From an optimization exercise on the open Yosys and OpenROAD flow, aimed at small area; shortcuts taken in it are not production practice.
RTL that was checked went through simulation tests only; none was proved equivalent to the original.
Some runs may be left out. An edit can pass the tests and still lose a function that they never use.
Only the layout flow was run in runs 6 to 10; the RTL was not checked for function there. No driver is modelled on the clock port, so clocking that relies on it looks cheaper here than on a real chip.

Run 1, signal metal coverage by tile:
(1.5 px per um) The die is cut into 24 by 24 equal tiles; dark purple is low, yellow is high, scaled to the fullest tile. Values are wire area over tile area, all layers added.
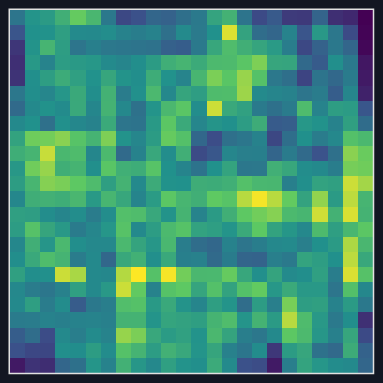
Run 1, gate-type map:
(2 px per um)
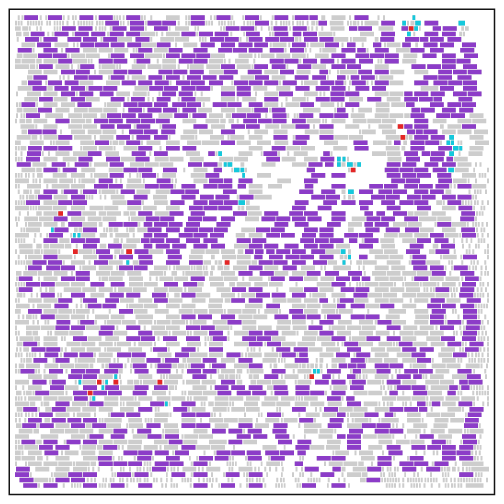
Run 1, wires at chosen ports, followed through buffers:
(2 px per um)
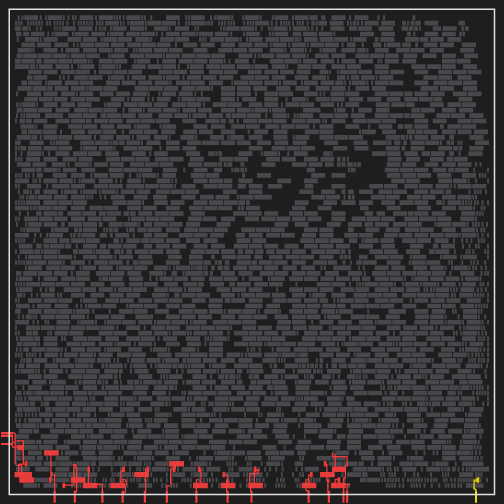
`design/flow/design.v`:
```
module fft_8point(
    input clk,
    input rst,
    input  signed [15:0] x_real_0, input signed [15:0] x_imag_0,
    input  signed [15:0] x_real_1, input signed [15:0] x_imag_1,
    input  signed [15:0] x_real_2, input signed [15:0] x_imag_2,
    input  signed [15:0] x_real_3, input signed [15:0] x_imag_3,
    input  signed [15:0] x_real_4, input signed [15:0] x_imag_4,
    input  signed [15:0] x_real_5, input signed [15:0] x_imag_5,
    input  signed [15:0] x_real_6, input signed [15:0] x_imag_6,
    input  signed [15:0] x_real_7, input signed [15:0] x_imag_7,
    output signed [15:0] X_real_0, output signed [15:0] X_imag_0,
    output signed [15:0] X_real_1, output signed [15:0] X_imag_1,
    output signed [15:0] X_real_2, output signed [15:0] X_imag_2,
    output signed [15:0] X_real_3, output signed [15:0] X_imag_3,
    output signed [15:0] X_real_4, output signed [15:0] X_imag_4,
    output signed [15:0] X_real_5, output signed [15:0] X_imag_5,
    output signed [15:0] X_real_6, output signed [15:0] X_imag_6,
    output signed [15:0] X_real_7, output signed [15:0] X_imag_7
);
  wire n1 = ~x_real_0[0];
  wire n2 = ~x_real_4[0];
  wire n3 = ~(n1 ^ n2);
  wire n4 = n1 | n2;
  wire n5 = ~x_real_0[1];
  wire n6 = ~x_real_4[1];
  wire n7, n8;
  fa u_n7(.a(n5), .b(n6), .c(n4), .s(n7), .co(n8));
  wire n9 = ~x_real_0[2];
  wire n10 = ~x_real_4[2];
  wire n11, n12;
  fa u_n11(.a(n9), .b(n10), .c(n8), .s(n11), .co(n12));
  wire n13 = ~x_real_0[3];
  wire n14 = ~x_real_4[3];
  wire n15, n16;
  fa u_n15(.a(n13), .b(n14), .c(n12), .s(n15), .co(n16));
  wire n17 = ~x_real_0[4];
  wire n18 = ~x_real_4[4];
  wire n19, n20;
  fa u_n19(.a(n17), .b(n18), .c(n16), .s(n19), .co(n20));
  wire n21 = ~x_real_0[5];
  wire n22 = ~x_real_4[5];
  wire n23, n24;
  fa u_n23(.a(n21), .b(n22), .c(n20), .s(n23), .co(n24));
  wire n25 = ~x_real_0[6];
  wire n26 = ~x_real_4[6];
  wire n27, n28;
  fa u_n27(.a(n25), .b(n26), .c(n24), .s(n27), .co(n28));
  wire n29 = ~x_real_0[7];
  wire n30 = ~x_real_4[7];
  wire n31, n32;
  fa u_n31(.a(n29), .b(n30), .c(n28), .s(n31), .co(n32));
  wire n33 = ~x_real_0[8];
  wire n34 = ~x_real_4[8];
  wire n35, n36;
  fa u_n35(.a(n33), .b(n34), .c(n32), .s(n35), .co(n36));
  wire n37 = ~x_real_0[9];
  wire n38 = ~x_real_4[9];
  wire n39, n40;
  fa u_n39(.a(n37), .b(n38), .c(n36), .s(n39), .co(n40));
  wire n41 = ~x_real_0[10];
  wire n42 = ~x_real_4[10];
  wire n43, n44;
  fa u_n43(.a(n41), .b(n42), .c(n40), .s(n43), .co(n44));
  wire n45 = ~x_real_0[11];
  wire n46 = ~x_real_4[11];
  wire n47, n48;
  fa u_n47(.a(n45), .b(n46), .c(n44), .s(n47), .co(n48));
  wire n49 = ~x_real_0[12];
  wire n50 = ~x_real_4[12];
  wire n51, n52;
  fa u_n51(.a(n49), .b(n50), .c(n48), .s(n51), .co(n52));
  wire n53 = ~x_real_0[13];
  wire n54 = ~x_real_4[13];
  wire n55, n56;
  fa u_n55(.a(n53), .b(n54), .c(n52), .s(n55), .co(n56));
  wire n57 = ~x_real_0[14];
  wire n58 = ~x_real_4[14];
  wire n59, n60;
  fa u_n59(.a(n57), .b(n58), .c(n56), .s(n59), .co(n60));
  wire n61 = x_real_0[15] ^ x_real_4[15];
  wire n62 = n61 ^ n60;
  wire n63 = n1 ^ x_real_4[0];
  wire n64 = n1 & x_real_4[0];
  wire n65, n66;
  fa u_n65(.a(n5), .b(x_real_4[1]), .c(n64), .s(n65), .co(n66));
  wire n67, n68;
  fa u_n67(.a(n9), .b(x_real_4[2]), .c(n66), .s(n67), .co(n68));
  wire n69, n70;
  fa u_n69(.a(n13), .b(x_real_4[3]), .c(n68), .s(n69), .co(n70));
  wire n71, n72;
  fa u_n71(.a(n17), .b(x_real_4[4]), .c(n70), .s(n71), .co(n72));
  wire n73, n74;
  fa u_n73(.a(n21), .b(x_real_4[5]), .c(n72), .s(n73), .co(n74));
  wire n75, n76;
  fa u_n75(.a(n25), .b(x_real_4[6]), .c(n74), .s(n75), .co(n76));
  wire n77, n78;
  fa u_n77(.a(n29), .b(x_real_4[7]), .c(n76), .s(n77), .co(n78));
  wire n79, n80;
  fa u_n79(.a(n33), .b(x_real_4[8]), .c(n78), .s(n79), .co(n80));
  wire n81, n82;
  fa u_n81(.a(n37), .b(x_real_4[9]), .c(n80), .s(n81), .co(n82));
  wire n83, n84;
  fa u_n83(.a(n41), .b(x_real_4[10]), .c(n82), .s(n83), .co(n84));
  wire n85, n86;
  fa u_n85(.a(n45), .b(x_real_4[11]), .c(n84), .s(n85), .co(n86));
  wire n87, n88;
  fa u_n87(.a(n49), .b(x_real_4[12]), .c(n86), .s(n87), .co(n88));
  wire n89, n90;
  fa u_n89(.a(n53), .b(x_real_4[13]), .c(n88), .s(n89), .co(n90));
  wire n91, n92;
  fa u_n91(.a(n57), .b(x_real_4[14]), .c(n90), .s(n91), .co(n92));
  wire n93 = ~(n61 ^ n92);
  reg [30:0] r1r0;
  wire n94 = ~x_imag_0[0];
  wire n95 = ~x_imag_4[0];
  wire n96 = ~(n94 ^ n95);
  wire n97 = n94 | n95;
  wire n98 = ~x_imag_0[1];
  wire n99 = ~x_imag_4[1];
  wire n100, n101;
  fa u_n100(.a(n98), .b(n99), .c(n97), .s(n100), .co(n101));
  wire n102 = ~x_imag_0[2];
  wire n103 = ~x_imag_4[2];
  wire n104, n105;
  fa u_n104(.a(n102), .b(n103), .c(n101), .s(n104), .co(n105));
  wire n106 = ~x_imag_0[3];
  wire n107 = ~x_imag_4[3];
  wire n108, n109;
  fa u_n108(.a(n106), .b(n107), .c(n105), .s(n108), .co(n109));
  wire n110 = ~x_imag_0[4];
  wire n111 = ~x_imag_4[4];
  wire n112, n113;
  fa u_n112(.a(n110), .b(n111), .c(n109), .s(n112), .co(n113));
  wire n114 = ~x_imag_0[5];
  wire n115 = ~x_imag_4[5];
  wire n116, n117;
  fa u_n116(.a(n114), .b(n115), .c(n113), .s(n116), .co(n117));
  wire n118 = ~x_imag_0[6];
  wire n119 = ~x_imag_4[6];
  wire n120, n121;
  fa u_n120(.a(n118), .b(n119), .c(n117), .s(n120), .co(n121));
  wire n122 = ~x_imag_0[7];
  wire n123 = ~x_imag_4[7];
  wire n124, n125;
  fa u_n124(.a(n122), .b(n123), .c(n121), .s(n124), .co(n125));
  wire n126 = ~x_imag_0[8];
  wire n127 = ~x_imag_4[8];
  wire n128, n129;
  fa u_n128(.a(n126), .b(n127), .c(n125), .s(n128), .co(n129));
  wire n130 = ~x_imag_0[9];
  wire n131 = ~x_imag_4[9];
  wire n132, n133;
  fa u_n132(.a(n130), .b(n131), .c(n129), .s(n132), .co(n133));
  wire n134 = ~x_imag_0[10];
  wire n135 = ~x_imag_4[10];
  wire n136, n137;
  fa u_n136(.a(n134), .b(n135), .c(n133), .s(n136), .co(n137));
  wire n138 = ~x_imag_0[11];
  wire n139 = ~x_imag_4[11];
  wire n140, n141;
  fa u_n140(.a(n138), .b(n139), .c(n137), .s(n140), .co(n141));
  wire n142 = ~x_imag_0[12];
  wire n143 = ~x_imag_4[12];
  wire n144, n145;
  fa u_n144(.a(n142), .b(n143), .c(n141), .s(n144), .co(n145));
  wire n146 = ~x_imag_0[13];
  wire n147 = ~x_imag_4[13];
  wire n148, n149;
  fa u_n148(.a(n146), .b(n147), .c(n145), .s(n148), .co(n149));
  wire n150 = ~x_imag_0[14];
  wire n151 = ~x_imag_4[14];
  wire n152, n153;
  fa u_n152(.a(n150), .b(n151), .c(n149), .s(n152), .co(n153));
  wire n154 = x_imag_0[15] ^ x_imag_4[15];
  wire n155 = n154 ^ n153;
  wire n156 = n94 ^ x_imag_4[0];
  wire n157 = n94 & x_imag_4[0];
  wire n158, n159;
  fa u_n158(.a(n98), .b(x_imag_4[1]), .c(n157), .s(n158), .co(n159));
  wire n160, n161;
  fa u_n160(.a(n102), .b(x_imag_4[2]), .c(n159), .s(n160), .co(n161));
  wire n162, n163;
  fa u_n162(.a(n106), .b(x_imag_4[3]), .c(n161), .s(n162), .co(n163));
  wire n164, n165;
  fa u_n164(.a(n110), .b(x_imag_4[4]), .c(n163), .s(n164), .co(n165));
  wire n166, n167;
  fa u_n166(.a(n114), .b(x_imag_4[5]), .c(n165), .s(n166), .co(n167));
  wire n168, n169;
  fa u_n168(.a(n118), .b(x_imag_4[6]), .c(n167), .s(n168), .co(n169));
  wire n170, n171;
  fa u_n170(.a(n122), .b(x_imag_4[7]), .c(n169), .s(n170), .co(n171));
  wire n172, n173;
  fa u_n172(.a(n126), .b(x_imag_4[8]), .c(n171), .s(n172), .co(n173));
  wire n174, n175;
  fa u_n174(.a(n130), .b(x_imag_4[9]), .c(n173), .s(n174), .co(n175));
  wire n176, n177;
  fa u_n176(.a(n134), .b(x_imag_4[10]), .c(n175), .s(n176), .co(n177));
  wire n178, n179;
  fa u_n178(.a(n138), .b(x_imag_4[11]), .c(n177), .s(n178), .co(n179));
  wire n180, n181;
  fa u_n180(.a(n142), .b(x_imag_4[12]), .c(n179), .s(n180), .co(n181));
  wire n182, n183;
  fa u_n182(.a(n146), .b(x_imag_4[13]), .c(n181), .s(n182), .co(n183));
  wire n184, n185;
  fa u_n184(.a(n150), .b(x_imag_4[14]), .c(n183), .s(n184), .co(n185));
  wire n186 = ~(n154 ^ n185);
  reg [30:0] r1i0;
  wire n187, n188;
  ha u_n187(.a(x_real_1[0]), .b(x_real_5[0]), .s(n187), .co(n188));
  wire n189, n190;
  fa u_n189(.a(x_real_1[1]), .b(x_real_5[1]), .c(n188), .s(n189), .co(n190));
  wire n191, n192;
  fa u_n191(.a(x_real_1[2]), .b(x_real_5[2]), .c(n190), .s(n191), .co(n192));
  wire n193, n194;
  fa u_n193(.a(x_real_1[3]), .b(x_real_5[3]), .c(n192), .s(n193), .co(n194));
  wire n195, n196;
  fa u_n195(.a(x_real_1[4]), .b(x_real_5[4]), .c(n194), .s(n195), .co(n196));
  wire n197, n198;
  fa u_n197(.a(x_real_1[5]), .b(x_real_5[5]), .c(n196), .s(n197), .co(n198));
  wire n199, n200;
  fa u_n199(.a(x_real_1[6]), .b(x_real_5[6]), .c(n198), .s(n199), .co(n200));
  wire n201, n202;
  fa u_n201(.a(x_real_1[7]), .b(x_real_5[7]), .c(n200), .s(n201), .co(n202));
  wire n203, n204;
  fa u_n203(.a(x_real_1[8]), .b(x_real_5[8]), .c(n202), .s(n203), .co(n204));
  wire n205, n206;
  fa u_n205(.a(x_real_1[9]), .b(x_real_5[9]), .c(n204), .s(n205), .co(n206));
  wire n207, n208;
  fa u_n207(.a(x_real_1[10]), .b(x_real_5[10]), .c(n206), .s(n207), .co(n208));
  wire n209, n210;
  fa u_n209(.a(x_real_1[11]), .b(x_real_5[11]), .c(n208), .s(n209), .co(n210));
  wire n211, n212;
  fa u_n211(.a(x_real_1[12]), .b(x_real_5[12]), .c(n210), .s(n211), .co(n212));
  wire n213, n214;
  fa u_n213(.a(x_real_1[13]), .b(x_real_5[13]), .c(n212), .s(n213), .co(n214));
  wire n215, n216;
  fa u_n215(.a(x_real_1[14]), .b(x_real_5[14]), .c(n214), .s(n215), .co(n216));
  wire n217 = x_real_1[15] ^ x_real_5[15];
  wire n218 = n217 ^ n216;
  wire n219 = ~x_real_5[0];
  wire n220 = ~(x_real_1[0] ^ n219);
  wire n221 = x_real_1[0] | n219;
  wire n222 = ~x_real_5[1];
  wire n223, n224;
  fa u_n223(.a(x_real_1[1]), .b(n222), .c(n221), .s(n223), .co(n224));
  wire n225 = ~x_real_5[2];
  wire n226, n227;
  fa u_n226(.a(x_real_1[2]), .b(n225), .c(n224), .s(n226), .co(n227));
  wire n228 = ~x_real_5[3];
  wire n229, n230;
  fa u_n229(.a(x_real_1[3]), .b(n228), .c(n227), .s(n229), .co(n230));
  wire n231 = ~x_real_5[4];
  wire n232, n233;
  fa u_n232(.a(x_real_1[4]), .b(n231), .c(n230), .s(n232), .co(n233));
  wire n234 = ~x_real_5[5];
  wire n235, n236;
  fa u_n235(.a(x_real_1[5]), .b(n234), .c(n233), .s(n235), .co(n236));
  wire n237 = ~x_real_5[6];
  wire n238, n239;
  fa u_n238(.a(x_real_1[6]), .b(n237), .c(n236), .s(n238), .co(n239));
  wire n240 = ~x_real_5[7];
  wire n241, n242;
  fa u_n241(.a(x_real_1[7]), .b(n240), .c(n239), .s(n241), .co(n242));
  wire n243 = ~x_real_5[8];
  wire n244, n245;
  fa u_n244(.a(x_real_1[8]), .b(n243), .c(n242), .s(n244), .co(n245));
  wire n246 = ~x_real_5[9];
  wire n247, n248;
  fa u_n247(.a(x_real_1[9]), .b(n246), .c(n245), .s(n247), .co(n248));
  wire n249 = ~x_real_5[10];
  wire n250, n251;
  fa u_n250(.a(x_real_1[10]), .b(n249), .c(n248), .s(n250), .co(n251));
  wire n252 = ~x_real_5[11];
  wire n253, n254;
  fa u_n253(.a(x_real_1[11]), .b(n252), .c(n251), .s(n253), .co(n254));
  wire n255 = ~x_real_5[12];
  wire n256, n257;
  fa u_n256(.a(x_real_1[12]), .b(n255), .c(n254), .s(n256), .co(n257));
  wire n258 = ~x_real_5[13];
  wire n259, n260;
  fa u_n259(.a(x_real_1[13]), .b(n258), .c(n257), .s(n259), .co(n260));
  wire n261 = ~x_real_5[14];
  wire n262, n263;
  fa u_n262(.a(x_real_1[14]), .b(n261), .c(n260), .s(n262), .co(n263));
  wire n264 = ~(n217 ^ n263);
  reg [30:0] r1r1;
  wire n265, n266;
  ha u_n265(.a(x_imag_1[0]), .b(x_imag_5[0]), .s(n265), .co(n266));
  wire n267, n268;
  fa u_n267(.a(x_imag_1[1]), .b(x_imag_5[1]), .c(n266), .s(n267), .co(n268));
  wire n269, n270;
  fa u_n269(.a(x_imag_1[2]), .b(x_imag_5[2]), .c(n268), .s(n269), .co(n270));
  wire n271, n272;
  fa u_n271(.a(x_imag_1[3]), .b(x_imag_5[3]), .c(n270), .s(n271), .co(n272));
  wire n273, n274;
  fa u_n273(.a(x_imag_1[4]), .b(x_imag_5[4]), .c(n272), .s(n273), .co(n274));
  wire n275, n276;
  fa u_n275(.a(x_imag_1[5]), .b(x_imag_5[5]), .c(n274), .s(n275), .co(n276));
  wire n277, n278;
  fa u_n277(.a(x_imag_1[6]), .b(x_imag_5[6]), .c(n276), .s(n277), .co(n278));
  wire n279, n280;
  fa u_n279(.a(x_imag_1[7]), .b(x_imag_5[7]), .c(n278), .s(n279), .co(n280));
  wire n281, n282;
  fa u_n281(.a(x_imag_1[8]), .b(x_imag_5[8]), .c(n280), .s(n281), .co(n282));
  wire n283, n284;
  fa u_n283(.a(x_imag_1[9]), .b(x_imag_5[9]), .c(n282), .s(n283), .co(n284));
  wire n285, n286;
  fa u_n285(.a(x_imag_1[10]), .b(x_imag_5[10]), .c(n284), .s(n285), .co(n286));
  wire n287, n288;
  fa u_n287(.a(x_imag_1[11]), .b(x_imag_5[11]), .c(n286), .s(n287), .co(n288));
  wire n289, n290;
  fa u_n289(.a(x_imag_1[12]), .b(x_imag_5[12]), .c(n288), .s(n289), .co(n290));
  wire n291, n292;
  fa u_n291(.a(x_imag_1[13]), .b(x_imag_5[13]), .c(n290), .s(n291), .co(n292));
  wire n293, n294;
  fa u_n293(.a(x_imag_1[14]), .b(x_imag_5[14]), .c(n292), .s(n293), .co(n294));
  wire n295 = x_imag_1[15] ^ x_imag_5[15];
  wire n296 = n295 ^ n294;
  wire n297 = ~x_imag_5[0];
  wire n298 = ~(x_imag_1[0] ^ n297);
  wire n299 = x_imag_1[0] | n297;
  wire n300 = ~x_imag_5[1];
  wire n301, n302;
  fa u_n301(.a(x_imag_1[1]), .b(n300), .c(n299), .s(n301), .co(n302));
  wire n303 = ~x_imag_5[2];
  wire n304, n305;
  fa u_n304(.a(x_imag_1[2]), .b(n303), .c(n302), .s(n304), .co(n305));
  wire n306 = ~x_imag_5[3];
  wire n307, n308;
  fa u_n307(.a(x_imag_1[3]), .b(n306), .c(n305), .s(n307), .co(n308));
  wire n309 = ~x_imag_5[4];
  wire n310, n311;
  fa u_n310(.a(x_imag_1[4]), .b(n309), .c(n308), .s(n310), .co(n311));
  wire n312 = ~x_imag_5[5];
  wire n313, n314;
  fa u_n313(.a(x_imag_1[5]), .b(n312), .c(n311), .s(n313), .co(n314));
  wire n315 = ~x_imag_5[6];
  wire n316, n317;
  fa u_n316(.a(x_imag_1[6]), .b(n315), .c(n314), .s(n316), .co(n317));
  wire n318 = ~x_imag_5[7];
  wire n319, n320;
  fa u_n319(.a(x_imag_1[7]), .b(n318), .c(n317), .s(n319), .co(n320));
  wire n321 = ~x_imag_5[8];
  wire n322, n323;
  fa u_n322(.a(x_imag_1[8]), .b(n321), .c(n320), .s(n322), .co(n323));
  wire n324 = ~x_imag_5[9];
  wire n325, n326;
  fa u_n325(.a(x_imag_1[9]), .b(n324), .c(n323), .s(n325), .co(n326));
  wire n327 = ~x_imag_5[10];
  wire n328, n329;
  fa u_n328(.a(x_imag_1[10]), .b(n327), .c(n326), .s(n328), .co(n329));
  wire n330 = ~x_imag_5[11];
  wire n331, n332;
  fa u_n331(.a(x_imag_1[11]), .b(n330), .c(n329), .s(n331), .co(n332));
  wire n333 = ~x_imag_5[12];
  wire n334, n335;
  fa u_n334(.a(x_imag_1[12]), .b(n333), .c(n332), .s(n334), .co(n335));
  wire n336 = ~x_imag_5[13];
  wire n337, n338;
  fa u_n337(.a(x_imag_1[13]), .b(n336), .c(n335), .s(n337), .co(n338));
  wire n339 = ~x_imag_5[14];
  wire n340, n341;
  fa u_n340(.a(x_imag_1[14]), .b(n339), .c(n338), .s(n340), .co(n341));
  wire n342 = ~(n295 ^ n341);
  reg [30:0] r1i1;
  wire n343, n344;
  ha u_n343(.a(x_real_2[0]), .b(x_real_6[0]), .s(n343), .co(n344));
  wire n345, n346;
  fa u_n345(.a(x_real_2[1]), .b(x_real_6[1]), .c(n344), .s(n345), .co(n346));
  wire n347, n348;
  fa u_n347(.a(x_real_2[2]), .b(x_real_6[2]), .c(n346), .s(n347), .co(n348));
  wire n349, n350;
  fa u_n349(.a(x_real_2[3]), .b(x_real_6[3]), .c(n348), .s(n349), .co(n350));
  wire n351, n352;
  fa u_n351(.a(x_real_2[4]), .b(x_real_6[4]), .c(n350), .s(n351), .co(n352));
  wire n353, n354;
  fa u_n353(.a(x_real_2[5]), .b(x_real_6[5]), .c(n352), .s(n353), .co(n354));
  wire n355, n356;
  fa u_n355(.a(x_real_2[6]), .b(x_real_6[6]), .c(n354), .s(n355), .co(n356));
  wire n357, n358;
  fa u_n357(.a(x_real_2[7]), .b(x_real_6[7]), .c(n356), .s(n357), .co(n358));
  wire n359, n360;
  fa u_n359(.a(x_real_2[8]), .b(x_real_6[8]), .c(n358), .s(n359), .co(n360));
  wire n361, n362;
  fa u_n361(.a(x_real_2[9]), .b(x_real_6[9]), .c(n360), .s(n361), .co(n362));
  wire n363, n364;
  fa u_n363(.a(x_real_2[10]), .b(x_real_6[10]), .c(n362), .s(n363), .co(n364));
  wire n365, n366;
  fa u_n365(.a(x_real_2[11]), .b(x_real_6[11]), .c(n364), .s(n365), .co(n366));
  wire n367, n368;
  fa u_n367(.a(x_real_2[12]), .b(x_real_6[12]), .c(n366), .s(n367), .co(n368));
  wire n369, n370;
  fa u_n369(.a(x_real_2[13]), .b(x_real_6[13]), .c(n368), .s(n369), .co(n370));
  wire n371, n372;
  fa u_n371(.a(x_real_2[14]), .b(x_real_6[14]), .c(n370), .s(n371), .co(n372));
  wire n373 = x_real_2[15] ^ x_real_6[15];
  wire n374 = n373 ^ n372;
  wire n375 = ~x_real_6[0];
  wire n376 = ~(x_real_2[0] ^ n375);
  wire n377 = x_real_2[0] | n375;
  wire n378 = ~x_real_6[1];
  wire n379, n380;
  fa u_n379(.a(x_real_2[1]), .b(n378), .c(n377), .s(n379), .co(n380));
  wire n381 = ~x_real_6[2];
  wire n382, n383;
  fa u_n382(.a(x_real_2[2]), .b(n381), .c(n380), .s(n382), .co(n383));
  wire n384 = ~x_real_6[3];
  wire n385, n386;
  fa u_n385(.a(x_real_2[3]), .b(n384), .c(n383), .s(n385), .co(n386));
  wire n387 = ~x_real_6[4];
  wire n388, n389;
  fa u_n388(.a(x_real_2[4]), .b(n387), .c(n386), .s(n388), .co(n389));
  wire n390 = ~x_real_6[5];
  wire n391, n392;
  fa u_n391(.a(x_real_2[5]), .b(n390), .c(n389), .s(n391), .co(n392));
  wire n393 = ~x_real_6[6];
  wire n394, n395;
  fa u_n394(.a(x_real_2[6]), .b(n393), .c(n392), .s(n394), .co(n395));
  wire n396 = ~x_real_6[7];
  wire n397, n398;
  fa u_n397(.a(x_real_2[7]), .b(n396), .c(n395), .s(n397), .co(n398));
  wire n399 = ~x_real_6[8];
  wire n400, n401;
  fa u_n400(.a(x_real_2[8]), .b(n399), .c(n398), .s(n400), .co(n401));
  wire n402 = ~x_real_6[9];
  wire n403, n404;
  fa u_n403(.a(x_real_2[9]), .b(n402), .c(n401), .s(n403), .co(n404));
  wire n405 = ~x_real_6[10];
  wire n406, n407;
  fa u_n406(.a(x_real_2[10]), .b(n405), .c(n404), .s(n406), .co(n407));
  wire n408 = ~x_real_6[11];
  wire n409, n410;
  fa u_n409(.a(x_real_2[11]), .b(n408), .c(n407), .s(n409), .co(n410));
  wire n411 = ~x_real_6[12];
  wire n412, n413;
  fa u_n412(.a(x_real_2[12]), .b(n411), .c(n410), .s(n412), .co(n413));
  wire n414 = ~x_real_6[13];
  wire n415, n416;
  fa u_n415(.a(x_real_2[13]), .b(n414), .c(n413), .s(n415), .co(n416));
  wire n417 = ~x_real_6[14];
  wire n418, n419;
  fa u_n418(.a(x_real_2[14]), .b(n417), .c(n416), .s(n418), .co(n419));
  wire n420 = ~(n373 ^ n419);
  reg [30:0] r1r2;
  wire n421, n422;
  ha u_n421(.a(x_imag_2[0]), .b(x_imag_6[0]), .s(n421), .co(n422));
  wire n423, n424;
  fa u_n423(.a(x_imag_2[1]), .b(x_imag_6[1]), .c(n422), .s(n423), .co(n424));
  wire n425, n426;
  fa u_n425(.a(x_imag_2[2]), .b(x_imag_6[2]), .c(n424), .s(n425), .co(n426));
  wire n427, n428;
  fa u_n427(.a(x_imag_2[3]), .b(x_imag_6[3]), .c(n426), .s(n427), .co(n428));
  wire n429, n430;
  fa u_n429(.a(x_imag_2[4]), .b(x_imag_6[4]), .c(n428), .s(n429), .co(n430));
  wire n431, n432;
  fa u_n431(.a(x_imag_2[5]), .b(x_imag_6[5]), .c(n430), .s(n431), .co(n432));
  wire n433, n434;
  fa u_n433(.a(x_imag_2[6]), .b(x_imag_6[6]), .c(n432), .s(n433), .co(n434));
  wire n435, n436;
  fa u_n435(.a(x_imag_2[7]), .b(x_imag_6[7]), .c(n434), .s(n435), .co(n436));
  wire n437, n438;
  fa u_n437(.a(x_imag_2[8]), .b(x_imag_6[8]), .c(n436), .s(n437), .co(n438));
  wire n439, n440;
  fa u_n439(.a(x_imag_2[9]), .b(x_imag_6[9]), .c(n438), .s(n439), .co(n440));
  wire n441, n442;
  fa u_n441(.a(x_imag_2[10]), .b(x_imag_6[10]), .c(n440), .s(n441), .co(n442));
  wire n443, n444;
  fa u_n443(.a(x_imag_2[11]), .b(x_imag_6[11]), .c(n442), .s(n443), .co(n444));
  wire n445, n446;
  fa u_n445(.a(x_imag_2[12]), .b(x_imag_6[12]), .c(n444), .s(n445), .co(n446));
  wire n447, n448;
  fa u_n447(.a(x_imag_2[13]), .b(x_imag_6[13]), .c(n446), .s(n447), .co(n448));
  wire n449, n450;
  fa u_n449(.a(x_imag_2[14]), .b(x_imag_6[14]), .c(n448), .s(n449), .co(n450));
  wire n451 = x_imag_2[15] ^ x_imag_6[15];
  wire n452 = n451 ^ n450;
  wire n453 = ~x_imag_6[0];
  wire n454 = ~(x_imag_2[0] ^ n453);
  wire n455 = x_imag_2[0] | n453;
  wire n456 = ~x_imag_6[1];
  wire n457, n458;
  fa u_n457(.a(x_imag_2[1]), .b(n456), .c(n455), .s(n457), .co(n458));
  wire n459 = ~x_imag_6[2];
  wire n460, n461;
  fa u_n460(.a(x_imag_2[2]), .b(n459), .c(n458), .s(n460), .co(n461));
  wire n462 = ~x_imag_6[3];
  wire n463, n464;
  fa u_n463(.a(x_imag_2[3]), .b(n462), .c(n461), .s(n463), .co(n464));
  wire n465 = ~x_imag_6[4];
  wire n466, n467;
  fa u_n466(.a(x_imag_2[4]), .b(n465), .c(n464), .s(n466), .co(n467));
  wire n468 = ~x_imag_6[5];
  wire n469, n470;
  fa u_n469(.a(x_imag_2[5]), .b(n468), .c(n467), .s(n469), .co(n470));
  wire n471 = ~x_imag_6[6];
  wire n472, n473;
  fa u_n472(.a(x_imag_2[6]), .b(n471), .c(n470), .s(n472), .co(n473));
  wire n474 = ~x_imag_6[7];
  wire n475, n476;
  fa u_n475(.a(x_imag_2[7]), .b(n474), .c(n473), .s(n475), .co(n476));
  wire n477 = ~x_imag_6[8];
  wire n478, n479;
  fa u_n478(.a(x_imag_2[8]), .b(n477), .c(n476), .s(n478), .co(n479));
  wire n480 = ~x_imag_6[9];
  wire n481, n482;
  fa u_n481(.a(x_imag_2[9]), .b(n480), .c(n479), .s(n481), .co(n482));
  wire n483 = ~x_imag_6[10];
  wire n484, n485;
  fa u_n484(.a(x_imag_2[10]), .b(n483), .c(n482), .s(n484), .co(n485));
  wire n486 = ~x_imag_6[11];
  wire n487, n488;
  fa u_n487(.a(x_imag_2[11]), .b(n486), .c(n485), .s(n487), .co(n488));
  wire n489 = ~x_imag_6[12];
  wire n490, n491;
  fa u_n490(.a(x_imag_2[12]), .b(n489), .c(n488), .s(n490), .co(n491));
  wire n492 = ~x_imag_6[13];
  wire n493, n494;
  fa u_n493(.a(x_imag_2[13]), .b(n492), .c(n491), .s(n493), .co(n494));
  wire n495 = ~x_imag_6[14];
  wire n496, n497;
  fa u_n496(.a(x_imag_2[14]), .b(n495), .c(n494), .s(n496), .co(n497));
  wire n498 = ~(n451 ^ n497);
  reg [30:0] r1i2;
  wire n499, n500;
  ha u_n499(.a(x_real_3[0]), .b(x_real_7[0]), .s(n499), .co(n500));
  wire n501, n502;
  fa u_n501(.a(x_real_3[1]), .b(x_real_7[1]), .c(n500), .s(n501), .co(n502));
  wire n503, n504;
  fa u_n503(.a(x_real_3[2]), .b(x_real_7[2]), .c(n502), .s(n503), .co(n504));
  wire n505, n506;
  fa u_n505(.a(x_real_3[3]), .b(x_real_7[3]), .c(n504), .s(n505), .co(n506));
  wire n507, n508;
  fa u_n507(.a(x_real_3[4]), .b(x_real_7[4]), .c(n506), .s(n507), .co(n508));
  wire n509, n510;
  fa u_n509(.a(x_real_3[5]), .b(x_real_7[5]), .c(n508), .s(n509), .co(n510));
  wire n511, n512;
  fa u_n511(.a(x_real_3[6]), .b(x_real_7[6]), .c(n510), .s(n511), .co(n512));
  wire n513, n514;
  fa u_n513(.a(x_real_3[7]), .b(x_real_7[7]), .c(n512), .s(n513), .co(n514));
  wire n515, n516;
  fa u_n515(.a(x_real_3[8]), .b(x_real_7[8]), .c(n514), .s(n515), .co(n516));
  wire n517, n518;
  fa u_n517(.a(x_real_3[9]), .b(x_real_7[9]), .c(n516), .s(n517), .co(n518));
  wire n519, n520;
  fa u_n519(.a(x_real_3[10]), .b(x_real_7[10]), .c(n518), .s(n519), .co(n520));
  wire n521, n522;
  fa u_n521(.a(x_real_3[11]), .b(x_real_7[11]), .c(n520), .s(n521), .co(n522));
  wire n523, n524;
  fa u_n523(.a(x_real_3[12]), .b(x_real_7[12]), .c(n522), .s(n523), .co(n524));
  wire n525, n526;
  fa u_n525(.a(x_real_3[13]), .b(x_real_7[13]), .c(n524), .s(n525), .co(n526));
  wire n527, n528;
  fa u_n527(.a(x_real_3[14]), .b(x_real_7[14]), .c(n526), .s(n527), .co(n528));
  wire n529 = x_real_3[15] ^ x_real_7[15];
  wire n530 = n529 ^ n528;
  wire n531 = ~x_real_7[0];
  wire n532 = ~(x_real_3[0] ^ n531);
  wire n533 = x_real_3[0] | n531;
  wire n534 = ~x_real_7[1];
  wire n535, n536;
  fa u_n535(.a(x_real_3[1]), .b(n534), .c(n533), .s(n535), .co(n536));
  wire n537 = ~x_real_7[2];
  wire n538, n539;
  fa u_n538(.a(x_real_3[2]), .b(n537), .c(n536), .s(n538), .co(n539));
  wire n540 = ~x_real_7[3];
  wire n541, n542;
  fa u_n541(.a(x_real_3[3]), .b(n540), .c(n539), .s(n541), .co(n542));
  wire n543 = ~x_real_7[4];
  wire n544, n545;
  fa u_n544(.a(x_real_3[4]), .b(n543), .c(n542), .s(n544), .co(n545));
  wire n546 = ~x_real_7[5];
  wire n547, n548;
  fa u_n547(.a(x_real_3[5]), .b(n546), .c(n545), .s(n547), .co(n548));
  wire n549 = ~x_real_7[6];
  wire n550, n551;
  fa u_n550(.a(x_real_3[6]), .b(n549), .c(n548), .s(n550), .co(n551));
  wire n552 = ~x_real_7[7];
  wire n553, n554;
  fa u_n553(.a(x_real_3[7]), .b(n552), .c(n551), .s(n553), .co(n554));
  wire n555 = ~x_real_7[8];
  wire n556, n557;
  fa u_n556(.a(x_real_3[8]), .b(n555), .c(n554), .s(n556), .co(n557));
  wire n558 = ~x_real_7[9];
  wire n559, n560;
  fa u_n559(.a(x_real_3[9]), .b(n558), .c(n557), .s(n559), .co(n560));
  wire n561 = ~x_real_7[10];
  wire n562, n563;
  fa u_n562(.a(x_real_3[10]), .b(n561), .c(n560), .s(n562), .co(n563));
  wire n564 = ~x_real_7[11];
  wire n565, n566;
  fa u_n565(.a(x_real_3[11]), .b(n564), .c(n563), .s(n565), .co(n566));
  wire n567 = ~x_real_7[12];
  wire n568, n569;
  fa u_n568(.a(x_real_3[12]), .b(n567), .c(n566), .s(n568), .co(n569));
  wire n570 = ~x_real_7[13];
  wire n571, n572;
  fa u_n571(.a(x_real_3[13]), .b(n570), .c(n569), .s(n571), .co(n572));
  wire n573 = ~x_real_7[14];
  wire n574, n575;
  fa u_n574(.a(x_real_3[14]), .b(n573), .c(n572), .s(n574), .co(n575));
  wire n576 = ~(n529 ^ n575);
  reg [30:0] r1r3;
  wire n577, n578;
  ha u_n577(.a(x_imag_3[0]), .b(x_imag_7[0]), .s(n577), .co(n578));
  wire n579, n580;
  fa u_n579(.a(x_imag_3[1]), .b(x_imag_7[1]), .c(n578), .s(n579), .co(n580));
  wire n581, n582;
  fa u_n581(.a(x_imag_3[2]), .b(x_imag_7[2]), .c(n580), .s(n581), .co(n582));
  wire n583, n584;
  fa u_n583(.a(x_imag_3[3]), .b(x_imag_7[3]), .c(n582), .s(n583), .co(n584));
  wire n585, n586;
  fa u_n585(.a(x_imag_3[4]), .b(x_imag_7[4]), .c(n584), .s(n585), .co(n586));
  wire n587, n588;
  fa u_n587(.a(x_imag_3[5]), .b(x_imag_7[5]), .c(n586), .s(n587), .co(n588));
  wire n589, n590;
  fa u_n589(.a(x_imag_3[6]), .b(x_imag_7[6]), .c(n588), .s(n589), .co(n590));
  wire n591, n592;
  fa u_n591(.a(x_imag_3[7]), .b(x_imag_7[7]), .c(n590), .s(n591), .co(n592));
  wire n593, n594;
  fa u_n593(.a(x_imag_3[8]), .b(x_imag_7[8]), .c(n592), .s(n593), .co(n594));
  wire n595, n596;
  fa u_n595(.a(x_imag_3[9]), .b(x_imag_7[9]), .c(n594), .s(n595), .co(n596));
  wire n597, n598;
  fa u_n597(.a(x_imag_3[10]), .b(x_imag_7[10]), .c(n596), .s(n597), .co(n598));
  wire n599, n600;
  fa u_n599(.a(x_imag_3[11]), .b(x_imag_7[11]), .c(n598), .s(n599), .co(n600));
  wire n601, n602;
  fa u_n601(.a(x_imag_3[12]), .b(x_imag_7[12]), .c(n600), .s(n601), .co(n602));
  wire n603, n604;
  fa u_n603(.a(x_imag_3[13]), .b(x_imag_7[13]), .c(n602), .s(n603), .co(n604));
  wire n605, n606;
  fa u_n605(.a(x_imag_3[14]), .b(x_imag_7[14]), .c(n604), .s(n605), .co(n606));
  wire n607 = x_imag_3[15] ^ x_imag_7[15];
  wire n608 = n607 ^ n606;
  wire n609 = ~x_imag_7[0];
  wire n610 = ~(x_imag_3[0] ^ n609);
  wire n611 = x_imag_3[0] | n609;
  wire n612 = ~x_imag_7[1];
  wire n613, n614;
  fa u_n613(.a(x_imag_3[1]), .b(n612), .c(n611), .s(n613), .co(n614));
  wire n615 = ~x_imag_7[2];
  wire n616, n617;
  fa u_n616(.a(x_imag_3[2]), .b(n615), .c(n614), .s(n616), .co(n617));
  wire n618 = ~x_imag_7[3];
  wire n619, n620;
  fa u_n619(.a(x_imag_3[3]), .b(n618), .c(n617), .s(n619), .co(n620));
  wire n621 = ~x_imag_7[4];
  wire n622, n623;
  fa u_n622(.a(x_imag_3[4]), .b(n621), .c(n620), .s(n622), .co(n623));
  wire n624 = ~x_imag_7[5];
  wire n625, n626;
  fa u_n625(.a(x_imag_3[5]), .b(n624), .c(n623), .s(n625), .co(n626));
  wire n627 = ~x_imag_7[6];
  wire n628, n629;
  fa u_n628(.a(x_imag_3[6]), .b(n627), .c(n626), .s(n628), .co(n629));
  wire n630 = ~x_imag_7[7];
  wire n631, n632;
  fa u_n631(.a(x_imag_3[7]), .b(n630), .c(n629), .s(n631), .co(n632));
  wire n633 = ~x_imag_7[8];
  wire n634, n635;
  fa u_n634(.a(x_imag_3[8]), .b(n633), .c(n632), .s(n634), .co(n635));
  wire n636 = ~x_imag_7[9];
  wire n637, n638;
  fa u_n637(.a(x_imag_3[9]), .b(n636), .c(n635), .s(n637), .co(n638));
  wire n639 = ~x_imag_7[10];
  wire n640, n641;
  fa u_n640(.a(x_imag_3[10]), .b(n639), .c(n638), .s(n640), .co(n641));
  wire n642 = ~x_imag_7[11];
  wire n643, n644;
  fa u_n643(.a(x_imag_3[11]), .b(n642), .c(n641), .s(n643), .co(n644));
  wire n645 = ~x_imag_7[12];
  wire n646, n647;
  fa u_n646(.a(x_imag_3[12]), .b(n645), .c(n644), .s(n646), .co(n647));
  wire n648 = ~x_imag_7[13];
  wire n649, n650;
  fa u_n649(.a(x_imag_3[13]), .b(n648), .c(n647), .s(n649), .co(n650));
  wire n651 = ~x_imag_7[14];
  wire n652, n653;
  fa u_n652(.a(x_imag_3[14]), .b(n651), .c(n650), .s(n652), .co(n653));
  wire n654 = ~(n607 ^ n653);
  reg [30:0] r1i3;
  wire n655 = ~r1r2[0];
  wire n656 = ~(r1r0[0] ^ n655);
  wire n657 = r1r0[0] | n655;
  wire n658 = ~r1r2[1];
  wire n659, n660;
  fa u_n659(.a(r1r0[1]), .b(n658), .c(n657), .s(n659), .co(n660));
  wire n661 = ~r1r2[2];
  wire n662, n663;
  fa u_n662(.a(r1r0[2]), .b(n661), .c(n660), .s(n662), .co(n663));
  wire n664 = ~r1r2[3];
  wire n665, n666;
  fa u_n665(.a(r1r0[3]), .b(n664), .c(n663), .s(n665), .co(n666));
  wire n667 = ~r1r2[4];
  wire n668, n669;
  fa u_n668(.a(r1r0[4]), .b(n667), .c(n666), .s(n668), .co(n669));
  wire n670 = ~r1r2[5];
  wire n671, n672;
  fa u_n671(.a(r1r0[5]), .b(n670), .c(n669), .s(n671), .co(n672));
  wire n673 = ~r1r2[6];
  wire n674, n675;
  fa u_n674(.a(r1r0[6]), .b(n673), .c(n672), .s(n674), .co(n675));
  wire n676 = ~r1r2[7];
  wire n677, n678;
  fa u_n677(.a(r1r0[7]), .b(n676), .c(n675), .s(n677), .co(n678));
  wire n679 = ~r1r2[8];
  wire n680, n681;
  fa u_n680(.a(r1r0[8]), .b(n679), .c(n678), .s(n680), .co(n681));
  wire n682 = ~r1r2[9];
  wire n683, n684;
  fa u_n683(.a(r1r0[9]), .b(n682), .c(n681), .s(n683), .co(n684));
  wire n685 = ~r1r2[10];
  wire n686, n687;
  fa u_n686(.a(r1r0[10]), .b(n685), .c(n684), .s(n686), .co(n687));
  wire n688 = ~r1r2[11];
  wire n689, n690;
  fa u_n689(.a(r1r0[11]), .b(n688), .c(n687), .s(n689), .co(n690));
  wire n691 = ~r1r2[12];
  wire n692, n693;
  fa u_n692(.a(r1r0[12]), .b(n691), .c(n690), .s(n692), .co(n693));
  wire n694 = ~r1r2[13];
  wire n695, n696;
  fa u_n695(.a(r1r0[13]), .b(n694), .c(n693), .s(n695), .co(n696));
  wire n697 = ~r1r2[14];
  wire n698, n699;
  fa u_n698(.a(r1r0[14]), .b(n697), .c(n696), .s(n698), .co(n699));
  wire n700 = r1r0[15] ^ r1r2[15];
  wire n701 = ~(n700 ^ n699);
  wire n702, n703;
  ha u_n702(.a(r1r0[0]), .b(r1r2[0]), .s(n702), .co(n703));
  wire n704, n705;
  fa u_n704(.a(r1r0[1]), .b(r1r2[1]), .c(n703), .s(n704), .co(n705));
  wire n706, n707;
  fa u_n706(.a(r1r0[2]), .b(r1r2[2]), .c(n705), .s(n706), .co(n707));
  wire n708, n709;
  fa u_n708(.a(r1r0[3]), .b(r1r2[3]), .c(n707), .s(n708), .co(n709));
  wire n710, n711;
  fa u_n710(.a(r1r0[4]), .b(r1r2[4]), .c(n709), .s(n710), .co(n711));
  wire n712, n713;
  fa u_n712(.a(r1r0[5]), .b(r1r2[5]), .c(n711), .s(n712), .co(n713));
  wire n714, n715;
  fa u_n714(.a(r1r0[6]), .b(r1r2[6]), .c(n713), .s(n714), .co(n715));
  wire n716, n717;
  fa u_n716(.a(r1r0[7]), .b(r1r2[7]), .c(n715), .s(n716), .co(n717));
  wire n718, n719;
  fa u_n718(.a(r1r0[8]), .b(r1r2[8]), .c(n717), .s(n718), .co(n719));
  wire n720, n721;
  fa u_n720(.a(r1r0[9]), .b(r1r2[9]), .c(n719), .s(n720), .co(n721));
  wire n722, n723;
  fa u_n722(.a(r1r0[10]), .b(r1r2[10]), .c(n721), .s(n722), .co(n723));
  wire n724, n725;
  fa u_n724(.a(r1r0[11]), .b(r1r2[11]), .c(n723), .s(n724), .co(n725));
  wire n726, n727;
  fa u_n726(.a(r1r0[12]), .b(r1r2[12]), .c(n725), .s(n726), .co(n727));
  wire n728, n729;
  fa u_n728(.a(r1r0[13]), .b(r1r2[13]), .c(n727), .s(n728), .co(n729));
  wire n730, n731;
  fa u_n730(.a(r1r0[14]), .b(r1r2[14]), .c(n729), .s(n730), .co(n731));
  wire n732 = n700 ^ n731;
  wire n733 = ~r1i2[0];
  wire n734 = ~(r1i0[0] ^ n733);
  wire n735 = r1i0[0] | n733;
  wire n736 = ~r1i2[1];
  wire n737, n738;
  fa u_n737(.a(r1i0[1]), .b(n736), .c(n735), .s(n737), .co(n738));
  wire n739 = ~r1i2[2];
  wire n740, n741;
  fa u_n740(.a(r1i0[2]), .b(n739), .c(n738), .s(n740), .co(n741));
  wire n742 = ~r1i2[3];
  wire n743, n744;
  fa u_n743(.a(r1i0[3]), .b(n742), .c(n741), .s(n743), .co(n744));
  wire n745 = ~r1i2[4];
  wire n746, n747;
  fa u_n746(.a(r1i0[4]), .b(n745), .c(n744), .s(n746), .co(n747));
  wire n748 = ~r1i2[5];
  wire n749, n750;
  fa u_n749(.a(r1i0[5]), .b(n748), .c(n747), .s(n749), .co(n750));
  wire n751 = ~r1i2[6];
  wire n752, n753;
  fa u_n752(.a(r1i0[6]), .b(n751), .c(n750), .s(n752), .co(n753));
  wire n754 = ~r1i2[7];
  wire n755, n756;
  fa u_n755(.a(r1i0[7]), .b(n754), .c(n753), .s(n755), .co(n756));
  wire n757 = ~r1i2[8];
  wire n758, n759;
  fa u_n758(.a(r1i0[8]), .b(n757), .c(n756), .s(n758), .co(n759));
  wire n760 = ~r1i2[9];
  wire n761, n762;
  fa u_n761(.a(r1i0[9]), .b(n760), .c(n759), .s(n761), .co(n762));
  wire n763 = ~r1i2[10];
  wire n764, n765;
  fa u_n764(.a(r1i0[10]), .b(n763), .c(n762), .s(n764), .co(n765));
  wire n766 = ~r1i2[11];
  wire n767, n768;
  fa u_n767(.a(r1i0[11]), .b(n766), .c(n765), .s(n767), .co(n768));
  wire n769 = ~r1i2[12];
  wire n770, n771;
  fa u_n770(.a(r1i0[12]), .b(n769), .c(n768), .s(n770), .co(n771));
  wire n772 = ~r1i2[13];
  wire n773, n774;
  fa u_n773(.a(r1i0[13]), .b(n772), .c(n771), .s(n773), .co(n774));
  wire n775 = ~r1i2[14];
  wire n776, n777;
  fa u_n776(.a(r1i0[14]), .b(n775), .c(n774), .s(n776), .co(n777));
  wire n778 = r1i0[15] ^ r1i2[15];
  wire n779 = ~(n778 ^ n777);
  wire n780, n781;
  ha u_n780(.a(r1i0[0]), .b(r1i2[0]), .s(n780), .co(n781));
  wire n782, n783;
  fa u_n782(.a(r1i0[1]), .b(r1i2[1]), .c(n781), .s(n782), .co(n783));
  wire n784, n785;
  fa u_n784(.a(r1i0[2]), .b(r1i2[2]), .c(n783), .s(n784), .co(n785));
  wire n786, n787;
  fa u_n786(.a(r1i0[3]), .b(r1i2[3]), .c(n785), .s(n786), .co(n787));
  wire n788, n789;
  fa u_n788(.a(r1i0[4]), .b(r1i2[4]), .c(n787), .s(n788), .co(n789));
  wire n790, n791;
  fa u_n790(.a(r1i0[5]), .b(r1i2[5]), .c(n789), .s(n790), .co(n791));
  wire n792, n793;
  fa u_n792(.a(r1i0[6]), .b(r1i2[6]), .c(n791), .s(n792), .co(n793));
  wire n794, n795;
  fa u_n794(.a(r1i0[7]), .b(r1i2[7]), .c(n793), .s(n794), .co(n795));
  wire n796, n797;
  fa u_n796(.a(r1i0[8]), .b(r1i2[8]), .c(n795), .s(n796), .co(n797));
  wire n798, n799;
  fa u_n798(.a(r1i0[9]), .b(r1i2[9]), .c(n797), .s(n798), .co(n799));
  wire n800, n801;
  fa u_n800(.a(r1i0[10]), .b(r1i2[10]), .c(n799), .s(n800), .co(n801));
  wire n802, n803;
  fa u_n802(.a(r1i0[11]), .b(r1i2[11]), .c(n801), .s(n802), .co(n803));
  wire n804, n805;
  fa u_n804(.a(r1i0[12]), .b(r1i2[12]), .c(n803), .s(n804), .co(n805));
  wire n806, n807;
  fa u_n806(.a(r1i0[13]), .b(r1i2[13]), .c(n805), .s(n806), .co(n807));
  wire n808, n809;
  fa u_n808(.a(r1i0[14]), .b(r1i2[14]), .c(n807), .s(n808), .co(n809));
  wire n810 = n778 ^ n809;
  wire n811, n812;
  ha u_n811(.a(r1r1[0]), .b(r1r3[0]), .s(n811), .co(n812));
  wire n813, n814;
  fa u_n813(.a(r1r1[1]), .b(r1r3[1]), .c(n812), .s(n813), .co(n814));
  wire n815, n816;
  fa u_n815(.a(r1r1[2]), .b(r1r3[2]), .c(n814), .s(n815), .co(n816));
  wire n817, n818;
  fa u_n817(.a(r1r1[3]), .b(r1r3[3]), .c(n816), .s(n817), .co(n818));
  wire n819, n820;
  fa u_n819(.a(r1r1[4]), .b(r1r3[4]), .c(n818), .s(n819), .co(n820));
  wire n821, n822;
  fa u_n821(.a(r1r1[5]), .b(r1r3[5]), .c(n820), .s(n821), .co(n822));
  wire n823, n824;
  fa u_n823(.a(r1r1[6]), .b(r1r3[6]), .c(n822), .s(n823), .co(n824));
  wire n825, n826;
  fa u_n825(.a(r1r1[7]), .b(r1r3[7]), .c(n824), .s(n825), .co(n826));
  wire n827, n828;
  fa u_n827(.a(r1r1[8]), .b(r1r3[8]), .c(n826), .s(n827), .co(n828));
  wire n829, n830;
  fa u_n829(.a(r1r1[9]), .b(r1r3[9]), .c(n828), .s(n829), .co(n830));
  wire n831, n832;
  fa u_n831(.a(r1r1[10]), .b(r1r3[10]), .c(n830), .s(n831), .co(n832));
  wire n833, n834;
  fa u_n833(.a(r1r1[11]), .b(r1r3[11]), .c(n832), .s(n833), .co(n834));
  wire n835, n836;
  fa u_n835(.a(r1r1[12]), .b(r1r3[12]), .c(n834), .s(n835), .co(n836));
  wire n837, n838;
  fa u_n837(.a(r1r1[13]), .b(r1r3[13]), .c(n836), .s(n837), .co(n838));
  wire n839, n840;
  fa u_n839(.a(r1r1[14]), .b(r1r3[14]), .c(n838), .s(n839), .co(n840));
  wire n841 = r1r1[15] ^ r1r3[15];
  wire n842 = n841 ^ n840;
  wire n843 = ~r1r3[0];
  wire n844 = ~(r1r1[0] ^ n843);
  wire n845 = r1r1[0] | n843;
  wire n846 = ~r1r3[1];
  wire n847, n848;
  fa u_n847(.a(r1r1[1]), .b(n846), .c(n845), .s(n847), .co(n848));
  wire n849 = ~r1r3[2];
  wire n850, n851;
  fa u_n850(.a(r1r1[2]), .b(n849), .c(n848), .s(n850), .co(n851));
  wire n852 = ~r1r3[3];
  wire n853, n854;
  fa u_n853(.a(r1r1[3]), .b(n852), .c(n851), .s(n853), .co(n854));
  wire n855 = ~r1r3[4];
  wire n856, n857;
  fa u_n856(.a(r1r1[4]), .b(n855), .c(n854), .s(n856), .co(n857));
  wire n858 = ~r1r3[5];
  wire n859, n860;
  fa u_n859(.a(r1r1[5]), .b(n858), .c(n857), .s(n859), .co(n860));
  wire n861 = ~r1r3[6];
  wire n862, n863;
  fa u_n862(.a(r1r1[6]), .b(n861), .c(n860), .s(n862), .co(n863));
  wire n864 = ~r1r3[7];
  wire n865, n866;
  fa u_n865(.a(r1r1[7]), .b(n864), .c(n863), .s(n865), .co(n866));
  wire n867 = ~r1r3[8];
  wire n868, n869;
  fa u_n868(.a(r1r1[8]), .b(n867), .c(n866), .s(n868), .co(n869));
  wire n870 = ~r1r3[9];
  wire n871, n872;
  fa u_n871(.a(r1r1[9]), .b(n870), .c(n869), .s(n871), .co(n872));
  wire n873 = ~r1r3[10];
  wire n874, n875;
  fa u_n874(.a(r1r1[10]), .b(n873), .c(n872), .s(n874), .co(n875));
  wire n876 = ~r1r3[11];
  wire n877, n878;
  fa u_n877(.a(r1r1[11]), .b(n876), .c(n875), .s(n877), .co(n878));
  wire n879 = ~r1r3[12];
  wire n880, n881;
  fa u_n880(.a(r1r1[12]), .b(n879), .c(n878), .s(n880), .co(n881));
  wire n882 = ~r1r3[13];
  wire n883, n884;
  fa u_n883(.a(r1r1[13]), .b(n882), .c(n881), .s(n883), .co(n884));
  wire n885 = ~r1r3[14];
  wire n886, n887;
  fa u_n886(.a(r1r1[14]), .b(n885), .c(n884), .s(n886), .co(n887));
  wire n888 = ~(n841 ^ n887);
  wire n889, n890;
  ha u_n889(.a(r1i1[0]), .b(r1i3[0]), .s(n889), .co(n890));
  wire n891, n892;
  fa u_n891(.a(r1i1[1]), .b(r1i3[1]), .c(n890), .s(n891), .co(n892));
  wire n893, n894;
  fa u_n893(.a(r1i1[2]), .b(r1i3[2]), .c(n892), .s(n893), .co(n894));
  wire n895, n896;
  fa u_n895(.a(r1i1[3]), .b(r1i3[3]), .c(n894), .s(n895), .co(n896));
  wire n897, n898;
  fa u_n897(.a(r1i1[4]), .b(r1i3[4]), .c(n896), .s(n897), .co(n898));
  wire n899, n900;
  fa u_n899(.a(r1i1[5]), .b(r1i3[5]), .c(n898), .s(n899), .co(n900));
  wire n901, n902;
  fa u_n901(.a(r1i1[6]), .b(r1i3[6]), .c(n900), .s(n901), .co(n902));
  wire n903, n904;
  fa u_n903(.a(r1i1[7]), .b(r1i3[7]), .c(n902), .s(n903), .co(n904));
  wire n905, n906;
  fa u_n905(.a(r1i1[8]), .b(r1i3[8]), .c(n904), .s(n905), .co(n906));
  wire n907, n908;
  fa u_n907(.a(r1i1[9]), .b(r1i3[9]), .c(n906), .s(n907), .co(n908));
  wire n909, n910;
  fa u_n909(.a(r1i1[10]), .b(r1i3[10]), .c(n908), .s(n909), .co(n910));
  wire n911, n912;
  fa u_n911(.a(r1i1[11]), .b(r1i3[11]), .c(n910), .s(n911), .co(n912));
  wire n913, n914;
  fa u_n913(.a(r1i1[12]), .b(r1i3[12]), .c(n912), .s(n913), .co(n914));
  wire n915, n916;
  fa u_n915(.a(r1i1[13]), .b(r1i3[13]), .c(n914), .s(n915), .co(n916));
  wire n917, n918;
  fa u_n917(.a(r1i1[14]), .b(r1i3[14]), .c(n916), .s(n917), .co(n918));
  wire n919 = r1i1[15] ^ r1i3[15];
  wire n920 = n919 ^ n918;
  wire n921 = ~r1i3[0];
  wire n922 = ~(r1i1[0] ^ n921);
  wire n923 = r1i1[0] | n921;
  wire n924 = ~r1i3[1];
  wire n925, n926;
  fa u_n925(.a(r1i1[1]), .b(n924), .c(n923), .s(n925), .co(n926));
  wire n927 = ~r1i3[2];
  wire n928, n929;
  fa u_n928(.a(r1i1[2]), .b(n927), .c(n926), .s(n928), .co(n929));
  wire n930 = ~r1i3[3];
  wire n931, n932;
  fa u_n931(.a(r1i1[3]), .b(n930), .c(n929), .s(n931), .co(n932));
  wire n933 = ~r1i3[4];
  wire n934, n935;
  fa u_n934(.a(r1i1[4]), .b(n933), .c(n932), .s(n934), .co(n935));
  wire n936 = ~r1i3[5];
  wire n937, n938;
  fa u_n937(.a(r1i1[5]), .b(n936), .c(n935), .s(n937), .co(n938));
  wire n939 = ~r1i3[6];
  wire n940, n941;
  fa u_n940(.a(r1i1[6]), .b(n939), .c(n938), .s(n940), .co(n941));
  wire n942 = ~r1i3[7];
  wire n943, n944;
  fa u_n943(.a(r1i1[7]), .b(n942), .c(n941), .s(n943), .co(n944));
  wire n945 = ~r1i3[8];
  wire n946, n947;
  fa u_n946(.a(r1i1[8]), .b(n945), .c(n944), .s(n946), .co(n947));
  wire n948 = ~r1i3[9];
  wire n949, n950;
  fa u_n949(.a(r1i1[9]), .b(n948), .c(n947), .s(n949), .co(n950));
  wire n951 = ~r1i3[10];
  wire n952, n953;
  fa u_n952(.a(r1i1[10]), .b(n951), .c(n950), .s(n952), .co(n953));
  wire n954 = ~r1i3[11];
  wire n955, n956;
  fa u_n955(.a(r1i1[11]), .b(n954), .c(n953), .s(n955), .co(n956));
  wire n957 = ~r1i3[12];
  wire n958, n959;
  fa u_n958(.a(r1i1[12]), .b(n957), .c(n956), .s(n958), .co(n959));
  wire n960 = ~r1i3[13];
  wire n961, n962;
  fa u_n961(.a(r1i1[13]), .b(n960), .c(n959), .s(n961), .co(n962));
  wire n963 = ~r1i3[14];
  wire n964, n965;
  fa u_n964(.a(r1i1[14]), .b(n963), .c(n962), .s(n964), .co(n965));
  wire n966 = ~(n919 ^ n965);
  wire n967 = ~(r1r0[0] ^ n733);
  wire n968 = r1r0[0] | n733;
  wire n969 = ~r1i2[16];
  wire n970, n971;
  fa u_n970(.a(r1r0[16]), .b(n969), .c(n968), .s(n970), .co(n971));
  wire n972 = ~r1i2[17];
  wire n973, n974;
  fa u_n973(.a(r1r0[17]), .b(n972), .c(n971), .s(n973), .co(n974));
  wire n975 = ~r1i2[18];
  wire n976, n977;
  fa u_n976(.a(r1r0[18]), .b(n975), .c(n974), .s(n976), .co(n977));
  wire n978 = ~r1i2[19];
  wire n979, n980;
  fa u_n979(.a(r1r0[19]), .b(n978), .c(n977), .s(n979), .co(n980));
  wire n981 = ~r1i2[20];
  wire n982, n983;
  fa u_n982(.a(r1r0[20]), .b(n981), .c(n980), .s(n982), .co(n983));
  wire n984 = ~r1i2[21];
  wire n985, n986;
  fa u_n985(.a(r1r0[21]), .b(n984), .c(n983), .s(n985), .co(n986));
  wire n987 = ~r1i2[22];
  wire n988, n989;
  fa u_n988(.a(r1r0[22]), .b(n987), .c(n986), .s(n988), .co(n989));
  wire n990 = ~r1i2[23];
  wire n991, n992;
  fa u_n991(.a(r1r0[23]), .b(n990), .c(n989), .s(n991), .co(n992));
  wire n993 = ~r1i2[24];
  wire n994, n995;
  fa u_n994(.a(r1r0[24]), .b(n993), .c(n992), .s(n994), .co(n995));
  wire n996 = ~r1i2[25];
  wire n997, n998;
  fa u_n997(.a(r1r0[25]), .b(n996), .c(n995), .s(n997), .co(n998));
  wire n999 = ~r1i2[26];
  wire n1000, n1001;
  fa u_n1000(.a(r1r0[26]), .b(n999), .c(n998), .s(n1000), .co(n1001));
  wire n1002 = ~r1i2[27];
  wire n1003, n1004;
  fa u_n1003(.a(r1r0[27]), .b(n1002), .c(n1001), .s(n1003), .co(n1004));
  wire n1005 = ~r1i2[28];
  wire n1006, n1007;
  fa u_n1006(.a(r1r0[28]), .b(n1005), .c(n1004), .s(n1006), .co(n1007));
  wire n1008 = ~r1i2[29];
  wire n1009, n1010;
  fa u_n1009(.a(r1r0[29]), .b(n1008), .c(n1007), .s(n1009), .co(n1010));
  wire n1011 = r1r0[30] ^ r1i2[30];
  wire n1012 = ~(n1011 ^ n1010);
  wire n1013, n1014;
  ha u_n1013(.a(r1r0[0]), .b(r1i2[0]), .s(n1013), .co(n1014));
  wire n1015, n1016;
  fa u_n1015(.a(r1r0[16]), .b(r1i2[16]), .c(n1014), .s(n1015), .co(n1016));
  wire n1017, n1018;
  fa u_n1017(.a(r1r0[17]), .b(r1i2[17]), .c(n1016), .s(n1017), .co(n1018));
  wire n1019, n1020;
  fa u_n1019(.a(r1r0[18]), .b(r1i2[18]), .c(n1018), .s(n1019), .co(n1020));
  wire n1021, n1022;
  fa u_n1021(.a(r1r0[19]), .b(r1i2[19]), .c(n1020), .s(n1021), .co(n1022));
  wire n1023, n1024;
  fa u_n1023(.a(r1r0[20]), .b(r1i2[20]), .c(n1022), .s(n1023), .co(n1024));
  wire n1025, n1026;
  fa u_n1025(.a(r1r0[21]), .b(r1i2[21]), .c(n1024), .s(n1025), .co(n1026));
  wire n1027, n1028;
  fa u_n1027(.a(r1r0[22]), .b(r1i2[22]), .c(n1026), .s(n1027), .co(n1028));
  wire n1029, n1030;
  fa u_n1029(.a(r1r0[23]), .b(r1i2[23]), .c(n1028), .s(n1029), .co(n1030));
  wire n1031, n1032;
  fa u_n1031(.a(r1r0[24]), .b(r1i2[24]), .c(n1030), .s(n1031), .co(n1032));
  wire n1033, n1034;
  fa u_n1033(.a(r1r0[25]), .b(r1i2[25]), .c(n1032), .s(n1033), .co(n1034));
  wire n1035, n1036;
  fa u_n1035(.a(r1r0[26]), .b(r1i2[26]), .c(n1034), .s(n1035), .co(n1036));
  wire n1037, n1038;
  fa u_n1037(.a(r1r0[27]), .b(r1i2[27]), .c(n1036), .s(n1037), .co(n1038));
  wire n1039, n1040;
  fa u_n1039(.a(r1r0[28]), .b(r1i2[28]), .c(n1038), .s(n1039), .co(n1040));
  wire n1041, n1042;
  fa u_n1041(.a(r1r0[29]), .b(r1i2[29]), .c(n1040), .s(n1041), .co(n1042));
  wire n1043 = n1011 ^ n1042;
  wire n1044 = ~(r1i0[0] ^ n655);
  wire n1045 = r1i0[0] | n655;
  wire n1046 = ~r1r2[16];
  wire n1047, n1048;
  fa u_n1047(.a(r1i0[16]), .b(n1046), .c(n1045), .s(n1047), .co(n1048));
  wire n1049 = ~r1r2[17];
  wire n1050, n1051;
  fa u_n1050(.a(r1i0[17]), .b(n1049), .c(n1048), .s(n1050), .co(n1051));
  wire n1052 = ~r1r2[18];
  wire n1053, n1054;
  fa u_n1053(.a(r1i0[18]), .b(n1052), .c(n1051), .s(n1053), .co(n1054));
  wire n1055 = ~r1r2[19];
  wire n1056, n1057;
  fa u_n1056(.a(r1i0[19]), .b(n1055), .c(n1054), .s(n1056), .co(n1057));
  wire n1058 = ~r1r2[20];
  wire n1059, n1060;
  fa u_n1059(.a(r1i0[20]), .b(n1058), .c(n1057), .s(n1059), .co(n1060));
  wire n1061 = ~r1r2[21];
  wire n1062, n1063;
  fa u_n1062(.a(r1i0[21]), .b(n1061), .c(n1060), .s(n1062), .co(n1063));
  wire n1064 = ~r1r2[22];
  wire n1065, n1066;
  fa u_n1065(.a(r1i0[22]), .b(n1064), .c(n1063), .s(n1065), .co(n1066));
  wire n1067 = ~r1r2[23];
  wire n1068, n1069;
  fa u_n1068(.a(r1i0[23]), .b(n1067), .c(n1066), .s(n1068), .co(n1069));
  wire n1070 = ~r1r2[24];
  wire n1071, n1072;
  fa u_n1071(.a(r1i0[24]), .b(n1070), .c(n1069), .s(n1071), .co(n1072));
  wire n1073 = ~r1r2[25];
  wire n1074, n1075;
  fa u_n1074(.a(r1i0[25]), .b(n1073), .c(n1072), .s(n1074), .co(n1075));
  wire n1076 = ~r1r2[26];
  wire n1077, n1078;
  fa u_n1077(.a(r1i0[26]), .b(n1076), .c(n1075), .s(n1077), .co(n1078));
  wire n1079 = ~r1r2[27];
  wire n1080, n1081;
  fa u_n1080(.a(r1i0[27]), .b(n1079), .c(n1078), .s(n1080), .co(n1081));
  wire n1082 = ~r1r2[28];
  wire n1083, n1084;
  fa u_n1083(.a(r1i0[28]), .b(n1082), .c(n1081), .s(n1083), .co(n1084));
  wire n1085 = ~r1r2[29];
  wire n1086, n1087;
  fa u_n1086(.a(r1i0[29]), .b(n1085), .c(n1084), .s(n1086), .co(n1087));
  wire n1088 = r1i0[30] ^ r1r2[30];
  wire n1089 = ~(n1088 ^ n1087);
  wire n1090, n1091;
  ha u_n1090(.a(r1i0[0]), .b(r1r2[0]), .s(n1090), .co(n1091));
  wire n1092, n1093;
  fa u_n1092(.a(r1i0[16]), .b(r1r2[16]), .c(n1091), .s(n1092), .co(n1093));
  wire n1094, n1095;
  fa u_n1094(.a(r1i0[17]), .b(r1r2[17]), .c(n1093), .s(n1094), .co(n1095));
  wire n1096, n1097;
  fa u_n1096(.a(r1i0[18]), .b(r1r2[18]), .c(n1095), .s(n1096), .co(n1097));
  wire n1098, n1099;
  fa u_n1098(.a(r1i0[19]), .b(r1r2[19]), .c(n1097), .s(n1098), .co(n1099));
  wire n1100, n1101;
  fa u_n1100(.a(r1i0[20]), .b(r1r2[20]), .c(n1099), .s(n1100), .co(n1101));
  wire n1102, n1103;
  fa u_n1102(.a(r1i0[21]), .b(r1r2[21]), .c(n1101), .s(n1102), .co(n1103));
  wire n1104, n1105;
  fa u_n1104(.a(r1i0[22]), .b(r1r2[22]), .c(n1103), .s(n1104), .co(n1105));
  wire n1106, n1107;
  fa u_n1106(.a(r1i0[23]), .b(r1r2[23]), .c(n1105), .s(n1106), .co(n1107));
  wire n1108, n1109;
  fa u_n1108(.a(r1i0[24]), .b(r1r2[24]), .c(n1107), .s(n1108), .co(n1109));
  wire n1110, n1111;
  fa u_n1110(.a(r1i0[25]), .b(r1r2[25]), .c(n1109), .s(n1110), .co(n1111));
  wire n1112, n1113;
  fa u_n1112(.a(r1i0[26]), .b(r1r2[26]), .c(n1111), .s(n1112), .co(n1113));
  wire n1114, n1115;
  fa u_n1114(.a(r1i0[27]), .b(r1r2[27]), .c(n1113), .s(n1114), .co(n1115));
  wire n1116, n1117;
  fa u_n1116(.a(r1i0[28]), .b(r1r2[28]), .c(n1115), .s(n1116), .co(n1117));
  wire n1118, n1119;
  fa u_n1118(.a(r1i0[29]), .b(r1r2[29]), .c(n1117), .s(n1118), .co(n1119));
  wire n1120 = n1088 ^ n1119;
  wire n1121, n1122;
  ha u_n1121(.a(r1r1[0]), .b(r1i3[0]), .s(n1121), .co(n1122));
  wire n1123, n1124;
  fa u_n1123(.a(r1r1[16]), .b(r1i3[16]), .c(n1122), .s(n1123), .co(n1124));
  wire n1125, n1126;
  fa u_n1125(.a(r1r1[17]), .b(r1i3[17]), .c(n1124), .s(n1125), .co(n1126));
  wire n1127, n1128;
  fa u_n1127(.a(r1r1[18]), .b(r1i3[18]), .c(n1126), .s(n1127), .co(n1128));
  wire n1129, n1130;
  fa u_n1129(.a(r1r1[19]), .b(r1i3[19]), .c(n1128), .s(n1129), .co(n1130));
  wire n1131, n1132;
  fa u_n1131(.a(r1r1[20]), .b(r1i3[20]), .c(n1130), .s(n1131), .co(n1132));
  wire n1133, n1134;
  fa u_n1133(.a(r1r1[21]), .b(r1i3[21]), .c(n1132), .s(n1133), .co(n1134));
  wire n1135, n1136;
  fa u_n1135(.a(r1r1[22]), .b(r1i3[22]), .c(n1134), .s(n1135), .co(n1136));
  wire n1137, n1138;
  fa u_n1137(.a(r1r1[23]), .b(r1i3[23]), .c(n1136), .s(n1137), .co(n1138));
  wire n1139, n1140;
  fa u_n1139(.a(r1r1[24]), .b(r1i3[24]), .c(n1138), .s(n1139), .co(n1140));
  wire n1141, n1142;
  fa u_n1141(.a(r1r1[25]), .b(r1i3[25]), .c(n1140), .s(n1141), .co(n1142));
  wire n1143, n1144;
  fa u_n1143(.a(r1r1[26]), .b(r1i3[26]), .c(n1142), .s(n1143), .co(n1144));
  wire n1145, n1146;
  fa u_n1145(.a(r1r1[27]), .b(r1i3[27]), .c(n1144), .s(n1145), .co(n1146));
  wire n1147, n1148;
  fa u_n1147(.a(r1r1[28]), .b(r1i3[28]), .c(n1146), .s(n1147), .co(n1148));
  wire n1149, n1150;
  fa u_n1149(.a(r1r1[29]), .b(r1i3[29]), .c(n1148), .s(n1149), .co(n1150));
  wire n1151 = r1r1[30] ^ r1i3[30];
  wire n1152 = n1151 ^ n1150;
  wire n1153 = ~(r1r1[0] ^ n921);
  wire n1154 = r1r1[0] | n921;
  wire n1155 = ~r1i3[16];
  wire n1156, n1157;
  fa u_n1156(.a(r1r1[16]), .b(n1155), .c(n1154), .s(n1156), .co(n1157));
  wire n1158 = ~r1i3[17];
  wire n1159, n1160;
  fa u_n1159(.a(r1r1[17]), .b(n1158), .c(n1157), .s(n1159), .co(n1160));
  wire n1161 = ~r1i3[18];
  wire n1162, n1163;
  fa u_n1162(.a(r1r1[18]), .b(n1161), .c(n1160), .s(n1162), .co(n1163));
  wire n1164 = ~r1i3[19];
  wire n1165, n1166;
  fa u_n1165(.a(r1r1[19]), .b(n1164), .c(n1163), .s(n1165), .co(n1166));
  wire n1167 = ~r1i3[20];
  wire n1168, n1169;
  fa u_n1168(.a(r1r1[20]), .b(n1167), .c(n1166), .s(n1168), .co(n1169));
  wire n1170 = ~r1i3[21];
  wire n1171, n1172;
  fa u_n1171(.a(r1r1[21]), .b(n1170), .c(n1169), .s(n1171), .co(n1172));
  wire n1173 = ~r1i3[22];
  wire n1174, n1175;
  fa u_n1174(.a(r1r1[22]), .b(n1173), .c(n1172), .s(n1174), .co(n1175));
  wire n1176 = ~r1i3[23];
  wire n1177, n1178;
  fa u_n1177(.a(r1r1[23]), .b(n1176), .c(n1175), .s(n1177), .co(n1178));
  wire n1179 = ~r1i3[24];
  wire n1180, n1181;
  fa u_n1180(.a(r1r1[24]), .b(n1179), .c(n1178), .s(n1180), .co(n1181));
  wire n1182 = ~r1i3[25];
  wire n1183, n1184;
  fa u_n1183(.a(r1r1[25]), .b(n1182), .c(n1181), .s(n1183), .co(n1184));
  wire n1185 = ~r1i3[26];
  wire n1186, n1187;
  fa u_n1186(.a(r1r1[26]), .b(n1185), .c(n1184), .s(n1186), .co(n1187));
  wire n1188 = ~r1i3[27];
  wire n1189, n1190;
  fa u_n1189(.a(r1r1[27]), .b(n1188), .c(n1187), .s(n1189), .co(n1190));
  wire n1191 = ~r1i3[28];
  wire n1192, n1193;
  fa u_n1192(.a(r1r1[28]), .b(n1191), .c(n1190), .s(n1192), .co(n1193));
  wire n1194 = ~r1i3[29];
  wire n1195, n1196;
  fa u_n1195(.a(r1r1[29]), .b(n1194), .c(n1193), .s(n1195), .co(n1196));
  wire n1197 = ~(n1151 ^ n1196);
  wire n1198, n1199;
  ha u_n1198(.a(r1i1[0]), .b(r1r3[0]), .s(n1198), .co(n1199));
  wire n1200, n1201;
  fa u_n1200(.a(r1i1[16]), .b(r1r3[16]), .c(n1199), .s(n1200), .co(n1201));
  wire n1202, n1203;
  fa u_n1202(.a(r1i1[17]), .b(r1r3[17]), .c(n1201), .s(n1202), .co(n1203));
  wire n1204, n1205;
  fa u_n1204(.a(r1i1[18]), .b(r1r3[18]), .c(n1203), .s(n1204), .co(n1205));
  wire n1206, n1207;
  fa u_n1206(.a(r1i1[19]), .b(r1r3[19]), .c(n1205), .s(n1206), .co(n1207));
  wire n1208, n1209;
  fa u_n1208(.a(r1i1[20]), .b(r1r3[20]), .c(n1207), .s(n1208), .co(n1209));
  wire n1210, n1211;
  fa u_n1210(.a(r1i1[21]), .b(r1r3[21]), .c(n1209), .s(n1210), .co(n1211));
  wire n1212, n1213;
  fa u_n1212(.a(r1i1[22]), .b(r1r3[22]), .c(n1211), .s(n1212), .co(n1213));
  wire n1214, n1215;
  fa u_n1214(.a(r1i1[23]), .b(r1r3[23]), .c(n1213), .s(n1214), .co(n1215));
  wire n1216, n1217;
  fa u_n1216(.a(r1i1[24]), .b(r1r3[24]), .c(n1215), .s(n1216), .co(n1217));
  wire n1218, n1219;
  fa u_n1218(.a(r1i1[25]), .b(r1r3[25]), .c(n1217), .s(n1218), .co(n1219));
  wire n1220, n1221;
  fa u_n1220(.a(r1i1[26]), .b(r1r3[26]), .c(n1219), .s(n1220), .co(n1221));
  wire n1222, n1223;
  fa u_n1222(.a(r1i1[27]), .b(r1r3[27]), .c(n1221), .s(n1222), .co(n1223));
  wire n1224, n1225;
  fa u_n1224(.a(r1i1[28]), .b(r1r3[28]), .c(n1223), .s(n1224), .co(n1225));
  wire n1226, n1227;
  fa u_n1226(.a(r1i1[29]), .b(r1r3[29]), .c(n1225), .s(n1226), .co(n1227));
  wire n1228 = r1i1[30] ^ r1r3[30];
  wire n1229 = n1228 ^ n1227;
  wire n1230 = ~(r1i1[0] ^ n843);
  wire n1231 = r1i1[0] | n843;
  wire n1232 = ~r1r3[16];
  wire n1233, n1234;
  fa u_n1233(.a(r1i1[16]), .b(n1232), .c(n1231), .s(n1233), .co(n1234));
  wire n1235 = ~r1r3[17];
  wire n1236, n1237;
  fa u_n1236(.a(r1i1[17]), .b(n1235), .c(n1234), .s(n1236), .co(n1237));
  wire n1238 = ~r1r3[18];
  wire n1239, n1240;
  fa u_n1239(.a(r1i1[18]), .b(n1238), .c(n1237), .s(n1239), .co(n1240));
  wire n1241 = ~r1r3[19];
  wire n1242, n1243;
  fa u_n1242(.a(r1i1[19]), .b(n1241), .c(n1240), .s(n1242), .co(n1243));
  wire n1244 = ~r1r3[20];
  wire n1245, n1246;
  fa u_n1245(.a(r1i1[20]), .b(n1244), .c(n1243), .s(n1245), .co(n1246));
  wire n1247 = ~r1r3[21];
  wire n1248, n1249;
  fa u_n1248(.a(r1i1[21]), .b(n1247), .c(n1246), .s(n1248), .co(n1249));
  wire n1250 = ~r1r3[22];
  wire n1251, n1252;
  fa u_n1251(.a(r1i1[22]), .b(n1250), .c(n1249), .s(n1251), .co(n1252));
  wire n1253 = ~r1r3[23];
  wire n1254, n1255;
  fa u_n1254(.a(r1i1[23]), .b(n1253), .c(n1252), .s(n1254), .co(n1255));
  wire n1256 = ~r1r3[24];
  wire n1257, n1258;
  fa u_n1257(.a(r1i1[24]), .b(n1256), .c(n1255), .s(n1257), .co(n1258));
  wire n1259 = ~r1r3[25];
  wire n1260, n1261;
  fa u_n1260(.a(r1i1[25]), .b(n1259), .c(n1258), .s(n1260), .co(n1261));
  wire n1262 = ~r1r3[26];
  wire n1263, n1264;
  fa u_n1263(.a(r1i1[26]), .b(n1262), .c(n1261), .s(n1263), .co(n1264));
  wire n1265 = ~r1r3[27];
  wire n1266, n1267;
  fa u_n1266(.a(r1i1[27]), .b(n1265), .c(n1264), .s(n1266), .co(n1267));
  wire n1268 = ~r1r3[28];
  wire n1269, n1270;
  fa u_n1269(.a(r1i1[28]), .b(n1268), .c(n1267), .s(n1269), .co(n1270));
  wire n1271 = ~r1r3[29];
  wire n1272, n1273;
  fa u_n1272(.a(r1i1[29]), .b(n1271), .c(n1270), .s(n1272), .co(n1273));
  wire n1274 = ~(n1228 ^ n1273);
  reg [30:0] r2_02r;
  reg [30:0] r2_02i;
  reg [30:0] r2_13r;
  reg [30:0] r2_13i;
  reg [30:0] r2_46r;
  reg [30:0] r2_46i;
  wire n1275, n1276;
  ha u_n1275(.a(n1121), .b(n1230), .s(n1275), .co(n1276));
  wire n1277, n1278;
  fa u_n1277(.a(n1123), .b(n1233), .c(n1276), .s(n1277), .co(n1278));
  wire n1279, n1280;
  fa u_n1279(.a(n1125), .b(n1236), .c(n1278), .s(n1279), .co(n1280));
  wire n1281, n1282;
  fa u_n1281(.a(n1127), .b(n1239), .c(n1280), .s(n1281), .co(n1282));
  wire n1283, n1284;
  fa u_n1283(.a(n1129), .b(n1242), .c(n1282), .s(n1283), .co(n1284));
  wire n1285, n1286;
  fa u_n1285(.a(n1131), .b(n1245), .c(n1284), .s(n1285), .co(n1286));
  wire n1287, n1288;
  fa u_n1287(.a(n1133), .b(n1248), .c(n1286), .s(n1287), .co(n1288));
  wire n1289, n1290;
  fa u_n1289(.a(n1135), .b(n1251), .c(n1288), .s(n1289), .co(n1290));
  wire n1291, n1292;
  fa u_n1291(.a(n1137), .b(n1254), .c(n1290), .s(n1291), .co(n1292));
  wire n1293, n1294;
  fa u_n1293(.a(n1139), .b(n1257), .c(n1292), .s(n1293), .co(n1294));
  wire n1295, n1296;
  fa u_n1295(.a(n1141), .b(n1260), .c(n1294), .s(n1295), .co(n1296));
  wire n1297, n1298;
  fa u_n1297(.a(n1143), .b(n1263), .c(n1296), .s(n1297), .co(n1298));
  wire n1299, n1300;
  fa u_n1299(.a(n1145), .b(n1266), .c(n1298), .s(n1299), .co(n1300));
  wire n1301, n1302;
  fa u_n1301(.a(n1147), .b(n1269), .c(n1300), .s(n1301), .co(n1302));
  wire n1303, n1304;
  fa u_n1303(.a(n1149), .b(n1272), .c(n1302), .s(n1303), .co(n1304));
  wire n1305, n1306;
  fa u_n1305(.a(n1152), .b(n1274), .c(n1304), .s(n1305), .co(n1306));
  wire n1307 = n1152 ^ n1274;
  wire n1308 = n1307 ^ n1306;
  wire n1309 = ~n1121;
  wire n1310 = ~(n1230 ^ n1309);
  wire n1311 = n1230 | n1309;
  wire n1312 = ~n1123;
  wire n1313, n1314;
  fa u_n1313(.a(n1233), .b(n1312), .c(n1311), .s(n1313), .co(n1314));
  wire n1315 = ~n1125;
  wire n1316, n1317;
  fa u_n1316(.a(n1236), .b(n1315), .c(n1314), .s(n1316), .co(n1317));
  wire n1318 = ~n1127;
  wire n1319, n1320;
  fa u_n1319(.a(n1239), .b(n1318), .c(n1317), .s(n1319), .co(n1320));
  wire n1321 = ~n1129;
  wire n1322, n1323;
  fa u_n1322(.a(n1242), .b(n1321), .c(n1320), .s(n1322), .co(n1323));
  wire n1324 = ~n1131;
  wire n1325, n1326;
  fa u_n1325(.a(n1245), .b(n1324), .c(n1323), .s(n1325), .co(n1326));
  wire n1327 = ~n1133;
  wire n1328, n1329;
  fa u_n1328(.a(n1248), .b(n1327), .c(n1326), .s(n1328), .co(n1329));
  wire n1330 = ~n1135;
  wire n1331, n1332;
  fa u_n1331(.a(n1251), .b(n1330), .c(n1329), .s(n1331), .co(n1332));
  wire n1333 = ~n1137;
  wire n1334, n1335;
  fa u_n1334(.a(n1254), .b(n1333), .c(n1332), .s(n1334), .co(n1335));
  wire n1336 = ~n1139;
  wire n1337, n1338;
  fa u_n1337(.a(n1257), .b(n1336), .c(n1335), .s(n1337), .co(n1338));
  wire n1339 = ~n1141;
  wire n1340, n1341;
  fa u_n1340(.a(n1260), .b(n1339), .c(n1338), .s(n1340), .co(n1341));
  wire n1342 = ~n1143;
  wire n1343, n1344;
  fa u_n1343(.a(n1263), .b(n1342), .c(n1341), .s(n1343), .co(n1344));
  wire n1345 = ~n1145;
  wire n1346, n1347;
  fa u_n1346(.a(n1266), .b(n1345), .c(n1344), .s(n1346), .co(n1347));
  wire n1348 = ~n1147;
  wire n1349, n1350;
  fa u_n1349(.a(n1269), .b(n1348), .c(n1347), .s(n1349), .co(n1350));
  wire n1351 = ~n1149;
  wire n1352, n1353;
  fa u_n1352(.a(n1272), .b(n1351), .c(n1350), .s(n1352), .co(n1353));
  wire n1354 = ~n1152;
  wire n1355, n1356;
  fa u_n1355(.a(n1274), .b(n1354), .c(n1353), .s(n1355), .co(n1356));
  wire n1357 = n1274 ^ n1152;
  wire n1358 = ~(n1357 ^ n1356);
  wire n1359, n1360;
  ha u_n1359(.a(n1153), .b(n1198), .s(n1359), .co(n1360));
  wire n1361, n1362;
  fa u_n1361(.a(n1156), .b(n1200), .c(n1360), .s(n1361), .co(n1362));
  wire n1363, n1364;
  fa u_n1363(.a(n1159), .b(n1202), .c(n1362), .s(n1363), .co(n1364));
  wire n1365, n1366;
  fa u_n1365(.a(n1162), .b(n1204), .c(n1364), .s(n1365), .co(n1366));
  wire n1367, n1368;
  fa u_n1367(.a(n1165), .b(n1206), .c(n1366), .s(n1367), .co(n1368));
  wire n1369, n1370;
  fa u_n1369(.a(n1168), .b(n1208), .c(n1368), .s(n1369), .co(n1370));
  wire n1371, n1372;
  fa u_n1371(.a(n1171), .b(n1210), .c(n1370), .s(n1371), .co(n1372));
  wire n1373, n1374;
  fa u_n1373(.a(n1174), .b(n1212), .c(n1372), .s(n1373), .co(n1374));
  wire n1375, n1376;
  fa u_n1375(.a(n1177), .b(n1214), .c(n1374), .s(n1375), .co(n1376));
  wire n1377, n1378;
  fa u_n1377(.a(n1180), .b(n1216), .c(n1376), .s(n1377), .co(n1378));
  wire n1379, n1380;
  fa u_n1379(.a(n1183), .b(n1218), .c(n1378), .s(n1379), .co(n1380));
  wire n1381, n1382;
  fa u_n1381(.a(n1186), .b(n1220), .c(n1380), .s(n1381), .co(n1382));
  wire n1383, n1384;
  fa u_n1383(.a(n1189), .b(n1222), .c(n1382), .s(n1383), .co(n1384));
  wire n1385, n1386;
  fa u_n1385(.a(n1192), .b(n1224), .c(n1384), .s(n1385), .co(n1386));
  wire n1387, n1388;
  fa u_n1387(.a(n1195), .b(n1226), .c(n1386), .s(n1387), .co(n1388));
  wire n1389, n1390;
  fa u_n1389(.a(n1197), .b(n1229), .c(n1388), .s(n1389), .co(n1390));
  wire n1391 = n1197 ^ n1229;
  wire n1392 = n1391 ^ n1390;
  wire n1393 = ~n1153;
  wire n1394 = ~(n1198 ^ n1393);
  wire n1395 = n1198 | n1393;
  wire n1396 = ~n1156;
  wire n1397, n1398;
  fa u_n1397(.a(n1200), .b(n1396), .c(n1395), .s(n1397), .co(n1398));
  wire n1399 = ~n1159;
  wire n1400, n1401;
  fa u_n1400(.a(n1202), .b(n1399), .c(n1398), .s(n1400), .co(n1401));
  wire n1402 = ~n1162;
  wire n1403, n1404;
  fa u_n1403(.a(n1204), .b(n1402), .c(n1401), .s(n1403), .co(n1404));
  wire n1405 = ~n1165;
  wire n1406, n1407;
  fa u_n1406(.a(n1206), .b(n1405), .c(n1404), .s(n1406), .co(n1407));
  wire n1408 = ~n1168;
  wire n1409, n1410;
  fa u_n1409(.a(n1208), .b(n1408), .c(n1407), .s(n1409), .co(n1410));
  wire n1411 = ~n1171;
  wire n1412, n1413;
  fa u_n1412(.a(n1210), .b(n1411), .c(n1410), .s(n1412), .co(n1413));
  wire n1414 = ~n1174;
  wire n1415, n1416;
  fa u_n1415(.a(n1212), .b(n1414), .c(n1413), .s(n1415), .co(n1416));
  wire n1417 = ~n1177;
  wire n1418, n1419;
  fa u_n1418(.a(n1214), .b(n1417), .c(n1416), .s(n1418), .co(n1419));
  wire n1420 = ~n1180;
  wire n1421, n1422;
  fa u_n1421(.a(n1216), .b(n1420), .c(n1419), .s(n1421), .co(n1422));
  wire n1423 = ~n1183;
  wire n1424, n1425;
  fa u_n1424(.a(n1218), .b(n1423), .c(n1422), .s(n1424), .co(n1425));
  wire n1426 = ~n1186;
  wire n1427, n1428;
  fa u_n1427(.a(n1220), .b(n1426), .c(n1425), .s(n1427), .co(n1428));
  wire n1429 = ~n1189;
  wire n1430, n1431;
  fa u_n1430(.a(n1222), .b(n1429), .c(n1428), .s(n1430), .co(n1431));
  wire n1432 = ~n1192;
  wire n1433, n1434;
  fa u_n1433(.a(n1224), .b(n1432), .c(n1431), .s(n1433), .co(n1434));
  wire n1435 = ~n1195;
  wire n1436, n1437;
  fa u_n1436(.a(n1226), .b(n1435), .c(n1434), .s(n1436), .co(n1437));
  wire n1438 = ~n1197;
  wire n1439, n1440;
  fa u_n1439(.a(n1229), .b(n1438), .c(n1437), .s(n1439), .co(n1440));
  wire n1441 = n1229 ^ n1197;
  wire n1442 = ~(n1441 ^ n1440);
  reg [32:0] r2_sd1;
  reg [32:0] r2_sd3;
  wire n1443 = ~r2_13r[0];
  wire n1444 = ~r2_13r[1];
  wire n1445 = n1443 & n1444;
  wire n1446 = ~r2_13r[2];
  wire n1447 = n1445 & n1446;
  wire n1448 = ~r2_13r[3];
  wire n1449 = n1447 & n1448;
  wire n1450 = ~r2_13r[4];
  wire n1451 = n1449 & n1450;
  wire n1452 = ~r2_13r[5];
  wire n1453 = n1451 & n1452;
  wire n1454 = ~r2_13r[6];
  wire n1455 = n1453 & n1454;
  wire n1456 = ~r2_13r[7];
  wire n1457 = n1455 & n1456;
  wire n1458 = ~r2_13r[8];
  wire n1459 = n1457 & n1458;
  wire n1460 = ~r2_13r[9];
  wire n1461 = n1459 & n1460;
  wire n1462 = ~r2_13r[10];
  wire n1463 = n1461 & n1462;
  wire n1464 = ~r2_13r[11];
  wire n1465 = n1463 & n1464;
  wire n1466 = ~r2_13r[12];
  wire n1467 = n1465 & n1466;
  wire n1468 = ~r2_13r[13];
  wire n1469 = n1467 & n1468;
  wire n1470 = ~r2_13r[14];
  wire n1471 = n1469 & n1470;
  wire n1472 = ~r2_13r[15];
  wire n1473 = ~n1471;
  wire n1474 = n1472 & n1473;
  wire n1475 = r2_13r[0] ^ n1474;
  wire n1476 = n1474 & n1443;
  wire n1477 = r2_13r[1] ^ n1476;
  wire n1478 = n1474 & n1445;
  wire n1479 = r2_13r[2] ^ n1478;
  wire n1480 = n1474 & n1447;
  wire n1481 = r2_13r[3] ^ n1480;
  wire n1482 = n1474 & n1449;
  wire n1483 = r2_13r[4] ^ n1482;
  wire n1484 = n1474 & n1451;
  wire n1485 = r2_13r[5] ^ n1484;
  wire n1486 = n1474 & n1453;
  wire n1487 = r2_13r[6] ^ n1486;
  wire n1488 = n1474 & n1455;
  wire n1489 = r2_13r[7] ^ n1488;
  wire n1490 = n1474 & n1457;
  wire n1491 = r2_13r[8] ^ n1490;
  wire n1492 = n1474 & n1459;
  wire n1493 = r2_13r[9] ^ n1492;
  wire n1494 = n1474 & n1461;
  wire n1495 = r2_13r[10] ^ n1494;
  wire n1496 = n1474 & n1463;
  wire n1497 = r2_13r[11] ^ n1496;
  wire n1498 = n1474 & n1465;
  wire n1499 = r2_13r[12] ^ n1498;
  wire n1500 = n1474 & n1467;
  wire n1501 = r2_13r[13] ^ n1500;
  wire n1502 = n1474 & n1469;
  wire n1503 = r2_13r[14] ^ n1502;
  wire n1504 = r2_13r[15] & n1471;
  wire n1505 = n1475 | n1504;
  wire n1506 = ~r2_13i[0];
  wire n1507 = ~r2_13i[1];
  wire n1508 = n1506 & n1507;
  wire n1509 = ~r2_13i[2];
  wire n1510 = n1508 & n1509;
  wire n1511 = ~r2_13i[3];
  wire n1512 = n1510 & n1511;
  wire n1513 = ~r2_13i[4];
  wire n1514 = n1512 & n1513;
  wire n1515 = ~r2_13i[5];
  wire n1516 = n1514 & n1515;
  wire n1517 = ~r2_13i[6];
  wire n1518 = n1516 & n1517;
  wire n1519 = ~r2_13i[7];
  wire n1520 = n1518 & n1519;
  wire n1521 = ~r2_13i[8];
  wire n1522 = n1520 & n1521;
  wire n1523 = ~r2_13i[9];
  wire n1524 = n1522 & n1523;
  wire n1525 = ~r2_13i[10];
  wire n1526 = n1524 & n1525;
  wire n1527 = ~r2_13i[11];
  wire n1528 = n1526 & n1527;
  wire n1529 = ~r2_13i[12];
  wire n1530 = n1528 & n1529;
  wire n1531 = ~r2_13i[13];
  wire n1532 = n1530 & n1531;
  wire n1533 = ~r2_13i[14];
  wire n1534 = n1532 & n1533;
  wire n1535 = ~r2_13i[15];
  wire n1536 = ~n1534;
  wire n1537 = n1535 & n1536;
  wire n1538 = r2_13i[0] ^ n1537;
  wire n1539 = n1537 & n1506;
  wire n1540 = r2_13i[1] ^ n1539;
  wire n1541 = n1537 & n1508;
  wire n1542 = r2_13i[2] ^ n1541;
  wire n1543 = n1537 & n1510;
  wire n1544 = r2_13i[3] ^ n1543;
  wire n1545 = n1537 & n1512;
  wire n1546 = r2_13i[4] ^ n1545;
  wire n1547 = n1537 & n1514;
  wire n1548 = r2_13i[5] ^ n1547;
  wire n1549 = n1537 & n1516;
  wire n1550 = r2_13i[6] ^ n1549;
  wire n1551 = n1537 & n1518;
  wire n1552 = r2_13i[7] ^ n1551;
  wire n1553 = n1537 & n1520;
  wire n1554 = r2_13i[8] ^ n1553;
  wire n1555 = n1537 & n1522;
  wire n1556 = r2_13i[9] ^ n1555;
  wire n1557 = n1537 & n1524;
  wire n1558 = r2_13i[10] ^ n1557;
  wire n1559 = n1537 & n1526;
  wire n1560 = r2_13i[11] ^ n1559;
  wire n1561 = n1537 & n1528;
  wire n1562 = r2_13i[12] ^ n1561;
  wire n1563 = n1537 & n1530;
  wire n1564 = r2_13i[13] ^ n1563;
  wire n1565 = n1537 & n1532;
  wire n1566 = r2_13i[14] ^ n1565;
  wire n1567 = r2_13i[15] & n1534;
  wire n1568 = n1538 | n1567;
  wire n1569, n1570;
  ha u_n1569(.a(r2_sd1[2]), .b(r2_sd1[0]), .s(n1569), .co(n1570));
  wire n1571, n1572;
  fa u_n1571(.a(r2_sd1[3]), .b(r2_sd1[1]), .c(n1570), .s(n1571), .co(n1572));
  wire n1573, n1574;
  fa u_n1573(.a(r2_sd1[4]), .b(r2_sd1[2]), .c(n1572), .s(n1573), .co(n1574));
  wire n1575, n1576;
  fa u_n1575(.a(r2_sd1[5]), .b(r2_sd1[3]), .c(n1574), .s(n1575), .co(n1576));
  wire n1577, n1578;
  fa u_n1577(.a(r2_sd1[6]), .b(r2_sd1[4]), .c(n1576), .s(n1577), .co(n1578));
  wire n1579, n1580;
  fa u_n1579(.a(r2_sd1[7]), .b(r2_sd1[5]), .c(n1578), .s(n1579), .co(n1580));
  wire n1581, n1582;
  fa u_n1581(.a(r2_sd1[8]), .b(r2_sd1[6]), .c(n1580), .s(n1581), .co(n1582));
  wire n1583, n1584;
  fa u_n1583(.a(r2_sd1[9]), .b(r2_sd1[7]), .c(n1582), .s(n1583), .co(n1584));
  wire n1585, n1586;
  fa u_n1585(.a(r2_sd1[10]), .b(r2_sd1[8]), .c(n1584), .s(n1585), .co(n1586));
  wire n1587, n1588;
  fa u_n1587(.a(r2_sd1[11]), .b(r2_sd1[9]), .c(n1586), .s(n1587), .co(n1588));
  wire n1589, n1590;
  fa u_n1589(.a(r2_sd1[12]), .b(r2_sd1[10]), .c(n1588), .s(n1589), .co(n1590));
  wire n1591, n1592;
  fa u_n1591(.a(r2_sd1[13]), .b(r2_sd1[11]), .c(n1590), .s(n1591), .co(n1592));
  wire n1593, n1594;
  fa u_n1593(.a(r2_sd1[14]), .b(r2_sd1[12]), .c(n1592), .s(n1593), .co(n1594));
  wire n1595, n1596;
  fa u_n1595(.a(r2_sd1[15]), .b(r2_sd1[13]), .c(n1594), .s(n1595), .co(n1596));
  wire n1597, n1598;
  ha u_n1597(.a(r2_sd1[14]), .b(n1596), .s(n1597), .co(n1598));
  wire n1599, n1600;
  ha u_n1599(.a(r2_sd1[15]), .b(n1598), .s(n1599), .co(n1600));
  wire n1601, n1602;
  ha u_n1601(.a(r2_sd1[11]), .b(r2_sd1[5]), .s(n1601), .co(n1602));
  wire n1603, n1604;
  fa u_n1603(.a(r2_sd1[12]), .b(r2_sd1[6]), .c(n1573), .s(n1603), .co(n1604));
  wire n1605, n1606;
  fa u_n1605(.a(r2_sd1[13]), .b(r2_sd1[7]), .c(n1575), .s(n1605), .co(n1606));
  wire n1607, n1608;
  fa u_n1607(.a(r2_sd1[14]), .b(r2_sd1[8]), .c(n1577), .s(n1607), .co(n1608));
  wire n1609, n1610;
  fa u_n1609(.a(r2_sd1[15]), .b(r2_sd1[9]), .c(n1579), .s(n1609), .co(n1610));
  wire n1611, n1612;
  fa u_n1611(.a(r2_sd1[10]), .b(n1581), .c(n1575), .s(n1611), .co(n1612));
  wire n1613, n1614;
  fa u_n1613(.a(r2_sd1[11]), .b(n1583), .c(n1577), .s(n1613), .co(n1614));
  wire n1615, n1616;
  fa u_n1615(.a(r2_sd1[12]), .b(n1585), .c(n1579), .s(n1615), .co(n1616));
  wire n1617, n1618;
  fa u_n1617(.a(r2_sd1[13]), .b(n1587), .c(n1581), .s(n1617), .co(n1618));
  wire n1619, n1620;
  fa u_n1619(.a(r2_sd1[14]), .b(n1589), .c(n1583), .s(n1619), .co(n1620));
  wire n1621, n1622;
  fa u_n1621(.a(r2_sd1[15]), .b(n1591), .c(n1585), .s(n1621), .co(n1622));
  wire n1623, n1624;
  ha u_n1623(.a(r2_sd1[8]), .b(r2_sd1[2]), .s(n1623), .co(n1624));
  wire n1625, n1626;
  fa u_n1625(.a(r2_sd1[9]), .b(r2_sd1[3]), .c(r2_sd1[1]), .s(n1625), .co(n1626));
  wire n1627, n1628;
  fa u_n1627(.a(r2_sd1[10]), .b(r2_sd1[4]), .c(n1569), .s(n1627), .co(n1628));
  wire n1629, n1630;
  fa u_n1629(.a(n1571), .b(r2_sd1[0]), .c(n1601), .s(n1629), .co(n1630));
  wire n1631, n1632;
  fa u_n1631(.a(r2_sd1[1]), .b(n1602), .c(n1603), .s(n1631), .co(n1632));
  wire n1633, n1634;
  fa u_n1633(.a(n1569), .b(n1604), .c(n1605), .s(n1633), .co(n1634));
  wire n1635, n1636;
  fa u_n1635(.a(n1571), .b(n1606), .c(n1607), .s(n1635), .co(n1636));
  wire n1637, n1638;
  fa u_n1637(.a(n1573), .b(n1608), .c(n1609), .s(n1637), .co(n1638));
  wire n1639, n1640;
  fa u_n1639(.a(r2_sd1[16]), .b(n1610), .c(n1611), .s(n1639), .co(n1640));
  wire n1641, n1642;
  fa u_n1641(.a(r2_sd1[16]), .b(n1612), .c(n1613), .s(n1641), .co(n1642));
  wire n1643, n1644;
  fa u_n1643(.a(r2_sd1[16]), .b(n1614), .c(n1615), .s(n1643), .co(n1644));
  wire n1645, n1646;
  fa u_n1645(.a(r2_sd1[16]), .b(n1616), .c(n1617), .s(n1645), .co(n1646));
  wire n1647, n1648;
  fa u_n1647(.a(r2_sd1[16]), .b(n1618), .c(n1619), .s(n1647), .co(n1648));
  wire n1649, n1650;
  fa u_n1649(.a(r2_sd1[16]), .b(n1620), .c(n1621), .s(n1649), .co(n1650));
  wire n1651, n1652;
  fa u_n1651(.a(n1593), .b(n1587), .c(n1622), .s(n1651), .co(n1652));
  wire n1653, n1654;
  fa u_n1653(.a(n1595), .b(n1589), .c(r2_sd1[16]), .s(n1653), .co(n1654));
  wire n1655, n1656;
  ha u_n1655(.a(n1597), .b(n1591), .s(n1655), .co(n1656));
  wire n1657, n1658;
  fa u_n1657(.a(n1599), .b(n1593), .c(r2_sd1[16]), .s(n1657), .co(n1658));
  wire n1659, n1660;
  ha u_n1659(.a(n1600), .b(n1595), .s(n1659), .co(n1660));
  wire n1661 = r2_sd1[6] & r2_sd1[0];
  wire n1662 = (r2_sd1[7] & r2_sd1[1]) | (r2_sd1[7] & n1661) | (r2_sd1[1] & n1661);
  wire n1663 = (r2_sd1[0] & n1623) | (r2_sd1[0] & n1662) | (n1623 & n1662);
  wire n1664 = (n1624 & n1625) | (n1624 & n1663) | (n1625 & n1663);
  wire n1665 = (n1626 & n1627) | (n1626 & n1664) | (n1627 & n1664);
  wire n1666 = (n1628 & n1629) | (n1628 & n1665) | (n1629 & n1665);
  wire n1667 = (n1630 & n1631) | (n1630 & n1666) | (n1631 & n1666);
  wire n1668 = (n1632 & n1633) | (n1632 & n1667) | (n1633 & n1667);
  wire n1669, n1670;
  fa u_n1669(.a(n1634), .b(n1635), .c(n1668), .s(n1669), .co(n1670));
  wire n1671, n1672;
  fa u_n1671(.a(n1636), .b(n1637), .c(n1670), .s(n1671), .co(n1672));
  wire n1673, n1674;
  fa u_n1673(.a(n1638), .b(n1639), .c(n1672), .s(n1673), .co(n1674));
  wire n1675, n1676;
  fa u_n1675(.a(n1640), .b(n1641), .c(n1674), .s(n1675), .co(n1676));
  wire n1677, n1678;
  fa u_n1677(.a(n1642), .b(n1643), .c(n1676), .s(n1677), .co(n1678));
  wire n1679, n1680;
  fa u_n1679(.a(n1644), .b(n1645), .c(n1678), .s(n1679), .co(n1680));
  wire n1681, n1682;
  fa u_n1681(.a(n1646), .b(n1647), .c(n1680), .s(n1681), .co(n1682));
  wire n1683, n1684;
  fa u_n1683(.a(n1648), .b(n1649), .c(n1682), .s(n1683), .co(n1684));
  wire n1685, n1686;
  fa u_n1685(.a(n1650), .b(n1651), .c(n1684), .s(n1685), .co(n1686));
  wire n1687, n1688;
  fa u_n1687(.a(n1652), .b(n1653), .c(n1686), .s(n1687), .co(n1688));
  wire n1689, n1690;
  fa u_n1689(.a(n1654), .b(n1655), .c(n1688), .s(n1689), .co(n1690));
  wire n1691, n1692;
  fa u_n1691(.a(n1656), .b(n1657), .c(n1690), .s(n1691), .co(n1692));
  wire n1693, n1694;
  fa u_n1693(.a(n1658), .b(n1659), .c(n1692), .s(n1693), .co(n1694));
  wire n1695, n1696;
  fa u_n1695(.a(n1597), .b(n1660), .c(n1694), .s(n1695), .co(n1696));
  wire n1697, n1698;
  fa u_n1697(.a(n1599), .b(r2_sd1[16]), .c(n1696), .s(n1697), .co(n1698));
  wire n1699 = n1600 ^ n1698;
  wire n1700, n1701;
  ha u_n1700(.a(r2_sd1[18]), .b(r2_sd1[0]), .s(n1700), .co(n1701));
  wire n1702, n1703;
  fa u_n1702(.a(r2_sd1[19]), .b(r2_sd1[17]), .c(n1701), .s(n1702), .co(n1703));
  wire n1704, n1705;
  fa u_n1704(.a(r2_sd1[20]), .b(r2_sd1[18]), .c(n1703), .s(n1704), .co(n1705));
  wire n1706, n1707;
  fa u_n1706(.a(r2_sd1[21]), .b(r2_sd1[19]), .c(n1705), .s(n1706), .co(n1707));
  wire n1708, n1709;
  fa u_n1708(.a(r2_sd1[22]), .b(r2_sd1[20]), .c(n1707), .s(n1708), .co(n1709));
  wire n1710, n1711;
  fa u_n1710(.a(r2_sd1[23]), .b(r2_sd1[21]), .c(n1709), .s(n1710), .co(n1711));
  wire n1712, n1713;
  fa u_n1712(.a(r2_sd1[24]), .b(r2_sd1[22]), .c(n1711), .s(n1712), .co(n1713));
  wire n1714, n1715;
  fa u_n1714(.a(r2_sd1[25]), .b(r2_sd1[23]), .c(n1713), .s(n1714), .co(n1715));
  wire n1716, n1717;
  fa u_n1716(.a(r2_sd1[26]), .b(r2_sd1[24]), .c(n1715), .s(n1716), .co(n1717));
  wire n1718, n1719;
  fa u_n1718(.a(r2_sd1[27]), .b(r2_sd1[25]), .c(n1717), .s(n1718), .co(n1719));
  wire n1720, n1721;
  fa u_n1720(.a(r2_sd1[28]), .b(r2_sd1[26]), .c(n1719), .s(n1720), .co(n1721));
  wire n1722, n1723;
  fa u_n1722(.a(r2_sd1[29]), .b(r2_sd1[27]), .c(n1721), .s(n1722), .co(n1723));
  wire n1724, n1725;
  fa u_n1724(.a(r2_sd1[30]), .b(r2_sd1[28]), .c(n1723), .s(n1724), .co(n1725));
  wire n1726, n1727;
  fa u_n1726(.a(r2_sd1[31]), .b(r2_sd1[29]), .c(n1725), .s(n1726), .co(n1727));
  wire n1728, n1729;
  ha u_n1728(.a(r2_sd1[30]), .b(n1727), .s(n1728), .co(n1729));
  wire n1730, n1731;
  ha u_n1730(.a(r2_sd1[31]), .b(n1729), .s(n1730), .co(n1731));
  wire n1732, n1733;
  ha u_n1732(.a(r2_sd1[27]), .b(r2_sd1[21]), .s(n1732), .co(n1733));
  wire n1734, n1735;
  fa u_n1734(.a(r2_sd1[28]), .b(r2_sd1[22]), .c(n1704), .s(n1734), .co(n1735));
  wire n1736, n1737;
  fa u_n1736(.a(r2_sd1[29]), .b(r2_sd1[23]), .c(n1706), .s(n1736), .co(n1737));
  wire n1738, n1739;
  fa u_n1738(.a(r2_sd1[30]), .b(r2_sd1[24]), .c(n1708), .s(n1738), .co(n1739));
  wire n1740, n1741;
  fa u_n1740(.a(r2_sd1[31]), .b(r2_sd1[25]), .c(n1710), .s(n1740), .co(n1741));
  wire n1742, n1743;
  fa u_n1742(.a(r2_sd1[26]), .b(n1712), .c(n1706), .s(n1742), .co(n1743));
  wire n1744, n1745;
  fa u_n1744(.a(r2_sd1[27]), .b(n1714), .c(n1708), .s(n1744), .co(n1745));
  wire n1746, n1747;
  fa u_n1746(.a(r2_sd1[28]), .b(n1716), .c(n1710), .s(n1746), .co(n1747));
  wire n1748, n1749;
  fa u_n1748(.a(r2_sd1[29]), .b(n1718), .c(n1712), .s(n1748), .co(n1749));
  wire n1750, n1751;
  fa u_n1750(.a(r2_sd1[30]), .b(n1720), .c(n1714), .s(n1750), .co(n1751));
  wire n1752, n1753;
  fa u_n1752(.a(r2_sd1[31]), .b(n1722), .c(n1716), .s(n1752), .co(n1753));
  wire n1754, n1755;
  ha u_n1754(.a(r2_sd1[24]), .b(r2_sd1[18]), .s(n1754), .co(n1755));
  wire n1756, n1757;
  fa u_n1756(.a(r2_sd1[25]), .b(r2_sd1[19]), .c(r2_sd1[17]), .s(n1756), .co(n1757));
  wire n1758, n1759;
  fa u_n1758(.a(r2_sd1[26]), .b(r2_sd1[20]), .c(n1700), .s(n1758), .co(n1759));
  wire n1760, n1761;
  fa u_n1760(.a(n1702), .b(r2_sd1[0]), .c(n1732), .s(n1760), .co(n1761));
  wire n1762, n1763;
  fa u_n1762(.a(r2_sd1[17]), .b(n1733), .c(n1734), .s(n1762), .co(n1763));
  wire n1764, n1765;
  fa u_n1764(.a(n1700), .b(n1735), .c(n1736), .s(n1764), .co(n1765));
  wire n1766, n1767;
  fa u_n1766(.a(n1702), .b(n1737), .c(n1738), .s(n1766), .co(n1767));
  wire n1768, n1769;
  fa u_n1768(.a(n1704), .b(n1739), .c(n1740), .s(n1768), .co(n1769));
  wire n1770, n1771;
  fa u_n1770(.a(r2_sd1[32]), .b(n1741), .c(n1742), .s(n1770), .co(n1771));
  wire n1772, n1773;
  fa u_n1772(.a(r2_sd1[32]), .b(n1743), .c(n1744), .s(n1772), .co(n1773));
  wire n1774, n1775;
  fa u_n1774(.a(r2_sd1[32]), .b(n1745), .c(n1746), .s(n1774), .co(n1775));
  wire n1776, n1777;
  fa u_n1776(.a(r2_sd1[32]), .b(n1747), .c(n1748), .s(n1776), .co(n1777));
  wire n1778, n1779;
  fa u_n1778(.a(r2_sd1[32]), .b(n1749), .c(n1750), .s(n1778), .co(n1779));
  wire n1780, n1781;
  fa u_n1780(.a(r2_sd1[32]), .b(n1751), .c(n1752), .s(n1780), .co(n1781));
  wire n1782, n1783;
  fa u_n1782(.a(n1724), .b(n1718), .c(n1753), .s(n1782), .co(n1783));
  wire n1784, n1785;
  fa u_n1784(.a(n1726), .b(n1720), .c(r2_sd1[32]), .s(n1784), .co(n1785));
  wire n1786, n1787;
  ha u_n1786(.a(n1728), .b(n1722), .s(n1786), .co(n1787));
  wire n1788, n1789;
  fa u_n1788(.a(n1730), .b(n1724), .c(r2_sd1[32]), .s(n1788), .co(n1789));
  wire n1790, n1791;
  ha u_n1790(.a(n1731), .b(n1726), .s(n1790), .co(n1791));
  wire n1792 = r2_sd1[22] & r2_sd1[0];
  wire n1793 = (r2_sd1[23] & r2_sd1[17]) | (r2_sd1[23] & n1792) | (r2_sd1[17] & n1792);
  wire n1794 = (r2_sd1[0] & n1754) | (r2_sd1[0] & n1793) | (n1754 & n1793);
  wire n1795 = (n1755 & n1756) | (n1755 & n1794) | (n1756 & n1794);
  wire n1796 = (n1757 & n1758) | (n1757 & n1795) | (n1758 & n1795);
  wire n1797 = (n1759 & n1760) | (n1759 & n1796) | (n1760 & n1796);
  wire n1798 = (n1761 & n1762) | (n1761 & n1797) | (n1762 & n1797);
  wire n1799 = (n1763 & n1764) | (n1763 & n1798) | (n1764 & n1798);
  wire n1800, n1801;
  fa u_n1800(.a(n1765), .b(n1766), .c(n1799), .s(n1800), .co(n1801));
  wire n1802, n1803;
  fa u_n1802(.a(n1767), .b(n1768), .c(n1801), .s(n1802), .co(n1803));
  wire n1804, n1805;
  fa u_n1804(.a(n1769), .b(n1770), .c(n1803), .s(n1804), .co(n1805));
  wire n1806, n1807;
  fa u_n1806(.a(n1771), .b(n1772), .c(n1805), .s(n1806), .co(n1807));
  wire n1808, n1809;
  fa u_n1808(.a(n1773), .b(n1774), .c(n1807), .s(n1808), .co(n1809));
  wire n1810, n1811;
  fa u_n1810(.a(n1775), .b(n1776), .c(n1809), .s(n1810), .co(n1811));
  wire n1812, n1813;
  fa u_n1812(.a(n1777), .b(n1778), .c(n1811), .s(n1812), .co(n1813));
  wire n1814, n1815;
  fa u_n1814(.a(n1779), .b(n1780), .c(n1813), .s(n1814), .co(n1815));
  wire n1816, n1817;
  fa u_n1816(.a(n1781), .b(n1782), .c(n1815), .s(n1816), .co(n1817));
  wire n1818, n1819;
  fa u_n1818(.a(n1783), .b(n1784), .c(n1817), .s(n1818), .co(n1819));
  wire n1820, n1821;
  fa u_n1820(.a(n1785), .b(n1786), .c(n1819), .s(n1820), .co(n1821));
  wire n1822, n1823;
  fa u_n1822(.a(n1787), .b(n1788), .c(n1821), .s(n1822), .co(n1823));
  wire n1824, n1825;
  fa u_n1824(.a(n1789), .b(n1790), .c(n1823), .s(n1824), .co(n1825));
  wire n1826, n1827;
  fa u_n1826(.a(n1728), .b(n1791), .c(n1825), .s(n1826), .co(n1827));
  wire n1828, n1829;
  fa u_n1828(.a(n1730), .b(r2_sd1[32]), .c(n1827), .s(n1828), .co(n1829));
  wire n1830 = n1731 ^ n1829;
  wire n1831, n1832;
  ha u_n1831(.a(r2_sd3[18]), .b(r2_sd3[0]), .s(n1831), .co(n1832));
  wire n1833, n1834;
  fa u_n1833(.a(r2_sd3[19]), .b(r2_sd3[17]), .c(n1832), .s(n1833), .co(n1834));
  wire n1835, n1836;
  fa u_n1835(.a(r2_sd3[20]), .b(r2_sd3[18]), .c(n1834), .s(n1835), .co(n1836));
  wire n1837, n1838;
  fa u_n1837(.a(r2_sd3[21]), .b(r2_sd3[19]), .c(n1836), .s(n1837), .co(n1838));
  wire n1839, n1840;
  fa u_n1839(.a(r2_sd3[22]), .b(r2_sd3[20]), .c(n1838), .s(n1839), .co(n1840));
  wire n1841, n1842;
  fa u_n1841(.a(r2_sd3[23]), .b(r2_sd3[21]), .c(n1840), .s(n1841), .co(n1842));
  wire n1843, n1844;
  fa u_n1843(.a(r2_sd3[24]), .b(r2_sd3[22]), .c(n1842), .s(n1843), .co(n1844));
  wire n1845, n1846;
  fa u_n1845(.a(r2_sd3[25]), .b(r2_sd3[23]), .c(n1844), .s(n1845), .co(n1846));
  wire n1847, n1848;
  fa u_n1847(.a(r2_sd3[26]), .b(r2_sd3[24]), .c(n1846), .s(n1847), .co(n1848));
  wire n1849, n1850;
  fa u_n1849(.a(r2_sd3[27]), .b(r2_sd3[25]), .c(n1848), .s(n1849), .co(n1850));
  wire n1851, n1852;
  fa u_n1851(.a(r2_sd3[28]), .b(r2_sd3[26]), .c(n1850), .s(n1851), .co(n1852));
  wire n1853, n1854;
  fa u_n1853(.a(r2_sd3[29]), .b(r2_sd3[27]), .c(n1852), .s(n1853), .co(n1854));
  wire n1855, n1856;
  fa u_n1855(.a(r2_sd3[30]), .b(r2_sd3[28]), .c(n1854), .s(n1855), .co(n1856));
  wire n1857, n1858;
  fa u_n1857(.a(r2_sd3[31]), .b(r2_sd3[29]), .c(n1856), .s(n1857), .co(n1858));
  wire n1859, n1860;
  ha u_n1859(.a(r2_sd3[30]), .b(n1858), .s(n1859), .co(n1860));
  wire n1861, n1862;
  ha u_n1861(.a(r2_sd3[31]), .b(n1860), .s(n1861), .co(n1862));
  wire n1863, n1864;
  ha u_n1863(.a(r2_sd3[27]), .b(r2_sd3[21]), .s(n1863), .co(n1864));
  wire n1865, n1866;
  fa u_n1865(.a(r2_sd3[28]), .b(r2_sd3[22]), .c(n1835), .s(n1865), .co(n1866));
  wire n1867, n1868;
  fa u_n1867(.a(r2_sd3[29]), .b(r2_sd3[23]), .c(n1837), .s(n1867), .co(n1868));
  wire n1869, n1870;
  fa u_n1869(.a(r2_sd3[30]), .b(r2_sd3[24]), .c(n1839), .s(n1869), .co(n1870));
  wire n1871, n1872;
  fa u_n1871(.a(r2_sd3[31]), .b(r2_sd3[25]), .c(n1841), .s(n1871), .co(n1872));
  wire n1873, n1874;
  fa u_n1873(.a(r2_sd3[26]), .b(n1843), .c(n1837), .s(n1873), .co(n1874));
  wire n1875, n1876;
  fa u_n1875(.a(r2_sd3[27]), .b(n1845), .c(n1839), .s(n1875), .co(n1876));
  wire n1877, n1878;
  fa u_n1877(.a(r2_sd3[28]), .b(n1847), .c(n1841), .s(n1877), .co(n1878));
  wire n1879, n1880;
  fa u_n1879(.a(r2_sd3[29]), .b(n1849), .c(n1843), .s(n1879), .co(n1880));
  wire n1881, n1882;
  fa u_n1881(.a(r2_sd3[30]), .b(n1851), .c(n1845), .s(n1881), .co(n1882));
  wire n1883, n1884;
  fa u_n1883(.a(r2_sd3[31]), .b(n1853), .c(n1847), .s(n1883), .co(n1884));
  wire n1885, n1886;
  ha u_n1885(.a(r2_sd3[24]), .b(r2_sd3[18]), .s(n1885), .co(n1886));
  wire n1887, n1888;
  fa u_n1887(.a(r2_sd3[25]), .b(r2_sd3[19]), .c(r2_sd3[17]), .s(n1887), .co(n1888));
  wire n1889, n1890;
  fa u_n1889(.a(r2_sd3[26]), .b(r2_sd3[20]), .c(n1831), .s(n1889), .co(n1890));
  wire n1891, n1892;
  fa u_n1891(.a(n1833), .b(r2_sd3[0]), .c(n1863), .s(n1891), .co(n1892));
  wire n1893, n1894;
  fa u_n1893(.a(r2_sd3[17]), .b(n1864), .c(n1865), .s(n1893), .co(n1894));
  wire n1895, n1896;
  fa u_n1895(.a(n1831), .b(n1866), .c(n1867), .s(n1895), .co(n1896));
  wire n1897, n1898;
  fa u_n1897(.a(n1833), .b(n1868), .c(n1869), .s(n1897), .co(n1898));
  wire n1899, n1900;
  fa u_n1899(.a(n1835), .b(n1870), .c(n1871), .s(n1899), .co(n1900));
  wire n1901, n1902;
  fa u_n1901(.a(r2_sd3[32]), .b(n1872), .c(n1873), .s(n1901), .co(n1902));
  wire n1903, n1904;
  fa u_n1903(.a(r2_sd3[32]), .b(n1874), .c(n1875), .s(n1903), .co(n1904));
  wire n1905, n1906;
  fa u_n1905(.a(r2_sd3[32]), .b(n1876), .c(n1877), .s(n1905), .co(n1906));
  wire n1907, n1908;
  fa u_n1907(.a(r2_sd3[32]), .b(n1878), .c(n1879), .s(n1907), .co(n1908));
  wire n1909, n1910;
  fa u_n1909(.a(r2_sd3[32]), .b(n1880), .c(n1881), .s(n1909), .co(n1910));
  wire n1911, n1912;
  fa u_n1911(.a(r2_sd3[32]), .b(n1882), .c(n1883), .s(n1911), .co(n1912));
  wire n1913, n1914;
  fa u_n1913(.a(n1855), .b(n1849), .c(n1884), .s(n1913), .co(n1914));
  wire n1915, n1916;
  fa u_n1915(.a(n1857), .b(n1851), .c(r2_sd3[32]), .s(n1915), .co(n1916));
  wire n1917, n1918;
  ha u_n1917(.a(n1859), .b(n1853), .s(n1917), .co(n1918));
  wire n1919, n1920;
  fa u_n1919(.a(n1861), .b(n1855), .c(r2_sd3[32]), .s(n1919), .co(n1920));
  wire n1921, n1922;
  ha u_n1921(.a(n1862), .b(n1857), .s(n1921), .co(n1922));
  wire n1923 = r2_sd3[22] & r2_sd3[0];
  wire n1924 = (r2_sd3[23] & r2_sd3[17]) | (r2_sd3[23] & n1923) | (r2_sd3[17] & n1923);
  wire n1925 = (r2_sd3[0] & n1885) | (r2_sd3[0] & n1924) | (n1885 & n1924);
  wire n1926 = (n1886 & n1887) | (n1886 & n1925) | (n1887 & n1925);
  wire n1927 = (n1888 & n1889) | (n1888 & n1926) | (n1889 & n1926);
  wire n1928 = (n1890 & n1891) | (n1890 & n1927) | (n1891 & n1927);
  wire n1929 = (n1892 & n1893) | (n1892 & n1928) | (n1893 & n1928);
  wire n1930 = (n1894 & n1895) | (n1894 & n1929) | (n1895 & n1929);
  wire n1931, n1932;
  fa u_n1931(.a(n1896), .b(n1897), .c(n1930), .s(n1931), .co(n1932));
  wire n1933, n1934;
  fa u_n1933(.a(n1898), .b(n1899), .c(n1932), .s(n1933), .co(n1934));
  wire n1935, n1936;
  fa u_n1935(.a(n1900), .b(n1901), .c(n1934), .s(n1935), .co(n1936));
  wire n1937, n1938;
  fa u_n1937(.a(n1902), .b(n1903), .c(n1936), .s(n1937), .co(n1938));
  wire n1939, n1940;
  fa u_n1939(.a(n1904), .b(n1905), .c(n1938), .s(n1939), .co(n1940));
  wire n1941, n1942;
  fa u_n1941(.a(n1906), .b(n1907), .c(n1940), .s(n1941), .co(n1942));
  wire n1943, n1944;
  fa u_n1943(.a(n1908), .b(n1909), .c(n1942), .s(n1943), .co(n1944));
  wire n1945, n1946;
  fa u_n1945(.a(n1910), .b(n1911), .c(n1944), .s(n1945), .co(n1946));
  wire n1947, n1948;
  fa u_n1947(.a(n1912), .b(n1913), .c(n1946), .s(n1947), .co(n1948));
  wire n1949, n1950;
  fa u_n1949(.a(n1914), .b(n1915), .c(n1948), .s(n1949), .co(n1950));
  wire n1951, n1952;
  fa u_n1951(.a(n1916), .b(n1917), .c(n1950), .s(n1951), .co(n1952));
  wire n1953, n1954;
  fa u_n1953(.a(n1918), .b(n1919), .c(n1952), .s(n1953), .co(n1954));
  wire n1955, n1956;
  fa u_n1955(.a(n1920), .b(n1921), .c(n1954), .s(n1955), .co(n1956));
  wire n1957, n1958;
  fa u_n1957(.a(n1859), .b(n1922), .c(n1956), .s(n1957), .co(n1958));
  wire n1959, n1960;
  fa u_n1959(.a(n1861), .b(r2_sd3[32]), .c(n1958), .s(n1959), .co(n1960));
  wire n1961 = n1862 ^ n1960;
  wire n1962, n1963;
  ha u_n1962(.a(r2_sd3[2]), .b(r2_sd3[0]), .s(n1962), .co(n1963));
  wire n1964, n1965;
  fa u_n1964(.a(r2_sd3[3]), .b(r2_sd3[1]), .c(n1963), .s(n1964), .co(n1965));
  wire n1966, n1967;
  fa u_n1966(.a(r2_sd3[4]), .b(r2_sd3[2]), .c(n1965), .s(n1966), .co(n1967));
  wire n1968, n1969;
  fa u_n1968(.a(r2_sd3[5]), .b(r2_sd3[3]), .c(n1967), .s(n1968), .co(n1969));
  wire n1970, n1971;
  fa u_n1970(.a(r2_sd3[6]), .b(r2_sd3[4]), .c(n1969), .s(n1970), .co(n1971));
  wire n1972, n1973;
  fa u_n1972(.a(r2_sd3[7]), .b(r2_sd3[5]), .c(n1971), .s(n1972), .co(n1973));
  wire n1974, n1975;
  fa u_n1974(.a(r2_sd3[8]), .b(r2_sd3[6]), .c(n1973), .s(n1974), .co(n1975));
  wire n1976, n1977;
  fa u_n1976(.a(r2_sd3[9]), .b(r2_sd3[7]), .c(n1975), .s(n1976), .co(n1977));
  wire n1978, n1979;
  fa u_n1978(.a(r2_sd3[10]), .b(r2_sd3[8]), .c(n1977), .s(n1978), .co(n1979));
  wire n1980, n1981;
  fa u_n1980(.a(r2_sd3[11]), .b(r2_sd3[9]), .c(n1979), .s(n1980), .co(n1981));
  wire n1982, n1983;
  fa u_n1982(.a(r2_sd3[12]), .b(r2_sd3[10]), .c(n1981), .s(n1982), .co(n1983));
  wire n1984, n1985;
  fa u_n1984(.a(r2_sd3[13]), .b(r2_sd3[11]), .c(n1983), .s(n1984), .co(n1985));
  wire n1986, n1987;
  fa u_n1986(.a(r2_sd3[14]), .b(r2_sd3[12]), .c(n1985), .s(n1986), .co(n1987));
  wire n1988, n1989;
  fa u_n1988(.a(r2_sd3[15]), .b(r2_sd3[13]), .c(n1987), .s(n1988), .co(n1989));
  wire n1990, n1991;
  ha u_n1990(.a(r2_sd3[14]), .b(n1989), .s(n1990), .co(n1991));
  wire n1992, n1993;
  ha u_n1992(.a(r2_sd3[15]), .b(n1991), .s(n1992), .co(n1993));
  wire n1994, n1995;
  ha u_n1994(.a(r2_sd3[11]), .b(r2_sd3[5]), .s(n1994), .co(n1995));
  wire n1996, n1997;
  fa u_n1996(.a(r2_sd3[12]), .b(r2_sd3[6]), .c(n1966), .s(n1996), .co(n1997));
  wire n1998, n1999;
  fa u_n1998(.a(r2_sd3[13]), .b(r2_sd3[7]), .c(n1968), .s(n1998), .co(n1999));
  wire n2000, n2001;
  fa u_n2000(.a(r2_sd3[14]), .b(r2_sd3[8]), .c(n1970), .s(n2000), .co(n2001));
  wire n2002, n2003;
  fa u_n2002(.a(r2_sd3[15]), .b(r2_sd3[9]), .c(n1972), .s(n2002), .co(n2003));
  wire n2004, n2005;
  fa u_n2004(.a(r2_sd3[10]), .b(n1974), .c(n1968), .s(n2004), .co(n2005));
  wire n2006, n2007;
  fa u_n2006(.a(r2_sd3[11]), .b(n1976), .c(n1970), .s(n2006), .co(n2007));
  wire n2008, n2009;
  fa u_n2008(.a(r2_sd3[12]), .b(n1978), .c(n1972), .s(n2008), .co(n2009));
  wire n2010, n2011;
  fa u_n2010(.a(r2_sd3[13]), .b(n1980), .c(n1974), .s(n2010), .co(n2011));
  wire n2012, n2013;
  fa u_n2012(.a(r2_sd3[14]), .b(n1982), .c(n1976), .s(n2012), .co(n2013));
  wire n2014, n2015;
  fa u_n2014(.a(r2_sd3[15]), .b(n1984), .c(n1978), .s(n2014), .co(n2015));
  wire n2016, n2017;
  ha u_n2016(.a(r2_sd3[8]), .b(r2_sd3[2]), .s(n2016), .co(n2017));
  wire n2018, n2019;
  fa u_n2018(.a(r2_sd3[9]), .b(r2_sd3[3]), .c(r2_sd3[1]), .s(n2018), .co(n2019));
  wire n2020, n2021;
  fa u_n2020(.a(r2_sd3[10]), .b(r2_sd3[4]), .c(n1962), .s(n2020), .co(n2021));
  wire n2022, n2023;
  fa u_n2022(.a(n1964), .b(r2_sd3[0]), .c(n1994), .s(n2022), .co(n2023));
  wire n2024, n2025;
  fa u_n2024(.a(r2_sd3[1]), .b(n1995), .c(n1996), .s(n2024), .co(n2025));
  wire n2026, n2027;
  fa u_n2026(.a(n1962), .b(n1997), .c(n1998), .s(n2026), .co(n2027));
  wire n2028, n2029;
  fa u_n2028(.a(n1964), .b(n1999), .c(n2000), .s(n2028), .co(n2029));
  wire n2030, n2031;
  fa u_n2030(.a(n1966), .b(n2001), .c(n2002), .s(n2030), .co(n2031));
  wire n2032, n2033;
  fa u_n2032(.a(r2_sd3[16]), .b(n2003), .c(n2004), .s(n2032), .co(n2033));
  wire n2034, n2035;
  fa u_n2034(.a(r2_sd3[16]), .b(n2005), .c(n2006), .s(n2034), .co(n2035));
  wire n2036, n2037;
  fa u_n2036(.a(r2_sd3[16]), .b(n2007), .c(n2008), .s(n2036), .co(n2037));
  wire n2038, n2039;
  fa u_n2038(.a(r2_sd3[16]), .b(n2009), .c(n2010), .s(n2038), .co(n2039));
  wire n2040, n2041;
  fa u_n2040(.a(r2_sd3[16]), .b(n2011), .c(n2012), .s(n2040), .co(n2041));
  wire n2042, n2043;
  fa u_n2042(.a(r2_sd3[16]), .b(n2013), .c(n2014), .s(n2042), .co(n2043));
  wire n2044, n2045;
  fa u_n2044(.a(n1986), .b(n1980), .c(n2015), .s(n2044), .co(n2045));
  wire n2046, n2047;
  fa u_n2046(.a(n1988), .b(n1982), .c(r2_sd3[16]), .s(n2046), .co(n2047));
  wire n2048, n2049;
  ha u_n2048(.a(n1990), .b(n1984), .s(n2048), .co(n2049));
  wire n2050, n2051;
  fa u_n2050(.a(n1992), .b(n1986), .c(r2_sd3[16]), .s(n2050), .co(n2051));
  wire n2052, n2053;
  ha u_n2052(.a(n1993), .b(n1988), .s(n2052), .co(n2053));
  wire n2054 = r2_sd3[6] & r2_sd3[0];
  wire n2055 = (r2_sd3[7] & r2_sd3[1]) | (r2_sd3[7] & n2054) | (r2_sd3[1] & n2054);
  wire n2056 = (r2_sd3[0] & n2016) | (r2_sd3[0] & n2055) | (n2016 & n2055);
  wire n2057 = (n2017 & n2018) | (n2017 & n2056) | (n2018 & n2056);
  wire n2058 = (n2019 & n2020) | (n2019 & n2057) | (n2020 & n2057);
  wire n2059 = (n2021 & n2022) | (n2021 & n2058) | (n2022 & n2058);
  wire n2060 = (n2023 & n2024) | (n2023 & n2059) | (n2024 & n2059);
  wire n2061 = (n2025 & n2026) | (n2025 & n2060) | (n2026 & n2060);
  wire n2062, n2063;
  fa u_n2062(.a(n2027), .b(n2028), .c(n2061), .s(n2062), .co(n2063));
  wire n2064, n2065;
  fa u_n2064(.a(n2029), .b(n2030), .c(n2063), .s(n2064), .co(n2065));
  wire n2066, n2067;
  fa u_n2066(.a(n2031), .b(n2032), .c(n2065), .s(n2066), .co(n2067));
  wire n2068, n2069;
  fa u_n2068(.a(n2033), .b(n2034), .c(n2067), .s(n2068), .co(n2069));
  wire n2070, n2071;
  fa u_n2070(.a(n2035), .b(n2036), .c(n2069), .s(n2070), .co(n2071));
  wire n2072, n2073;
  fa u_n2072(.a(n2037), .b(n2038), .c(n2071), .s(n2072), .co(n2073));
  wire n2074, n2075;
  fa u_n2074(.a(n2039), .b(n2040), .c(n2073), .s(n2074), .co(n2075));
  wire n2076, n2077;
  fa u_n2076(.a(n2041), .b(n2042), .c(n2075), .s(n2076), .co(n2077));
  wire n2078, n2079;
  fa u_n2078(.a(n2043), .b(n2044), .c(n2077), .s(n2078), .co(n2079));
  wire n2080, n2081;
  fa u_n2080(.a(n2045), .b(n2046), .c(n2079), .s(n2080), .co(n2081));
  wire n2082, n2083;
  fa u_n2082(.a(n2047), .b(n2048), .c(n2081), .s(n2082), .co(n2083));
  wire n2084, n2085;
  fa u_n2084(.a(n2049), .b(n2050), .c(n2083), .s(n2084), .co(n2085));
  wire n2086, n2087;
  fa u_n2086(.a(n2051), .b(n2052), .c(n2085), .s(n2086), .co(n2087));
  wire n2088, n2089;
  fa u_n2088(.a(n1990), .b(n2053), .c(n2087), .s(n2088), .co(n2089));
  wire n2090, n2091;
  fa u_n2090(.a(n1992), .b(r2_sd3[16]), .c(n2089), .s(n2090), .co(n2091));
  wire n2092 = n1993 ^ n2091;
  wire n2093 = r2_sd3[0] | r2_sd3[1];
  wire n2094 = n2093 | r2_sd3[2];
  wire n2095 = n2094 | r2_sd3[3];
  wire n2096 = n2095 | r2_sd3[4];
  wire n2097 = n2096 | r2_sd3[5];
  wire n2098 = n2097 | r2_sd3[6];
  wire n2099 = n2098 | r2_sd3[7];
  wire n2100 = n2099 | r2_sd3[8];
  wire n2101 = n2100 | r2_sd3[9];
  wire n2102 = n2101 | r2_sd3[10];
  wire n2103 = n2102 | r2_sd3[11];
  wire n2104 = n2103 | r2_sd3[12];
  wire n2105 = n2104 | r2_sd3[13];
  wire n2106 = ~n1505;
  wire n2107 = ~(r2_02r[0] ^ n2106);
  wire n2108 = r2_02r[0] | n2106;
  wire n2109 = ~n1477;
  wire n2110, n2111;
  fa u_n2110(.a(r2_02r[1]), .b(n2109), .c(n2108), .s(n2110), .co(n2111));
  wire n2112 = ~n1479;
  wire n2113, n2114;
  fa u_n2113(.a(r2_02r[2]), .b(n2112), .c(n2111), .s(n2113), .co(n2114));
  wire n2115 = ~n1481;
  wire n2116, n2117;
  fa u_n2116(.a(r2_02r[3]), .b(n2115), .c(n2114), .s(n2116), .co(n2117));
  wire n2118 = ~n1483;
  wire n2119, n2120;
  fa u_n2119(.a(r2_02r[4]), .b(n2118), .c(n2117), .s(n2119), .co(n2120));
  wire n2121 = ~n1485;
  wire n2122, n2123;
  fa u_n2122(.a(r2_02r[5]), .b(n2121), .c(n2120), .s(n2122), .co(n2123));
  wire n2124 = ~n1487;
  wire n2125, n2126;
  fa u_n2125(.a(r2_02r[6]), .b(n2124), .c(n2123), .s(n2125), .co(n2126));
  wire n2127 = ~n1489;
  wire n2128, n2129;
  fa u_n2128(.a(r2_02r[7]), .b(n2127), .c(n2126), .s(n2128), .co(n2129));
  wire n2130 = ~n1491;
  wire n2131, n2132;
  fa u_n2131(.a(r2_02r[8]), .b(n2130), .c(n2129), .s(n2131), .co(n2132));
  wire n2133 = ~n1493;
  wire n2134, n2135;
  fa u_n2134(.a(r2_02r[9]), .b(n2133), .c(n2132), .s(n2134), .co(n2135));
  wire n2136 = ~n1495;
  wire n2137, n2138;
  fa u_n2137(.a(r2_02r[10]), .b(n2136), .c(n2135), .s(n2137), .co(n2138));
  wire n2139 = ~n1497;
  wire n2140, n2141;
  fa u_n2140(.a(r2_02r[11]), .b(n2139), .c(n2138), .s(n2140), .co(n2141));
  wire n2142 = ~n1499;
  wire n2143, n2144;
  fa u_n2143(.a(r2_02r[12]), .b(n2142), .c(n2141), .s(n2143), .co(n2144));
  wire n2145 = ~n1501;
  wire n2146, n2147;
  fa u_n2146(.a(r2_02r[13]), .b(n2145), .c(n2144), .s(n2146), .co(n2147));
  wire n2148 = ~n1503;
  wire n2149, n2150;
  fa u_n2149(.a(r2_02r[14]), .b(n2148), .c(n2147), .s(n2149), .co(n2150));
  wire n2151 = r2_02r[15] ^ r2_13r[15];
  wire n2152 = ~(n2151 ^ n2150);
  wire n2153, n2154;
  ha u_n2153(.a(r2_02r[0]), .b(n1505), .s(n2153), .co(n2154));
  wire n2155, n2156;
  fa u_n2155(.a(r2_02r[1]), .b(n1477), .c(n2154), .s(n2155), .co(n2156));
  wire n2157, n2158;
  fa u_n2157(.a(r2_02r[2]), .b(n1479), .c(n2156), .s(n2157), .co(n2158));
  wire n2159, n2160;
  fa u_n2159(.a(r2_02r[3]), .b(n1481), .c(n2158), .s(n2159), .co(n2160));
  wire n2161, n2162;
  fa u_n2161(.a(r2_02r[4]), .b(n1483), .c(n2160), .s(n2161), .co(n2162));
  wire n2163, n2164;
  fa u_n2163(.a(r2_02r[5]), .b(n1485), .c(n2162), .s(n2163), .co(n2164));
  wire n2165, n2166;
  fa u_n2165(.a(r2_02r[6]), .b(n1487), .c(n2164), .s(n2165), .co(n2166));
  wire n2167, n2168;
  fa u_n2167(.a(r2_02r[7]), .b(n1489), .c(n2166), .s(n2167), .co(n2168));
  wire n2169, n2170;
  fa u_n2169(.a(r2_02r[8]), .b(n1491), .c(n2168), .s(n2169), .co(n2170));
  wire n2171, n2172;
  fa u_n2171(.a(r2_02r[9]), .b(n1493), .c(n2170), .s(n2171), .co(n2172));
  wire n2173, n2174;
  fa u_n2173(.a(r2_02r[10]), .b(n1495), .c(n2172), .s(n2173), .co(n2174));
  wire n2175, n2176;
  fa u_n2175(.a(r2_02r[11]), .b(n1497), .c(n2174), .s(n2175), .co(n2176));
  wire n2177, n2178;
  fa u_n2177(.a(r2_02r[12]), .b(n1499), .c(n2176), .s(n2177), .co(n2178));
  wire n2179, n2180;
  fa u_n2179(.a(r2_02r[13]), .b(n1501), .c(n2178), .s(n2179), .co(n2180));
  wire n2181, n2182;
  fa u_n2181(.a(r2_02r[14]), .b(n1503), .c(n2180), .s(n2181), .co(n2182));
  wire n2183 = n2151 ^ n2182;
  reg [30:0] r3_x04r;
  wire n2184 = ~n1568;
  wire n2185 = ~(r2_02i[0] ^ n2184);
  wire n2186 = r2_02i[0] | n2184;
  wire n2187 = ~n1540;
  wire n2188, n2189;
  fa u_n2188(.a(r2_02i[1]), .b(n2187), .c(n2186), .s(n2188), .co(n2189));
  wire n2190 = ~n1542;
  wire n2191, n2192;
  fa u_n2191(.a(r2_02i[2]), .b(n2190), .c(n2189), .s(n2191), .co(n2192));
  wire n2193 = ~n1544;
  wire n2194, n2195;
  fa u_n2194(.a(r2_02i[3]), .b(n2193), .c(n2192), .s(n2194), .co(n2195));
  wire n2196 = ~n1546;
  wire n2197, n2198;
  fa u_n2197(.a(r2_02i[4]), .b(n2196), .c(n2195), .s(n2197), .co(n2198));
  wire n2199 = ~n1548;
  wire n2200, n2201;
  fa u_n2200(.a(r2_02i[5]), .b(n2199), .c(n2198), .s(n2200), .co(n2201));
  wire n2202 = ~n1550;
  wire n2203, n2204;
  fa u_n2203(.a(r2_02i[6]), .b(n2202), .c(n2201), .s(n2203), .co(n2204));
  wire n2205 = ~n1552;
  wire n2206, n2207;
  fa u_n2206(.a(r2_02i[7]), .b(n2205), .c(n2204), .s(n2206), .co(n2207));
  wire n2208 = ~n1554;
  wire n2209, n2210;
  fa u_n2209(.a(r2_02i[8]), .b(n2208), .c(n2207), .s(n2209), .co(n2210));
  wire n2211 = ~n1556;
  wire n2212, n2213;
  fa u_n2212(.a(r2_02i[9]), .b(n2211), .c(n2210), .s(n2212), .co(n2213));
  wire n2214 = ~n1558;
  wire n2215, n2216;
  fa u_n2215(.a(r2_02i[10]), .b(n2214), .c(n2213), .s(n2215), .co(n2216));
  wire n2217 = ~n1560;
  wire n2218, n2219;
  fa u_n2218(.a(r2_02i[11]), .b(n2217), .c(n2216), .s(n2218), .co(n2219));
  wire n2220 = ~n1562;
  wire n2221, n2222;
  fa u_n2221(.a(r2_02i[12]), .b(n2220), .c(n2219), .s(n2221), .co(n2222));
  wire n2223 = ~n1564;
  wire n2224, n2225;
  fa u_n2224(.a(r2_02i[13]), .b(n2223), .c(n2222), .s(n2224), .co(n2225));
  wire n2226 = ~n1566;
  wire n2227, n2228;
  fa u_n2227(.a(r2_02i[14]), .b(n2226), .c(n2225), .s(n2227), .co(n2228));
  wire n2229 = r2_02i[15] ^ r2_13i[15];
  wire n2230 = ~(n2229 ^ n2228);
  wire n2231, n2232;
  ha u_n2231(.a(r2_02i[0]), .b(n1568), .s(n2231), .co(n2232));
  wire n2233, n2234;
  fa u_n2233(.a(r2_02i[1]), .b(n1540), .c(n2232), .s(n2233), .co(n2234));
  wire n2235, n2236;
  fa u_n2235(.a(r2_02i[2]), .b(n1542), .c(n2234), .s(n2235), .co(n2236));
  wire n2237, n2238;
  fa u_n2237(.a(r2_02i[3]), .b(n1544), .c(n2236), .s(n2237), .co(n2238));
  wire n2239, n2240;
  fa u_n2239(.a(r2_02i[4]), .b(n1546), .c(n2238), .s(n2239), .co(n2240));
  wire n2241, n2242;
  fa u_n2241(.a(r2_02i[5]), .b(n1548), .c(n2240), .s(n2241), .co(n2242));
  wire n2243, n2244;
  fa u_n2243(.a(r2_02i[6]), .b(n1550), .c(n2242), .s(n2243), .co(n2244));
  wire n2245, n2246;
  fa u_n2245(.a(r2_02i[7]), .b(n1552), .c(n2244), .s(n2245), .co(n2246));
  wire n2247, n2248;
  fa u_n2247(.a(r2_02i[8]), .b(n1554), .c(n2246), .s(n2247), .co(n2248));
  wire n2249, n2250;
  fa u_n2249(.a(r2_02i[9]), .b(n1556), .c(n2248), .s(n2249), .co(n2250));
  wire n2251, n2252;
  fa u_n2251(.a(r2_02i[10]), .b(n1558), .c(n2250), .s(n2251), .co(n2252));
  wire n2253, n2254;
  fa u_n2253(.a(r2_02i[11]), .b(n1560), .c(n2252), .s(n2253), .co(n2254));
  wire n2255, n2256;
  fa u_n2255(.a(r2_02i[12]), .b(n1562), .c(n2254), .s(n2255), .co(n2256));
  wire n2257, n2258;
  fa u_n2257(.a(r2_02i[13]), .b(n1564), .c(n2256), .s(n2257), .co(n2258));
  wire n2259, n2260;
  fa u_n2259(.a(r2_02i[14]), .b(n1566), .c(n2258), .s(n2259), .co(n2260));
  wire n2261 = n2229 ^ n2260;
  reg [30:0] r3_x04i;
  wire n2262 = ~(r2_02r[0] ^ n1506);
  wire n2263 = r2_02r[0] | n1506;
  wire n2264 = ~r2_13i[16];
  wire n2265, n2266;
  fa u_n2265(.a(r2_02r[16]), .b(n2264), .c(n2263), .s(n2265), .co(n2266));
  wire n2267 = ~r2_13i[17];
  wire n2268, n2269;
  fa u_n2268(.a(r2_02r[17]), .b(n2267), .c(n2266), .s(n2268), .co(n2269));
  wire n2270 = ~r2_13i[18];
  wire n2271, n2272;
  fa u_n2271(.a(r2_02r[18]), .b(n2270), .c(n2269), .s(n2271), .co(n2272));
  wire n2273 = ~r2_13i[19];
  wire n2274, n2275;
  fa u_n2274(.a(r2_02r[19]), .b(n2273), .c(n2272), .s(n2274), .co(n2275));
  wire n2276 = ~r2_13i[20];
  wire n2277, n2278;
  fa u_n2277(.a(r2_02r[20]), .b(n2276), .c(n2275), .s(n2277), .co(n2278));
  wire n2279 = ~r2_13i[21];
  wire n2280, n2281;
  fa u_n2280(.a(r2_02r[21]), .b(n2279), .c(n2278), .s(n2280), .co(n2281));
  wire n2282 = ~r2_13i[22];
  wire n2283, n2284;
  fa u_n2283(.a(r2_02r[22]), .b(n2282), .c(n2281), .s(n2283), .co(n2284));
  wire n2285 = ~r2_13i[23];
  wire n2286, n2287;
  fa u_n2286(.a(r2_02r[23]), .b(n2285), .c(n2284), .s(n2286), .co(n2287));
  wire n2288 = ~r2_13i[24];
  wire n2289, n2290;
  fa u_n2289(.a(r2_02r[24]), .b(n2288), .c(n2287), .s(n2289), .co(n2290));
  wire n2291 = ~r2_13i[25];
  wire n2292, n2293;
  fa u_n2292(.a(r2_02r[25]), .b(n2291), .c(n2290), .s(n2292), .co(n2293));
  wire n2294 = ~r2_13i[26];
  wire n2295, n2296;
  fa u_n2295(.a(r2_02r[26]), .b(n2294), .c(n2293), .s(n2295), .co(n2296));
  wire n2297 = ~r2_13i[27];
  wire n2298, n2299;
  fa u_n2298(.a(r2_02r[27]), .b(n2297), .c(n2296), .s(n2298), .co(n2299));
  wire n2300 = ~r2_13i[28];
  wire n2301, n2302;
  fa u_n2301(.a(r2_02r[28]), .b(n2300), .c(n2299), .s(n2301), .co(n2302));
  wire n2303 = ~r2_13i[29];
  wire n2304, n2305;
  fa u_n2304(.a(r2_02r[29]), .b(n2303), .c(n2302), .s(n2304), .co(n2305));
  wire n2306 = r2_02r[30] ^ r2_13i[30];
  wire n2307 = ~(n2306 ^ n2305);
  wire n2308, n2309;
  ha u_n2308(.a(r2_02r[0]), .b(r2_13i[0]), .s(n2308), .co(n2309));
  wire n2310, n2311;
  fa u_n2310(.a(r2_02r[16]), .b(r2_13i[16]), .c(n2309), .s(n2310), .co(n2311));
  wire n2312, n2313;
  fa u_n2312(.a(r2_02r[17]), .b(r2_13i[17]), .c(n2311), .s(n2312), .co(n2313));
  wire n2314, n2315;
  fa u_n2314(.a(r2_02r[18]), .b(r2_13i[18]), .c(n2313), .s(n2314), .co(n2315));
  wire n2316, n2317;
  fa u_n2316(.a(r2_02r[19]), .b(r2_13i[19]), .c(n2315), .s(n2316), .co(n2317));
  wire n2318, n2319;
  fa u_n2318(.a(r2_02r[20]), .b(r2_13i[20]), .c(n2317), .s(n2318), .co(n2319));
  wire n2320, n2321;
  fa u_n2320(.a(r2_02r[21]), .b(r2_13i[21]), .c(n2319), .s(n2320), .co(n2321));
  wire n2322, n2323;
  fa u_n2322(.a(r2_02r[22]), .b(r2_13i[22]), .c(n2321), .s(n2322), .co(n2323));
  wire n2324, n2325;
  fa u_n2324(.a(r2_02r[23]), .b(r2_13i[23]), .c(n2323), .s(n2324), .co(n2325));
  wire n2326, n2327;
  fa u_n2326(.a(r2_02r[24]), .b(r2_13i[24]), .c(n2325), .s(n2326), .co(n2327));
  wire n2328, n2329;
  fa u_n2328(.a(r2_02r[25]), .b(r2_13i[25]), .c(n2327), .s(n2328), .co(n2329));
  wire n2330, n2331;
  fa u_n2330(.a(r2_02r[26]), .b(r2_13i[26]), .c(n2329), .s(n2330), .co(n2331));
  wire n2332, n2333;
  fa u_n2332(.a(r2_02r[27]), .b(r2_13i[27]), .c(n2331), .s(n2332), .co(n2333));
  wire n2334, n2335;
  fa u_n2334(.a(r2_02r[28]), .b(r2_13i[28]), .c(n2333), .s(n2334), .co(n2335));
  wire n2336, n2337;
  fa u_n2336(.a(r2_02r[29]), .b(r2_13i[29]), .c(n2335), .s(n2336), .co(n2337));
  wire n2338 = n2306 ^ n2337;
  reg [30:0] r3_x26r;
  wire n2339 = ~(r2_02i[0] ^ n1443);
  wire n2340 = r2_02i[0] | n1443;
  wire n2341 = ~r2_13r[16];
  wire n2342, n2343;
  fa u_n2342(.a(r2_02i[16]), .b(n2341), .c(n2340), .s(n2342), .co(n2343));
  wire n2344 = ~r2_13r[17];
  wire n2345, n2346;
  fa u_n2345(.a(r2_02i[17]), .b(n2344), .c(n2343), .s(n2345), .co(n2346));
  wire n2347 = ~r2_13r[18];
  wire n2348, n2349;
  fa u_n2348(.a(r2_02i[18]), .b(n2347), .c(n2346), .s(n2348), .co(n2349));
  wire n2350 = ~r2_13r[19];
  wire n2351, n2352;
  fa u_n2351(.a(r2_02i[19]), .b(n2350), .c(n2349), .s(n2351), .co(n2352));
  wire n2353 = ~r2_13r[20];
  wire n2354, n2355;
  fa u_n2354(.a(r2_02i[20]), .b(n2353), .c(n2352), .s(n2354), .co(n2355));
  wire n2356 = ~r2_13r[21];
  wire n2357, n2358;
  fa u_n2357(.a(r2_02i[21]), .b(n2356), .c(n2355), .s(n2357), .co(n2358));
  wire n2359 = ~r2_13r[22];
  wire n2360, n2361;
  fa u_n2360(.a(r2_02i[22]), .b(n2359), .c(n2358), .s(n2360), .co(n2361));
  wire n2362 = ~r2_13r[23];
  wire n2363, n2364;
  fa u_n2363(.a(r2_02i[23]), .b(n2362), .c(n2361), .s(n2363), .co(n2364));
  wire n2365 = ~r2_13r[24];
  wire n2366, n2367;
  fa u_n2366(.a(r2_02i[24]), .b(n2365), .c(n2364), .s(n2366), .co(n2367));
  wire n2368 = ~r2_13r[25];
  wire n2369, n2370;
  fa u_n2369(.a(r2_02i[25]), .b(n2368), .c(n2367), .s(n2369), .co(n2370));
  wire n2371 = ~r2_13r[26];
  wire n2372, n2373;
  fa u_n2372(.a(r2_02i[26]), .b(n2371), .c(n2370), .s(n2372), .co(n2373));
  wire n2374 = ~r2_13r[27];
  wire n2375, n2376;
  fa u_n2375(.a(r2_02i[27]), .b(n2374), .c(n2373), .s(n2375), .co(n2376));
  wire n2377 = ~r2_13r[28];
  wire n2378, n2379;
  fa u_n2378(.a(r2_02i[28]), .b(n2377), .c(n2376), .s(n2378), .co(n2379));
  wire n2380 = ~r2_13r[29];
  wire n2381, n2382;
  fa u_n2381(.a(r2_02i[29]), .b(n2380), .c(n2379), .s(n2381), .co(n2382));
  wire n2383 = r2_02i[30] ^ r2_13r[30];
  wire n2384 = ~(n2383 ^ n2382);
  wire n2385, n2386;
  ha u_n2385(.a(r2_02i[0]), .b(r2_13r[0]), .s(n2385), .co(n2386));
  wire n2387, n2388;
  fa u_n2387(.a(r2_02i[16]), .b(r2_13r[16]), .c(n2386), .s(n2387), .co(n2388));
  wire n2389, n2390;
  fa u_n2389(.a(r2_02i[17]), .b(r2_13r[17]), .c(n2388), .s(n2389), .co(n2390));
  wire n2391, n2392;
  fa u_n2391(.a(r2_02i[18]), .b(r2_13r[18]), .c(n2390), .s(n2391), .co(n2392));
  wire n2393, n2394;
  fa u_n2393(.a(r2_02i[19]), .b(r2_13r[19]), .c(n2392), .s(n2393), .co(n2394));
  wire n2395, n2396;
  fa u_n2395(.a(r2_02i[20]), .b(r2_13r[20]), .c(n2394), .s(n2395), .co(n2396));
  wire n2397, n2398;
  fa u_n2397(.a(r2_02i[21]), .b(r2_13r[21]), .c(n2396), .s(n2397), .co(n2398));
  wire n2399, n2400;
  fa u_n2399(.a(r2_02i[22]), .b(r2_13r[22]), .c(n2398), .s(n2399), .co(n2400));
  wire n2401, n2402;
  fa u_n2401(.a(r2_02i[23]), .b(r2_13r[23]), .c(n2400), .s(n2401), .co(n2402));
  wire n2403, n2404;
  fa u_n2403(.a(r2_02i[24]), .b(r2_13r[24]), .c(n2402), .s(n2403), .co(n2404));
  wire n2405, n2406;
  fa u_n2405(.a(r2_02i[25]), .b(r2_13r[25]), .c(n2404), .s(n2405), .co(n2406));
  wire n2407, n2408;
  fa u_n2407(.a(r2_02i[26]), .b(r2_13r[26]), .c(n2406), .s(n2407), .co(n2408));
  wire n2409, n2410;
  fa u_n2409(.a(r2_02i[27]), .b(r2_13r[27]), .c(n2408), .s(n2409), .co(n2410));
  wire n2411, n2412;
  fa u_n2411(.a(r2_02i[28]), .b(r2_13r[28]), .c(n2410), .s(n2411), .co(n2412));
  wire n2413, n2414;
  fa u_n2413(.a(r2_02i[29]), .b(r2_13r[29]), .c(n2412), .s(n2413), .co(n2414));
  wire n2415 = n2383 ^ n2414;
  reg [30:0] r3_x26i;
  reg [30:0] r3_46r;
  reg [30:0] r3_46i;
  reg [15:0] r3_u1r;
  reg [15:0] r3_u1i;
  reg [15:0] r3_u3r;
  reg [16:0] r3_m3i;
  wire n2416 = ~r3_u1r[0];
  wire n2417 = ~(r3_46r[0] ^ n2416);
  wire n2418 = r3_46r[0] | n2416;
  wire n2419 = ~r3_u1r[1];
  wire n2420, n2421;
  fa u_n2420(.a(r3_46r[1]), .b(n2419), .c(n2418), .s(n2420), .co(n2421));
  wire n2422 = ~r3_u1r[2];
  wire n2423, n2424;
  fa u_n2423(.a(r3_46r[2]), .b(n2422), .c(n2421), .s(n2423), .co(n2424));
  wire n2425 = ~r3_u1r[3];
  wire n2426, n2427;
  fa u_n2426(.a(r3_46r[3]), .b(n2425), .c(n2424), .s(n2426), .co(n2427));
  wire n2428 = ~r3_u1r[4];
  wire n2429, n2430;
  fa u_n2429(.a(r3_46r[4]), .b(n2428), .c(n2427), .s(n2429), .co(n2430));
  wire n2431 = ~r3_u1r[5];
  wire n2432, n2433;
  fa u_n2432(.a(r3_46r[5]), .b(n2431), .c(n2430), .s(n2432), .co(n2433));
  wire n2434 = ~r3_u1r[6];
  wire n2435, n2436;
  fa u_n2435(.a(r3_46r[6]), .b(n2434), .c(n2433), .s(n2435), .co(n2436));
  wire n2437 = ~r3_u1r[7];
  wire n2438, n2439;
  fa u_n2438(.a(r3_46r[7]), .b(n2437), .c(n2436), .s(n2438), .co(n2439));
  wire n2440 = ~r3_u1r[8];
  wire n2441, n2442;
  fa u_n2441(.a(r3_46r[8]), .b(n2440), .c(n2439), .s(n2441), .co(n2442));
  wire n2443 = ~r3_u1r[9];
  wire n2444, n2445;
  fa u_n2444(.a(r3_46r[9]), .b(n2443), .c(n2442), .s(n2444), .co(n2445));
  wire n2446 = ~r3_u1r[10];
  wire n2447, n2448;
  fa u_n2447(.a(r3_46r[10]), .b(n2446), .c(n2445), .s(n2447), .co(n2448));
  wire n2449 = ~r3_u1r[11];
  wire n2450, n2451;
  fa u_n2450(.a(r3_46r[11]), .b(n2449), .c(n2448), .s(n2450), .co(n2451));
  wire n2452 = ~r3_u1r[12];
  wire n2453, n2454;
  fa u_n2453(.a(r3_46r[12]), .b(n2452), .c(n2451), .s(n2453), .co(n2454));
  wire n2455 = ~r3_u1r[13];
  wire n2456, n2457;
  fa u_n2456(.a(r3_46r[13]), .b(n2455), .c(n2454), .s(n2456), .co(n2457));
  wire n2458 = ~r3_u1r[14];
  wire n2459, n2460;
  fa u_n2459(.a(r3_46r[14]), .b(n2458), .c(n2457), .s(n2459), .co(n2460));
  wire n2461 = r3_46r[15] ^ r3_u1r[15];
  wire n2462 = ~(n2461 ^ n2460);
  wire n2463, n2464;
  ha u_n2463(.a(r3_46r[0]), .b(r3_u1r[0]), .s(n2463), .co(n2464));
  wire n2465, n2466;
  fa u_n2465(.a(r3_46r[1]), .b(r3_u1r[1]), .c(n2464), .s(n2465), .co(n2466));
  wire n2467, n2468;
  fa u_n2467(.a(r3_46r[2]), .b(r3_u1r[2]), .c(n2466), .s(n2467), .co(n2468));
  wire n2469, n2470;
  fa u_n2469(.a(r3_46r[3]), .b(r3_u1r[3]), .c(n2468), .s(n2469), .co(n2470));
  wire n2471, n2472;
  fa u_n2471(.a(r3_46r[4]), .b(r3_u1r[4]), .c(n2470), .s(n2471), .co(n2472));
  wire n2473, n2474;
  fa u_n2473(.a(r3_46r[5]), .b(r3_u1r[5]), .c(n2472), .s(n2473), .co(n2474));
  wire n2475, n2476;
  fa u_n2475(.a(r3_46r[6]), .b(r3_u1r[6]), .c(n2474), .s(n2475), .co(n2476));
  wire n2477, n2478;
  fa u_n2477(.a(r3_46r[7]), .b(r3_u1r[7]), .c(n2476), .s(n2477), .co(n2478));
  wire n2479, n2480;
  fa u_n2479(.a(r3_46r[8]), .b(r3_u1r[8]), .c(n2478), .s(n2479), .co(n2480));
  wire n2481, n2482;
  fa u_n2481(.a(r3_46r[9]), .b(r3_u1r[9]), .c(n2480), .s(n2481), .co(n2482));
  wire n2483, n2484;
  fa u_n2483(.a(r3_46r[10]), .b(r3_u1r[10]), .c(n2482), .s(n2483), .co(n2484));
  wire n2485, n2486;
  fa u_n2485(.a(r3_46r[11]), .b(r3_u1r[11]), .c(n2484), .s(n2485), .co(n2486));
  wire n2487, n2488;
  fa u_n2487(.a(r3_46r[12]), .b(r3_u1r[12]), .c(n2486), .s(n2487), .co(n2488));
  wire n2489, n2490;
  fa u_n2489(.a(r3_46r[13]), .b(r3_u1r[13]), .c(n2488), .s(n2489), .co(n2490));
  wire n2491, n2492;
  fa u_n2491(.a(r3_46r[14]), .b(r3_u1r[14]), .c(n2490), .s(n2491), .co(n2492));
  wire n2493 = n2461 ^ n2492;
  wire n2494 = ~r3_u1i[0];
  wire n2495 = ~(r3_46i[0] ^ n2494);
  wire n2496 = r3_46i[0] | n2494;
  wire n2497 = ~r3_u1i[1];
  wire n2498, n2499;
  fa u_n2498(.a(r3_46i[16]), .b(n2497), .c(n2496), .s(n2498), .co(n2499));
  wire n2500 = ~r3_u1i[2];
  wire n2501, n2502;
  fa u_n2501(.a(r3_46i[17]), .b(n2500), .c(n2499), .s(n2501), .co(n2502));
  wire n2503 = ~r3_u1i[3];
  wire n2504, n2505;
  fa u_n2504(.a(r3_46i[18]), .b(n2503), .c(n2502), .s(n2504), .co(n2505));
  wire n2506 = ~r3_u1i[4];
  wire n2507, n2508;
  fa u_n2507(.a(r3_46i[19]), .b(n2506), .c(n2505), .s(n2507), .co(n2508));
  wire n2509 = ~r3_u1i[5];
  wire n2510, n2511;
  fa u_n2510(.a(r3_46i[20]), .b(n2509), .c(n2508), .s(n2510), .co(n2511));
  wire n2512 = ~r3_u1i[6];
  wire n2513, n2514;
  fa u_n2513(.a(r3_46i[21]), .b(n2512), .c(n2511), .s(n2513), .co(n2514));
  wire n2515 = ~r3_u1i[7];
  wire n2516, n2517;
  fa u_n2516(.a(r3_46i[22]), .b(n2515), .c(n2514), .s(n2516), .co(n2517));
  wire n2518 = ~r3_u1i[8];
  wire n2519, n2520;
  fa u_n2519(.a(r3_46i[23]), .b(n2518), .c(n2517), .s(n2519), .co(n2520));
  wire n2521 = ~r3_u1i[9];
  wire n2522, n2523;
  fa u_n2522(.a(r3_46i[24]), .b(n2521), .c(n2520), .s(n2522), .co(n2523));
  wire n2524 = ~r3_u1i[10];
  wire n2525, n2526;
  fa u_n2525(.a(r3_46i[25]), .b(n2524), .c(n2523), .s(n2525), .co(n2526));
  wire n2527 = ~r3_u1i[11];
  wire n2528, n2529;
  fa u_n2528(.a(r3_46i[26]), .b(n2527), .c(n2526), .s(n2528), .co(n2529));
  wire n2530 = ~r3_u1i[12];
  wire n2531, n2532;
  fa u_n2531(.a(r3_46i[27]), .b(n2530), .c(n2529), .s(n2531), .co(n2532));
  wire n2533 = ~r3_u1i[13];
  wire n2534, n2535;
  fa u_n2534(.a(r3_46i[28]), .b(n2533), .c(n2532), .s(n2534), .co(n2535));
  wire n2536 = ~r3_u1i[14];
  wire n2537, n2538;
  fa u_n2537(.a(r3_46i[29]), .b(n2536), .c(n2535), .s(n2537), .co(n2538));
  wire n2539 = r3_46i[30] ^ r3_u1i[15];
  wire n2540 = ~(n2539 ^ n2538);
  wire n2541, n2542;
  ha u_n2541(.a(r3_46i[0]), .b(r3_u1i[0]), .s(n2541), .co(n2542));
  wire n2543, n2544;
  fa u_n2543(.a(r3_46i[16]), .b(r3_u1i[1]), .c(n2542), .s(n2543), .co(n2544));
  wire n2545, n2546;
  fa u_n2545(.a(r3_46i[17]), .b(r3_u1i[2]), .c(n2544), .s(n2545), .co(n2546));
  wire n2547, n2548;
  fa u_n2547(.a(r3_46i[18]), .b(r3_u1i[3]), .c(n2546), .s(n2547), .co(n2548));
  wire n2549, n2550;
  fa u_n2549(.a(r3_46i[19]), .b(r3_u1i[4]), .c(n2548), .s(n2549), .co(n2550));
  wire n2551, n2552;
  fa u_n2551(.a(r3_46i[20]), .b(r3_u1i[5]), .c(n2550), .s(n2551), .co(n2552));
  wire n2553, n2554;
  fa u_n2553(.a(r3_46i[21]), .b(r3_u1i[6]), .c(n2552), .s(n2553), .co(n2554));
  wire n2555, n2556;
  fa u_n2555(.a(r3_46i[22]), .b(r3_u1i[7]), .c(n2554), .s(n2555), .co(n2556));
  wire n2557, n2558;
  fa u_n2557(.a(r3_46i[23]), .b(r3_u1i[8]), .c(n2556), .s(n2557), .co(n2558));
  wire n2559, n2560;
  fa u_n2559(.a(r3_46i[24]), .b(r3_u1i[9]), .c(n2558), .s(n2559), .co(n2560));
  wire n2561, n2562;
  fa u_n2561(.a(r3_46i[25]), .b(r3_u1i[10]), .c(n2560), .s(n2561), .co(n2562));
  wire n2563, n2564;
  fa u_n2563(.a(r3_46i[26]), .b(r3_u1i[11]), .c(n2562), .s(n2563), .co(n2564));
  wire n2565, n2566;
  fa u_n2565(.a(r3_46i[27]), .b(r3_u1i[12]), .c(n2564), .s(n2565), .co(n2566));
  wire n2567, n2568;
  fa u_n2567(.a(r3_46i[28]), .b(r3_u1i[13]), .c(n2566), .s(n2567), .co(n2568));
  wire n2569, n2570;
  fa u_n2569(.a(r3_46i[29]), .b(r3_u1i[14]), .c(n2568), .s(n2569), .co(n2570));
  wire n2571 = n2539 ^ n2570;
  wire n2572 = ~r3_u3r[0];
  wire n2573 = ~(r3_46r[0] ^ n2572);
  wire n2574 = r3_46r[0] | n2572;
  wire n2575 = ~r3_u3r[1];
  wire n2576, n2577;
  fa u_n2576(.a(r3_46r[16]), .b(n2575), .c(n2574), .s(n2576), .co(n2577));
  wire n2578 = ~r3_u3r[2];
  wire n2579, n2580;
  fa u_n2579(.a(r3_46r[17]), .b(n2578), .c(n2577), .s(n2579), .co(n2580));
  wire n2581 = ~r3_u3r[3];
  wire n2582, n2583;
  fa u_n2582(.a(r3_46r[18]), .b(n2581), .c(n2580), .s(n2582), .co(n2583));
  wire n2584 = ~r3_u3r[4];
  wire n2585, n2586;
  fa u_n2585(.a(r3_46r[19]), .b(n2584), .c(n2583), .s(n2585), .co(n2586));
  wire n2587 = ~r3_u3r[5];
  wire n2588, n2589;
  fa u_n2588(.a(r3_46r[20]), .b(n2587), .c(n2586), .s(n2588), .co(n2589));
  wire n2590 = ~r3_u3r[6];
  wire n2591, n2592;
  fa u_n2591(.a(r3_46r[21]), .b(n2590), .c(n2589), .s(n2591), .co(n2592));
  wire n2593 = ~r3_u3r[7];
  wire n2594, n2595;
  fa u_n2594(.a(r3_46r[22]), .b(n2593), .c(n2592), .s(n2594), .co(n2595));
  wire n2596 = ~r3_u3r[8];
  wire n2597, n2598;
  fa u_n2597(.a(r3_46r[23]), .b(n2596), .c(n2595), .s(n2597), .co(n2598));
  wire n2599 = ~r3_u3r[9];
  wire n2600, n2601;
  fa u_n2600(.a(r3_46r[24]), .b(n2599), .c(n2598), .s(n2600), .co(n2601));
  wire n2602 = ~r3_u3r[10];
  wire n2603, n2604;
  fa u_n2603(.a(r3_46r[25]), .b(n2602), .c(n2601), .s(n2603), .co(n2604));
  wire n2605 = ~r3_u3r[11];
  wire n2606, n2607;
  fa u_n2606(.a(r3_46r[26]), .b(n2605), .c(n2604), .s(n2606), .co(n2607));
  wire n2608 = ~r3_u3r[12];
  wire n2609, n2610;
  fa u_n2609(.a(r3_46r[27]), .b(n2608), .c(n2607), .s(n2609), .co(n2610));
  wire n2611 = ~r3_u3r[13];
  wire n2612, n2613;
  fa u_n2612(.a(r3_46r[28]), .b(n2611), .c(n2610), .s(n2612), .co(n2613));
  wire n2614 = ~r3_u3r[14];
  wire n2615, n2616;
  fa u_n2615(.a(r3_46r[29]), .b(n2614), .c(n2613), .s(n2615), .co(n2616));
  wire n2617 = r3_46r[30] ^ r3_u3r[15];
  wire n2618 = ~(n2617 ^ n2616);
  wire n2619, n2620;
  ha u_n2619(.a(r3_46r[0]), .b(r3_u3r[0]), .s(n2619), .co(n2620));
  wire n2621, n2622;
  fa u_n2621(.a(r3_46r[16]), .b(r3_u3r[1]), .c(n2620), .s(n2621), .co(n2622));
  wire n2623, n2624;
  fa u_n2623(.a(r3_46r[17]), .b(r3_u3r[2]), .c(n2622), .s(n2623), .co(n2624));
  wire n2625, n2626;
  fa u_n2625(.a(r3_46r[18]), .b(r3_u3r[3]), .c(n2624), .s(n2625), .co(n2626));
  wire n2627, n2628;
  fa u_n2627(.a(r3_46r[19]), .b(r3_u3r[4]), .c(n2626), .s(n2627), .co(n2628));
  wire n2629, n2630;
  fa u_n2629(.a(r3_46r[20]), .b(r3_u3r[5]), .c(n2628), .s(n2629), .co(n2630));
  wire n2631, n2632;
  fa u_n2631(.a(r3_46r[21]), .b(r3_u3r[6]), .c(n2630), .s(n2631), .co(n2632));
  wire n2633, n2634;
  fa u_n2633(.a(r3_46r[22]), .b(r3_u3r[7]), .c(n2632), .s(n2633), .co(n2634));
  wire n2635, n2636;
  fa u_n2635(.a(r3_46r[23]), .b(r3_u3r[8]), .c(n2634), .s(n2635), .co(n2636));
  wire n2637, n2638;
  fa u_n2637(.a(r3_46r[24]), .b(r3_u3r[9]), .c(n2636), .s(n2637), .co(n2638));
  wire n2639, n2640;
  fa u_n2639(.a(r3_46r[25]), .b(r3_u3r[10]), .c(n2638), .s(n2639), .co(n2640));
  wire n2641, n2642;
  fa u_n2641(.a(r3_46r[26]), .b(r3_u3r[11]), .c(n2640), .s(n2641), .co(n2642));
  wire n2643, n2644;
  fa u_n2643(.a(r3_46r[27]), .b(r3_u3r[12]), .c(n2642), .s(n2643), .co(n2644));
  wire n2645, n2646;
  fa u_n2645(.a(r3_46r[28]), .b(r3_u3r[13]), .c(n2644), .s(n2645), .co(n2646));
  wire n2647, n2648;
  fa u_n2647(.a(r3_46r[29]), .b(r3_u3r[14]), .c(n2646), .s(n2647), .co(n2648));
  wire n2649 = n2617 ^ n2648;
  wire n2650 = ~r3_m3i[16];
  wire n2651 = ~r3_m3i[0];
  wire n2652, n2653;
  fa u_n2652(.a(r3_46i[0]), .b(n2651), .c(n2650), .s(n2652), .co(n2653));
  wire n2654 = ~r3_m3i[1];
  wire n2655, n2656;
  fa u_n2655(.a(r3_46i[1]), .b(n2654), .c(n2653), .s(n2655), .co(n2656));
  wire n2657 = ~r3_m3i[2];
  wire n2658, n2659;
  fa u_n2658(.a(r3_46i[2]), .b(n2657), .c(n2656), .s(n2658), .co(n2659));
  wire n2660 = ~r3_m3i[3];
  wire n2661, n2662;
  fa u_n2661(.a(r3_46i[3]), .b(n2660), .c(n2659), .s(n2661), .co(n2662));
  wire n2663 = ~r3_m3i[4];
  wire n2664, n2665;
  fa u_n2664(.a(r3_46i[4]), .b(n2663), .c(n2662), .s(n2664), .co(n2665));
  wire n2666 = ~r3_m3i[5];
  wire n2667, n2668;
  fa u_n2667(.a(r3_46i[5]), .b(n2666), .c(n2665), .s(n2667), .co(n2668));
  wire n2669 = ~r3_m3i[6];
  wire n2670, n2671;
  fa u_n2670(.a(r3_46i[6]), .b(n2669), .c(n2668), .s(n2670), .co(n2671));
  wire n2672 = ~r3_m3i[7];
  wire n2673, n2674;
  fa u_n2673(.a(r3_46i[7]), .b(n2672), .c(n2671), .s(n2673), .co(n2674));
  wire n2675 = ~r3_m3i[8];
  wire n2676, n2677;
  fa u_n2676(.a(r3_46i[8]), .b(n2675), .c(n2674), .s(n2676), .co(n2677));
  wire n2678 = ~r3_m3i[9];
  wire n2679, n2680;
  fa u_n2679(.a(r3_46i[9]), .b(n2678), .c(n2677), .s(n2679), .co(n2680));
  wire n2681 = ~r3_m3i[10];
  wire n2682, n2683;
  fa u_n2682(.a(r3_46i[10]), .b(n2681), .c(n2680), .s(n2682), .co(n2683));
  wire n2684 = ~r3_m3i[11];
  wire n2685, n2686;
  fa u_n2685(.a(r3_46i[11]), .b(n2684), .c(n2683), .s(n2685), .co(n2686));
  wire n2687 = ~r3_m3i[12];
  wire n2688, n2689;
  fa u_n2688(.a(r3_46i[12]), .b(n2687), .c(n2686), .s(n2688), .co(n2689));
  wire n2690 = ~r3_m3i[13];
  wire n2691, n2692;
  fa u_n2691(.a(r3_46i[13]), .b(n2690), .c(n2689), .s(n2691), .co(n2692));
  wire n2693 = ~r3_m3i[14];
  wire n2694, n2695;
  fa u_n2694(.a(r3_46i[14]), .b(n2693), .c(n2692), .s(n2694), .co(n2695));
  wire n2696 = r3_46i[15] ^ r3_m3i[15];
  wire n2697 = ~(n2696 ^ n2695);
  wire n2698, n2699;
  fa u_n2698(.a(r3_46i[0]), .b(r3_m3i[0]), .c(r3_m3i[16]), .s(n2698), .co(n2699));
  wire n2700, n2701;
  fa u_n2700(.a(r3_46i[1]), .b(r3_m3i[1]), .c(n2699), .s(n2700), .co(n2701));
  wire n2702, n2703;
  fa u_n2702(.a(r3_46i[2]), .b(r3_m3i[2]), .c(n2701), .s(n2702), .co(n2703));
  wire n2704, n2705;
  fa u_n2704(.a(r3_46i[3]), .b(r3_m3i[3]), .c(n2703), .s(n2704), .co(n2705));
  wire n2706, n2707;
  fa u_n2706(.a(r3_46i[4]), .b(r3_m3i[4]), .c(n2705), .s(n2706), .co(n2707));
  wire n2708, n2709;
  fa u_n2708(.a(r3_46i[5]), .b(r3_m3i[5]), .c(n2707), .s(n2708), .co(n2709));
  wire n2710, n2711;
  fa u_n2710(.a(r3_46i[6]), .b(r3_m3i[6]), .c(n2709), .s(n2710), .co(n2711));
  wire n2712, n2713;
  fa u_n2712(.a(r3_46i[7]), .b(r3_m3i[7]), .c(n2711), .s(n2712), .co(n2713));
  wire n2714, n2715;
  fa u_n2714(.a(r3_46i[8]), .b(r3_m3i[8]), .c(n2713), .s(n2714), .co(n2715));
  wire n2716, n2717;
  fa u_n2716(.a(r3_46i[9]), .b(r3_m3i[9]), .c(n2715), .s(n2716), .co(n2717));
  wire n2718, n2719;
  fa u_n2718(.a(r3_46i[10]), .b(r3_m3i[10]), .c(n2717), .s(n2718), .co(n2719));
  wire n2720, n2721;
  fa u_n2720(.a(r3_46i[11]), .b(r3_m3i[11]), .c(n2719), .s(n2720), .co(n2721));
  wire n2722, n2723;
  fa u_n2722(.a(r3_46i[12]), .b(r3_m3i[12]), .c(n2721), .s(n2722), .co(n2723));
  wire n2724, n2725;
  fa u_n2724(.a(r3_46i[13]), .b(r3_m3i[13]), .c(n2723), .s(n2724), .co(n2725));
  wire n2726, n2727;
  fa u_n2726(.a(r3_46i[14]), .b(r3_m3i[14]), .c(n2725), .s(n2726), .co(n2727));
  wire n2728 = n2696 ^ n2727;
  always @(posedge clk)
    r1r0 <= {n93, n91, n89, n87, n85, n83, n81, n79, n77, n75, n73, n71, n69, n67, n65, n62, n59, n55, n51, n47, n43, n39, n35, n31, n27, n23, n19, n15, n11, n7, n3};
  always @(posedge clk)
    r1i0 <= {n186, n184, n182, n180, n178, n176, n174, n172, n170, n168, n166, n164, n162, n160, n158, n155, n152, n148, n144, n140, n136, n132, n128, n124, n120, n116, n112, n108, n104, n100, n96};
  always @(posedge clk)
    r1r1 <= {n264, n262, n259, n256, n253, n250, n247, n244, n241, n238, n235, n232, n229, n226, n223, n218, n215, n213, n211, n209, n207, n205, n203, n201, n199, n197, n195, n193, n191, n189, n187};
  always @(posedge clk)
    r1i1 <= {n342, n340, n337, n334, n331, n328, n325, n322, n319, n316, n313, n310, n307, n304, n301, n296, n293, n291, n289, n287, n285, n283, n281, n279, n277, n275, n273, n271, n269, n267, n265};
  always @(posedge clk)
    r1r2 <= {n420, n418, n415, n412, n409, n406, n403, n400, n397, n394, n391, n388, n385, n382, n379, n374, n371, n369, n367, n365, n363, n361, n359, n357, n355, n353, n351, n349, n347, n345, n343};
  always @(posedge clk)
    r1i2 <= {n498, n496, n493, n490, n487, n484, n481, n478, n475, n472, n469, n466, n463, n460, n457, n452, n449, n447, n445, n443, n441, n439, n437, n435, n433, n431, n429, n427, n425, n423, n421};
  always @(posedge clk)
    r1r3 <= {n576, n574, n571, n568, n565, n562, n559, n556, n553, n550, n547, n544, n541, n538, n535, n530, n527, n525, n523, n521, n519, n517, n515, n513, n511, n509, n507, n505, n503, n501, n499};
  always @(posedge clk)
    r1i3 <= {n654, n652, n649, n646, n643, n640, n637, n634, n631, n628, n625, n622, n619, n616, n613, n608, n605, n603, n601, n599, n597, n595, n593, n591, n589, n587, n585, n583, n581, n579, n577};
  always @(posedge clk)
    r2_02r <= {n732, n730, n728, n726, n724, n722, n720, n718, n716, n714, n712, n710, n708, n706, n704, n701, n698, n695, n692, n689, n686, n683, n680, n677, n674, n671, n668, n665, n662, n659, n656};
  always @(posedge clk)
    r2_02i <= {n810, n808, n806, n804, n802, n800, n798, n796, n794, n792, n790, n788, n786, n784, n782, n779, n776, n773, n770, n767, n764, n761, n758, n755, n752, n749, n746, n743, n740, n737, n734};
  always @(posedge clk)
    r2_13r <= {n888, n886, n883, n880, n877, n874, n871, n868, n865, n862, n859, n856, n853, n850, n847, n842, n839, n837, n835, n833, n831, n829, n827, n825, n823, n821, n819, n817, n815, n813, n811};
  always @(posedge clk)
    r2_13i <= {n966, n964, n961, n958, n955, n952, n949, n946, n943, n940, n937, n934, n931, n928, n925, n920, n917, n915, n913, n911, n909, n907, n905, n903, n901, n899, n897, n895, n893, n891, n889};
  always @(posedge clk)
    r2_46r <= {n1043, n1041, n1039, n1037, n1035, n1033, n1031, n1029, n1027, n1025, n1023, n1021, n1019, n1017, n1015, n1012, n1009, n1006, n1003, n1000, n997, n994, n991, n988, n985, n982, n979, n976, n973, n970, n967};
  always @(posedge clk)
    r2_46i <= {n1120, n1118, n1116, n1114, n1112, n1110, n1108, n1106, n1104, n1102, n1100, n1098, n1096, n1094, n1092, n1089, n1086, n1083, n1080, n1077, n1074, n1071, n1068, n1065, n1062, n1059, n1056, n1053, n1050, n1047, n1044};
  always @(posedge clk)
    r2_sd1 <= {n1358, n1355, n1352, n1349, n1346, n1343, n1340, n1337, n1334, n1331, n1328, n1325, n1322, n1319, n1316, n1313, n1308, n1305, n1303, n1301, n1299, n1297, n1295, n1293, n1291, n1289, n1287, n1285, n1283, n1281, n1279, n1277, n1275};
  always @(posedge clk)
    r2_sd3 <= {n1442, n1439, n1436, n1433, n1430, n1427, n1424, n1421, n1418, n1415, n1412, n1409, n1406, n1403, n1400, n1397, n1392, n1389, n1387, n1385, n1383, n1381, n1379, n1377, n1375, n1373, n1371, n1369, n1367, n1365, n1363, n1361, n1359};
  always @(posedge clk)
    r3_x04r <= {n2183, n2181, n2179, n2177, n2175, n2173, n2171, n2169, n2167, n2165, n2163, n2161, n2159, n2157, n2155, n2152, n2149, n2146, n2143, n2140, n2137, n2134, n2131, n2128, n2125, n2122, n2119, n2116, n2113, n2110, n2107};
  always @(posedge clk)
    r3_x04i <= {n2261, n2259, n2257, n2255, n2253, n2251, n2249, n2247, n2245, n2243, n2241, n2239, n2237, n2235, n2233, n2230, n2227, n2224, n2221, n2218, n2215, n2212, n2209, n2206, n2203, n2200, n2197, n2194, n2191, n2188, n2185};
  always @(posedge clk)
    r3_x26r <= {n2338, n2336, n2334, n2332, n2330, n2328, n2326, n2324, n2322, n2320, n2318, n2316, n2314, n2312, n2310, n2307, n2304, n2301, n2298, n2295, n2292, n2289, n2286, n2283, n2280, n2277, n2274, n2271, n2268, n2265, n2262};
  always @(posedge clk)
    r3_x26i <= {n2384, n2381, n2378, n2375, n2372, n2369, n2366, n2363, n2360, n2357, n2354, n2351, n2348, n2345, n2342, n2415, n2413, n2411, n2409, n2407, n2405, n2403, n2401, n2399, n2397, n2395, n2393, n2391, n2389, n2387, n2385};
  always @(posedge clk)
    r3_46r <= {r2_46r[30], r2_46r[29], r2_46r[28], r2_46r[27], r2_46r[26], r2_46r[25], r2_46r[24], r2_46r[23], r2_46r[22], r2_46r[21], r2_46r[20], r2_46r[19], r2_46r[18], r2_46r[17], r2_46r[16], r2_46r[15], r2_46r[14], r2_46r[13], r2_46r[12], r2_46r[11], r2_46r[10], r2_46r[9], r2_46r[8], r2_46r[7], r2_46r[6], r2_46r[5], r2_46r[4], r2_46r[3], r2_46r[2], r2_46r[1], r2_46r[0]};
  always @(posedge clk)
    r3_46i <= {r2_46i[30], r2_46i[29], r2_46i[28], r2_46i[27], r2_46i[26], r2_46i[25], r2_46i[24], r2_46i[23], r2_46i[22], r2_46i[21], r2_46i[20], r2_46i[19], r2_46i[18], r2_46i[17], r2_46i[16], r2_46i[15], r2_46i[14], r2_46i[13], r2_46i[12], r2_46i[11], r2_46i[10], r2_46i[9], r2_46i[8], r2_46i[7], r2_46i[6], r2_46i[5], r2_46i[4], r2_46i[3], r2_46i[2], r2_46i[1], r2_46i[0]};
  always @(posedge clk)
    r3_u1r <= {n1699, n1697, n1695, n1693, n1691, n1689, n1687, n1685, n1683, n1681, n1679, n1677, n1675, n1673, n1671, n1669};
  always @(posedge clk)
    r3_u1i <= {n1830, n1828, n1826, n1824, n1822, n1820, n1818, n1816, n1814, n1812, n1810, n1808, n1806, n1804, n1802, n1800};
  always @(posedge clk)
    r3_u3r <= {n1961, n1959, n1957, n1955, n1953, n1951, n1949, n1947, n1945, n1943, n1941, n1939, n1937, n1935, n1933, n1931};
  always @(posedge clk)
    r3_m3i <= {n2105, n2092, n2090, n2088, n2086, n2084, n2082, n2080, n2078, n2076, n2074, n2072, n2070, n2068, n2066, n2064, n2062};
  reg v1, v2, nv3;
  always @(posedge clk or posedge rst)
    if (rst) begin v1 <= 1'b0; v2 <= 1'b0; nv3 <= 1'b1; end
    else begin v1 <= 1'b1; v2 <= v1; nv3 <= ~v2; end
  assign X_real_0 = {~(nv3 | r3_x04r[15]), ~(nv3 | r3_x04r[14]), ~(nv3 | r3_x04r[13]), ~(nv3 | r3_x04r[12]), ~(nv3 | r3_x04r[11]), ~(nv3 | r3_x04r[10]), ~(nv3 | r3_x04r[9]), ~(nv3 | r3_x04r[8]), ~(nv3 | r3_x04r[7]), ~(nv3 | r3_x04r[6]), ~(nv3 | r3_x04r[5]), ~(nv3 | r3_x04r[4]), ~(nv3 | r3_x04r[3]), ~(nv3 | r3_x04r[2]), ~(nv3 | r3_x04r[1]), ~(nv3 | r3_x04r[0])};
  assign X_imag_0 = {~(nv3 | r3_x04i[15]), ~(nv3 | r3_x04i[14]), ~(nv3 | r3_x04i[13]), ~(nv3 | r3_x04i[12]), ~(nv3 | r3_x04i[11]), ~(nv3 | r3_x04i[10]), ~(nv3 | r3_x04i[9]), ~(nv3 | r3_x04i[8]), ~(nv3 | r3_x04i[7]), ~(nv3 | r3_x04i[6]), ~(nv3 | r3_x04i[5]), ~(nv3 | r3_x04i[4]), ~(nv3 | r3_x04i[3]), ~(nv3 | r3_x04i[2]), ~(nv3 | r3_x04i[1]), ~(nv3 | r3_x04i[0])};
  assign X_real_1 = {~(nv3 | n2462), ~(nv3 | n2459), ~(nv3 | n2456), ~(nv3 | n2453), ~(nv3 | n2450), ~(nv3 | n2447), ~(nv3 | n2444), ~(nv3 | n2441), ~(nv3 | n2438), ~(nv3 | n2435), ~(nv3 | n2432), ~(nv3 | n2429), ~(nv3 | n2426), ~(nv3 | n2423), ~(nv3 | n2420), ~(nv3 | n2417)};
  assign X_imag_1 = {~(nv3 | n2540), ~(nv3 | n2537), ~(nv3 | n2534), ~(nv3 | n2531), ~(nv3 | n2528), ~(nv3 | n2525), ~(nv3 | n2522), ~(nv3 | n2519), ~(nv3 | n2516), ~(nv3 | n2513), ~(nv3 | n2510), ~(nv3 | n2507), ~(nv3 | n2504), ~(nv3 | n2501), ~(nv3 | n2498), ~(nv3 | n2495)};
  assign X_real_2 = {~(nv3 | r3_x26r[15]), ~(nv3 | r3_x26r[14]), ~(nv3 | r3_x26r[13]), ~(nv3 | r3_x26r[12]), ~(nv3 | r3_x26r[11]), ~(nv3 | r3_x26r[10]), ~(nv3 | r3_x26r[9]), ~(nv3 | r3_x26r[8]), ~(nv3 | r3_x26r[7]), ~(nv3 | r3_x26r[6]), ~(nv3 | r3_x26r[5]), ~(nv3 | r3_x26r[4]), ~(nv3 | r3_x26r[3]), ~(nv3 | r3_x26r[2]), ~(nv3 | r3_x26r[1]), ~(nv3 | r3_x26r[0])};
  assign X_imag_2 = {~(nv3 | r3_x26i[15]), ~(nv3 | r3_x26i[14]), ~(nv3 | r3_x26i[13]), ~(nv3 | r3_x26i[12]), ~(nv3 | r3_x26i[11]), ~(nv3 | r3_x26i[10]), ~(nv3 | r3_x26i[9]), ~(nv3 | r3_x26i[8]), ~(nv3 | r3_x26i[7]), ~(nv3 | r3_x26i[6]), ~(nv3 | r3_x26i[5]), ~(nv3 | r3_x26i[4]), ~(nv3 | r3_x26i[3]), ~(nv3 | r3_x26i[2]), ~(nv3 | r3_x26i[1]), ~(nv3 | r3_x26i[0])};
  assign X_real_3 = {~(nv3 | n2618), ~(nv3 | n2615), ~(nv3 | n2612), ~(nv3 | n2609), ~(nv3 | n2606), ~(nv3 | n2603), ~(nv3 | n2600), ~(nv3 | n2597), ~(nv3 | n2594), ~(nv3 | n2591), ~(nv3 | n2588), ~(nv3 | n2585), ~(nv3 | n2582), ~(nv3 | n2579), ~(nv3 | n2576), ~(nv3 | n2573)};
  assign X_imag_3 = {~(nv3 | n2728), ~(nv3 | n2726), ~(nv3 | n2724), ~(nv3 | n2722), ~(nv3 | n2720), ~(nv3 | n2718), ~(nv3 | n2716), ~(nv3 | n2714), ~(nv3 | n2712), ~(nv3 | n2710), ~(nv3 | n2708), ~(nv3 | n2706), ~(nv3 | n2704), ~(nv3 | n2702), ~(nv3 | n2700), ~(nv3 | n2698)};
  assign X_real_4 = {~(nv3 | r3_x04r[30]), ~(nv3 | r3_x04r[29]), ~(nv3 | r3_x04r[28]), ~(nv3 | r3_x04r[27]), ~(nv3 | r3_x04r[26]), ~(nv3 | r3_x04r[25]), ~(nv3 | r3_x04r[24]), ~(nv3 | r3_x04r[23]), ~(nv3 | r3_x04r[22]), ~(nv3 | r3_x04r[21]), ~(nv3 | r3_x04r[20]), ~(nv3 | r3_x04r[19]), ~(nv3 | r3_x04r[18]), ~(nv3 | r3_x04r[17]), ~(nv3 | r3_x04r[16]), ~(nv3 | r3_x04r[0])};
  assign X_imag_4 = {~(nv3 | r3_x04i[30]), ~(nv3 | r3_x04i[29]), ~(nv3 | r3_x04i[28]), ~(nv3 | r3_x04i[27]), ~(nv3 | r3_x04i[26]), ~(nv3 | r3_x04i[25]), ~(nv3 | r3_x04i[24]), ~(nv3 | r3_x04i[23]), ~(nv3 | r3_x04i[22]), ~(nv3 | r3_x04i[21]), ~(nv3 | r3_x04i[20]), ~(nv3 | r3_x04i[19]), ~(nv3 | r3_x04i[18]), ~(nv3 | r3_x04i[17]), ~(nv3 | r3_x04i[16]), ~(nv3 | r3_x04i[0])};
  assign X_real_5 = {~(nv3 | n2493), ~(nv3 | n2491), ~(nv3 | n2489), ~(nv3 | n2487), ~(nv3 | n2485), ~(nv3 | n2483), ~(nv3 | n2481), ~(nv3 | n2479), ~(nv3 | n2477), ~(nv3 | n2475), ~(nv3 | n2473), ~(nv3 | n2471), ~(nv3 | n2469), ~(nv3 | n2467), ~(nv3 | n2465), ~(nv3 | n2417)};
  assign X_imag_5 = {~(nv3 | n2571), ~(nv3 | n2569), ~(nv3 | n2567), ~(nv3 | n2565), ~(nv3 | n2563), ~(nv3 | n2561), ~(nv3 | n2559), ~(nv3 | n2557), ~(nv3 | n2555), ~(nv3 | n2553), ~(nv3 | n2551), ~(nv3 | n2549), ~(nv3 | n2547), ~(nv3 | n2545), ~(nv3 | n2543), ~(nv3 | n2495)};
  assign X_real_6 = {~(nv3 | r3_x26r[30]), ~(nv3 | r3_x26r[29]), ~(nv3 | r3_x26r[28]), ~(nv3 | r3_x26r[27]), ~(nv3 | r3_x26r[26]), ~(nv3 | r3_x26r[25]), ~(nv3 | r3_x26r[24]), ~(nv3 | r3_x26r[23]), ~(nv3 | r3_x26r[22]), ~(nv3 | r3_x26r[21]), ~(nv3 | r3_x26r[20]), ~(nv3 | r3_x26r[19]), ~(nv3 | r3_x26r[18]), ~(nv3 | r3_x26r[17]), ~(nv3 | r3_x26r[16]), ~(nv3 | r3_x26r[0])};
  assign X_imag_6 = {~(nv3 | r3_x26i[30]), ~(nv3 | r3_x26i[29]), ~(nv3 | r3_x26i[28]), ~(nv3 | r3_x26i[27]), ~(nv3 | r3_x26i[26]), ~(nv3 | r3_x26i[25]), ~(nv3 | r3_x26i[24]), ~(nv3 | r3_x26i[23]), ~(nv3 | r3_x26i[22]), ~(nv3 | r3_x26i[21]), ~(nv3 | r3_x26i[20]), ~(nv3 | r3_x26i[19]), ~(nv3 | r3_x26i[18]), ~(nv3 | r3_x26i[17]), ~(nv3 | r3_x26i[16]), ~(nv3 | r3_x26i[0])};
  assign X_real_7 = {~(nv3 | n2649), ~(nv3 | n2647), ~(nv3 | n2645), ~(nv3 | n2643), ~(nv3 | n2641), ~(nv3 | n2639), ~(nv3 | n2637), ~(nv3 | n2635), ~(nv3 | n2633), ~(nv3 | n2631), ~(nv3 | n2629), ~(nv3 | n2627), ~(nv3 | n2625), ~(nv3 | n2623), ~(nv3 | n2621), ~(nv3 | n2573)};
  assign X_imag_7 = {~(nv3 | n2697), ~(nv3 | n2694), ~(nv3 | n2691), ~(nv3 | n2688), ~(nv3 | n2685), ~(nv3 | n2682), ~(nv3 | n2679), ~(nv3 | n2676), ~(nv3 | n2673), ~(nv3 | n2670), ~(nv3 | n2667), ~(nv3 | n2664), ~(nv3 | n2661), ~(nv3 | n2658), ~(nv3 | n2655), ~(nv3 | n2698)};
endmodule
module fa(input a, input b, input c, output s, output co);
  assign s = a ^ b ^ c;
  assign co = (a & b) | (a & c) | (b & c);
endmodule
module ha(input a, input b, output s, output co);
  assign s = a ^ b;
  assign co = a & b;
endmodule
```
`design/flow/constraint.sdc`:
```
create_clock -name core_clock -period 10.0 [get_ports {clk}]
set_input_delay 2.0000 -clock core_clock [delete_from_list [all_inputs] [get_ports {clk}]]
set_output_delay 2.0000 -clock core_clock [all_outputs]
set_load 0.01 [all_outputs]
```
`design/flow/config.mk`:
```
export PLATFORM = sky130hd
export DESIGN_NAME = fft_8point
export DESIGN_NICKNAME = fft_8point
export VERILOG_FILES = /design/flow/design.v
export SDC_FILE = /design/flow/constraint.sdc
export NUM_CORES = 4
export LEC_CHECK = 0
export CAP_MARGIN = 20
export CORE_MARGIN = 2
export CORE_UTILIZATION = 70
export CTS_BUF_LIST = sky130_fd_sc_hd__clkbuf_16
export CTS_CLUSTER_DIAMETER = 100
export CTS_CLUSTER_SIZE = 28
export SLEW_MARGIN = 20
export SYNTH_HIERARCHICAL = 1
export SYNTH_MINIMUM_KEEP_SIZE = 0
```
`design/flow/flow/run.sh`:
```
#!/bin/bash
# The standard layout (standard.sh: unchanged synthesis and steps) with two
# settings changed: buf_1 as the port buffer cell, and no dummy clock loads in CTS.
export BUFFER_PORTS_ARGS="-buffer_cell sky130_fd_sc_hd__buf_1"
export CTS_ARGS="-sink_clustering_enable -repair_clock_nets -buf_list sky130_fd_sc_hd__clkbuf_16 -sink_clustering_size 28 -sink_clustering_max_diameter 120 -tree_buf sky130_fd_sc_hd__clkbuf_8 -root_buf sky130_fd_sc_hd__clkbuf_8 -dont_use_dummy_load"
bash standard.sh > standard.log 2>&1
```
`design/flow/standard.sh`:
```
#!/bin/bash
# synth_recipe.tcl (not shown) runs the flow's synth.tcl, then flattens the netlist and writes it again
# the make line also repeats each setting of config.mk as NAME=value (left out here)
make -C /OpenROAD-flow-scripts/flow DESIGN_CONFIG=/design/flow/config.mk WORK_HOME=/design/flow/orfs CLKGATE_MAP_FILE= SYNTH_SCRIPT=/design/flow/synth_recipe.tcl "${@:-finish}"
```
==> results.yml, run 1 <==
synth:
  synth_area_mm2: 0.0396
  yosys_register_bits: 754
  synth_area_leaders: "fa_1, dfxtp_1, inv_1"
  ys_types: 50
  ys_warn_count: 7
  synth_top_family_by_area: "adder cells"
  synth_top_cell_by_area: "fa_1"
  synthSimpleGateAreaFrac_pct: 3.73
  synth_compound_area_share_pct: 0.901
  post_synth_fa_ha_maj_area_fraction_pct: 50.4
  synth.mux.area_fraction_pct: 0.171
  netlist_instances: 2749
drt:
  ant_nets: 0
  vias_per_cell: 5.24
  routed_wl_mm: 93.4
clock_network:
  cts_tree: "built"
  htree_levels: 1
  numCtsBuffers: 30
  cts_num_sinks: 754
  clk_pin_slew_ns: 0.11
  clockBufferDepth: 3
  cts_root_buffer: "clkbuf_8"
  clock_insertion_delay_worst_skew_ns: 0.75
grt:
  overflow: 0
  first_global_vias: 24370
sta:
  hold_viol_final: 0
  drv_slew: 0
  tns_ns: 0
  worst_clock_skew_ns: 0.0327
  period_needed_ns: 9.66
  period_share_pct: 96.6
  worst_pin_slew_ns: 0.875
  worst_slack_ns: 0.343
final_layout:
  reg_top3: "r2_sd1: 33 flops, r2_sd3: 33 flops"
floorplan:
  rows: 87
  die_area_mm2: 0.0585
place:
  dp_hpwl_mm: 83.2
  dp_cells: 3981
  place.gp.congestion: 1.02
run_status:
  outcome: "timing/DRC/antenna clean"
critical_path:
  worstPathArrival_ns: 10.28
  crit_type: "reg2reg"
  rrSetupSlack_ns: 0.34
hold_path:
  holdPathStages: 0
  hp-start: "r2_46r[19]$_DFF_P_"
## Picture notes: 'signal metal coverage by tile'
The fullest tile reaches 0.50. The emptiest ninth of the die: north-east. 0.50% of the tiles are nearly empty. 54% of the tiles are over half the peak. The mean over all tiles is 0.26.
Vias: 21074
GR Util All Layers: 33.2%

## Picture notes: 'gate-type map'
Key: cyan = inverting AOI/OAI gates [cells 41, where widely spread]; purple = adder and majority cells [cells 1025, where widely spread]; red = AND-OR and OR-AND gates [cells 13]
multi-input logic portion of the cell area: 52.8%
non-filler cells, final: 4022
commonest non-fill, non-tap cell in the layout: fa_1

## Picture notes: 'wires at chosen ports, followed through buffers'
Key: red = x_real_6 [direction input, edge 13 south, 3 west, end cells 31, wire 346 um]; yellow = rst [direction input, edge south, end cells 1, wire 9.50 um]
IO Pins: 514
PortBufs: 513

run 1: cell usage after synthesis (all sizes together):
master	count
or4	2
or3	4
mux2i	3
a211oi	1
a21o	9
mux2	3
buf	11
nand4b	1
inv	418
xnor2	35
nand3	4
a22oi	1
and4b	1
nor4	10
o21ai	11
o2bb2ai	2
fa	950
clkbuf	27
or2	3
nand3b	2
a2111oi	3
ha	69
o21a	3
o311ai	3
dfstp	1
nand4	2
dfrtp	2
nand2	23
o22ai	3
a31oi	6
xor2	66
and3b	1
nor3	15
conb	1
a21oi	9
o31ai	2
dfxtp	751
nor2b	6
nor2	264
a22o	1
maj3	6
nand2b	7
and2	7
run 1: Yosys stat by module (local to each module, per instance):
module      times used  cell area [um2]
fft_8point           1            19900
ha                  51             12.5
fa                 950             20.0
run 1: metrics by stage:
| step | hold WS, ns |
|---|---|
| after detailed placement | 0.312 |
| after CTS | 0.332 |
| after global routing | 0.340 |
| after floorplan | 0.310 |
| final | 0.331 |
| after global placement | 0.310 |
run 1: critical path, stage by stage (launching register included):
cell	delay [ns]
dfxtp_2	0.41
ha_1	0.22
fa_1	0.39
fa_1	0.40
fa_1	0.56
fa_1	0.44
fa_1	0.45
and2_1	0.16
a2111oi_1	0.37
nor3_1	0.12
fa_1	0.39
fa_1	0.39
fa_1	0.39
fa_1	0.39
fa_1	0.39
fa_1	0.39
fa_1	0.40
fa_1	0.40
fa_1	0.39
fa_1	0.38
fa_1	0.39
fa_1	0.39
fa_1	0.38
fa_1	0.39
fa_1	0.38
xor2_1	0.17
run 1: timing repair:
action	4_1_cts	5_1_grt
setup endpoints to repair	0	5
gates resized for setup	0	4
buffers inserted	0	0
run 1: final cells by class:
class                      count  area, um2
multi-input combinational   1539      22700
sequential                   754      15100
fill                        3548      13100
timing repair buffer         514       1950
inverter                     418       1570
tap                          756        946
clock buffer                  30        717
antenna                       11       27.5
run 1: per-layer routing:
layer | GRT usage [%] | routed length, um
met5 | 0 | 55
met4 | 16.0 | 5520
met3 | 4.00 | 4330
met2 | 56.2 | 47900
met1 | 43.5 | 35600
==> run 2, diff against run 1 <==
--- a/design/flow/config.mk
+++ b/design/flow/config.mk
@@ -9,3 +9,3 @@
 export CORE_MARGIN = 2
-export CORE_UTILIZATION = 70
+export CORE_UTILIZATION = 50
 export CTS_BUF_LIST = sky130_fd_sc_hd__clkbuf_16
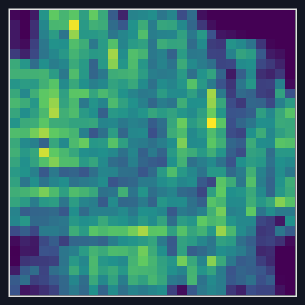
Run 2: signal metal coverage by tile
(1 px per um) The die is cut into 29 by 29 equal tiles; dark purple is low, yellow is high, scaled to the fullest tile. Values are wire area over tile area, all layers added.
The densest ninth of the die: west. The mean over all tiles is 0.19. The fullest tile reaches 0.43. 5.2% of the tiles are nearly empty. 40% of the tiles are over half the peak. The emptiest ninth of the die: north-east.

==> run 2 against run 1 <==
Against the previous run: still clean; sequential share of layout area is 0.31 points lower; via count down 1.9%; register-to-register slack is essentially flat; final cell count increased by 7.3%; die area is 39% higher; wire length is 7.3% higher; non-clock buffer count is 2 higher; critical path type unchanged; clock skew is 0.023 ns higher.
==> results.yml, run 2 <==
drt:
  ant_nets: 0
  met3_length_mm: 3.50
  vias_per_cell: 4.79
  num_vias: 20682
  wl_met2_mm: 53.5
critical_path:
  crit_type: "reg2reg"
  cp_slowest_cell: "fa_1"
  path_delay_family: "adder cells"
  worstPathArrival_ns: 10.27
  cp_common_cell: "fa_1"
sta:
  worst_clock_skew_ns: 0.0562
  period_needed_ns: 9.64
  tns_ns: 0
  worst_pin_slew_ns: 1.17
  period_share_pct: 96.4
clock_network:
  cts_root_buffer: "clkbuf_8"
  cts_tree: "built"
  cts_num_sinks: 754
  clockBufferDepth: 3
  htree_levels: 1
  numCtsBuffers: 30
floorplan:
  die_area_mm2: 0.0815
  io_pins: 514
  rows: 103
synth:
  synth_area_leaders: "fa_1, dfxtp_1, inv_1"
  synth-edff-count: 0
  netlist_instances: 2749
  yosys_register_bits: 754
  ys_warn_count: 7
  yosysMostFrequentCell: "fa_1"
  synth_common_cells: "fa_1, dfxtp_1, inv_1, nor2_1, ha_1"
  synth_ff_type: "dfxtp_1"
grt:
  busiest_layer: "met2"
  overflow: 0
  use_met2_pct: 45.9
  grt_use_total_pct: 25.3
final_layout:
  final_common_cell: "fa_1"
run_status:
  outcome: "timing/DRC/antenna clean"
place:
  port_buffers: 513
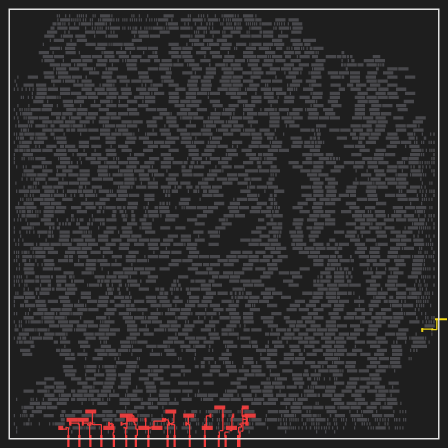
Run 2: wires at chosen ports, followed through buffers
(1.5 px per um)
Key: red = x_real_6 [direction input, edge south, end cells 31, wire 340 um]; yellow = rst [direction input, edge east, end cells 1, wire 18.6 um]

==> run 2: area by class of cell <==
class	instances	area, um2
Multi-Input combinational cell	1539	22700
Clock buffer	30	717
Tap cell	1050	1310
Fill cell	6593	35300
Inverter	418	1570
Timing Repair Buffer	516	1960
Sequential cell	754	15100
Antenna cell	8	20.0
==> run 2: what timing repair did <==
item / CTS / global route
buffers inserted: 0 / 1
gates resized for setup: 0 / 9
endpoints found under the setup margin: 0 / 8
==> run 2: per-stage QoR <==
| stage | hold slack [ns] | area, um2 | std cells | setup slack, ns |
|---|---|---|---|---|
| 4_1_cts | 0.333 | 43400 | 4306 | 0.171 |
| 2_1_floorplan | 0.310 | 39600 | 2749 | 0.670 |
| 3_5_place_dp | 0.312 | 42700 | 4276 | 0.196 |
| 6_report | 0.330 | 43400 | 4315 | 0.355 |
| 3_3_place_gp | 0.311 | 42700 | 4276 | 0.321 |
| 5_1_grt | 0.337 | 43400 | 4310 | 0.0231 |
==> run 2: modules after synthesis, one instance, submodules excluded <==
module	area, um2	flops+latches
ha	12.5	0
fa	20.0	0
fft_8point	19900	754
==> run 2: logic make-up (layout without fill, tap and decap cells) <==
family	Yosys count	in the layout	synth area share, %
AND/OR/NAND/NOR	352	352	3.73
multiplexers	6	6	0.171
AO/OA/AOI/OAI	54	54	0.901
adder cells (fa/ha/maj)	1025	1025	50.4
buffers and inverters	456	964	4.42
other	1	9	0.00947
XOR/XNOR	101	101	2.23
flip-flops	754	754	38.2
==> run 2: worst paths after layout <==
| kind | from | endpoint | slack [ns] | depth (start not counted) |
|---|---|---|---|---|
| hold reg to reg | r2_46r[1]$_DFF_P_ | r3_46r[1]$_DFF_P_ | 0.33 | 0 |
| setup / recovery | r2_sd3[0]$_DFF_P_ | r3_m3i[15]$_DFF_P_ | 0.36 | 25 |
| max in group asynchronous | rst | nv3$_DFF_PP1_ | 8.70 | 2 |
| hold / removal | r2_46r[1]$_DFF_P_ | r3_46r[1]$_DFF_P_ | 0.33 | 0 |
| setup reg to reg | r2_sd3[0]$_DFF_P_ | r3_m3i[15]$_DFF_P_ | 0.36 | 25 |
| min in group asynchronous | rst | v2$_DFF_PP0_ | 1.09 | 2 |
==> run 3, diff against run 2 <==
--- a/design/flow/flow/run.sh
+++ b/design/flow/flow/run.sh
@@ -2,3 +2,6 @@
 # The standard layout (standard.sh: unchanged synthesis and steps) with two
-# settings changed: buf_1 as the port buffer cell, and no dummy clock loads in CTS.
+# layout settings changed:
+#  - the port buffers use the smallest buffer cell (buf_1);
+#  - CTS: clkbuf_16 leaf buffers over clusters of up to 28 registers, clkbuf_8
+#    for the tree above them, and no dummy clock loads.
 export BUFFER_PORTS_ARGS="-buffer_cell sky130_fd_sc_hd__buf_1"
--- a/design/flow/config.mk
+++ b/design/flow/config.mk
@@ -9,5 +9,5 @@
 export CORE_MARGIN = 2
-export CORE_UTILIZATION = 50
+export CORE_UTILIZATION = 60
 export CTS_BUF_LIST = sky130_fd_sc_hd__clkbuf_16
-export CTS_CLUSTER_DIAMETER = 100
+export CTS_CLUSTER_DIAMETER = 120
 export CTS_CLUSTER_SIZE = 28
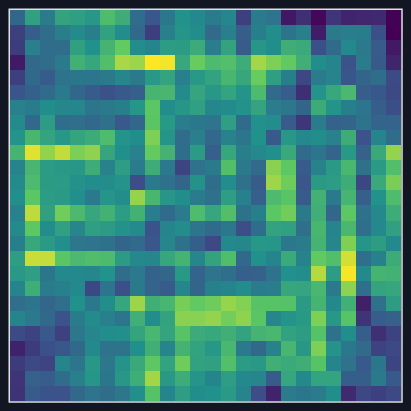
Run 3: signal metal coverage by tile
(1.5 px per um) The die is cut into 26 by 26 equal tiles; dark purple is low, yellow is high, scaled to the fullest tile. Values are wire area over tile area, all layers added.
WL per Instance: 23.0 um
Vias: 20629

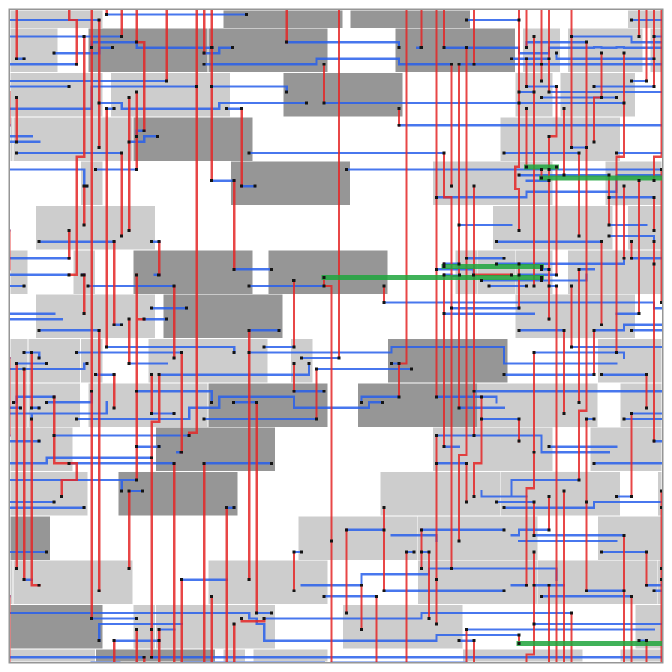
Run 3: layout detail
Window x 176 to 216, y 176 to 216 um. Cells in grey, sequential cells in the stronger grey; small squares are vias.
Key: blue = metal 1; green = metal 3; red = metal 2
Most frequent: fa_1 (29), dfxtp_1 (15), inv_1 (4). Sequential cells in the window: 15. Netlist names of flops here include r2_sd3 (13). 59 logic cells have their middle in the window.

==> run 3 against run 2 <==
Against the previous run: highest routed layer unchanged; first-iteration DRC count is 16% higher; setup slack worse by 0.045 ns; still clean.
==> results.yml, run 3 <==
run_status:
  outcome: "timing/DRC/antenna clean"
place:
  port_buffers: 513
  place.gp.congestion: 0.928
  place_area_mm2: 0.0424
  dp_hpwl_mm: 85.1
  pre_cts_slack_ns: 0.223
grt:
  overflow: 0
  grt_use_total_pct: 28.8
  first_global_vias: 23409
clock_network:
  clockBufferDepth: 3
  clk_pin_slew_ns: 0.11
  htree_levels: 1
  cts_tree: "built"
  cts_setup_buffers: 0
  postCtsResizedCells: 0
  clock_insertion_delay_worst_skew_ns: 0.78
drt:
  wl_met1_mm: 36.9
  ant_nets: 0
  met3_length_mm: 4.74
  routed_wl_mm: 94.8
  wl_met2_mm: 49.6
critical_path:
  path_delay_family: "adder cells"
  critical_path.startpoint: "r2_sd3[0]$_DFF_P_"
  cp_slowest_cell: "fa_1"
  worstPathArrival_ns: 10.31
  r2r_start: "r2_sd3[0]$_DFF_P_"
floorplan:
  die_area_mm2: 0.0681
  io_pins: 514
  rows: 94
sta:
  drv_slew: 0
  whs_ns: 0.330
  tns_ns: 0
  worst_slack_ns: 0.310
  worst_clock_skew_ns: 0.0747
  hold_viol_final: 0
  period_share_pct: 96.9
  period_needed_ns: 9.69
  worst_pin_slew_ns: 0.898
synth:
  synth_ff_type: "dfxtp_1"
  synth-edff-count: 0
  ys_types: 50
  synth_area_mm2: 0.0396
  yosysMostFrequentCell: "fa_1"
  ys_warn_count: 7
  synth_top_cell_by_area: "fa_1"
  async_reset_ff_share_pct: 0.398
  synth_area_leaders: "fa_1, dfxtp_1, inv_1"
  synth_common_cells: "fa_1, dfxtp_1, inv_1, nor2_1, ha_1"
final_layout:
  final_common_cell: "fa_1"
  final_area_mm2: 0.0432
  fill_cells: 4963
  reg_top3: "r2_sd1: 33 flops, r2_sd3: 33 flops"
run 3: area by class of cell:
cell class	instances	area, um2	area share, %
inverter	418	1570	3.63
multi-input combinational	1539	22700	52.7
tap	864	1080	2.50
antenna	4	10.0	0.0232
timing repair buffer	514	1950	4.51
clock buffer	30	717	1.66
sequential	754	15100	35.0
run 3: final timing paths:
| kind | to | slack (ns) | depth (start not counted) |
|---|---|---|---|
| worst max-delay path | r3_u3r[15]$_DFF_P_ | 0.31 | 25 |
| worst min-delay path | r3_46r[12]$_DFF_P_ | 0.33 | 0 |
| worst max register to register | r3_u3r[15]$_DFF_P_ | 0.31 | 25 |
| worst min register to register | r3_46r[12]$_DFF_P_ | 0.33 | 0 |
| max in group asynchronous | nv3$_DFF_PP1_ | 8.69 | 2 |
| min in group asynchronous | v1$_DFF_PP0_ | 1.10 | 2 |
run 3: stage by stage:
step                std cells  utilization [%]
CTS                      4119             65.9
finish                   4123             65.9
detailed placement       4089             64.8
floorplan                2749                -
global route             4120             65.9
global placement         4089             64.8
run 3: Yosys stat by module, one instance, submodules excluded:
module,cells inside,times used,cell area [um2]
fa,1,950,20.0
fft_8point,1748,1,19900
ha,1,51,12.5
run 3: kinds of logic (layout without fill, tap and decap cells):
| logic type | Yosys count | count (layout) | synth area share (%) |
|---|---|---|---|
| other | 1 | 5 | 0.00947 |
| flip-flops | 754 | 754 | 38.2 |
| XOR/XNOR | 101 | 101 | 2.23 |
| multiplexers | 6 | 6 | 0.171 |
| AO/OA/AOI/OAI | 54 | 54 | 0.901 |
| buffers and inverters | 456 | 962 | 4.42 |
| adder cells (fa/ha/maj) | 1025 | 1025 | 50.4 |
| AND/OR/NAND/NOR | 352 | 352 | 3.73 |
run 3: layer usage:
metal,global-route usage (%),vias to the layer above
li1,-,9053
met1,36.7,10933
met2,50.9,526
met3,4.26,117
met4,9.37,0
met5,0,-
==> run 4, diff against run 3 <==
==> design/flow/flow/run.sh (replaced) <==
#!/bin/bash
# The standard layout (standard.sh: unchanged synthesis and steps) with two
# layout settings changed:
#  - the port buffers use the smallest buffer cell (buf_1);
#  - CTS: clkbuf_16 leaf buffers over clusters of up to 28 registers, clkbuf_8
#    for the tree above them, and no dummy clock loads.
export BUFFER_PORTS_ARGS="-buffer_cell sky130_fd_sc_hd__buf_1"
export CTS_ARGS="-sink_clustering_enable -repair_clock_nets -buf_list sky130_fd_sc_hd__clkbuf_16 -sink_clustering_size 30 -sink_clustering_max_diameter 110 -tree_buf sky130_fd_sc_hd__clkbuf_8 -root_buf sky130_fd_sc_hd__clkbuf_8 -dont_use_dummy_load"
bash standard.sh > standard.log 2>&1
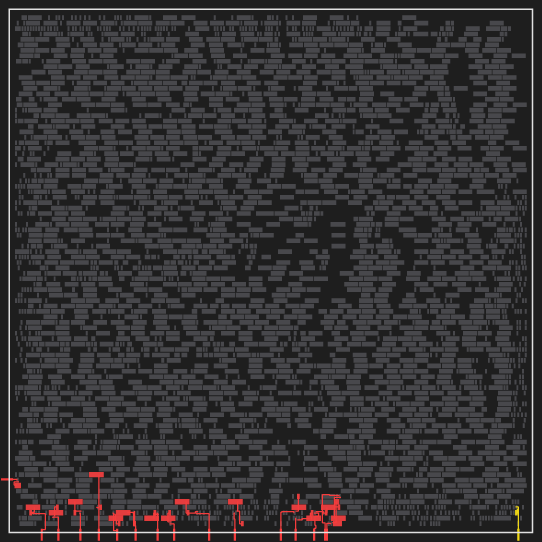
Run 4: wires at chosen ports, followed through buffers
(2 px per um)
Key: red = x_real_6 [direction input, edge 15 south, 1 west, end cells 31, wire 343 um]; yellow = rst [direction input, edge south, end cells 1, wire 16.1 um]

==> run 4 against run 3 <==
Against the previous run: critical path depth is the same; synthesized area is the same; final area is essentially flat; first-iteration DRC count shrank 10%; die area is the same; final cell count is essentially flat; via count shrank 0.13%; global-route usage shrank 0.10 points; maximum frequency grew 0.40%.
==> results.yml, run 4 <==
sta:
  worst_clock_skew_ns: 0.114
  tns_ns: 0
  period_needed_ns: 9.65
  hold_viol_final: 0
  worst_pin_slew_ns: 0.874
drt:
  routed_wl_mm: 94.6
  ant_nets: 0
  wl_per_cell_um: 23.0
  vias_per_cell: 5.00
synth:
  ys_types: 50
  synth_top_cell_by_area: "fa_1"
  async_reset_ff_share_pct: 0.398
  yosysMostFrequentCell: "fa_1"
  yosys_register_bits: 754
  synth_common_cells: "fa_1, dfxtp_1, inv_1, nor2_1, ha_1"
  synth_ff_type: "dfxtp_1"
  netlist_instances: 2749
  ys_warn_count: 7
  synth-edff-count: 0
final_layout:
  final_common_cell: "fa_1"
place:
  port_buffers: 513
  place.gp.congestion: 0.928
  dp_hpwl_mm: 85.1
  dp_cells: 4089
critical_path:
  r2r_start: "r2_sd3[0]$_DFF_P_"
  rrSetupSlack_ns: 0.35
  slowest_delay_ns: 0.56
  worstPathArrival_ns: 10.26
  critical_path.startpoint: "r2_sd3[0]$_DFF_P_"
  critical_path_buf_inv_count: 0
  cp-endpoint: "r3_u3r[15]$_DFF_P_"
  crit_cells: 25
  crit_type: "reg2reg"
clock_network:
  clock_insertion_delay_worst_skew_ns: 0.79
  numCtsBuffers: 29
  cts_root_buffer: "clkbuf_8"
  cts_num_sinks: 754
  cts_setup_buffers: 0
  clk_pin_slew_ns: 0.11
  htree_levels: 1
  cts_tree: "built"
grt:
  grt_use_total_pct: 28.7
  first_global_vias: 23385
  overflow: 0
hold_path:
  worstHoldEndpoint: "r3_46i[29]$_DFF_P_"
  hp-start: "r2_46i[29]$_DFF_P_"
  holdPathStages: 0
floorplan:
  die_area_mm2: 0.0681
  io_pins: 514
  rows: 94
run_status:
  outcome: "timing/DRC/antenna clean"
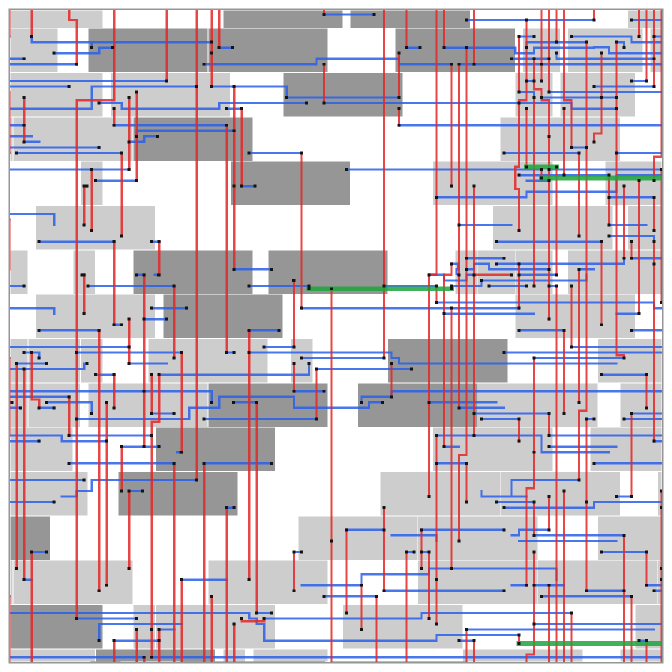
Run 4: layout detail
Window x 176 to 216, y 176 to 216 um. Cells in grey, sequential cells in the stronger grey; small squares are vias.

-- run 4: cell types whose count changed in the layout (fill, tap and decap cells not counted), sizes merged --
cell,before,now
diode,4,1
clkbuf,30,29
-- run 4: timing repair --
action,4_1_cts,5_1_grt
gates resized for setup,0,4
hold buffers,0,0
setup endpoints to repair,0,3
-- run 4: cell families (layout without fill, tap and decap cells) --
| group | count (synthesis) | in the layout | share of synthesized area [%] |
|---|---|---|---|
| multiplexers | 6 | 6 | 0.171 |
| XOR/XNOR | 101 | 101 | 2.23 |
| other | 1 | 2 | 0.00947 |
| buffers and inverters | 456 | 961 | 4.42 |
| AO/OA/AOI/OAI | 54 | 54 | 0.901 |
| adder cells (fa/ha/maj) | 1025 | 1025 | 50.4 |
| flip-flops | 754 | 754 | 38.2 |
| AND/OR/NAND/NOR | 352 | 352 | 3.73 |
-- run 4: stage by stage --
step / instance area, um2 / hold slack (ns) / util, % / setup WS, ns
floorplan: 39600 / 0.310 / - / 0.670
finish: 43100 / 0.303 / 65.9 / 0.348
detailed placement: 42400 / 0.312 / 64.8 / 0.223
global route: 43100 / 0.319 / 65.9 / 0.0510
global placement: 42400 / 0.311 / 64.8 / 0.349
CTS: 43100 / 0.303 / 65.8 / 0.232
-- run 4: modules after synthesis, one instance, submodules excluded --
module	cells	flops+latches
ha	1	0
fa	1	0
fft_8point	1748	754
-- run 4: cell type report --
cell class                      instances  area [um2]
Tap cell                              864        1080
Multi-Input combinational cell       1539       22700
Antenna cell                            1        2.50
Fill cell                            4976       22400
Timing Repair Buffer                  514        1950
Clock buffer                           29         692
Inverter                              418        1570
Sequential cell                       754       15100
-- run 4: layer usage --
| layer | vias to the layer above | share of wire (%) | track usage (%) |
|---|---|---|---|
| met5 | - | 0 | 0 |
| li1 | 9045 | - | - |
| met2 | 529 | 52 | 51.0 |
| met4 | 0 | 3.5 | 8.81 |
| met3 | 106 | 5.1 | 4.14 |
| met1 | 10922 | 39 | 36.6 |
==> run 5, diff against run 4 <==
==> design/flow/flow/run.sh (replaced) <==
#!/bin/bash
# The standard layout (standard.sh: unchanged synthesis and steps) with two
# layout settings changed:
#  - the port buffers use the smallest buffer cell (buf_1);
#  - CTS: clkbuf_16 leaf buffers over clusters of up to 28 registers, clkbuf_8
#    for the tree above them, and no dummy clock loads.
export BUFFER_PORTS_ARGS="-buffer_cell sky130_fd_sc_hd__buf_1"
export CTS_ARGS="-sink_clustering_enable -repair_clock_nets -buf_list {sky130_fd_sc_hd__clkbuf_8 sky130_fd_sc_hd__clkbuf_16} -sink_clustering_size 28 -sink_clustering_max_diameter 120 -tree_buf sky130_fd_sc_hd__clkbuf_8 -root_buf sky130_fd_sc_hd__clkbuf_8 -dont_use_dummy_load"
bash standard.sh > standard.log 2>&1
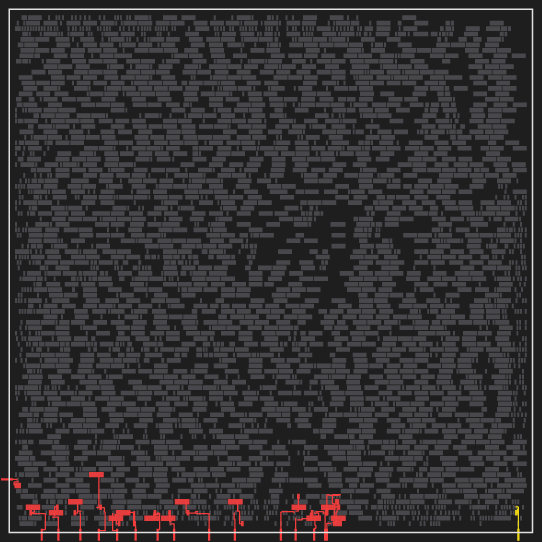
Run 5: wires at chosen ports, followed through buffers
(2 px per um)
Key: red = x_real_6 [direction input, edge 15 south, 1 west, end cells 31, wire 353 um]; yellow = rst [direction input, edge south, end cells 1, wire 16.1 um]

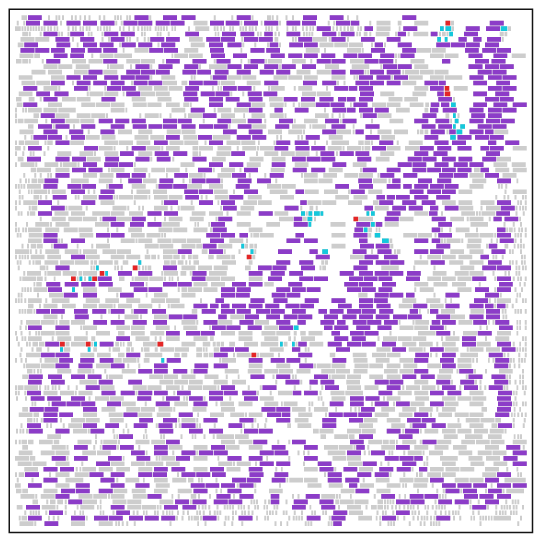
Run 5: gate-type map
(2 px per um)
multi-input logic portion of the cell area: 52.7%
non-filler cells, final: 4123

==> run 5 against run 4 <==
Against the previous run: maximum frequency is 0.40% lower; still clean on timing, DRC and antenna; clock skew is 0.039 ns lower; highest routed layer unchanged; via count is 0.13% higher; setup slack worse by 0.038 ns.
==> results.yml, run 5 <==
clock_network:
  cts_tree: "built"
  postCtsResizedCells: 0
  numCtsBuffers: 30
  cts_num_sinks: 754
  htree_levels: 1
  clockBufferDepth: 3
  postCtsHoldBufs: 0
  cts_setup_buffers: 0
  cts_root_buffer: "clkbuf_8"
synth:
  synth_xor_area_share_pct: 2.23
  synth_top_family_by_area: "adder cells"
  yosys_register_bits: 754
  synth_top_cell_by_area: "fa_1"
  synthSimpleGateAreaFrac_pct: 3.73
  ys_types: 50
  synth_common_cells: "fa_1, dfxtp_1, inv_1, nor2_1, ha_1"
  synth.mux.area_fraction_pct: 0.171
  yosysMostFrequentCell: "fa_1"
  netlist_instances: 2749
  synth_compound_area_share_pct: 0.901
  async_reset_ff_share_pct: 0.398
  ys_warn_count: 7
  post_synth_fa_ha_maj_area_fraction_pct: 50.4
  synth_ff_type: "dfxtp_1"
critical_path:
  cp_slowest_cell: "fa_1"
  worstPathArrival_ns: 10.31
  path_delay_family: "adder cells"
  slowest_delay_ns: 0.56
  critical_path_buf_inv_count: 0
floorplan:
  io_pins: 514
  rows: 94
sta:
  worst_clock_skew_ns: 0.0747
  period_needed_ns: 9.69
  worst_pin_slew_ns: 0.898
  drv_slew: 0
  hold_viol_final: 0
drt:
  vias_per_cell: 5.00
  ant_nets: 0
  wl_per_cell_um: 23.0
  routed_wl_mm: 94.8
  num_vias: 20629
grt:
  use_met1_pct: 36.7
  overflow: 0
  use_met2_pct: 50.9
  first_global_vias: 23409
  grt_use_total_pct: 28.8
place:
  dp_cells: 4089
  dp_hpwl_mm: 85.1
  place.gp.congestion: 0.928
  port_buffers: 513
final_layout:
  reg_top3: "r2_sd1: 33 flops, r2_sd3: 33 flops"
run_status:
  outcome: "timing/DRC/antenna clean"
==> run 5: logic make-up after synthesis <==
logic type	count (synthesis)
adders and majority gates	1025
DFF	754
buffers and inverters	456
and+or+nand+nor	352
xor gates and xnor gates	101
AOI/OAI and AO/OA	54
muxes	6
other	1
==> run 5: stage by stage <==
| stage | area (um2) | utilization, % | setup slack, ns |
|---|---|---|---|
| after floorplan | 39600 | - | 0.670 |
| after global placement | 42400 | 64.8 | 0.349 |
| after detailed placement | 42400 | 64.8 | 0.223 |
| after CTS | 43200 | 65.9 | 0.195 |
| after global routing | 43200 | 65.9 | 0.0123 |
| final | 43200 | 65.9 | 0.310 |
==> run 5: routing by layer <==
layer	share of wire, %	up-vias	routed length, um
li1	-	9053	-
met1	39	10933	36900
met2	52	526	49600
met3	5.0	117	4740
met4	3.7	0	3540
met5	0	-	0
==> run 5: worst paths after layout <==
kind | cells after the start | to | slack (ns) | start
worst max-delay path | 25 | r3_u3r[15]$_DFF_P_ | 0.31 | r2_sd3[0]$_DFF_P_
worst min register to register | 0 | r3_46r[12]$_DFF_P_ | 0.33 | r2_46r[12]$_DFF_P_
max in group asynchronous | 2 | nv3$_DFF_PP1_ | 8.69 | rst
worst max register to register | 25 | r3_u3r[15]$_DFF_P_ | 0.31 | r2_sd3[0]$_DFF_P_
worst min-delay path | 0 | r3_46r[12]$_DFF_P_ | 0.33 | r2_46r[12]$_DFF_P_
min in group asynchronous | 2 | v1$_DFF_PP0_ | 1.10 | rst
==> run 5: area by class of cell <==
| type | count | area, um2 |
|---|---|---|
| Multi-Input combinational cell | 1539 | 22700 |
| Fill cell | 4963 | 22300 |
| Sequential cell | 754 | 15100 |
| Timing Repair Buffer | 514 | 1950 |
| Inverter | 418 | 1570 |
| Tap cell | 864 | 1080 |
| Clock buffer | 30 | 717 |
| Antenna cell | 4 | 10.0 |
==> run 5: modules after synthesis (local to each module, per instance) <==
module | copies in the design | cells | flops+latches | cell area (um2)
fft_8point | 1 | 1748 | 754 | 19900
ha | 51 | 1 | 0 | 12.5
fa | 950 | 1 | 0 | 20.0
## Run 6: large edit since run 5, in outline
design/flow/design.v: 2855 -> 2921 lines; modules unchanged: 2
  fft_8point: edited, 2847 -> 2913 lines
==> design/flow/run.sh (new file) <==
#!/bin/bash
# synth_recipe.tcl (not shown) runs the flow's synth.tcl, then flattens the netlist and writes it again
# the make line also repeats each setting of config.mk as NAME=value (left out here)
make -C /OpenROAD-flow-scripts/flow DESIGN_CONFIG=/design/flow/config.mk WORK_HOME=/design/flow/orfs CLKGATE_MAP_FILE= SYNTH_SCRIPT=/design/flow/synth_recipe.tcl finish
--- a/design/flow/config.mk
+++ b/design/flow/config.mk
@@ -8,8 +8,5 @@
 export CAP_MARGIN = 20
 export CORE_MARGIN = 2
-export CORE_UTILIZATION = 60
-export CTS_BUF_LIST = sky130_fd_sc_hd__clkbuf_16
-export CTS_CLUSTER_DIAMETER = 120
-export CTS_CLUSTER_SIZE = 28
+export CORE_UTILIZATION = 40
 export SLEW_MARGIN = 20
 export SYNTH_HIERARCHICAL = 1
removed: design/flow/flow/run.sh
removed: design/flow/standard.sh
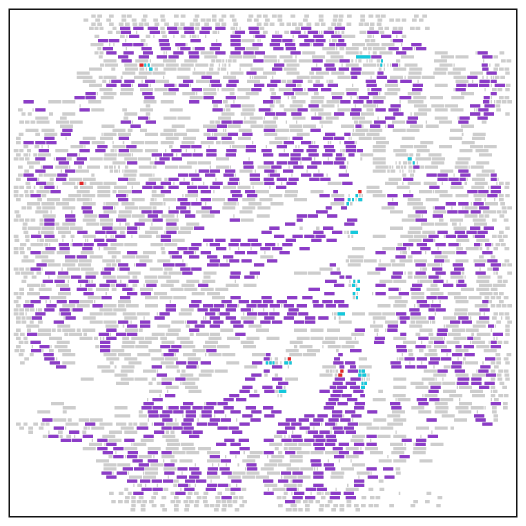
Run 6: gate-type map
(1.5 px per um)
Key: cyan = inverting AOI/OAI gates [cells 34]; purple = adder and majority cells [cells 1032, where widely spread]; red = AND-OR and OR-AND gates [cells 6]

==> run 6 against run 5 <==
Against the previous run: count of clock-buffer cells in the layout up 90; non-clock buffer count up 18; utilization down 18 points; register-to-register slack worse by 0.13 ns; global-route usage down 8.4 points; sequential share of layout area up 0.72 points; wire length up 17%; synthesized area up 12%; first-iteration DRC count up 3.2%; largest cell class unchanged.
==> results.yml, run 6 <==
drt:
  vias_per_cell: 4.44
  ant_nets: 0
critical_path:
  r2r_start: "r2_sd3[2]$_DFF_PP0_"
  rrSetupSlack_ns: 0.18
  worstPathArrival_ns: 10.34
  cp_common_cell: "fa_1"
  slowest_delay_ns: 0.55
  r2r-end: "r3_m3i[15]$_DFF_PP0_"
  critical_path_buf_inv_count: 0
  crit_type: "reg2reg"
clock_network:
  clk_pin_slew_ns: 0.06
  cts_setup_buffers: 0
  cts_root_buffer: "clkbuf_16"
  cts_tree: "built"
synth:
  synth_ff_type: "dfrtp_1"
  synth_area_mm2: 0.0444
  yosysMostFrequentCell: "fa_1"
  ys_types: 41
  netlist_instances: 2730
  synth-edff-count: 0
  synth_area_leaders: "fa_1, dfrtp_1, buf_4"
  synth_top_cell_by_area: "fa_1"
  ys_warn_count: 7
  synth_compound_area_share_pct: 0.668
  synth_xor_area_share_pct: 2.11
  async_reset_ff_share_pct: 100
  post_synth_fa_ha_maj_area_fraction_pct: 45.6
grt:
  first_global_vias: 24775
  overflow: 0
place:
  place.gp.congestion: 0.864
  dp_hpwl_mm: 96.8
hold_path:
  worstHoldEndpoint: "r3_46r[26]$_DFF_PP0_"
  hp-start: "r2_46r[26]$_DFF_PP0_"
sta:
  period_needed_ns: 9.82
  worst_pin_slew_ns: 1.27
  worst_clock_skew_ns: 0.0224
final_layout:
  multi_input_area_mm2: 0.0221
  inverters_excl_clock: 443
  reg_top3: "r2_sd1: 33 flops, r2_sd3: 33 flops"
  clock_area_share_pct: 5.55
  n_all_buffers: 532
  sh_seq_area_pct: 35.7
  n_clock_buffer: 120
run_status:
  outcome: "timing/DRC/antenna clean"
floorplan:
  io_pins: 514
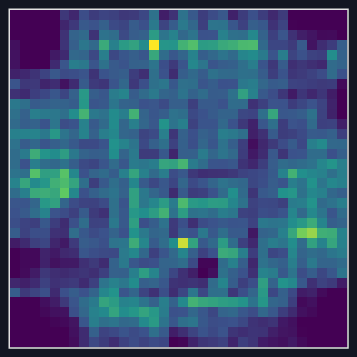
Run 6: signal metal coverage by tile
(1 px per um) The die is cut into 34 by 34 equal tiles; dark purple is low, yellow is high, scaled to the fullest tile. Values are wire area over tile area, all layers added.
8.1% of the tiles are nearly empty. 8.7% of the tiles are over half the peak. The emptiest ninth of the die: south-west. The mean over all tiles is 0.16. The fullest tile reaches 0.56.
Vias: 20656
Post-Route WL: 111 mm
WL per Instance: 23.8 um
GR Util All Layers: 20.4%

==> run 6: cell count changes after synthesis, moves of 25 or more <==
cell      change
buf_4       +248
clkbuf_1     -26
dfrtp_1     +751
inv_1        +25
nor2_1      -244
dfxtp_1     -751
fa_1         +28
==> run 6: metal layers <==
layer | vias to the layer above | global-route usage, % | share of wire, %
li1 | 8533 | - | -
met1 | 11402 | 26.3 | 39
met2 | 544 | 34.6 | 52
met3 | 151 | 4.84 | 6.1
met4 | 26 | 5.65 | 2.8
met5 | - | 0 | 0.15
==> run 6: worst max path at each step <==
stage / from / to / cells after the start
after floorplan: rst / r1i0[0]$_DFF_PP0_ / 1
after global placement: r2_sd1[0]$_DFF_PP0_ / r3_u1i[15]$_DFF_PP0_ / 26
after CTS: r3_46r[0]$_DFF_PP0_ / X_real_1[15] / 18
final: r2_sd3[2]$_DFF_PP0_ / r3_m3i[15]$_DFF_PP0_ / 26
after detailed placement: r2_sd3[0]$_DFF_PP0_ / r3_m3i[15]$_DFF_PP0_ / 26
after global routing: r2_sd3[2]$_DFF_PP0_ / r3_m3i[15]$_DFF_PP0_ / 26
==> run 6: worst reg2reg max path, delay by kind of cell, from the launching register on <==
| family | cells | cell delay, ns |
|---|---|---|
| adder cells (fa/ha/maj) | 22 | 8.69 |
| XOR/XNOR | 2 | 0.28 |
| AO/OA/AOI/OAI | 2 | 0.29 |
| flip-flops | 1 | 0.44 |
==> run 6: Yosys stat by module (local to each module, per instance) <==
module      area [um2]  times used  cells inside
fft_8point       24400           1          1715
fa                20.0         978             1
ha                12.5          37             1
==> run 6: metrics by stage <==
stage          instances  setup WS (ns)  hold slack [ns]  instance area, um2  util [%]
2_1_floorplan       2730          -2.32            0.331               44400         -
3_3_place_gp        4488          0.207            0.332               49700      45.0
3_5_place_dp        4488         0.0916            0.335               49700      45.0
4_1_cts             4640         0.0271            0.340               52600      47.6
5_1_grt             4647        -0.0879            0.352               52700      47.8
6_report            4651          0.185            0.337               52700      47.8
==> run 7, diff against run 6 <==
--- a/design/flow/config.mk
+++ b/design/flow/config.mk
@@ -7,5 +7,6 @@
 export LEC_CHECK = 0
+export ABC_AREA = 1
 export CAP_MARGIN = 20
 export CORE_MARGIN = 2
-export CORE_UTILIZATION = 40
+export CORE_UTILIZATION = 65
 export SLEW_MARGIN = 20
==> run 7 against run 6 <==
Against the previous run: flip-flop and latch count did not move; clock skew grew 0.0019 ns; count of clock-buffer cells in the layout decreased by 19; die area down 38%; critical path depth shrank 9; worst hold slack barely moved; first-iteration DRC count grew 24%; maximum frequency down 0.72%; wire length down 9.0%; final cell count decreased by 11%; critical endpoint is now X_real_1[15]; highest routed layer unchanged.
==> results.yml, run 7 <==
run_status:
  outcome: "timing/DRC/antenna clean"
synth:
  synth-edff-count: 0
  ys_types: 32
  yosysMostFrequentCell: "fa_1"
  synth_area_mm2: 0.0447
  yosys_register_bits: 753
  post_synth_fa_ha_maj_area_fraction_pct: 45.1
  synth_area_leaders: "fa_1, dfrtp_1, buf_4"
  synth_compound_area_share_pct: 0.448
  synth_ff_type: "dfrtp_1"
  synthSimpleGateAreaFrac_pct: 2.08
  netlist_instances: 2866
  synth_top_family_by_area: "adder cells"
  ys_warn_count: 7
critical_path:
  critical_path.startpoint: "r3_46r[0]$_DFF_PP0_"
  worstPathCellList: "ha_1, fa_1, fa_1, fa_1, fa_1, fa_1, fa_1, fa_1, fa_1, fa_1, fa_1, fa_1, fa_1, fa_1, fa_1, xnor2_1, clkdlybuf4s50_1"
  path_delay_family: "adder cells"
  r2r_start: "r2_sd1[18]$_DFF_PP0_"
  reg2reg_depth: 24
  slowest_delay_ns: 0.59
  cp-endpoint: "X_real_1[15]"
  crit_cells: 17
  worstPathArrival_ns: 7.89
  critical_path_buf_inv_count: 1
  r2r-end: "r3_u1i[15]$_DFF_PP0_"
clock_network:
  clockBufferDepth: 3
  numCtsBuffers: 78
  clock_insertion_delay_worst_skew_ns: 0.63
  clk_pin_slew_ns: 0.06
  htree_levels: 3
  cts_root_buffer: "clkbuf_16"
  cts_setup_buffers: 0
  cts_tree: "built"
final_layout:
  seqCellArea_mm2: 0.0188
  multi_input_area_mm2: 0.0221
  fin_util_pct: 75.8
  final_common_cell: "fa_1"
  fill_cells: 4124
place:
  place.gp.congestion: 0.908
  dp_hpwl_mm: 86.2
  port_buffers: 513
drt:
  ant_nets: 0
  vias_per_cell: 5.16
sta:
  worst_clock_skew_ns: 0.0243
  hold_viol_final: 0
  drv_slew: 0
  worst_pin_slew_ns: 0.982
  period_needed_ns: 9.89
floorplan:
  io_pins: 514
  rows: 96
  die_area_mm2: 0.0709
grt:
  first_global_vias: 26225
hold_path:
  worstHoldEndpoint: "r3_46r[8]$_DFF_PP0_"
  hp-start: "r2_46r[8]$_DFF_PP0_"
run 7: Yosys stat by module (local to each module, per instance):
module / area, um2 / times used / flip-flops and latches / cells
fa: 20.0 / 978 / 0 / 1
fft_8point: 24700 / 1 / 753 / 1851
ha: 12.5 / 37 / 0 / 1
run 7: worst reg2reg max path: stages, from the launching register on:
cell and delay, ns:
dfrtp_1 0.43, ha_1 0.23, fa_1 0.38, fa_1 0.39, fa_1 0.39, fa_1 0.39
fa_1 0.39, fa_1 0.40, fa_2 0.48, fa_1 0.59, fa_1 0.47, fa_1 0.43
fa_1 0.39, fa_1 0.38, fa_1 0.39, fa_1 0.41, fa_1 0.39, fa_1 0.39
fa_1 0.39, fa_1 0.38, fa_1 0.39, fa_1 0.40, fa_1 0.44, xnor2_2 0.16
xor2_1 0.15
run 7: timing repair:
item                       4_1_cts  5_1_grt
pin swaps                        0        0
setup endpoints to repair        1       15
gates resized for setup          1       24
run 7: layer usage:
metal / global-route usage [%] / vias up / share of wire (%)
met5: 0 / - / 0.032
met4: 12.0 / 6 / 4.5
met3: 4.97 / 179 / 4.8
met2: 54.2 / 543 / 55
met1: 39.1 / 11869 / 36
li1: - / 8799 / -
run 7: per-stage QoR:
stage,TNS [ns],std cells,cell area (um2),setup WS [ns]
detailed placement,0,4008,49100,0.0762
global placement,0,4008,49100,0.375
finish,0,4148,51800,0.114
global route,-0.0766,4146,51800,-0.0766
floorplan,-1749.46,2866,44700,-2.32
CTS,0,4144,51800,0.000334
run 7: layout make-up:
type	instances	area share, %
Multi-Input combinational cell	1346	42.6
Clock inverter	35	0.944
Inverter	507	3.68
Sequential cell	753	36.4
Clock buffer	101	4.13
Timing Repair Buffer	520	10.1
Antenna cell	4	0.0193
Tap cell	882	2.13
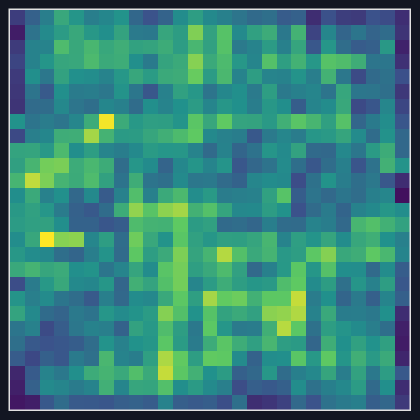
Run 7: signal metal coverage by tile
(1.5 px per um) The die is cut into 27 by 27 equal tiles; dark purple is low, yellow is high, scaled to the fullest tile. Values are wire area over tile area, all layers added.
The fullest tile reaches 0.47. The mean over all tiles is 0.23. 46% of the tiles are over half the peak.
WL per Instance: 24.3 um
Vias: 21396
Post-Route WL: 101 mm
GR Util All Layers: 30.9%

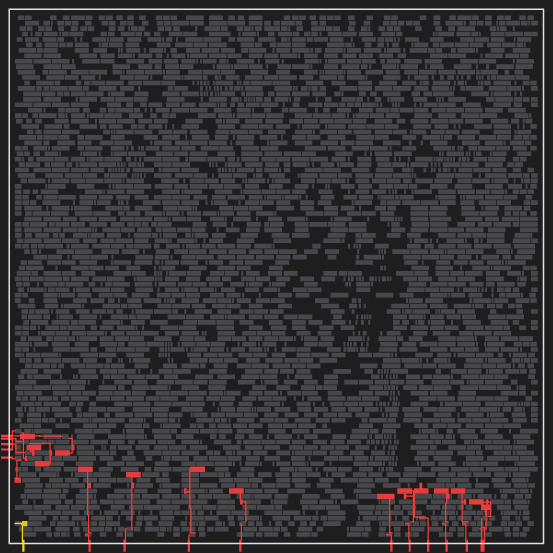
Run 7: wires at chosen ports, followed through buffers
(2 px per um)
Key: red = x_real_6 [direction input, edge 11 south, 5 west, end cells 31, wire 484 um]; yellow = rst [direction input, edge south, end cells 1, wire 14.3 um]

==> run 8: too many edits to list; what changed since run 7 <==
design/flow/design.v: 2921 -> 2897 lines; modules unchanged: 2
  fft_8point: edited, 2913 -> 2889 lines
--- a/design/flow/config.mk
+++ b/design/flow/config.mk
@@ -6,8 +6,8 @@
 export NUM_CORES = 4
 export LEC_CHECK = 0
-export ABC_AREA = 1
 export CAP_MARGIN = 20
 export CORE_MARGIN = 2
-export CORE_UTILIZATION = 65
+export CORE_UTILIZATION = 60
+export CTS_BUF_LIST = sky130_fd_sc_hd__clkbuf_4
 export SLEW_MARGIN = 20
 export SYNTH_HIERARCHICAL = 1
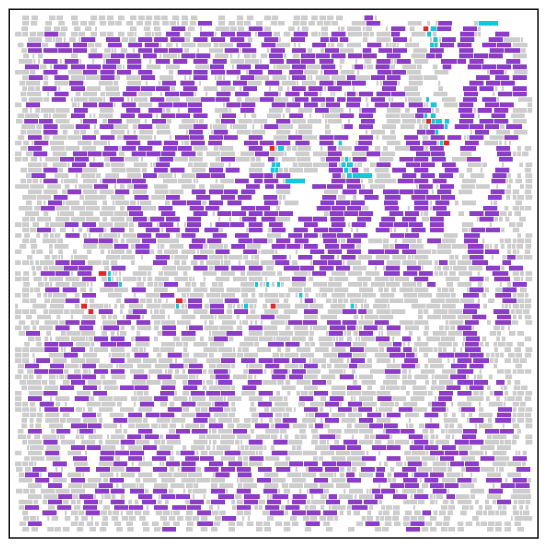
Run 8: gate-type map
(2 px per um)
Key: red = AND-OR and OR-AND gates [cells 9]; cyan = inverting AOI/OAI gates [cells 39]; purple = adder and majority cells [cells 1029, where widely spread]
multi-input logic portion of the cell area: 48.3%
non-filler cells, final: 4460

==> run 8 against run 7 <==
Against the previous run: via count is 3.4% higher; critical path depth is 1 higher; synthesized area is 9.5% lower; still clean; global-route usage is 0.41 points lower; register-to-register slack worse by 0.03 ns; clock skew is 0.035 ns higher; synthesized cell count is 3.8% lower; maximum frequency is 1.1% higher; sequential share of layout area is 5.5 points lower.
==> results.yml, run 8 <==
synth:
  synth_compound_area_share_pct: 0.795
  synth_top_cell_by_area: "fa_1"
  ys_warn_count: 7
  synth_xor_area_share_pct: 2.25
  synth_area_mm2: 0.0405
  synth_common_cells: "fa_1, dfxtp_1, inv_1, and2_1, xor2_1"
  synth-edff-count: 0
  yosys_register_bits: 756
  async_reset_ff_share_pct: 0.397
  synth_area_leaders: "fa_1, dfxtp_1, inv_1"
  synth.mux.area_fraction_pct: 0
critical_path:
  reg2reg_depth: 26
  worstPathArrival_ns: 7.77
  rrSetupSlack_ns: 0.24
  path_delay_family: "adder cells"
  r2r_start: "r2_sd1[18]$_DFF_P_"
  crit_type: "reg2out"
  r2r-end: "r3_u1i[15]$_DFF_P_"
  cp-endpoint: "X_imag_5[14]"
  critical_path.startpoint: "r3_u1i[0]$_DFF_P_"
  crit_cells: 18
  slowest_delay_ns: 0.48
clock_network:
  clockBufferDepth: 3
  cts_tree: "built"
  numCtsBuffers: 188
  cts_root_buffer: "clkbuf_4"
  postCtsHoldBufs: 0
grt:
  first_global_vias: 26418
  overflow: 0
drt:
  wl_per_cell_um: 22.5
  vias_per_cell: 4.96
  ant_nets: 0
floorplan:
  die_area_mm2: 0.0695
sta:
  hold_viol_final: 0
  drv_slew: 0
place:
  dp_hpwl_mm: 88.5
  pre_cts_slack_ns: 0.102
  port_buffers: 513
run_status:
  outcome: "timing/DRC/antenna clean"
hold_path:
  hp-start: "r2_46r[5]$_DFF_P_"
  worstHoldEndpoint: "r3_46r[5]$_DFF_P_"
  holdPathStages: 0
final_layout:
  reg_top3: "r2_sd1: 33 flops, r2_sd3: 33 flops"
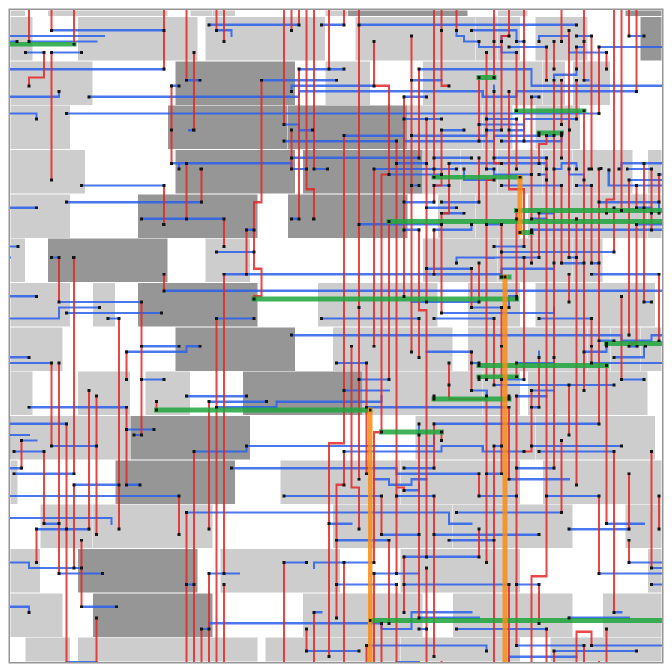
Run 8: layout detail
Window x 178 to 218, y 178 to 218 um. Cells in grey, sequential cells in the stronger grey; small squares are vias.
Key: red = metal 2; blue = metal 1; orange = metal 4; green = metal 3
80 logic cells have their middle in the window. Netlist names of flops here include r2_sd3 (15). Sequential cells in the window: 15. Most frequent: fa_1 (31), dfxtp_1 (15), clkbuf_4 (5).

run 8: cell count changes after synthesis, moves of 8 or more:
cell,previous run,this run
dfxtp_1,0,753
dfrtp_1,753,3
buf_4,256,0
and2_1,0,253
nand2_1,121,18
inv_1,507,435
xor2_1,32,61
clkbuf_1,1,28
nand2b_1,0,13
nand3_1,16,8
nor4_1,2,10
run 8: cell type report:
class	count	area, um2
Multi-Input combinational cell	1538	23800
Fill cell	4541	17700
Sequential cell	756	15200
Timing Repair Buffer	519	5150
Clock buffer	257	1930
Inverter	435	1630
Tap cell	873	1090
Clock inverter	73	447
Antenna cell	9	22.5
run 8: logic make-up (layout without fill, tap and decap cells):
kind of cell	after synthesis	in the layout
other	1	10
buffers and inverters	463	1284
adder cells (fa/ha/maj)	1029	1029
AND/OR/NAND/NOR	356	356
flip-flops	756	756
AO/OA/AOI/OAI	48	48
XOR/XNOR	104	104
run 8: per-stage QoR:
| stage | instances | instance area, um2 | setup TNS, ns | hold WS [ns] |
|---|---|---|---|---|
| after floorplan | 2757 | 40500 | 0 | 0.310 |
| after detailed placement | 4120 | 46600 | 0 | 0.312 |
| after global routing | 4456 | 49200 | -0.0448 | 0.308 |
| after global placement | 4120 | 46600 | 0 | 0.312 |
| final | 4460 | 49200 | 0 | 0.302 |
| after CTS | 4450 | 49100 | 0 | 0.306 |
run 8: modules after synthesis, one instance, submodules excluded:
module      copies in the design  cell area [um2]
fft_8point                     1            20400
fa                           978             20.0
ha                            37             12.5
run 8: routing by layer:
metal  track usage (%)  wire length (um)  vias to the layer above
li1                  -                 -                     9611
met1              36.1             36800                    11625
met2              53.8             53300                      697
met3              6.72              6170                      187
met4              12.9              4170                        0
met5                 0                 0                        -
run 8: timing repair:
item | CTS | global route
gates resized for setup | 73 | 46
buffers inserted | 0 | 1
endpoints found under the setup margin | 33 | 20
pin swaps | 4 | 5
Run 8, wires at chosen ports, followed through buffers:
(2 px per um)
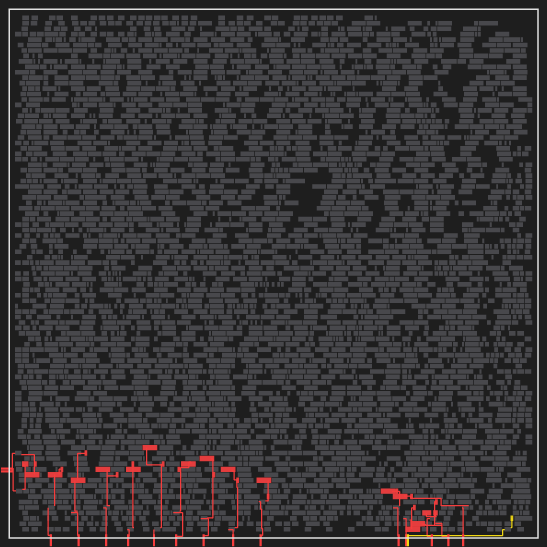

==> run 9, diff against run 8 <==
--- a/design/flow/config.mk
+++ b/design/flow/config.mk
@@ -10,3 +10,4 @@
 export CORE_UTILIZATION = 60
-export CTS_BUF_LIST = sky130_fd_sc_hd__clkbuf_4
+export CTS_BUF_LIST = sky130_fd_sc_hd__clkbuf_8
+export CTS_CLUSTER_SIZE = 30
 export SLEW_MARGIN = 20
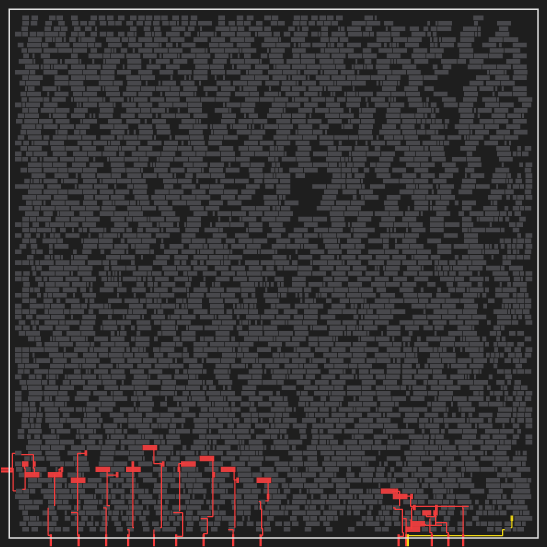
Run 9: wires at chosen ports, followed through buffers
(2 px per um)

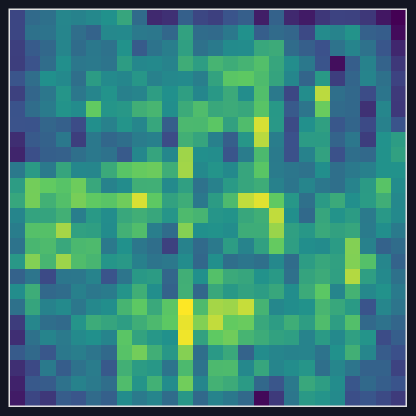
Run 9: signal metal coverage by tile
(1.5 px per um) The die is cut into 26 by 26 equal tiles; dark purple is low, yellow is high, scaled to the fullest tile. Values are wire area over tile area, all layers added.
Vias: 21536
Post-Route WL: 99.6 mm
GR Util All Layers: 30.1%
WL per Instance: 23.0 um

==> run 9 against run 8 <==
Against the previous run: register-to-register slack about the same; wire length down 0.78%; synthesized cell count unchanged; flip-flop and latch count unchanged; utilization down 0.097 points; global-route usage down 0.33 points; largest cell class unchanged; count of clock-buffer cells in the layout down 111; still clean on timing, DRC and antenna; highest routed layer unchanged; via count down 2.6%.
==> results.yml, run 9 <==
run_status:
  outcome: "timing/DRC/antenna clean"
synth:
  synth_area_mm2: 0.0405
  synth_top_cell_by_area: "fa_1"
  yosysMostFrequentCell: "fa_1"
  synth-edff-count: 0
  synth_ff_type: "dfxtp_1"
  yosys_register_bits: 756
final_layout:
  nonClkBufAreaFrac_pct: 10.5
  seqCellArea_mm2: 0.0152
  clock_area_share_pct: 4.97
  sh_seq_area_pct: 30.8
  final_common_cell: "fa_1"
  inverters_excl_clock: 435
  nMultiInputCombCells: 1538
sta:
  worst_slack_ns: 0.251
  worst_clock_skew_ns: 0.0265
  period_share_pct: 97.5
  period_needed_ns: 9.75
  whs_ns: 0.302
drt:
  vias_per_cell: 4.96
  ant_nets: 0
  wl_met1_mm: 36.8
place:
  dp_hpwl_mm: 88.5
  pre_cts_slack_ns: 0.102
  place.gp.congestion: 0.933
clock_network:
  cts_tree: "built"
  numCtsBuffers: 118
critical_path:
  slowest_delay_ns: 0.55
  path_delay_family: "adder cells"
## run 9: what timing repair did
action / CTS / global route
resized for setup: 3 / 36
pin swaps: 0 / 1
endpoints found under the setup margin: 2 / 20
## run 9: cell families (layout without fill, tap and decap cells)
logic type | count (synthesis) | count (layout) | share of synthesized area (%)
XOR/XNOR | 104 | 104 | 2.25
adder cells (fa/ha/maj) | 1029 | 1029 | 49.9
other | 1 | 7 | 0.00927
AO/OA/AOI/OAI | 48 | 48 | 0.795
buffers and inverters | 463 | 1166 | 4.30
AND/OR/NAND/NOR | 356 | 356 | 5.26
flip-flops | 756 | 756 | 37.4
## run 9: path summary, 6_finish.rpt
| path | start | end | slack, ns | cells past startpoint |
|---|---|---|---|---|
| worst min-delay path | r2_46i[2]$_DFF_P_ | r3_46i[2]$_DFF_P_ | 0.30 | 0 |
| worst min register to register | r2_46i[2]$_DFF_P_ | r3_46i[2]$_DFF_P_ | 0.30 | 0 |
| max in group asynchronous | rst | v3$_DFF_PP0_ | 8.37 | 2 |
| worst max register to register | r2_sd1[0]$_DFF_P_ | r3_u1i[15]$_DFF_P_ | 0.25 | 26 |
| worst max-delay path | r2_sd1[0]$_DFF_P_ | r3_u1i[15]$_DFF_P_ | 0.25 | 26 |
| min in group asynchronous | rst | v1$_DFF_PP0_ | 1.48 | 2 |
## run 9: modules after synthesis (local to each module, per instance)
module,times used,cells inside,flip-flops and latches,area (um2)
fa,978,1,0,20.0
fft_8point,1,1742,756,20400
ha,37,1,0,12.5
## run 9: metal layers
layer / up-vias / track usage [%]
met2: 619 / 53.6
met1: 11367 / 36.3
li1: 9368 / -
met5: - / 0
met3: 182 / 6.03
met4: 0 / 11.7
## run 9: metrics by stage
stage	TNS [ns]	area [um2]	util (%)	std cells
2_1_floorplan	0	40500	-	2757
3_3_place_gp	0	46600	69.7	4120
3_5_place_dp	0	46600	69.7	4120
4_1_cts	0	49100	73.3	4333
5_1_grt	-0.0244	49200	73.5	4337
6_report	0	49200	73.5	4339
==> run 10, diff against run 9 <==
--- a/design/flow/config.mk
+++ b/design/flow/config.mk
@@ -10,4 +10,5 @@
 export CORE_UTILIZATION = 60
-export CTS_BUF_LIST = sky130_fd_sc_hd__clkbuf_8
-export CTS_CLUSTER_SIZE = 30
+export CTS_BUF_LIST = sky130_fd_sc_hd__clkbuf_16
+export CTS_CLUSTER_DIAMETER = 120
+export CTS_CLUSTER_SIZE = 24
 export SLEW_MARGIN = 20
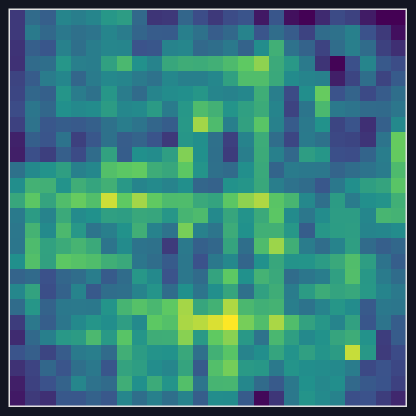
Run 10: signal metal coverage by tile
(1.5 px per um) The die is cut into 26 by 26 equal tiles; dark purple is low, yellow is high, scaled to the fullest tile. Values are wire area over tile area, all layers added.
Vias: 20929
WL per Instance: 23.6 um
Post-Route WL: 98.4 mm

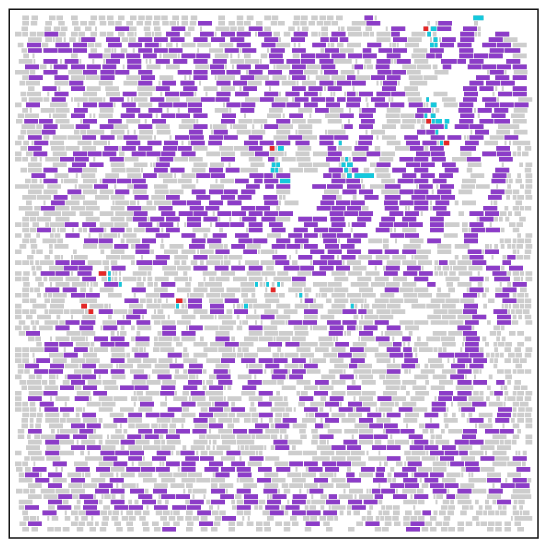
Run 10: gate-type map
(2 px per um)
Key: purple = adder and majority cells [cells 1029, where widely spread]; cyan = inverting AOI/OAI gates [cells 39]; red = AND-OR and OR-AND gates [cells 9]
multi-input logic portion of the cell area: 49.6%
non-filler cells, final: 4171

==> run 10 against run 9 <==
Against the previous run: clock skew is 0.0012 ns lower; final cell count decreased by 3.9%; worst hold slack better by 0.021 ns; flip-flop and latch count unchanged.
==> results.yml, run 10 <==
clock_network:
  clk_pin_slew_ns: 0.10
  cts_num_sinks: 756
  cts_tree: "built"
  cts_root_buffer: "clkbuf_16"
synth:
  synth_ff_type: "dfxtp_1"
  synth_area_mm2: 0.0405
  yosysMostFrequentCell: "fa_1"
  synth-edff-count: 0
  synth_area_leaders: "fa_1, dfxtp_1, inv_1"
  netlist_instances: 2757
  ys_warn_count: 7
  yosys_register_bits: 756
sta:
  drv_slew: 0
  hold_viol_final: 0
  period_needed_ns: 9.77
  worst_pin_slew_ns: 0.953
  worst_clock_skew_ns: 0.0254
  worst_slack_ns: 0.231
  whs_ns: 0.322
grt:
  first_global_vias: 25214
  grt_use_total_pct: 29.7
critical_path:
  cp_common_cell: "fa_1"
  slowest_delay_ns: 0.54
  critical_path_buf_inv_count: 1
  path_delay_family: "adder cells"
  rrSetupSlack_ns: 0.27
  crit_type: "reg2out"
  cp_slowest_cell: "clkdlybuf4s50_1"
  worstPathArrival_ns: 7.77
run_status:
  outcome: "timing/DRC/antenna clean"
place:
  place.gp.congestion: 0.933
  dp_hpwl_mm: 88.5
final_layout:
  fill_cells: 4622
  fin_util_pct: 71.4
  final_area_mm2: 0.0478
  reg_top3: "r2_sd1: 33 flops, r2_sd3: 33 flops"
floorplan:
  io_pins: 514
drt:
  ant_nets: 0
run 10: logic make-up (layout without fill, tap and decap cells):
logic type | Yosys count | count (layout) | share of synthesized area, %
other cells | 1 | 8 | 0.00927
compound gates | 48 | 48 | 0.795
buf+inv | 463 | 997 | 4.30
fa+ha+maj | 1029 | 1029 | 49.9
xor+xnor | 104 | 104 | 2.25
flops | 756 | 756 | 37.4
simple gates | 356 | 356 | 5.26
run 10: area by class of cell:
cell class / count / area (um2) / share of cell area [%]
multi-input combinational: 1538 / 23700 / 49.6
sequential: 756 / 15200 / 31.7
timing repair buffer: 519 / 5180 / 10.9
inverter: 435 / 1630 / 3.42
tap: 873 / 1090 / 2.29
clock buffer: 37 / 926 / 1.94
clock inverter: 6 / 80.1 / 0.168
antenna: 7 / 17.5 / 0.0367
run 10: per-layer routing:
layer / track usage [%] / share of wire (%) / routed length [um] / vias to the layer above
met5: 0 / 0.010 / 10 / -
met4: 14.4 / 5.2 / 5160 / 2
met3: 7.39 / 6.5 / 6400 / 171
met2: 51.9 / 52 / 51400 / 558
met1: 34.3 / 36 / 35400 / 11061
li1: - / - / - / 9137
run 10: per-module statistics from Yosys, one instance, submodules excluded:
module,times used,cells inside,area (um2),flip-flops and latches
ha,37,1,12.5,0
fft_8point,1,1742,20400,756
fa,978,1,20.0,0
run 10: path summary, 6_finish.rpt:
check	from	endpoint	cells after the start
worst max register to register	r2_sd1[0]$_DFF_P_	r3_u1i[15]$_DFF_P_	26
worst min-delay path	r2_02r[10]$_DFF_P_	r3_02r[10]$_DFF_P_	0
min in group asynchronous	rst	v3$_DFF_PP0_	2
worst min register to register	r2_02r[10]$_DFF_P_	r3_02r[10]$_DFF_P_	0
max in group asynchronous	rst	v3$_DFF_PP0_	2
worst max-delay path	r3_46i[0]$_DFF_P_	X_imag_7[14]	17
run 10: repair_timing:
action                                  4_1_cts  5_1_grt
endpoints found under the setup margin        0       10
hold buffers                                  0        0
resized for setup                             0       32
buffers inserted                              0        1

==> screenshots <==
Layout detail.
(a)
Window x 233 to 273, y 233 to 273 um. Cells in grey, sequential cells in the stronger grey; small squares are vias.
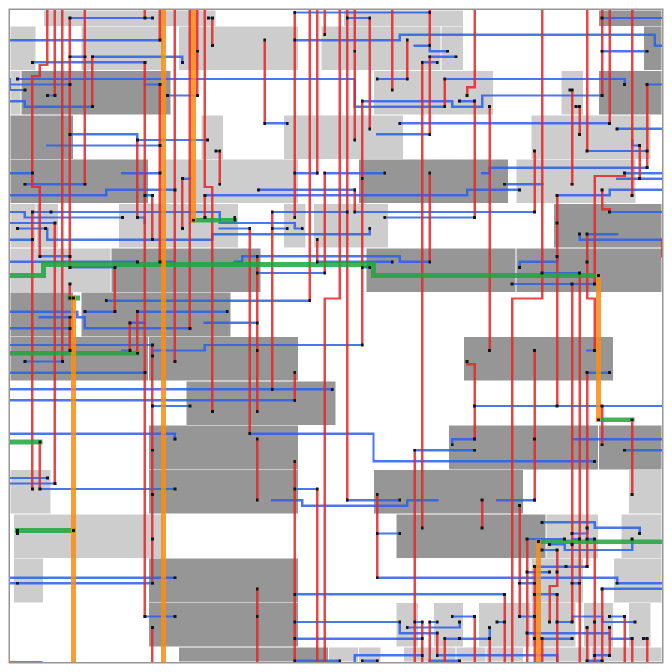
(b)
Window x 161 to 201, y 161 to 201 um. Cells in grey, sequential cells in the stronger grey; small squares are vias.
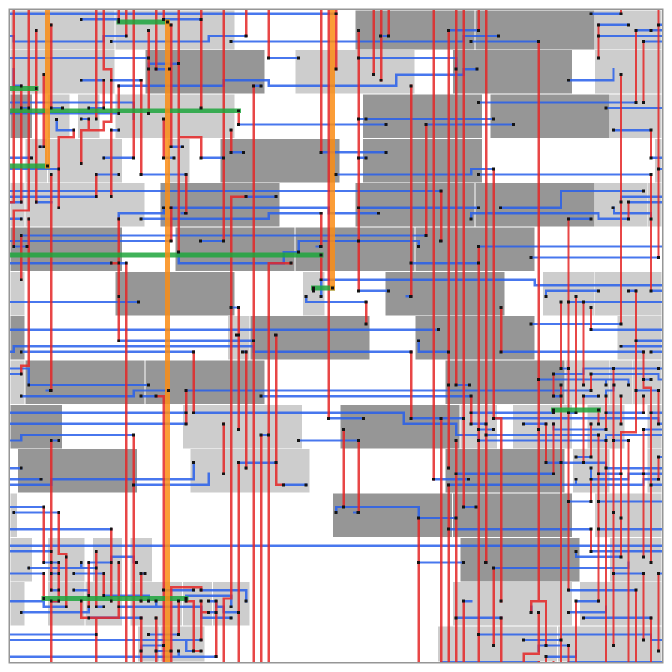
(c)
Window x 178 to 218, y 178 to 218 um. Cells in grey, sequential cells in the stronger grey; small squares are vias.
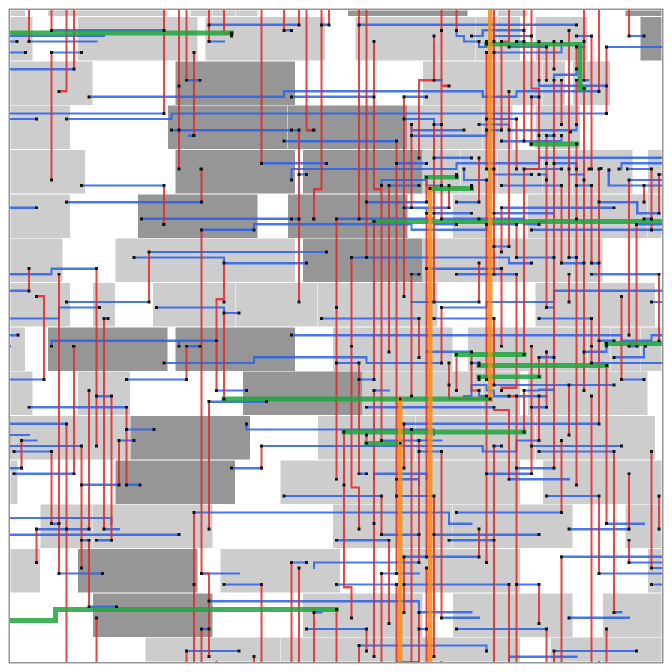
(d)
Window x 180 to 220, y 180 to 220 um. Cells in grey, sequential cells in the stronger grey; small squares are vias.
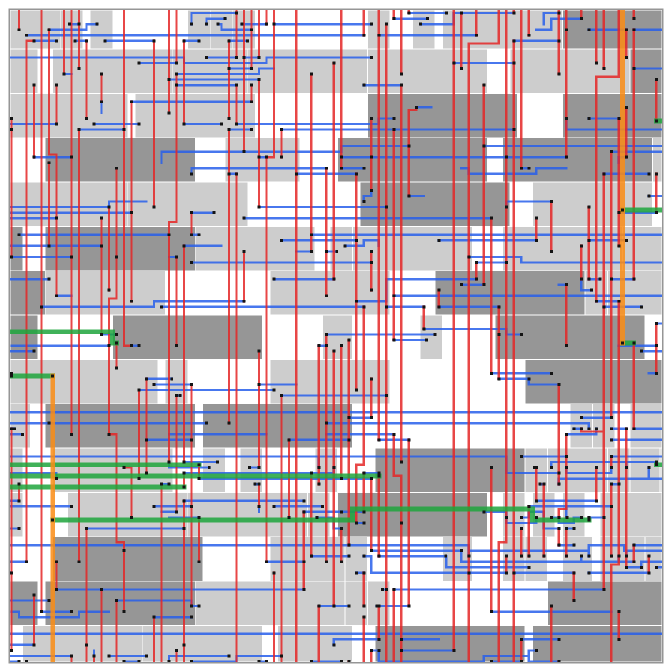
(e)
Window x 194 to 234, y 194 to 234 um. Cells in grey, sequential cells in the stronger grey; small squares are vias.
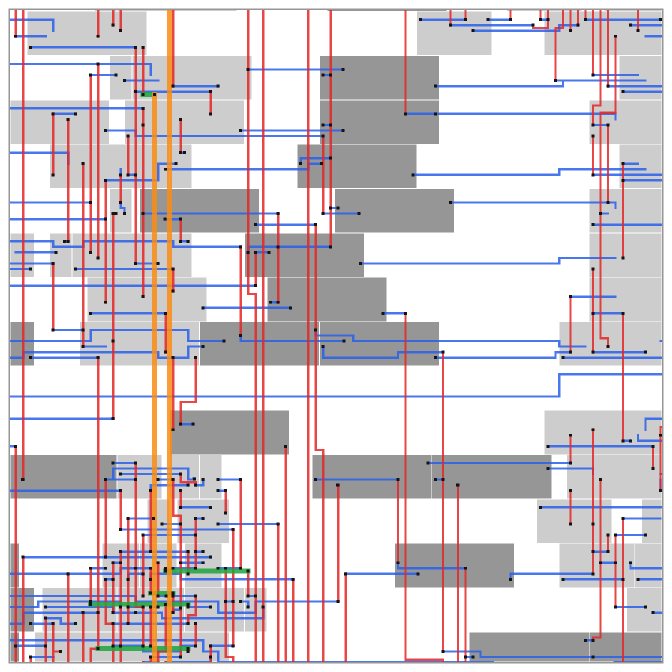
(b): run 1
(e): run 2
(d): run 7
(a): run 6
(c): run 9

Key to (d):
Key: blue = metal 1; orange = metal 4; green = metal 3; red = metal 2
Most frequent: dfrtp_1 (21), fa_1 (20), inv_1 (15). Sequential cells in the window: 21. 84 logic cells have their middle in the window. Netlist names of flops here include r1r1 (6), r1r3 (5), r2_13r (5).


## Gallery

Gate-type map.
(2 px per um)
Plate I
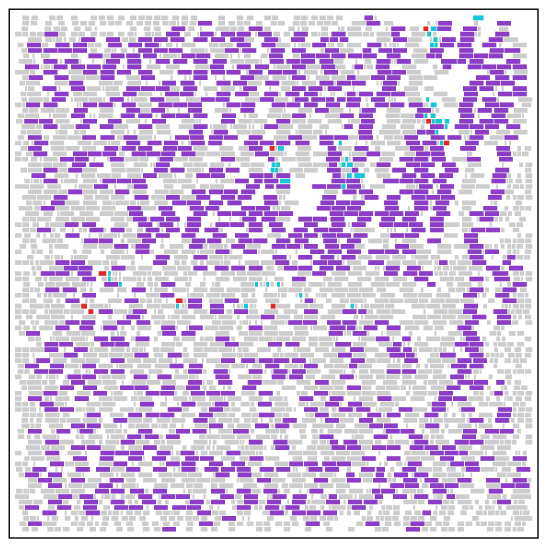
Plate II
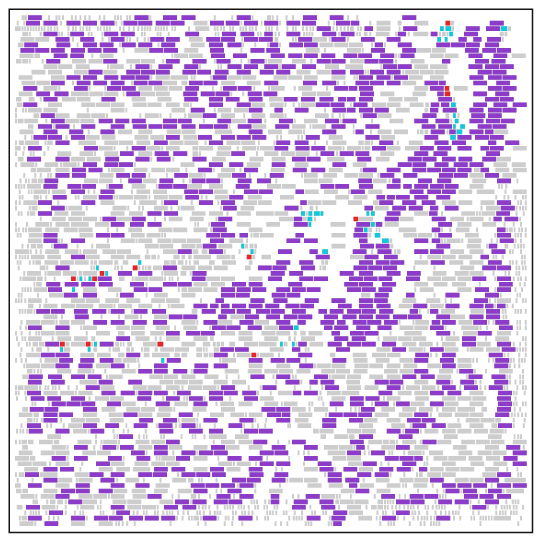
Plate III
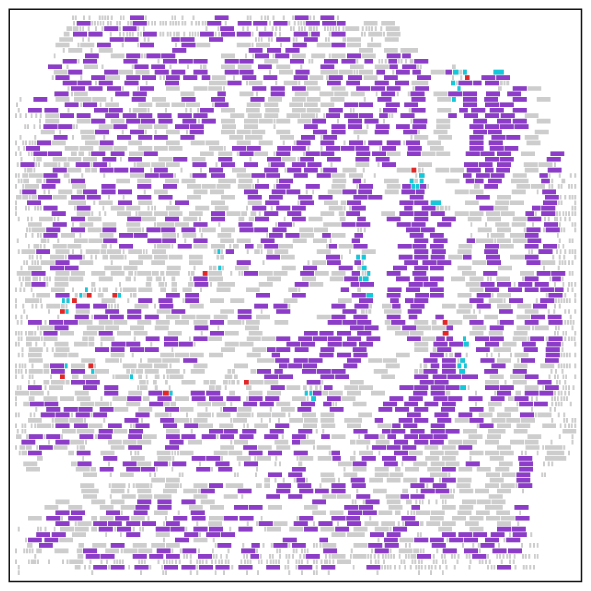
Plate IV
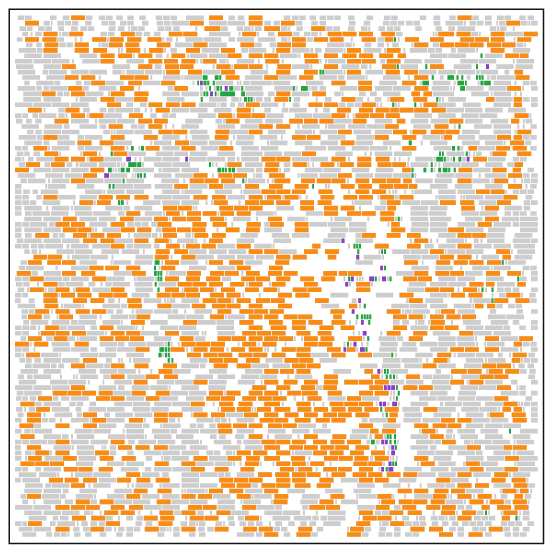
Plate IV comes from run 7.
Plate I comes from run 9.
Plate III comes from run 2.
Plate II comes from run 4.

Key to Plate I:
Key: red = AND-OR and OR-AND gates [cells 9]; cyan = inverting AOI/OAI gates [cells 39]; purple = adder and majority cells [cells 1029, where widely spread]

## what the ideal ports hide
The results above use ideal ports. As a check the final layouts listed here were re-extracted and re-timed, cells and wires unchanged.
Step 1 sets driving cells, clkbuf_16 on the clock port and buf_2 on the other inputs (assumed; they add their load-dependent delay and slew).
Step 2 also shifts input and output timing later by t, the mid clock arrival at the registers, as if the neighbouring blocks saw the same clock.
Three values: ideal ports, drivers, drivers and shift; two values: the first two.
run | t, ns | slack for setup (ns) | slew at the worst register clock pin (ns) | pins driven straight from the clock port
run 1 | 0.790 | 0.343 / 0.343 / 0.343 | 0.11 / 0.11 | 1
run 2 | 0.814 | 0.355 / 0.355 / 0.355 | 0.12 / 0.12 | 1
run 3 | 0.810 | 0.310 / 0.310 / 0.310 | 0.11 / 0.11 | 1
run 4 | 0.798 | 0.348 / 0.348 / 0.348 | 0.12 / 0.12 | 1
run 5 | 0.810 | 0.310 / 0.310 / 0.310 | 0.11 / 0.11 | 1
run 6 | 0.710 | 0.185 / 0.157 / 0.185 | 0.06 / 0.06 | 1
run 7 | 0.682 | 0.114 / 0.048 / 0.266 | 0.07 / 0.07 | 1
run 8 | 1.105 | 0.225 / 0.164 / 0.238 | 0.08 / 0.08 | 1
run 9 | 0.767 | 0.251 / 0.194 / 0.251 | 0.07 / 0.07 | 1
run 10 | 0.661 | 0.231 / 0.163 / 0.267 | 0.10 / 0.10 | 1
After both steps every run listed still meets setup and hold.
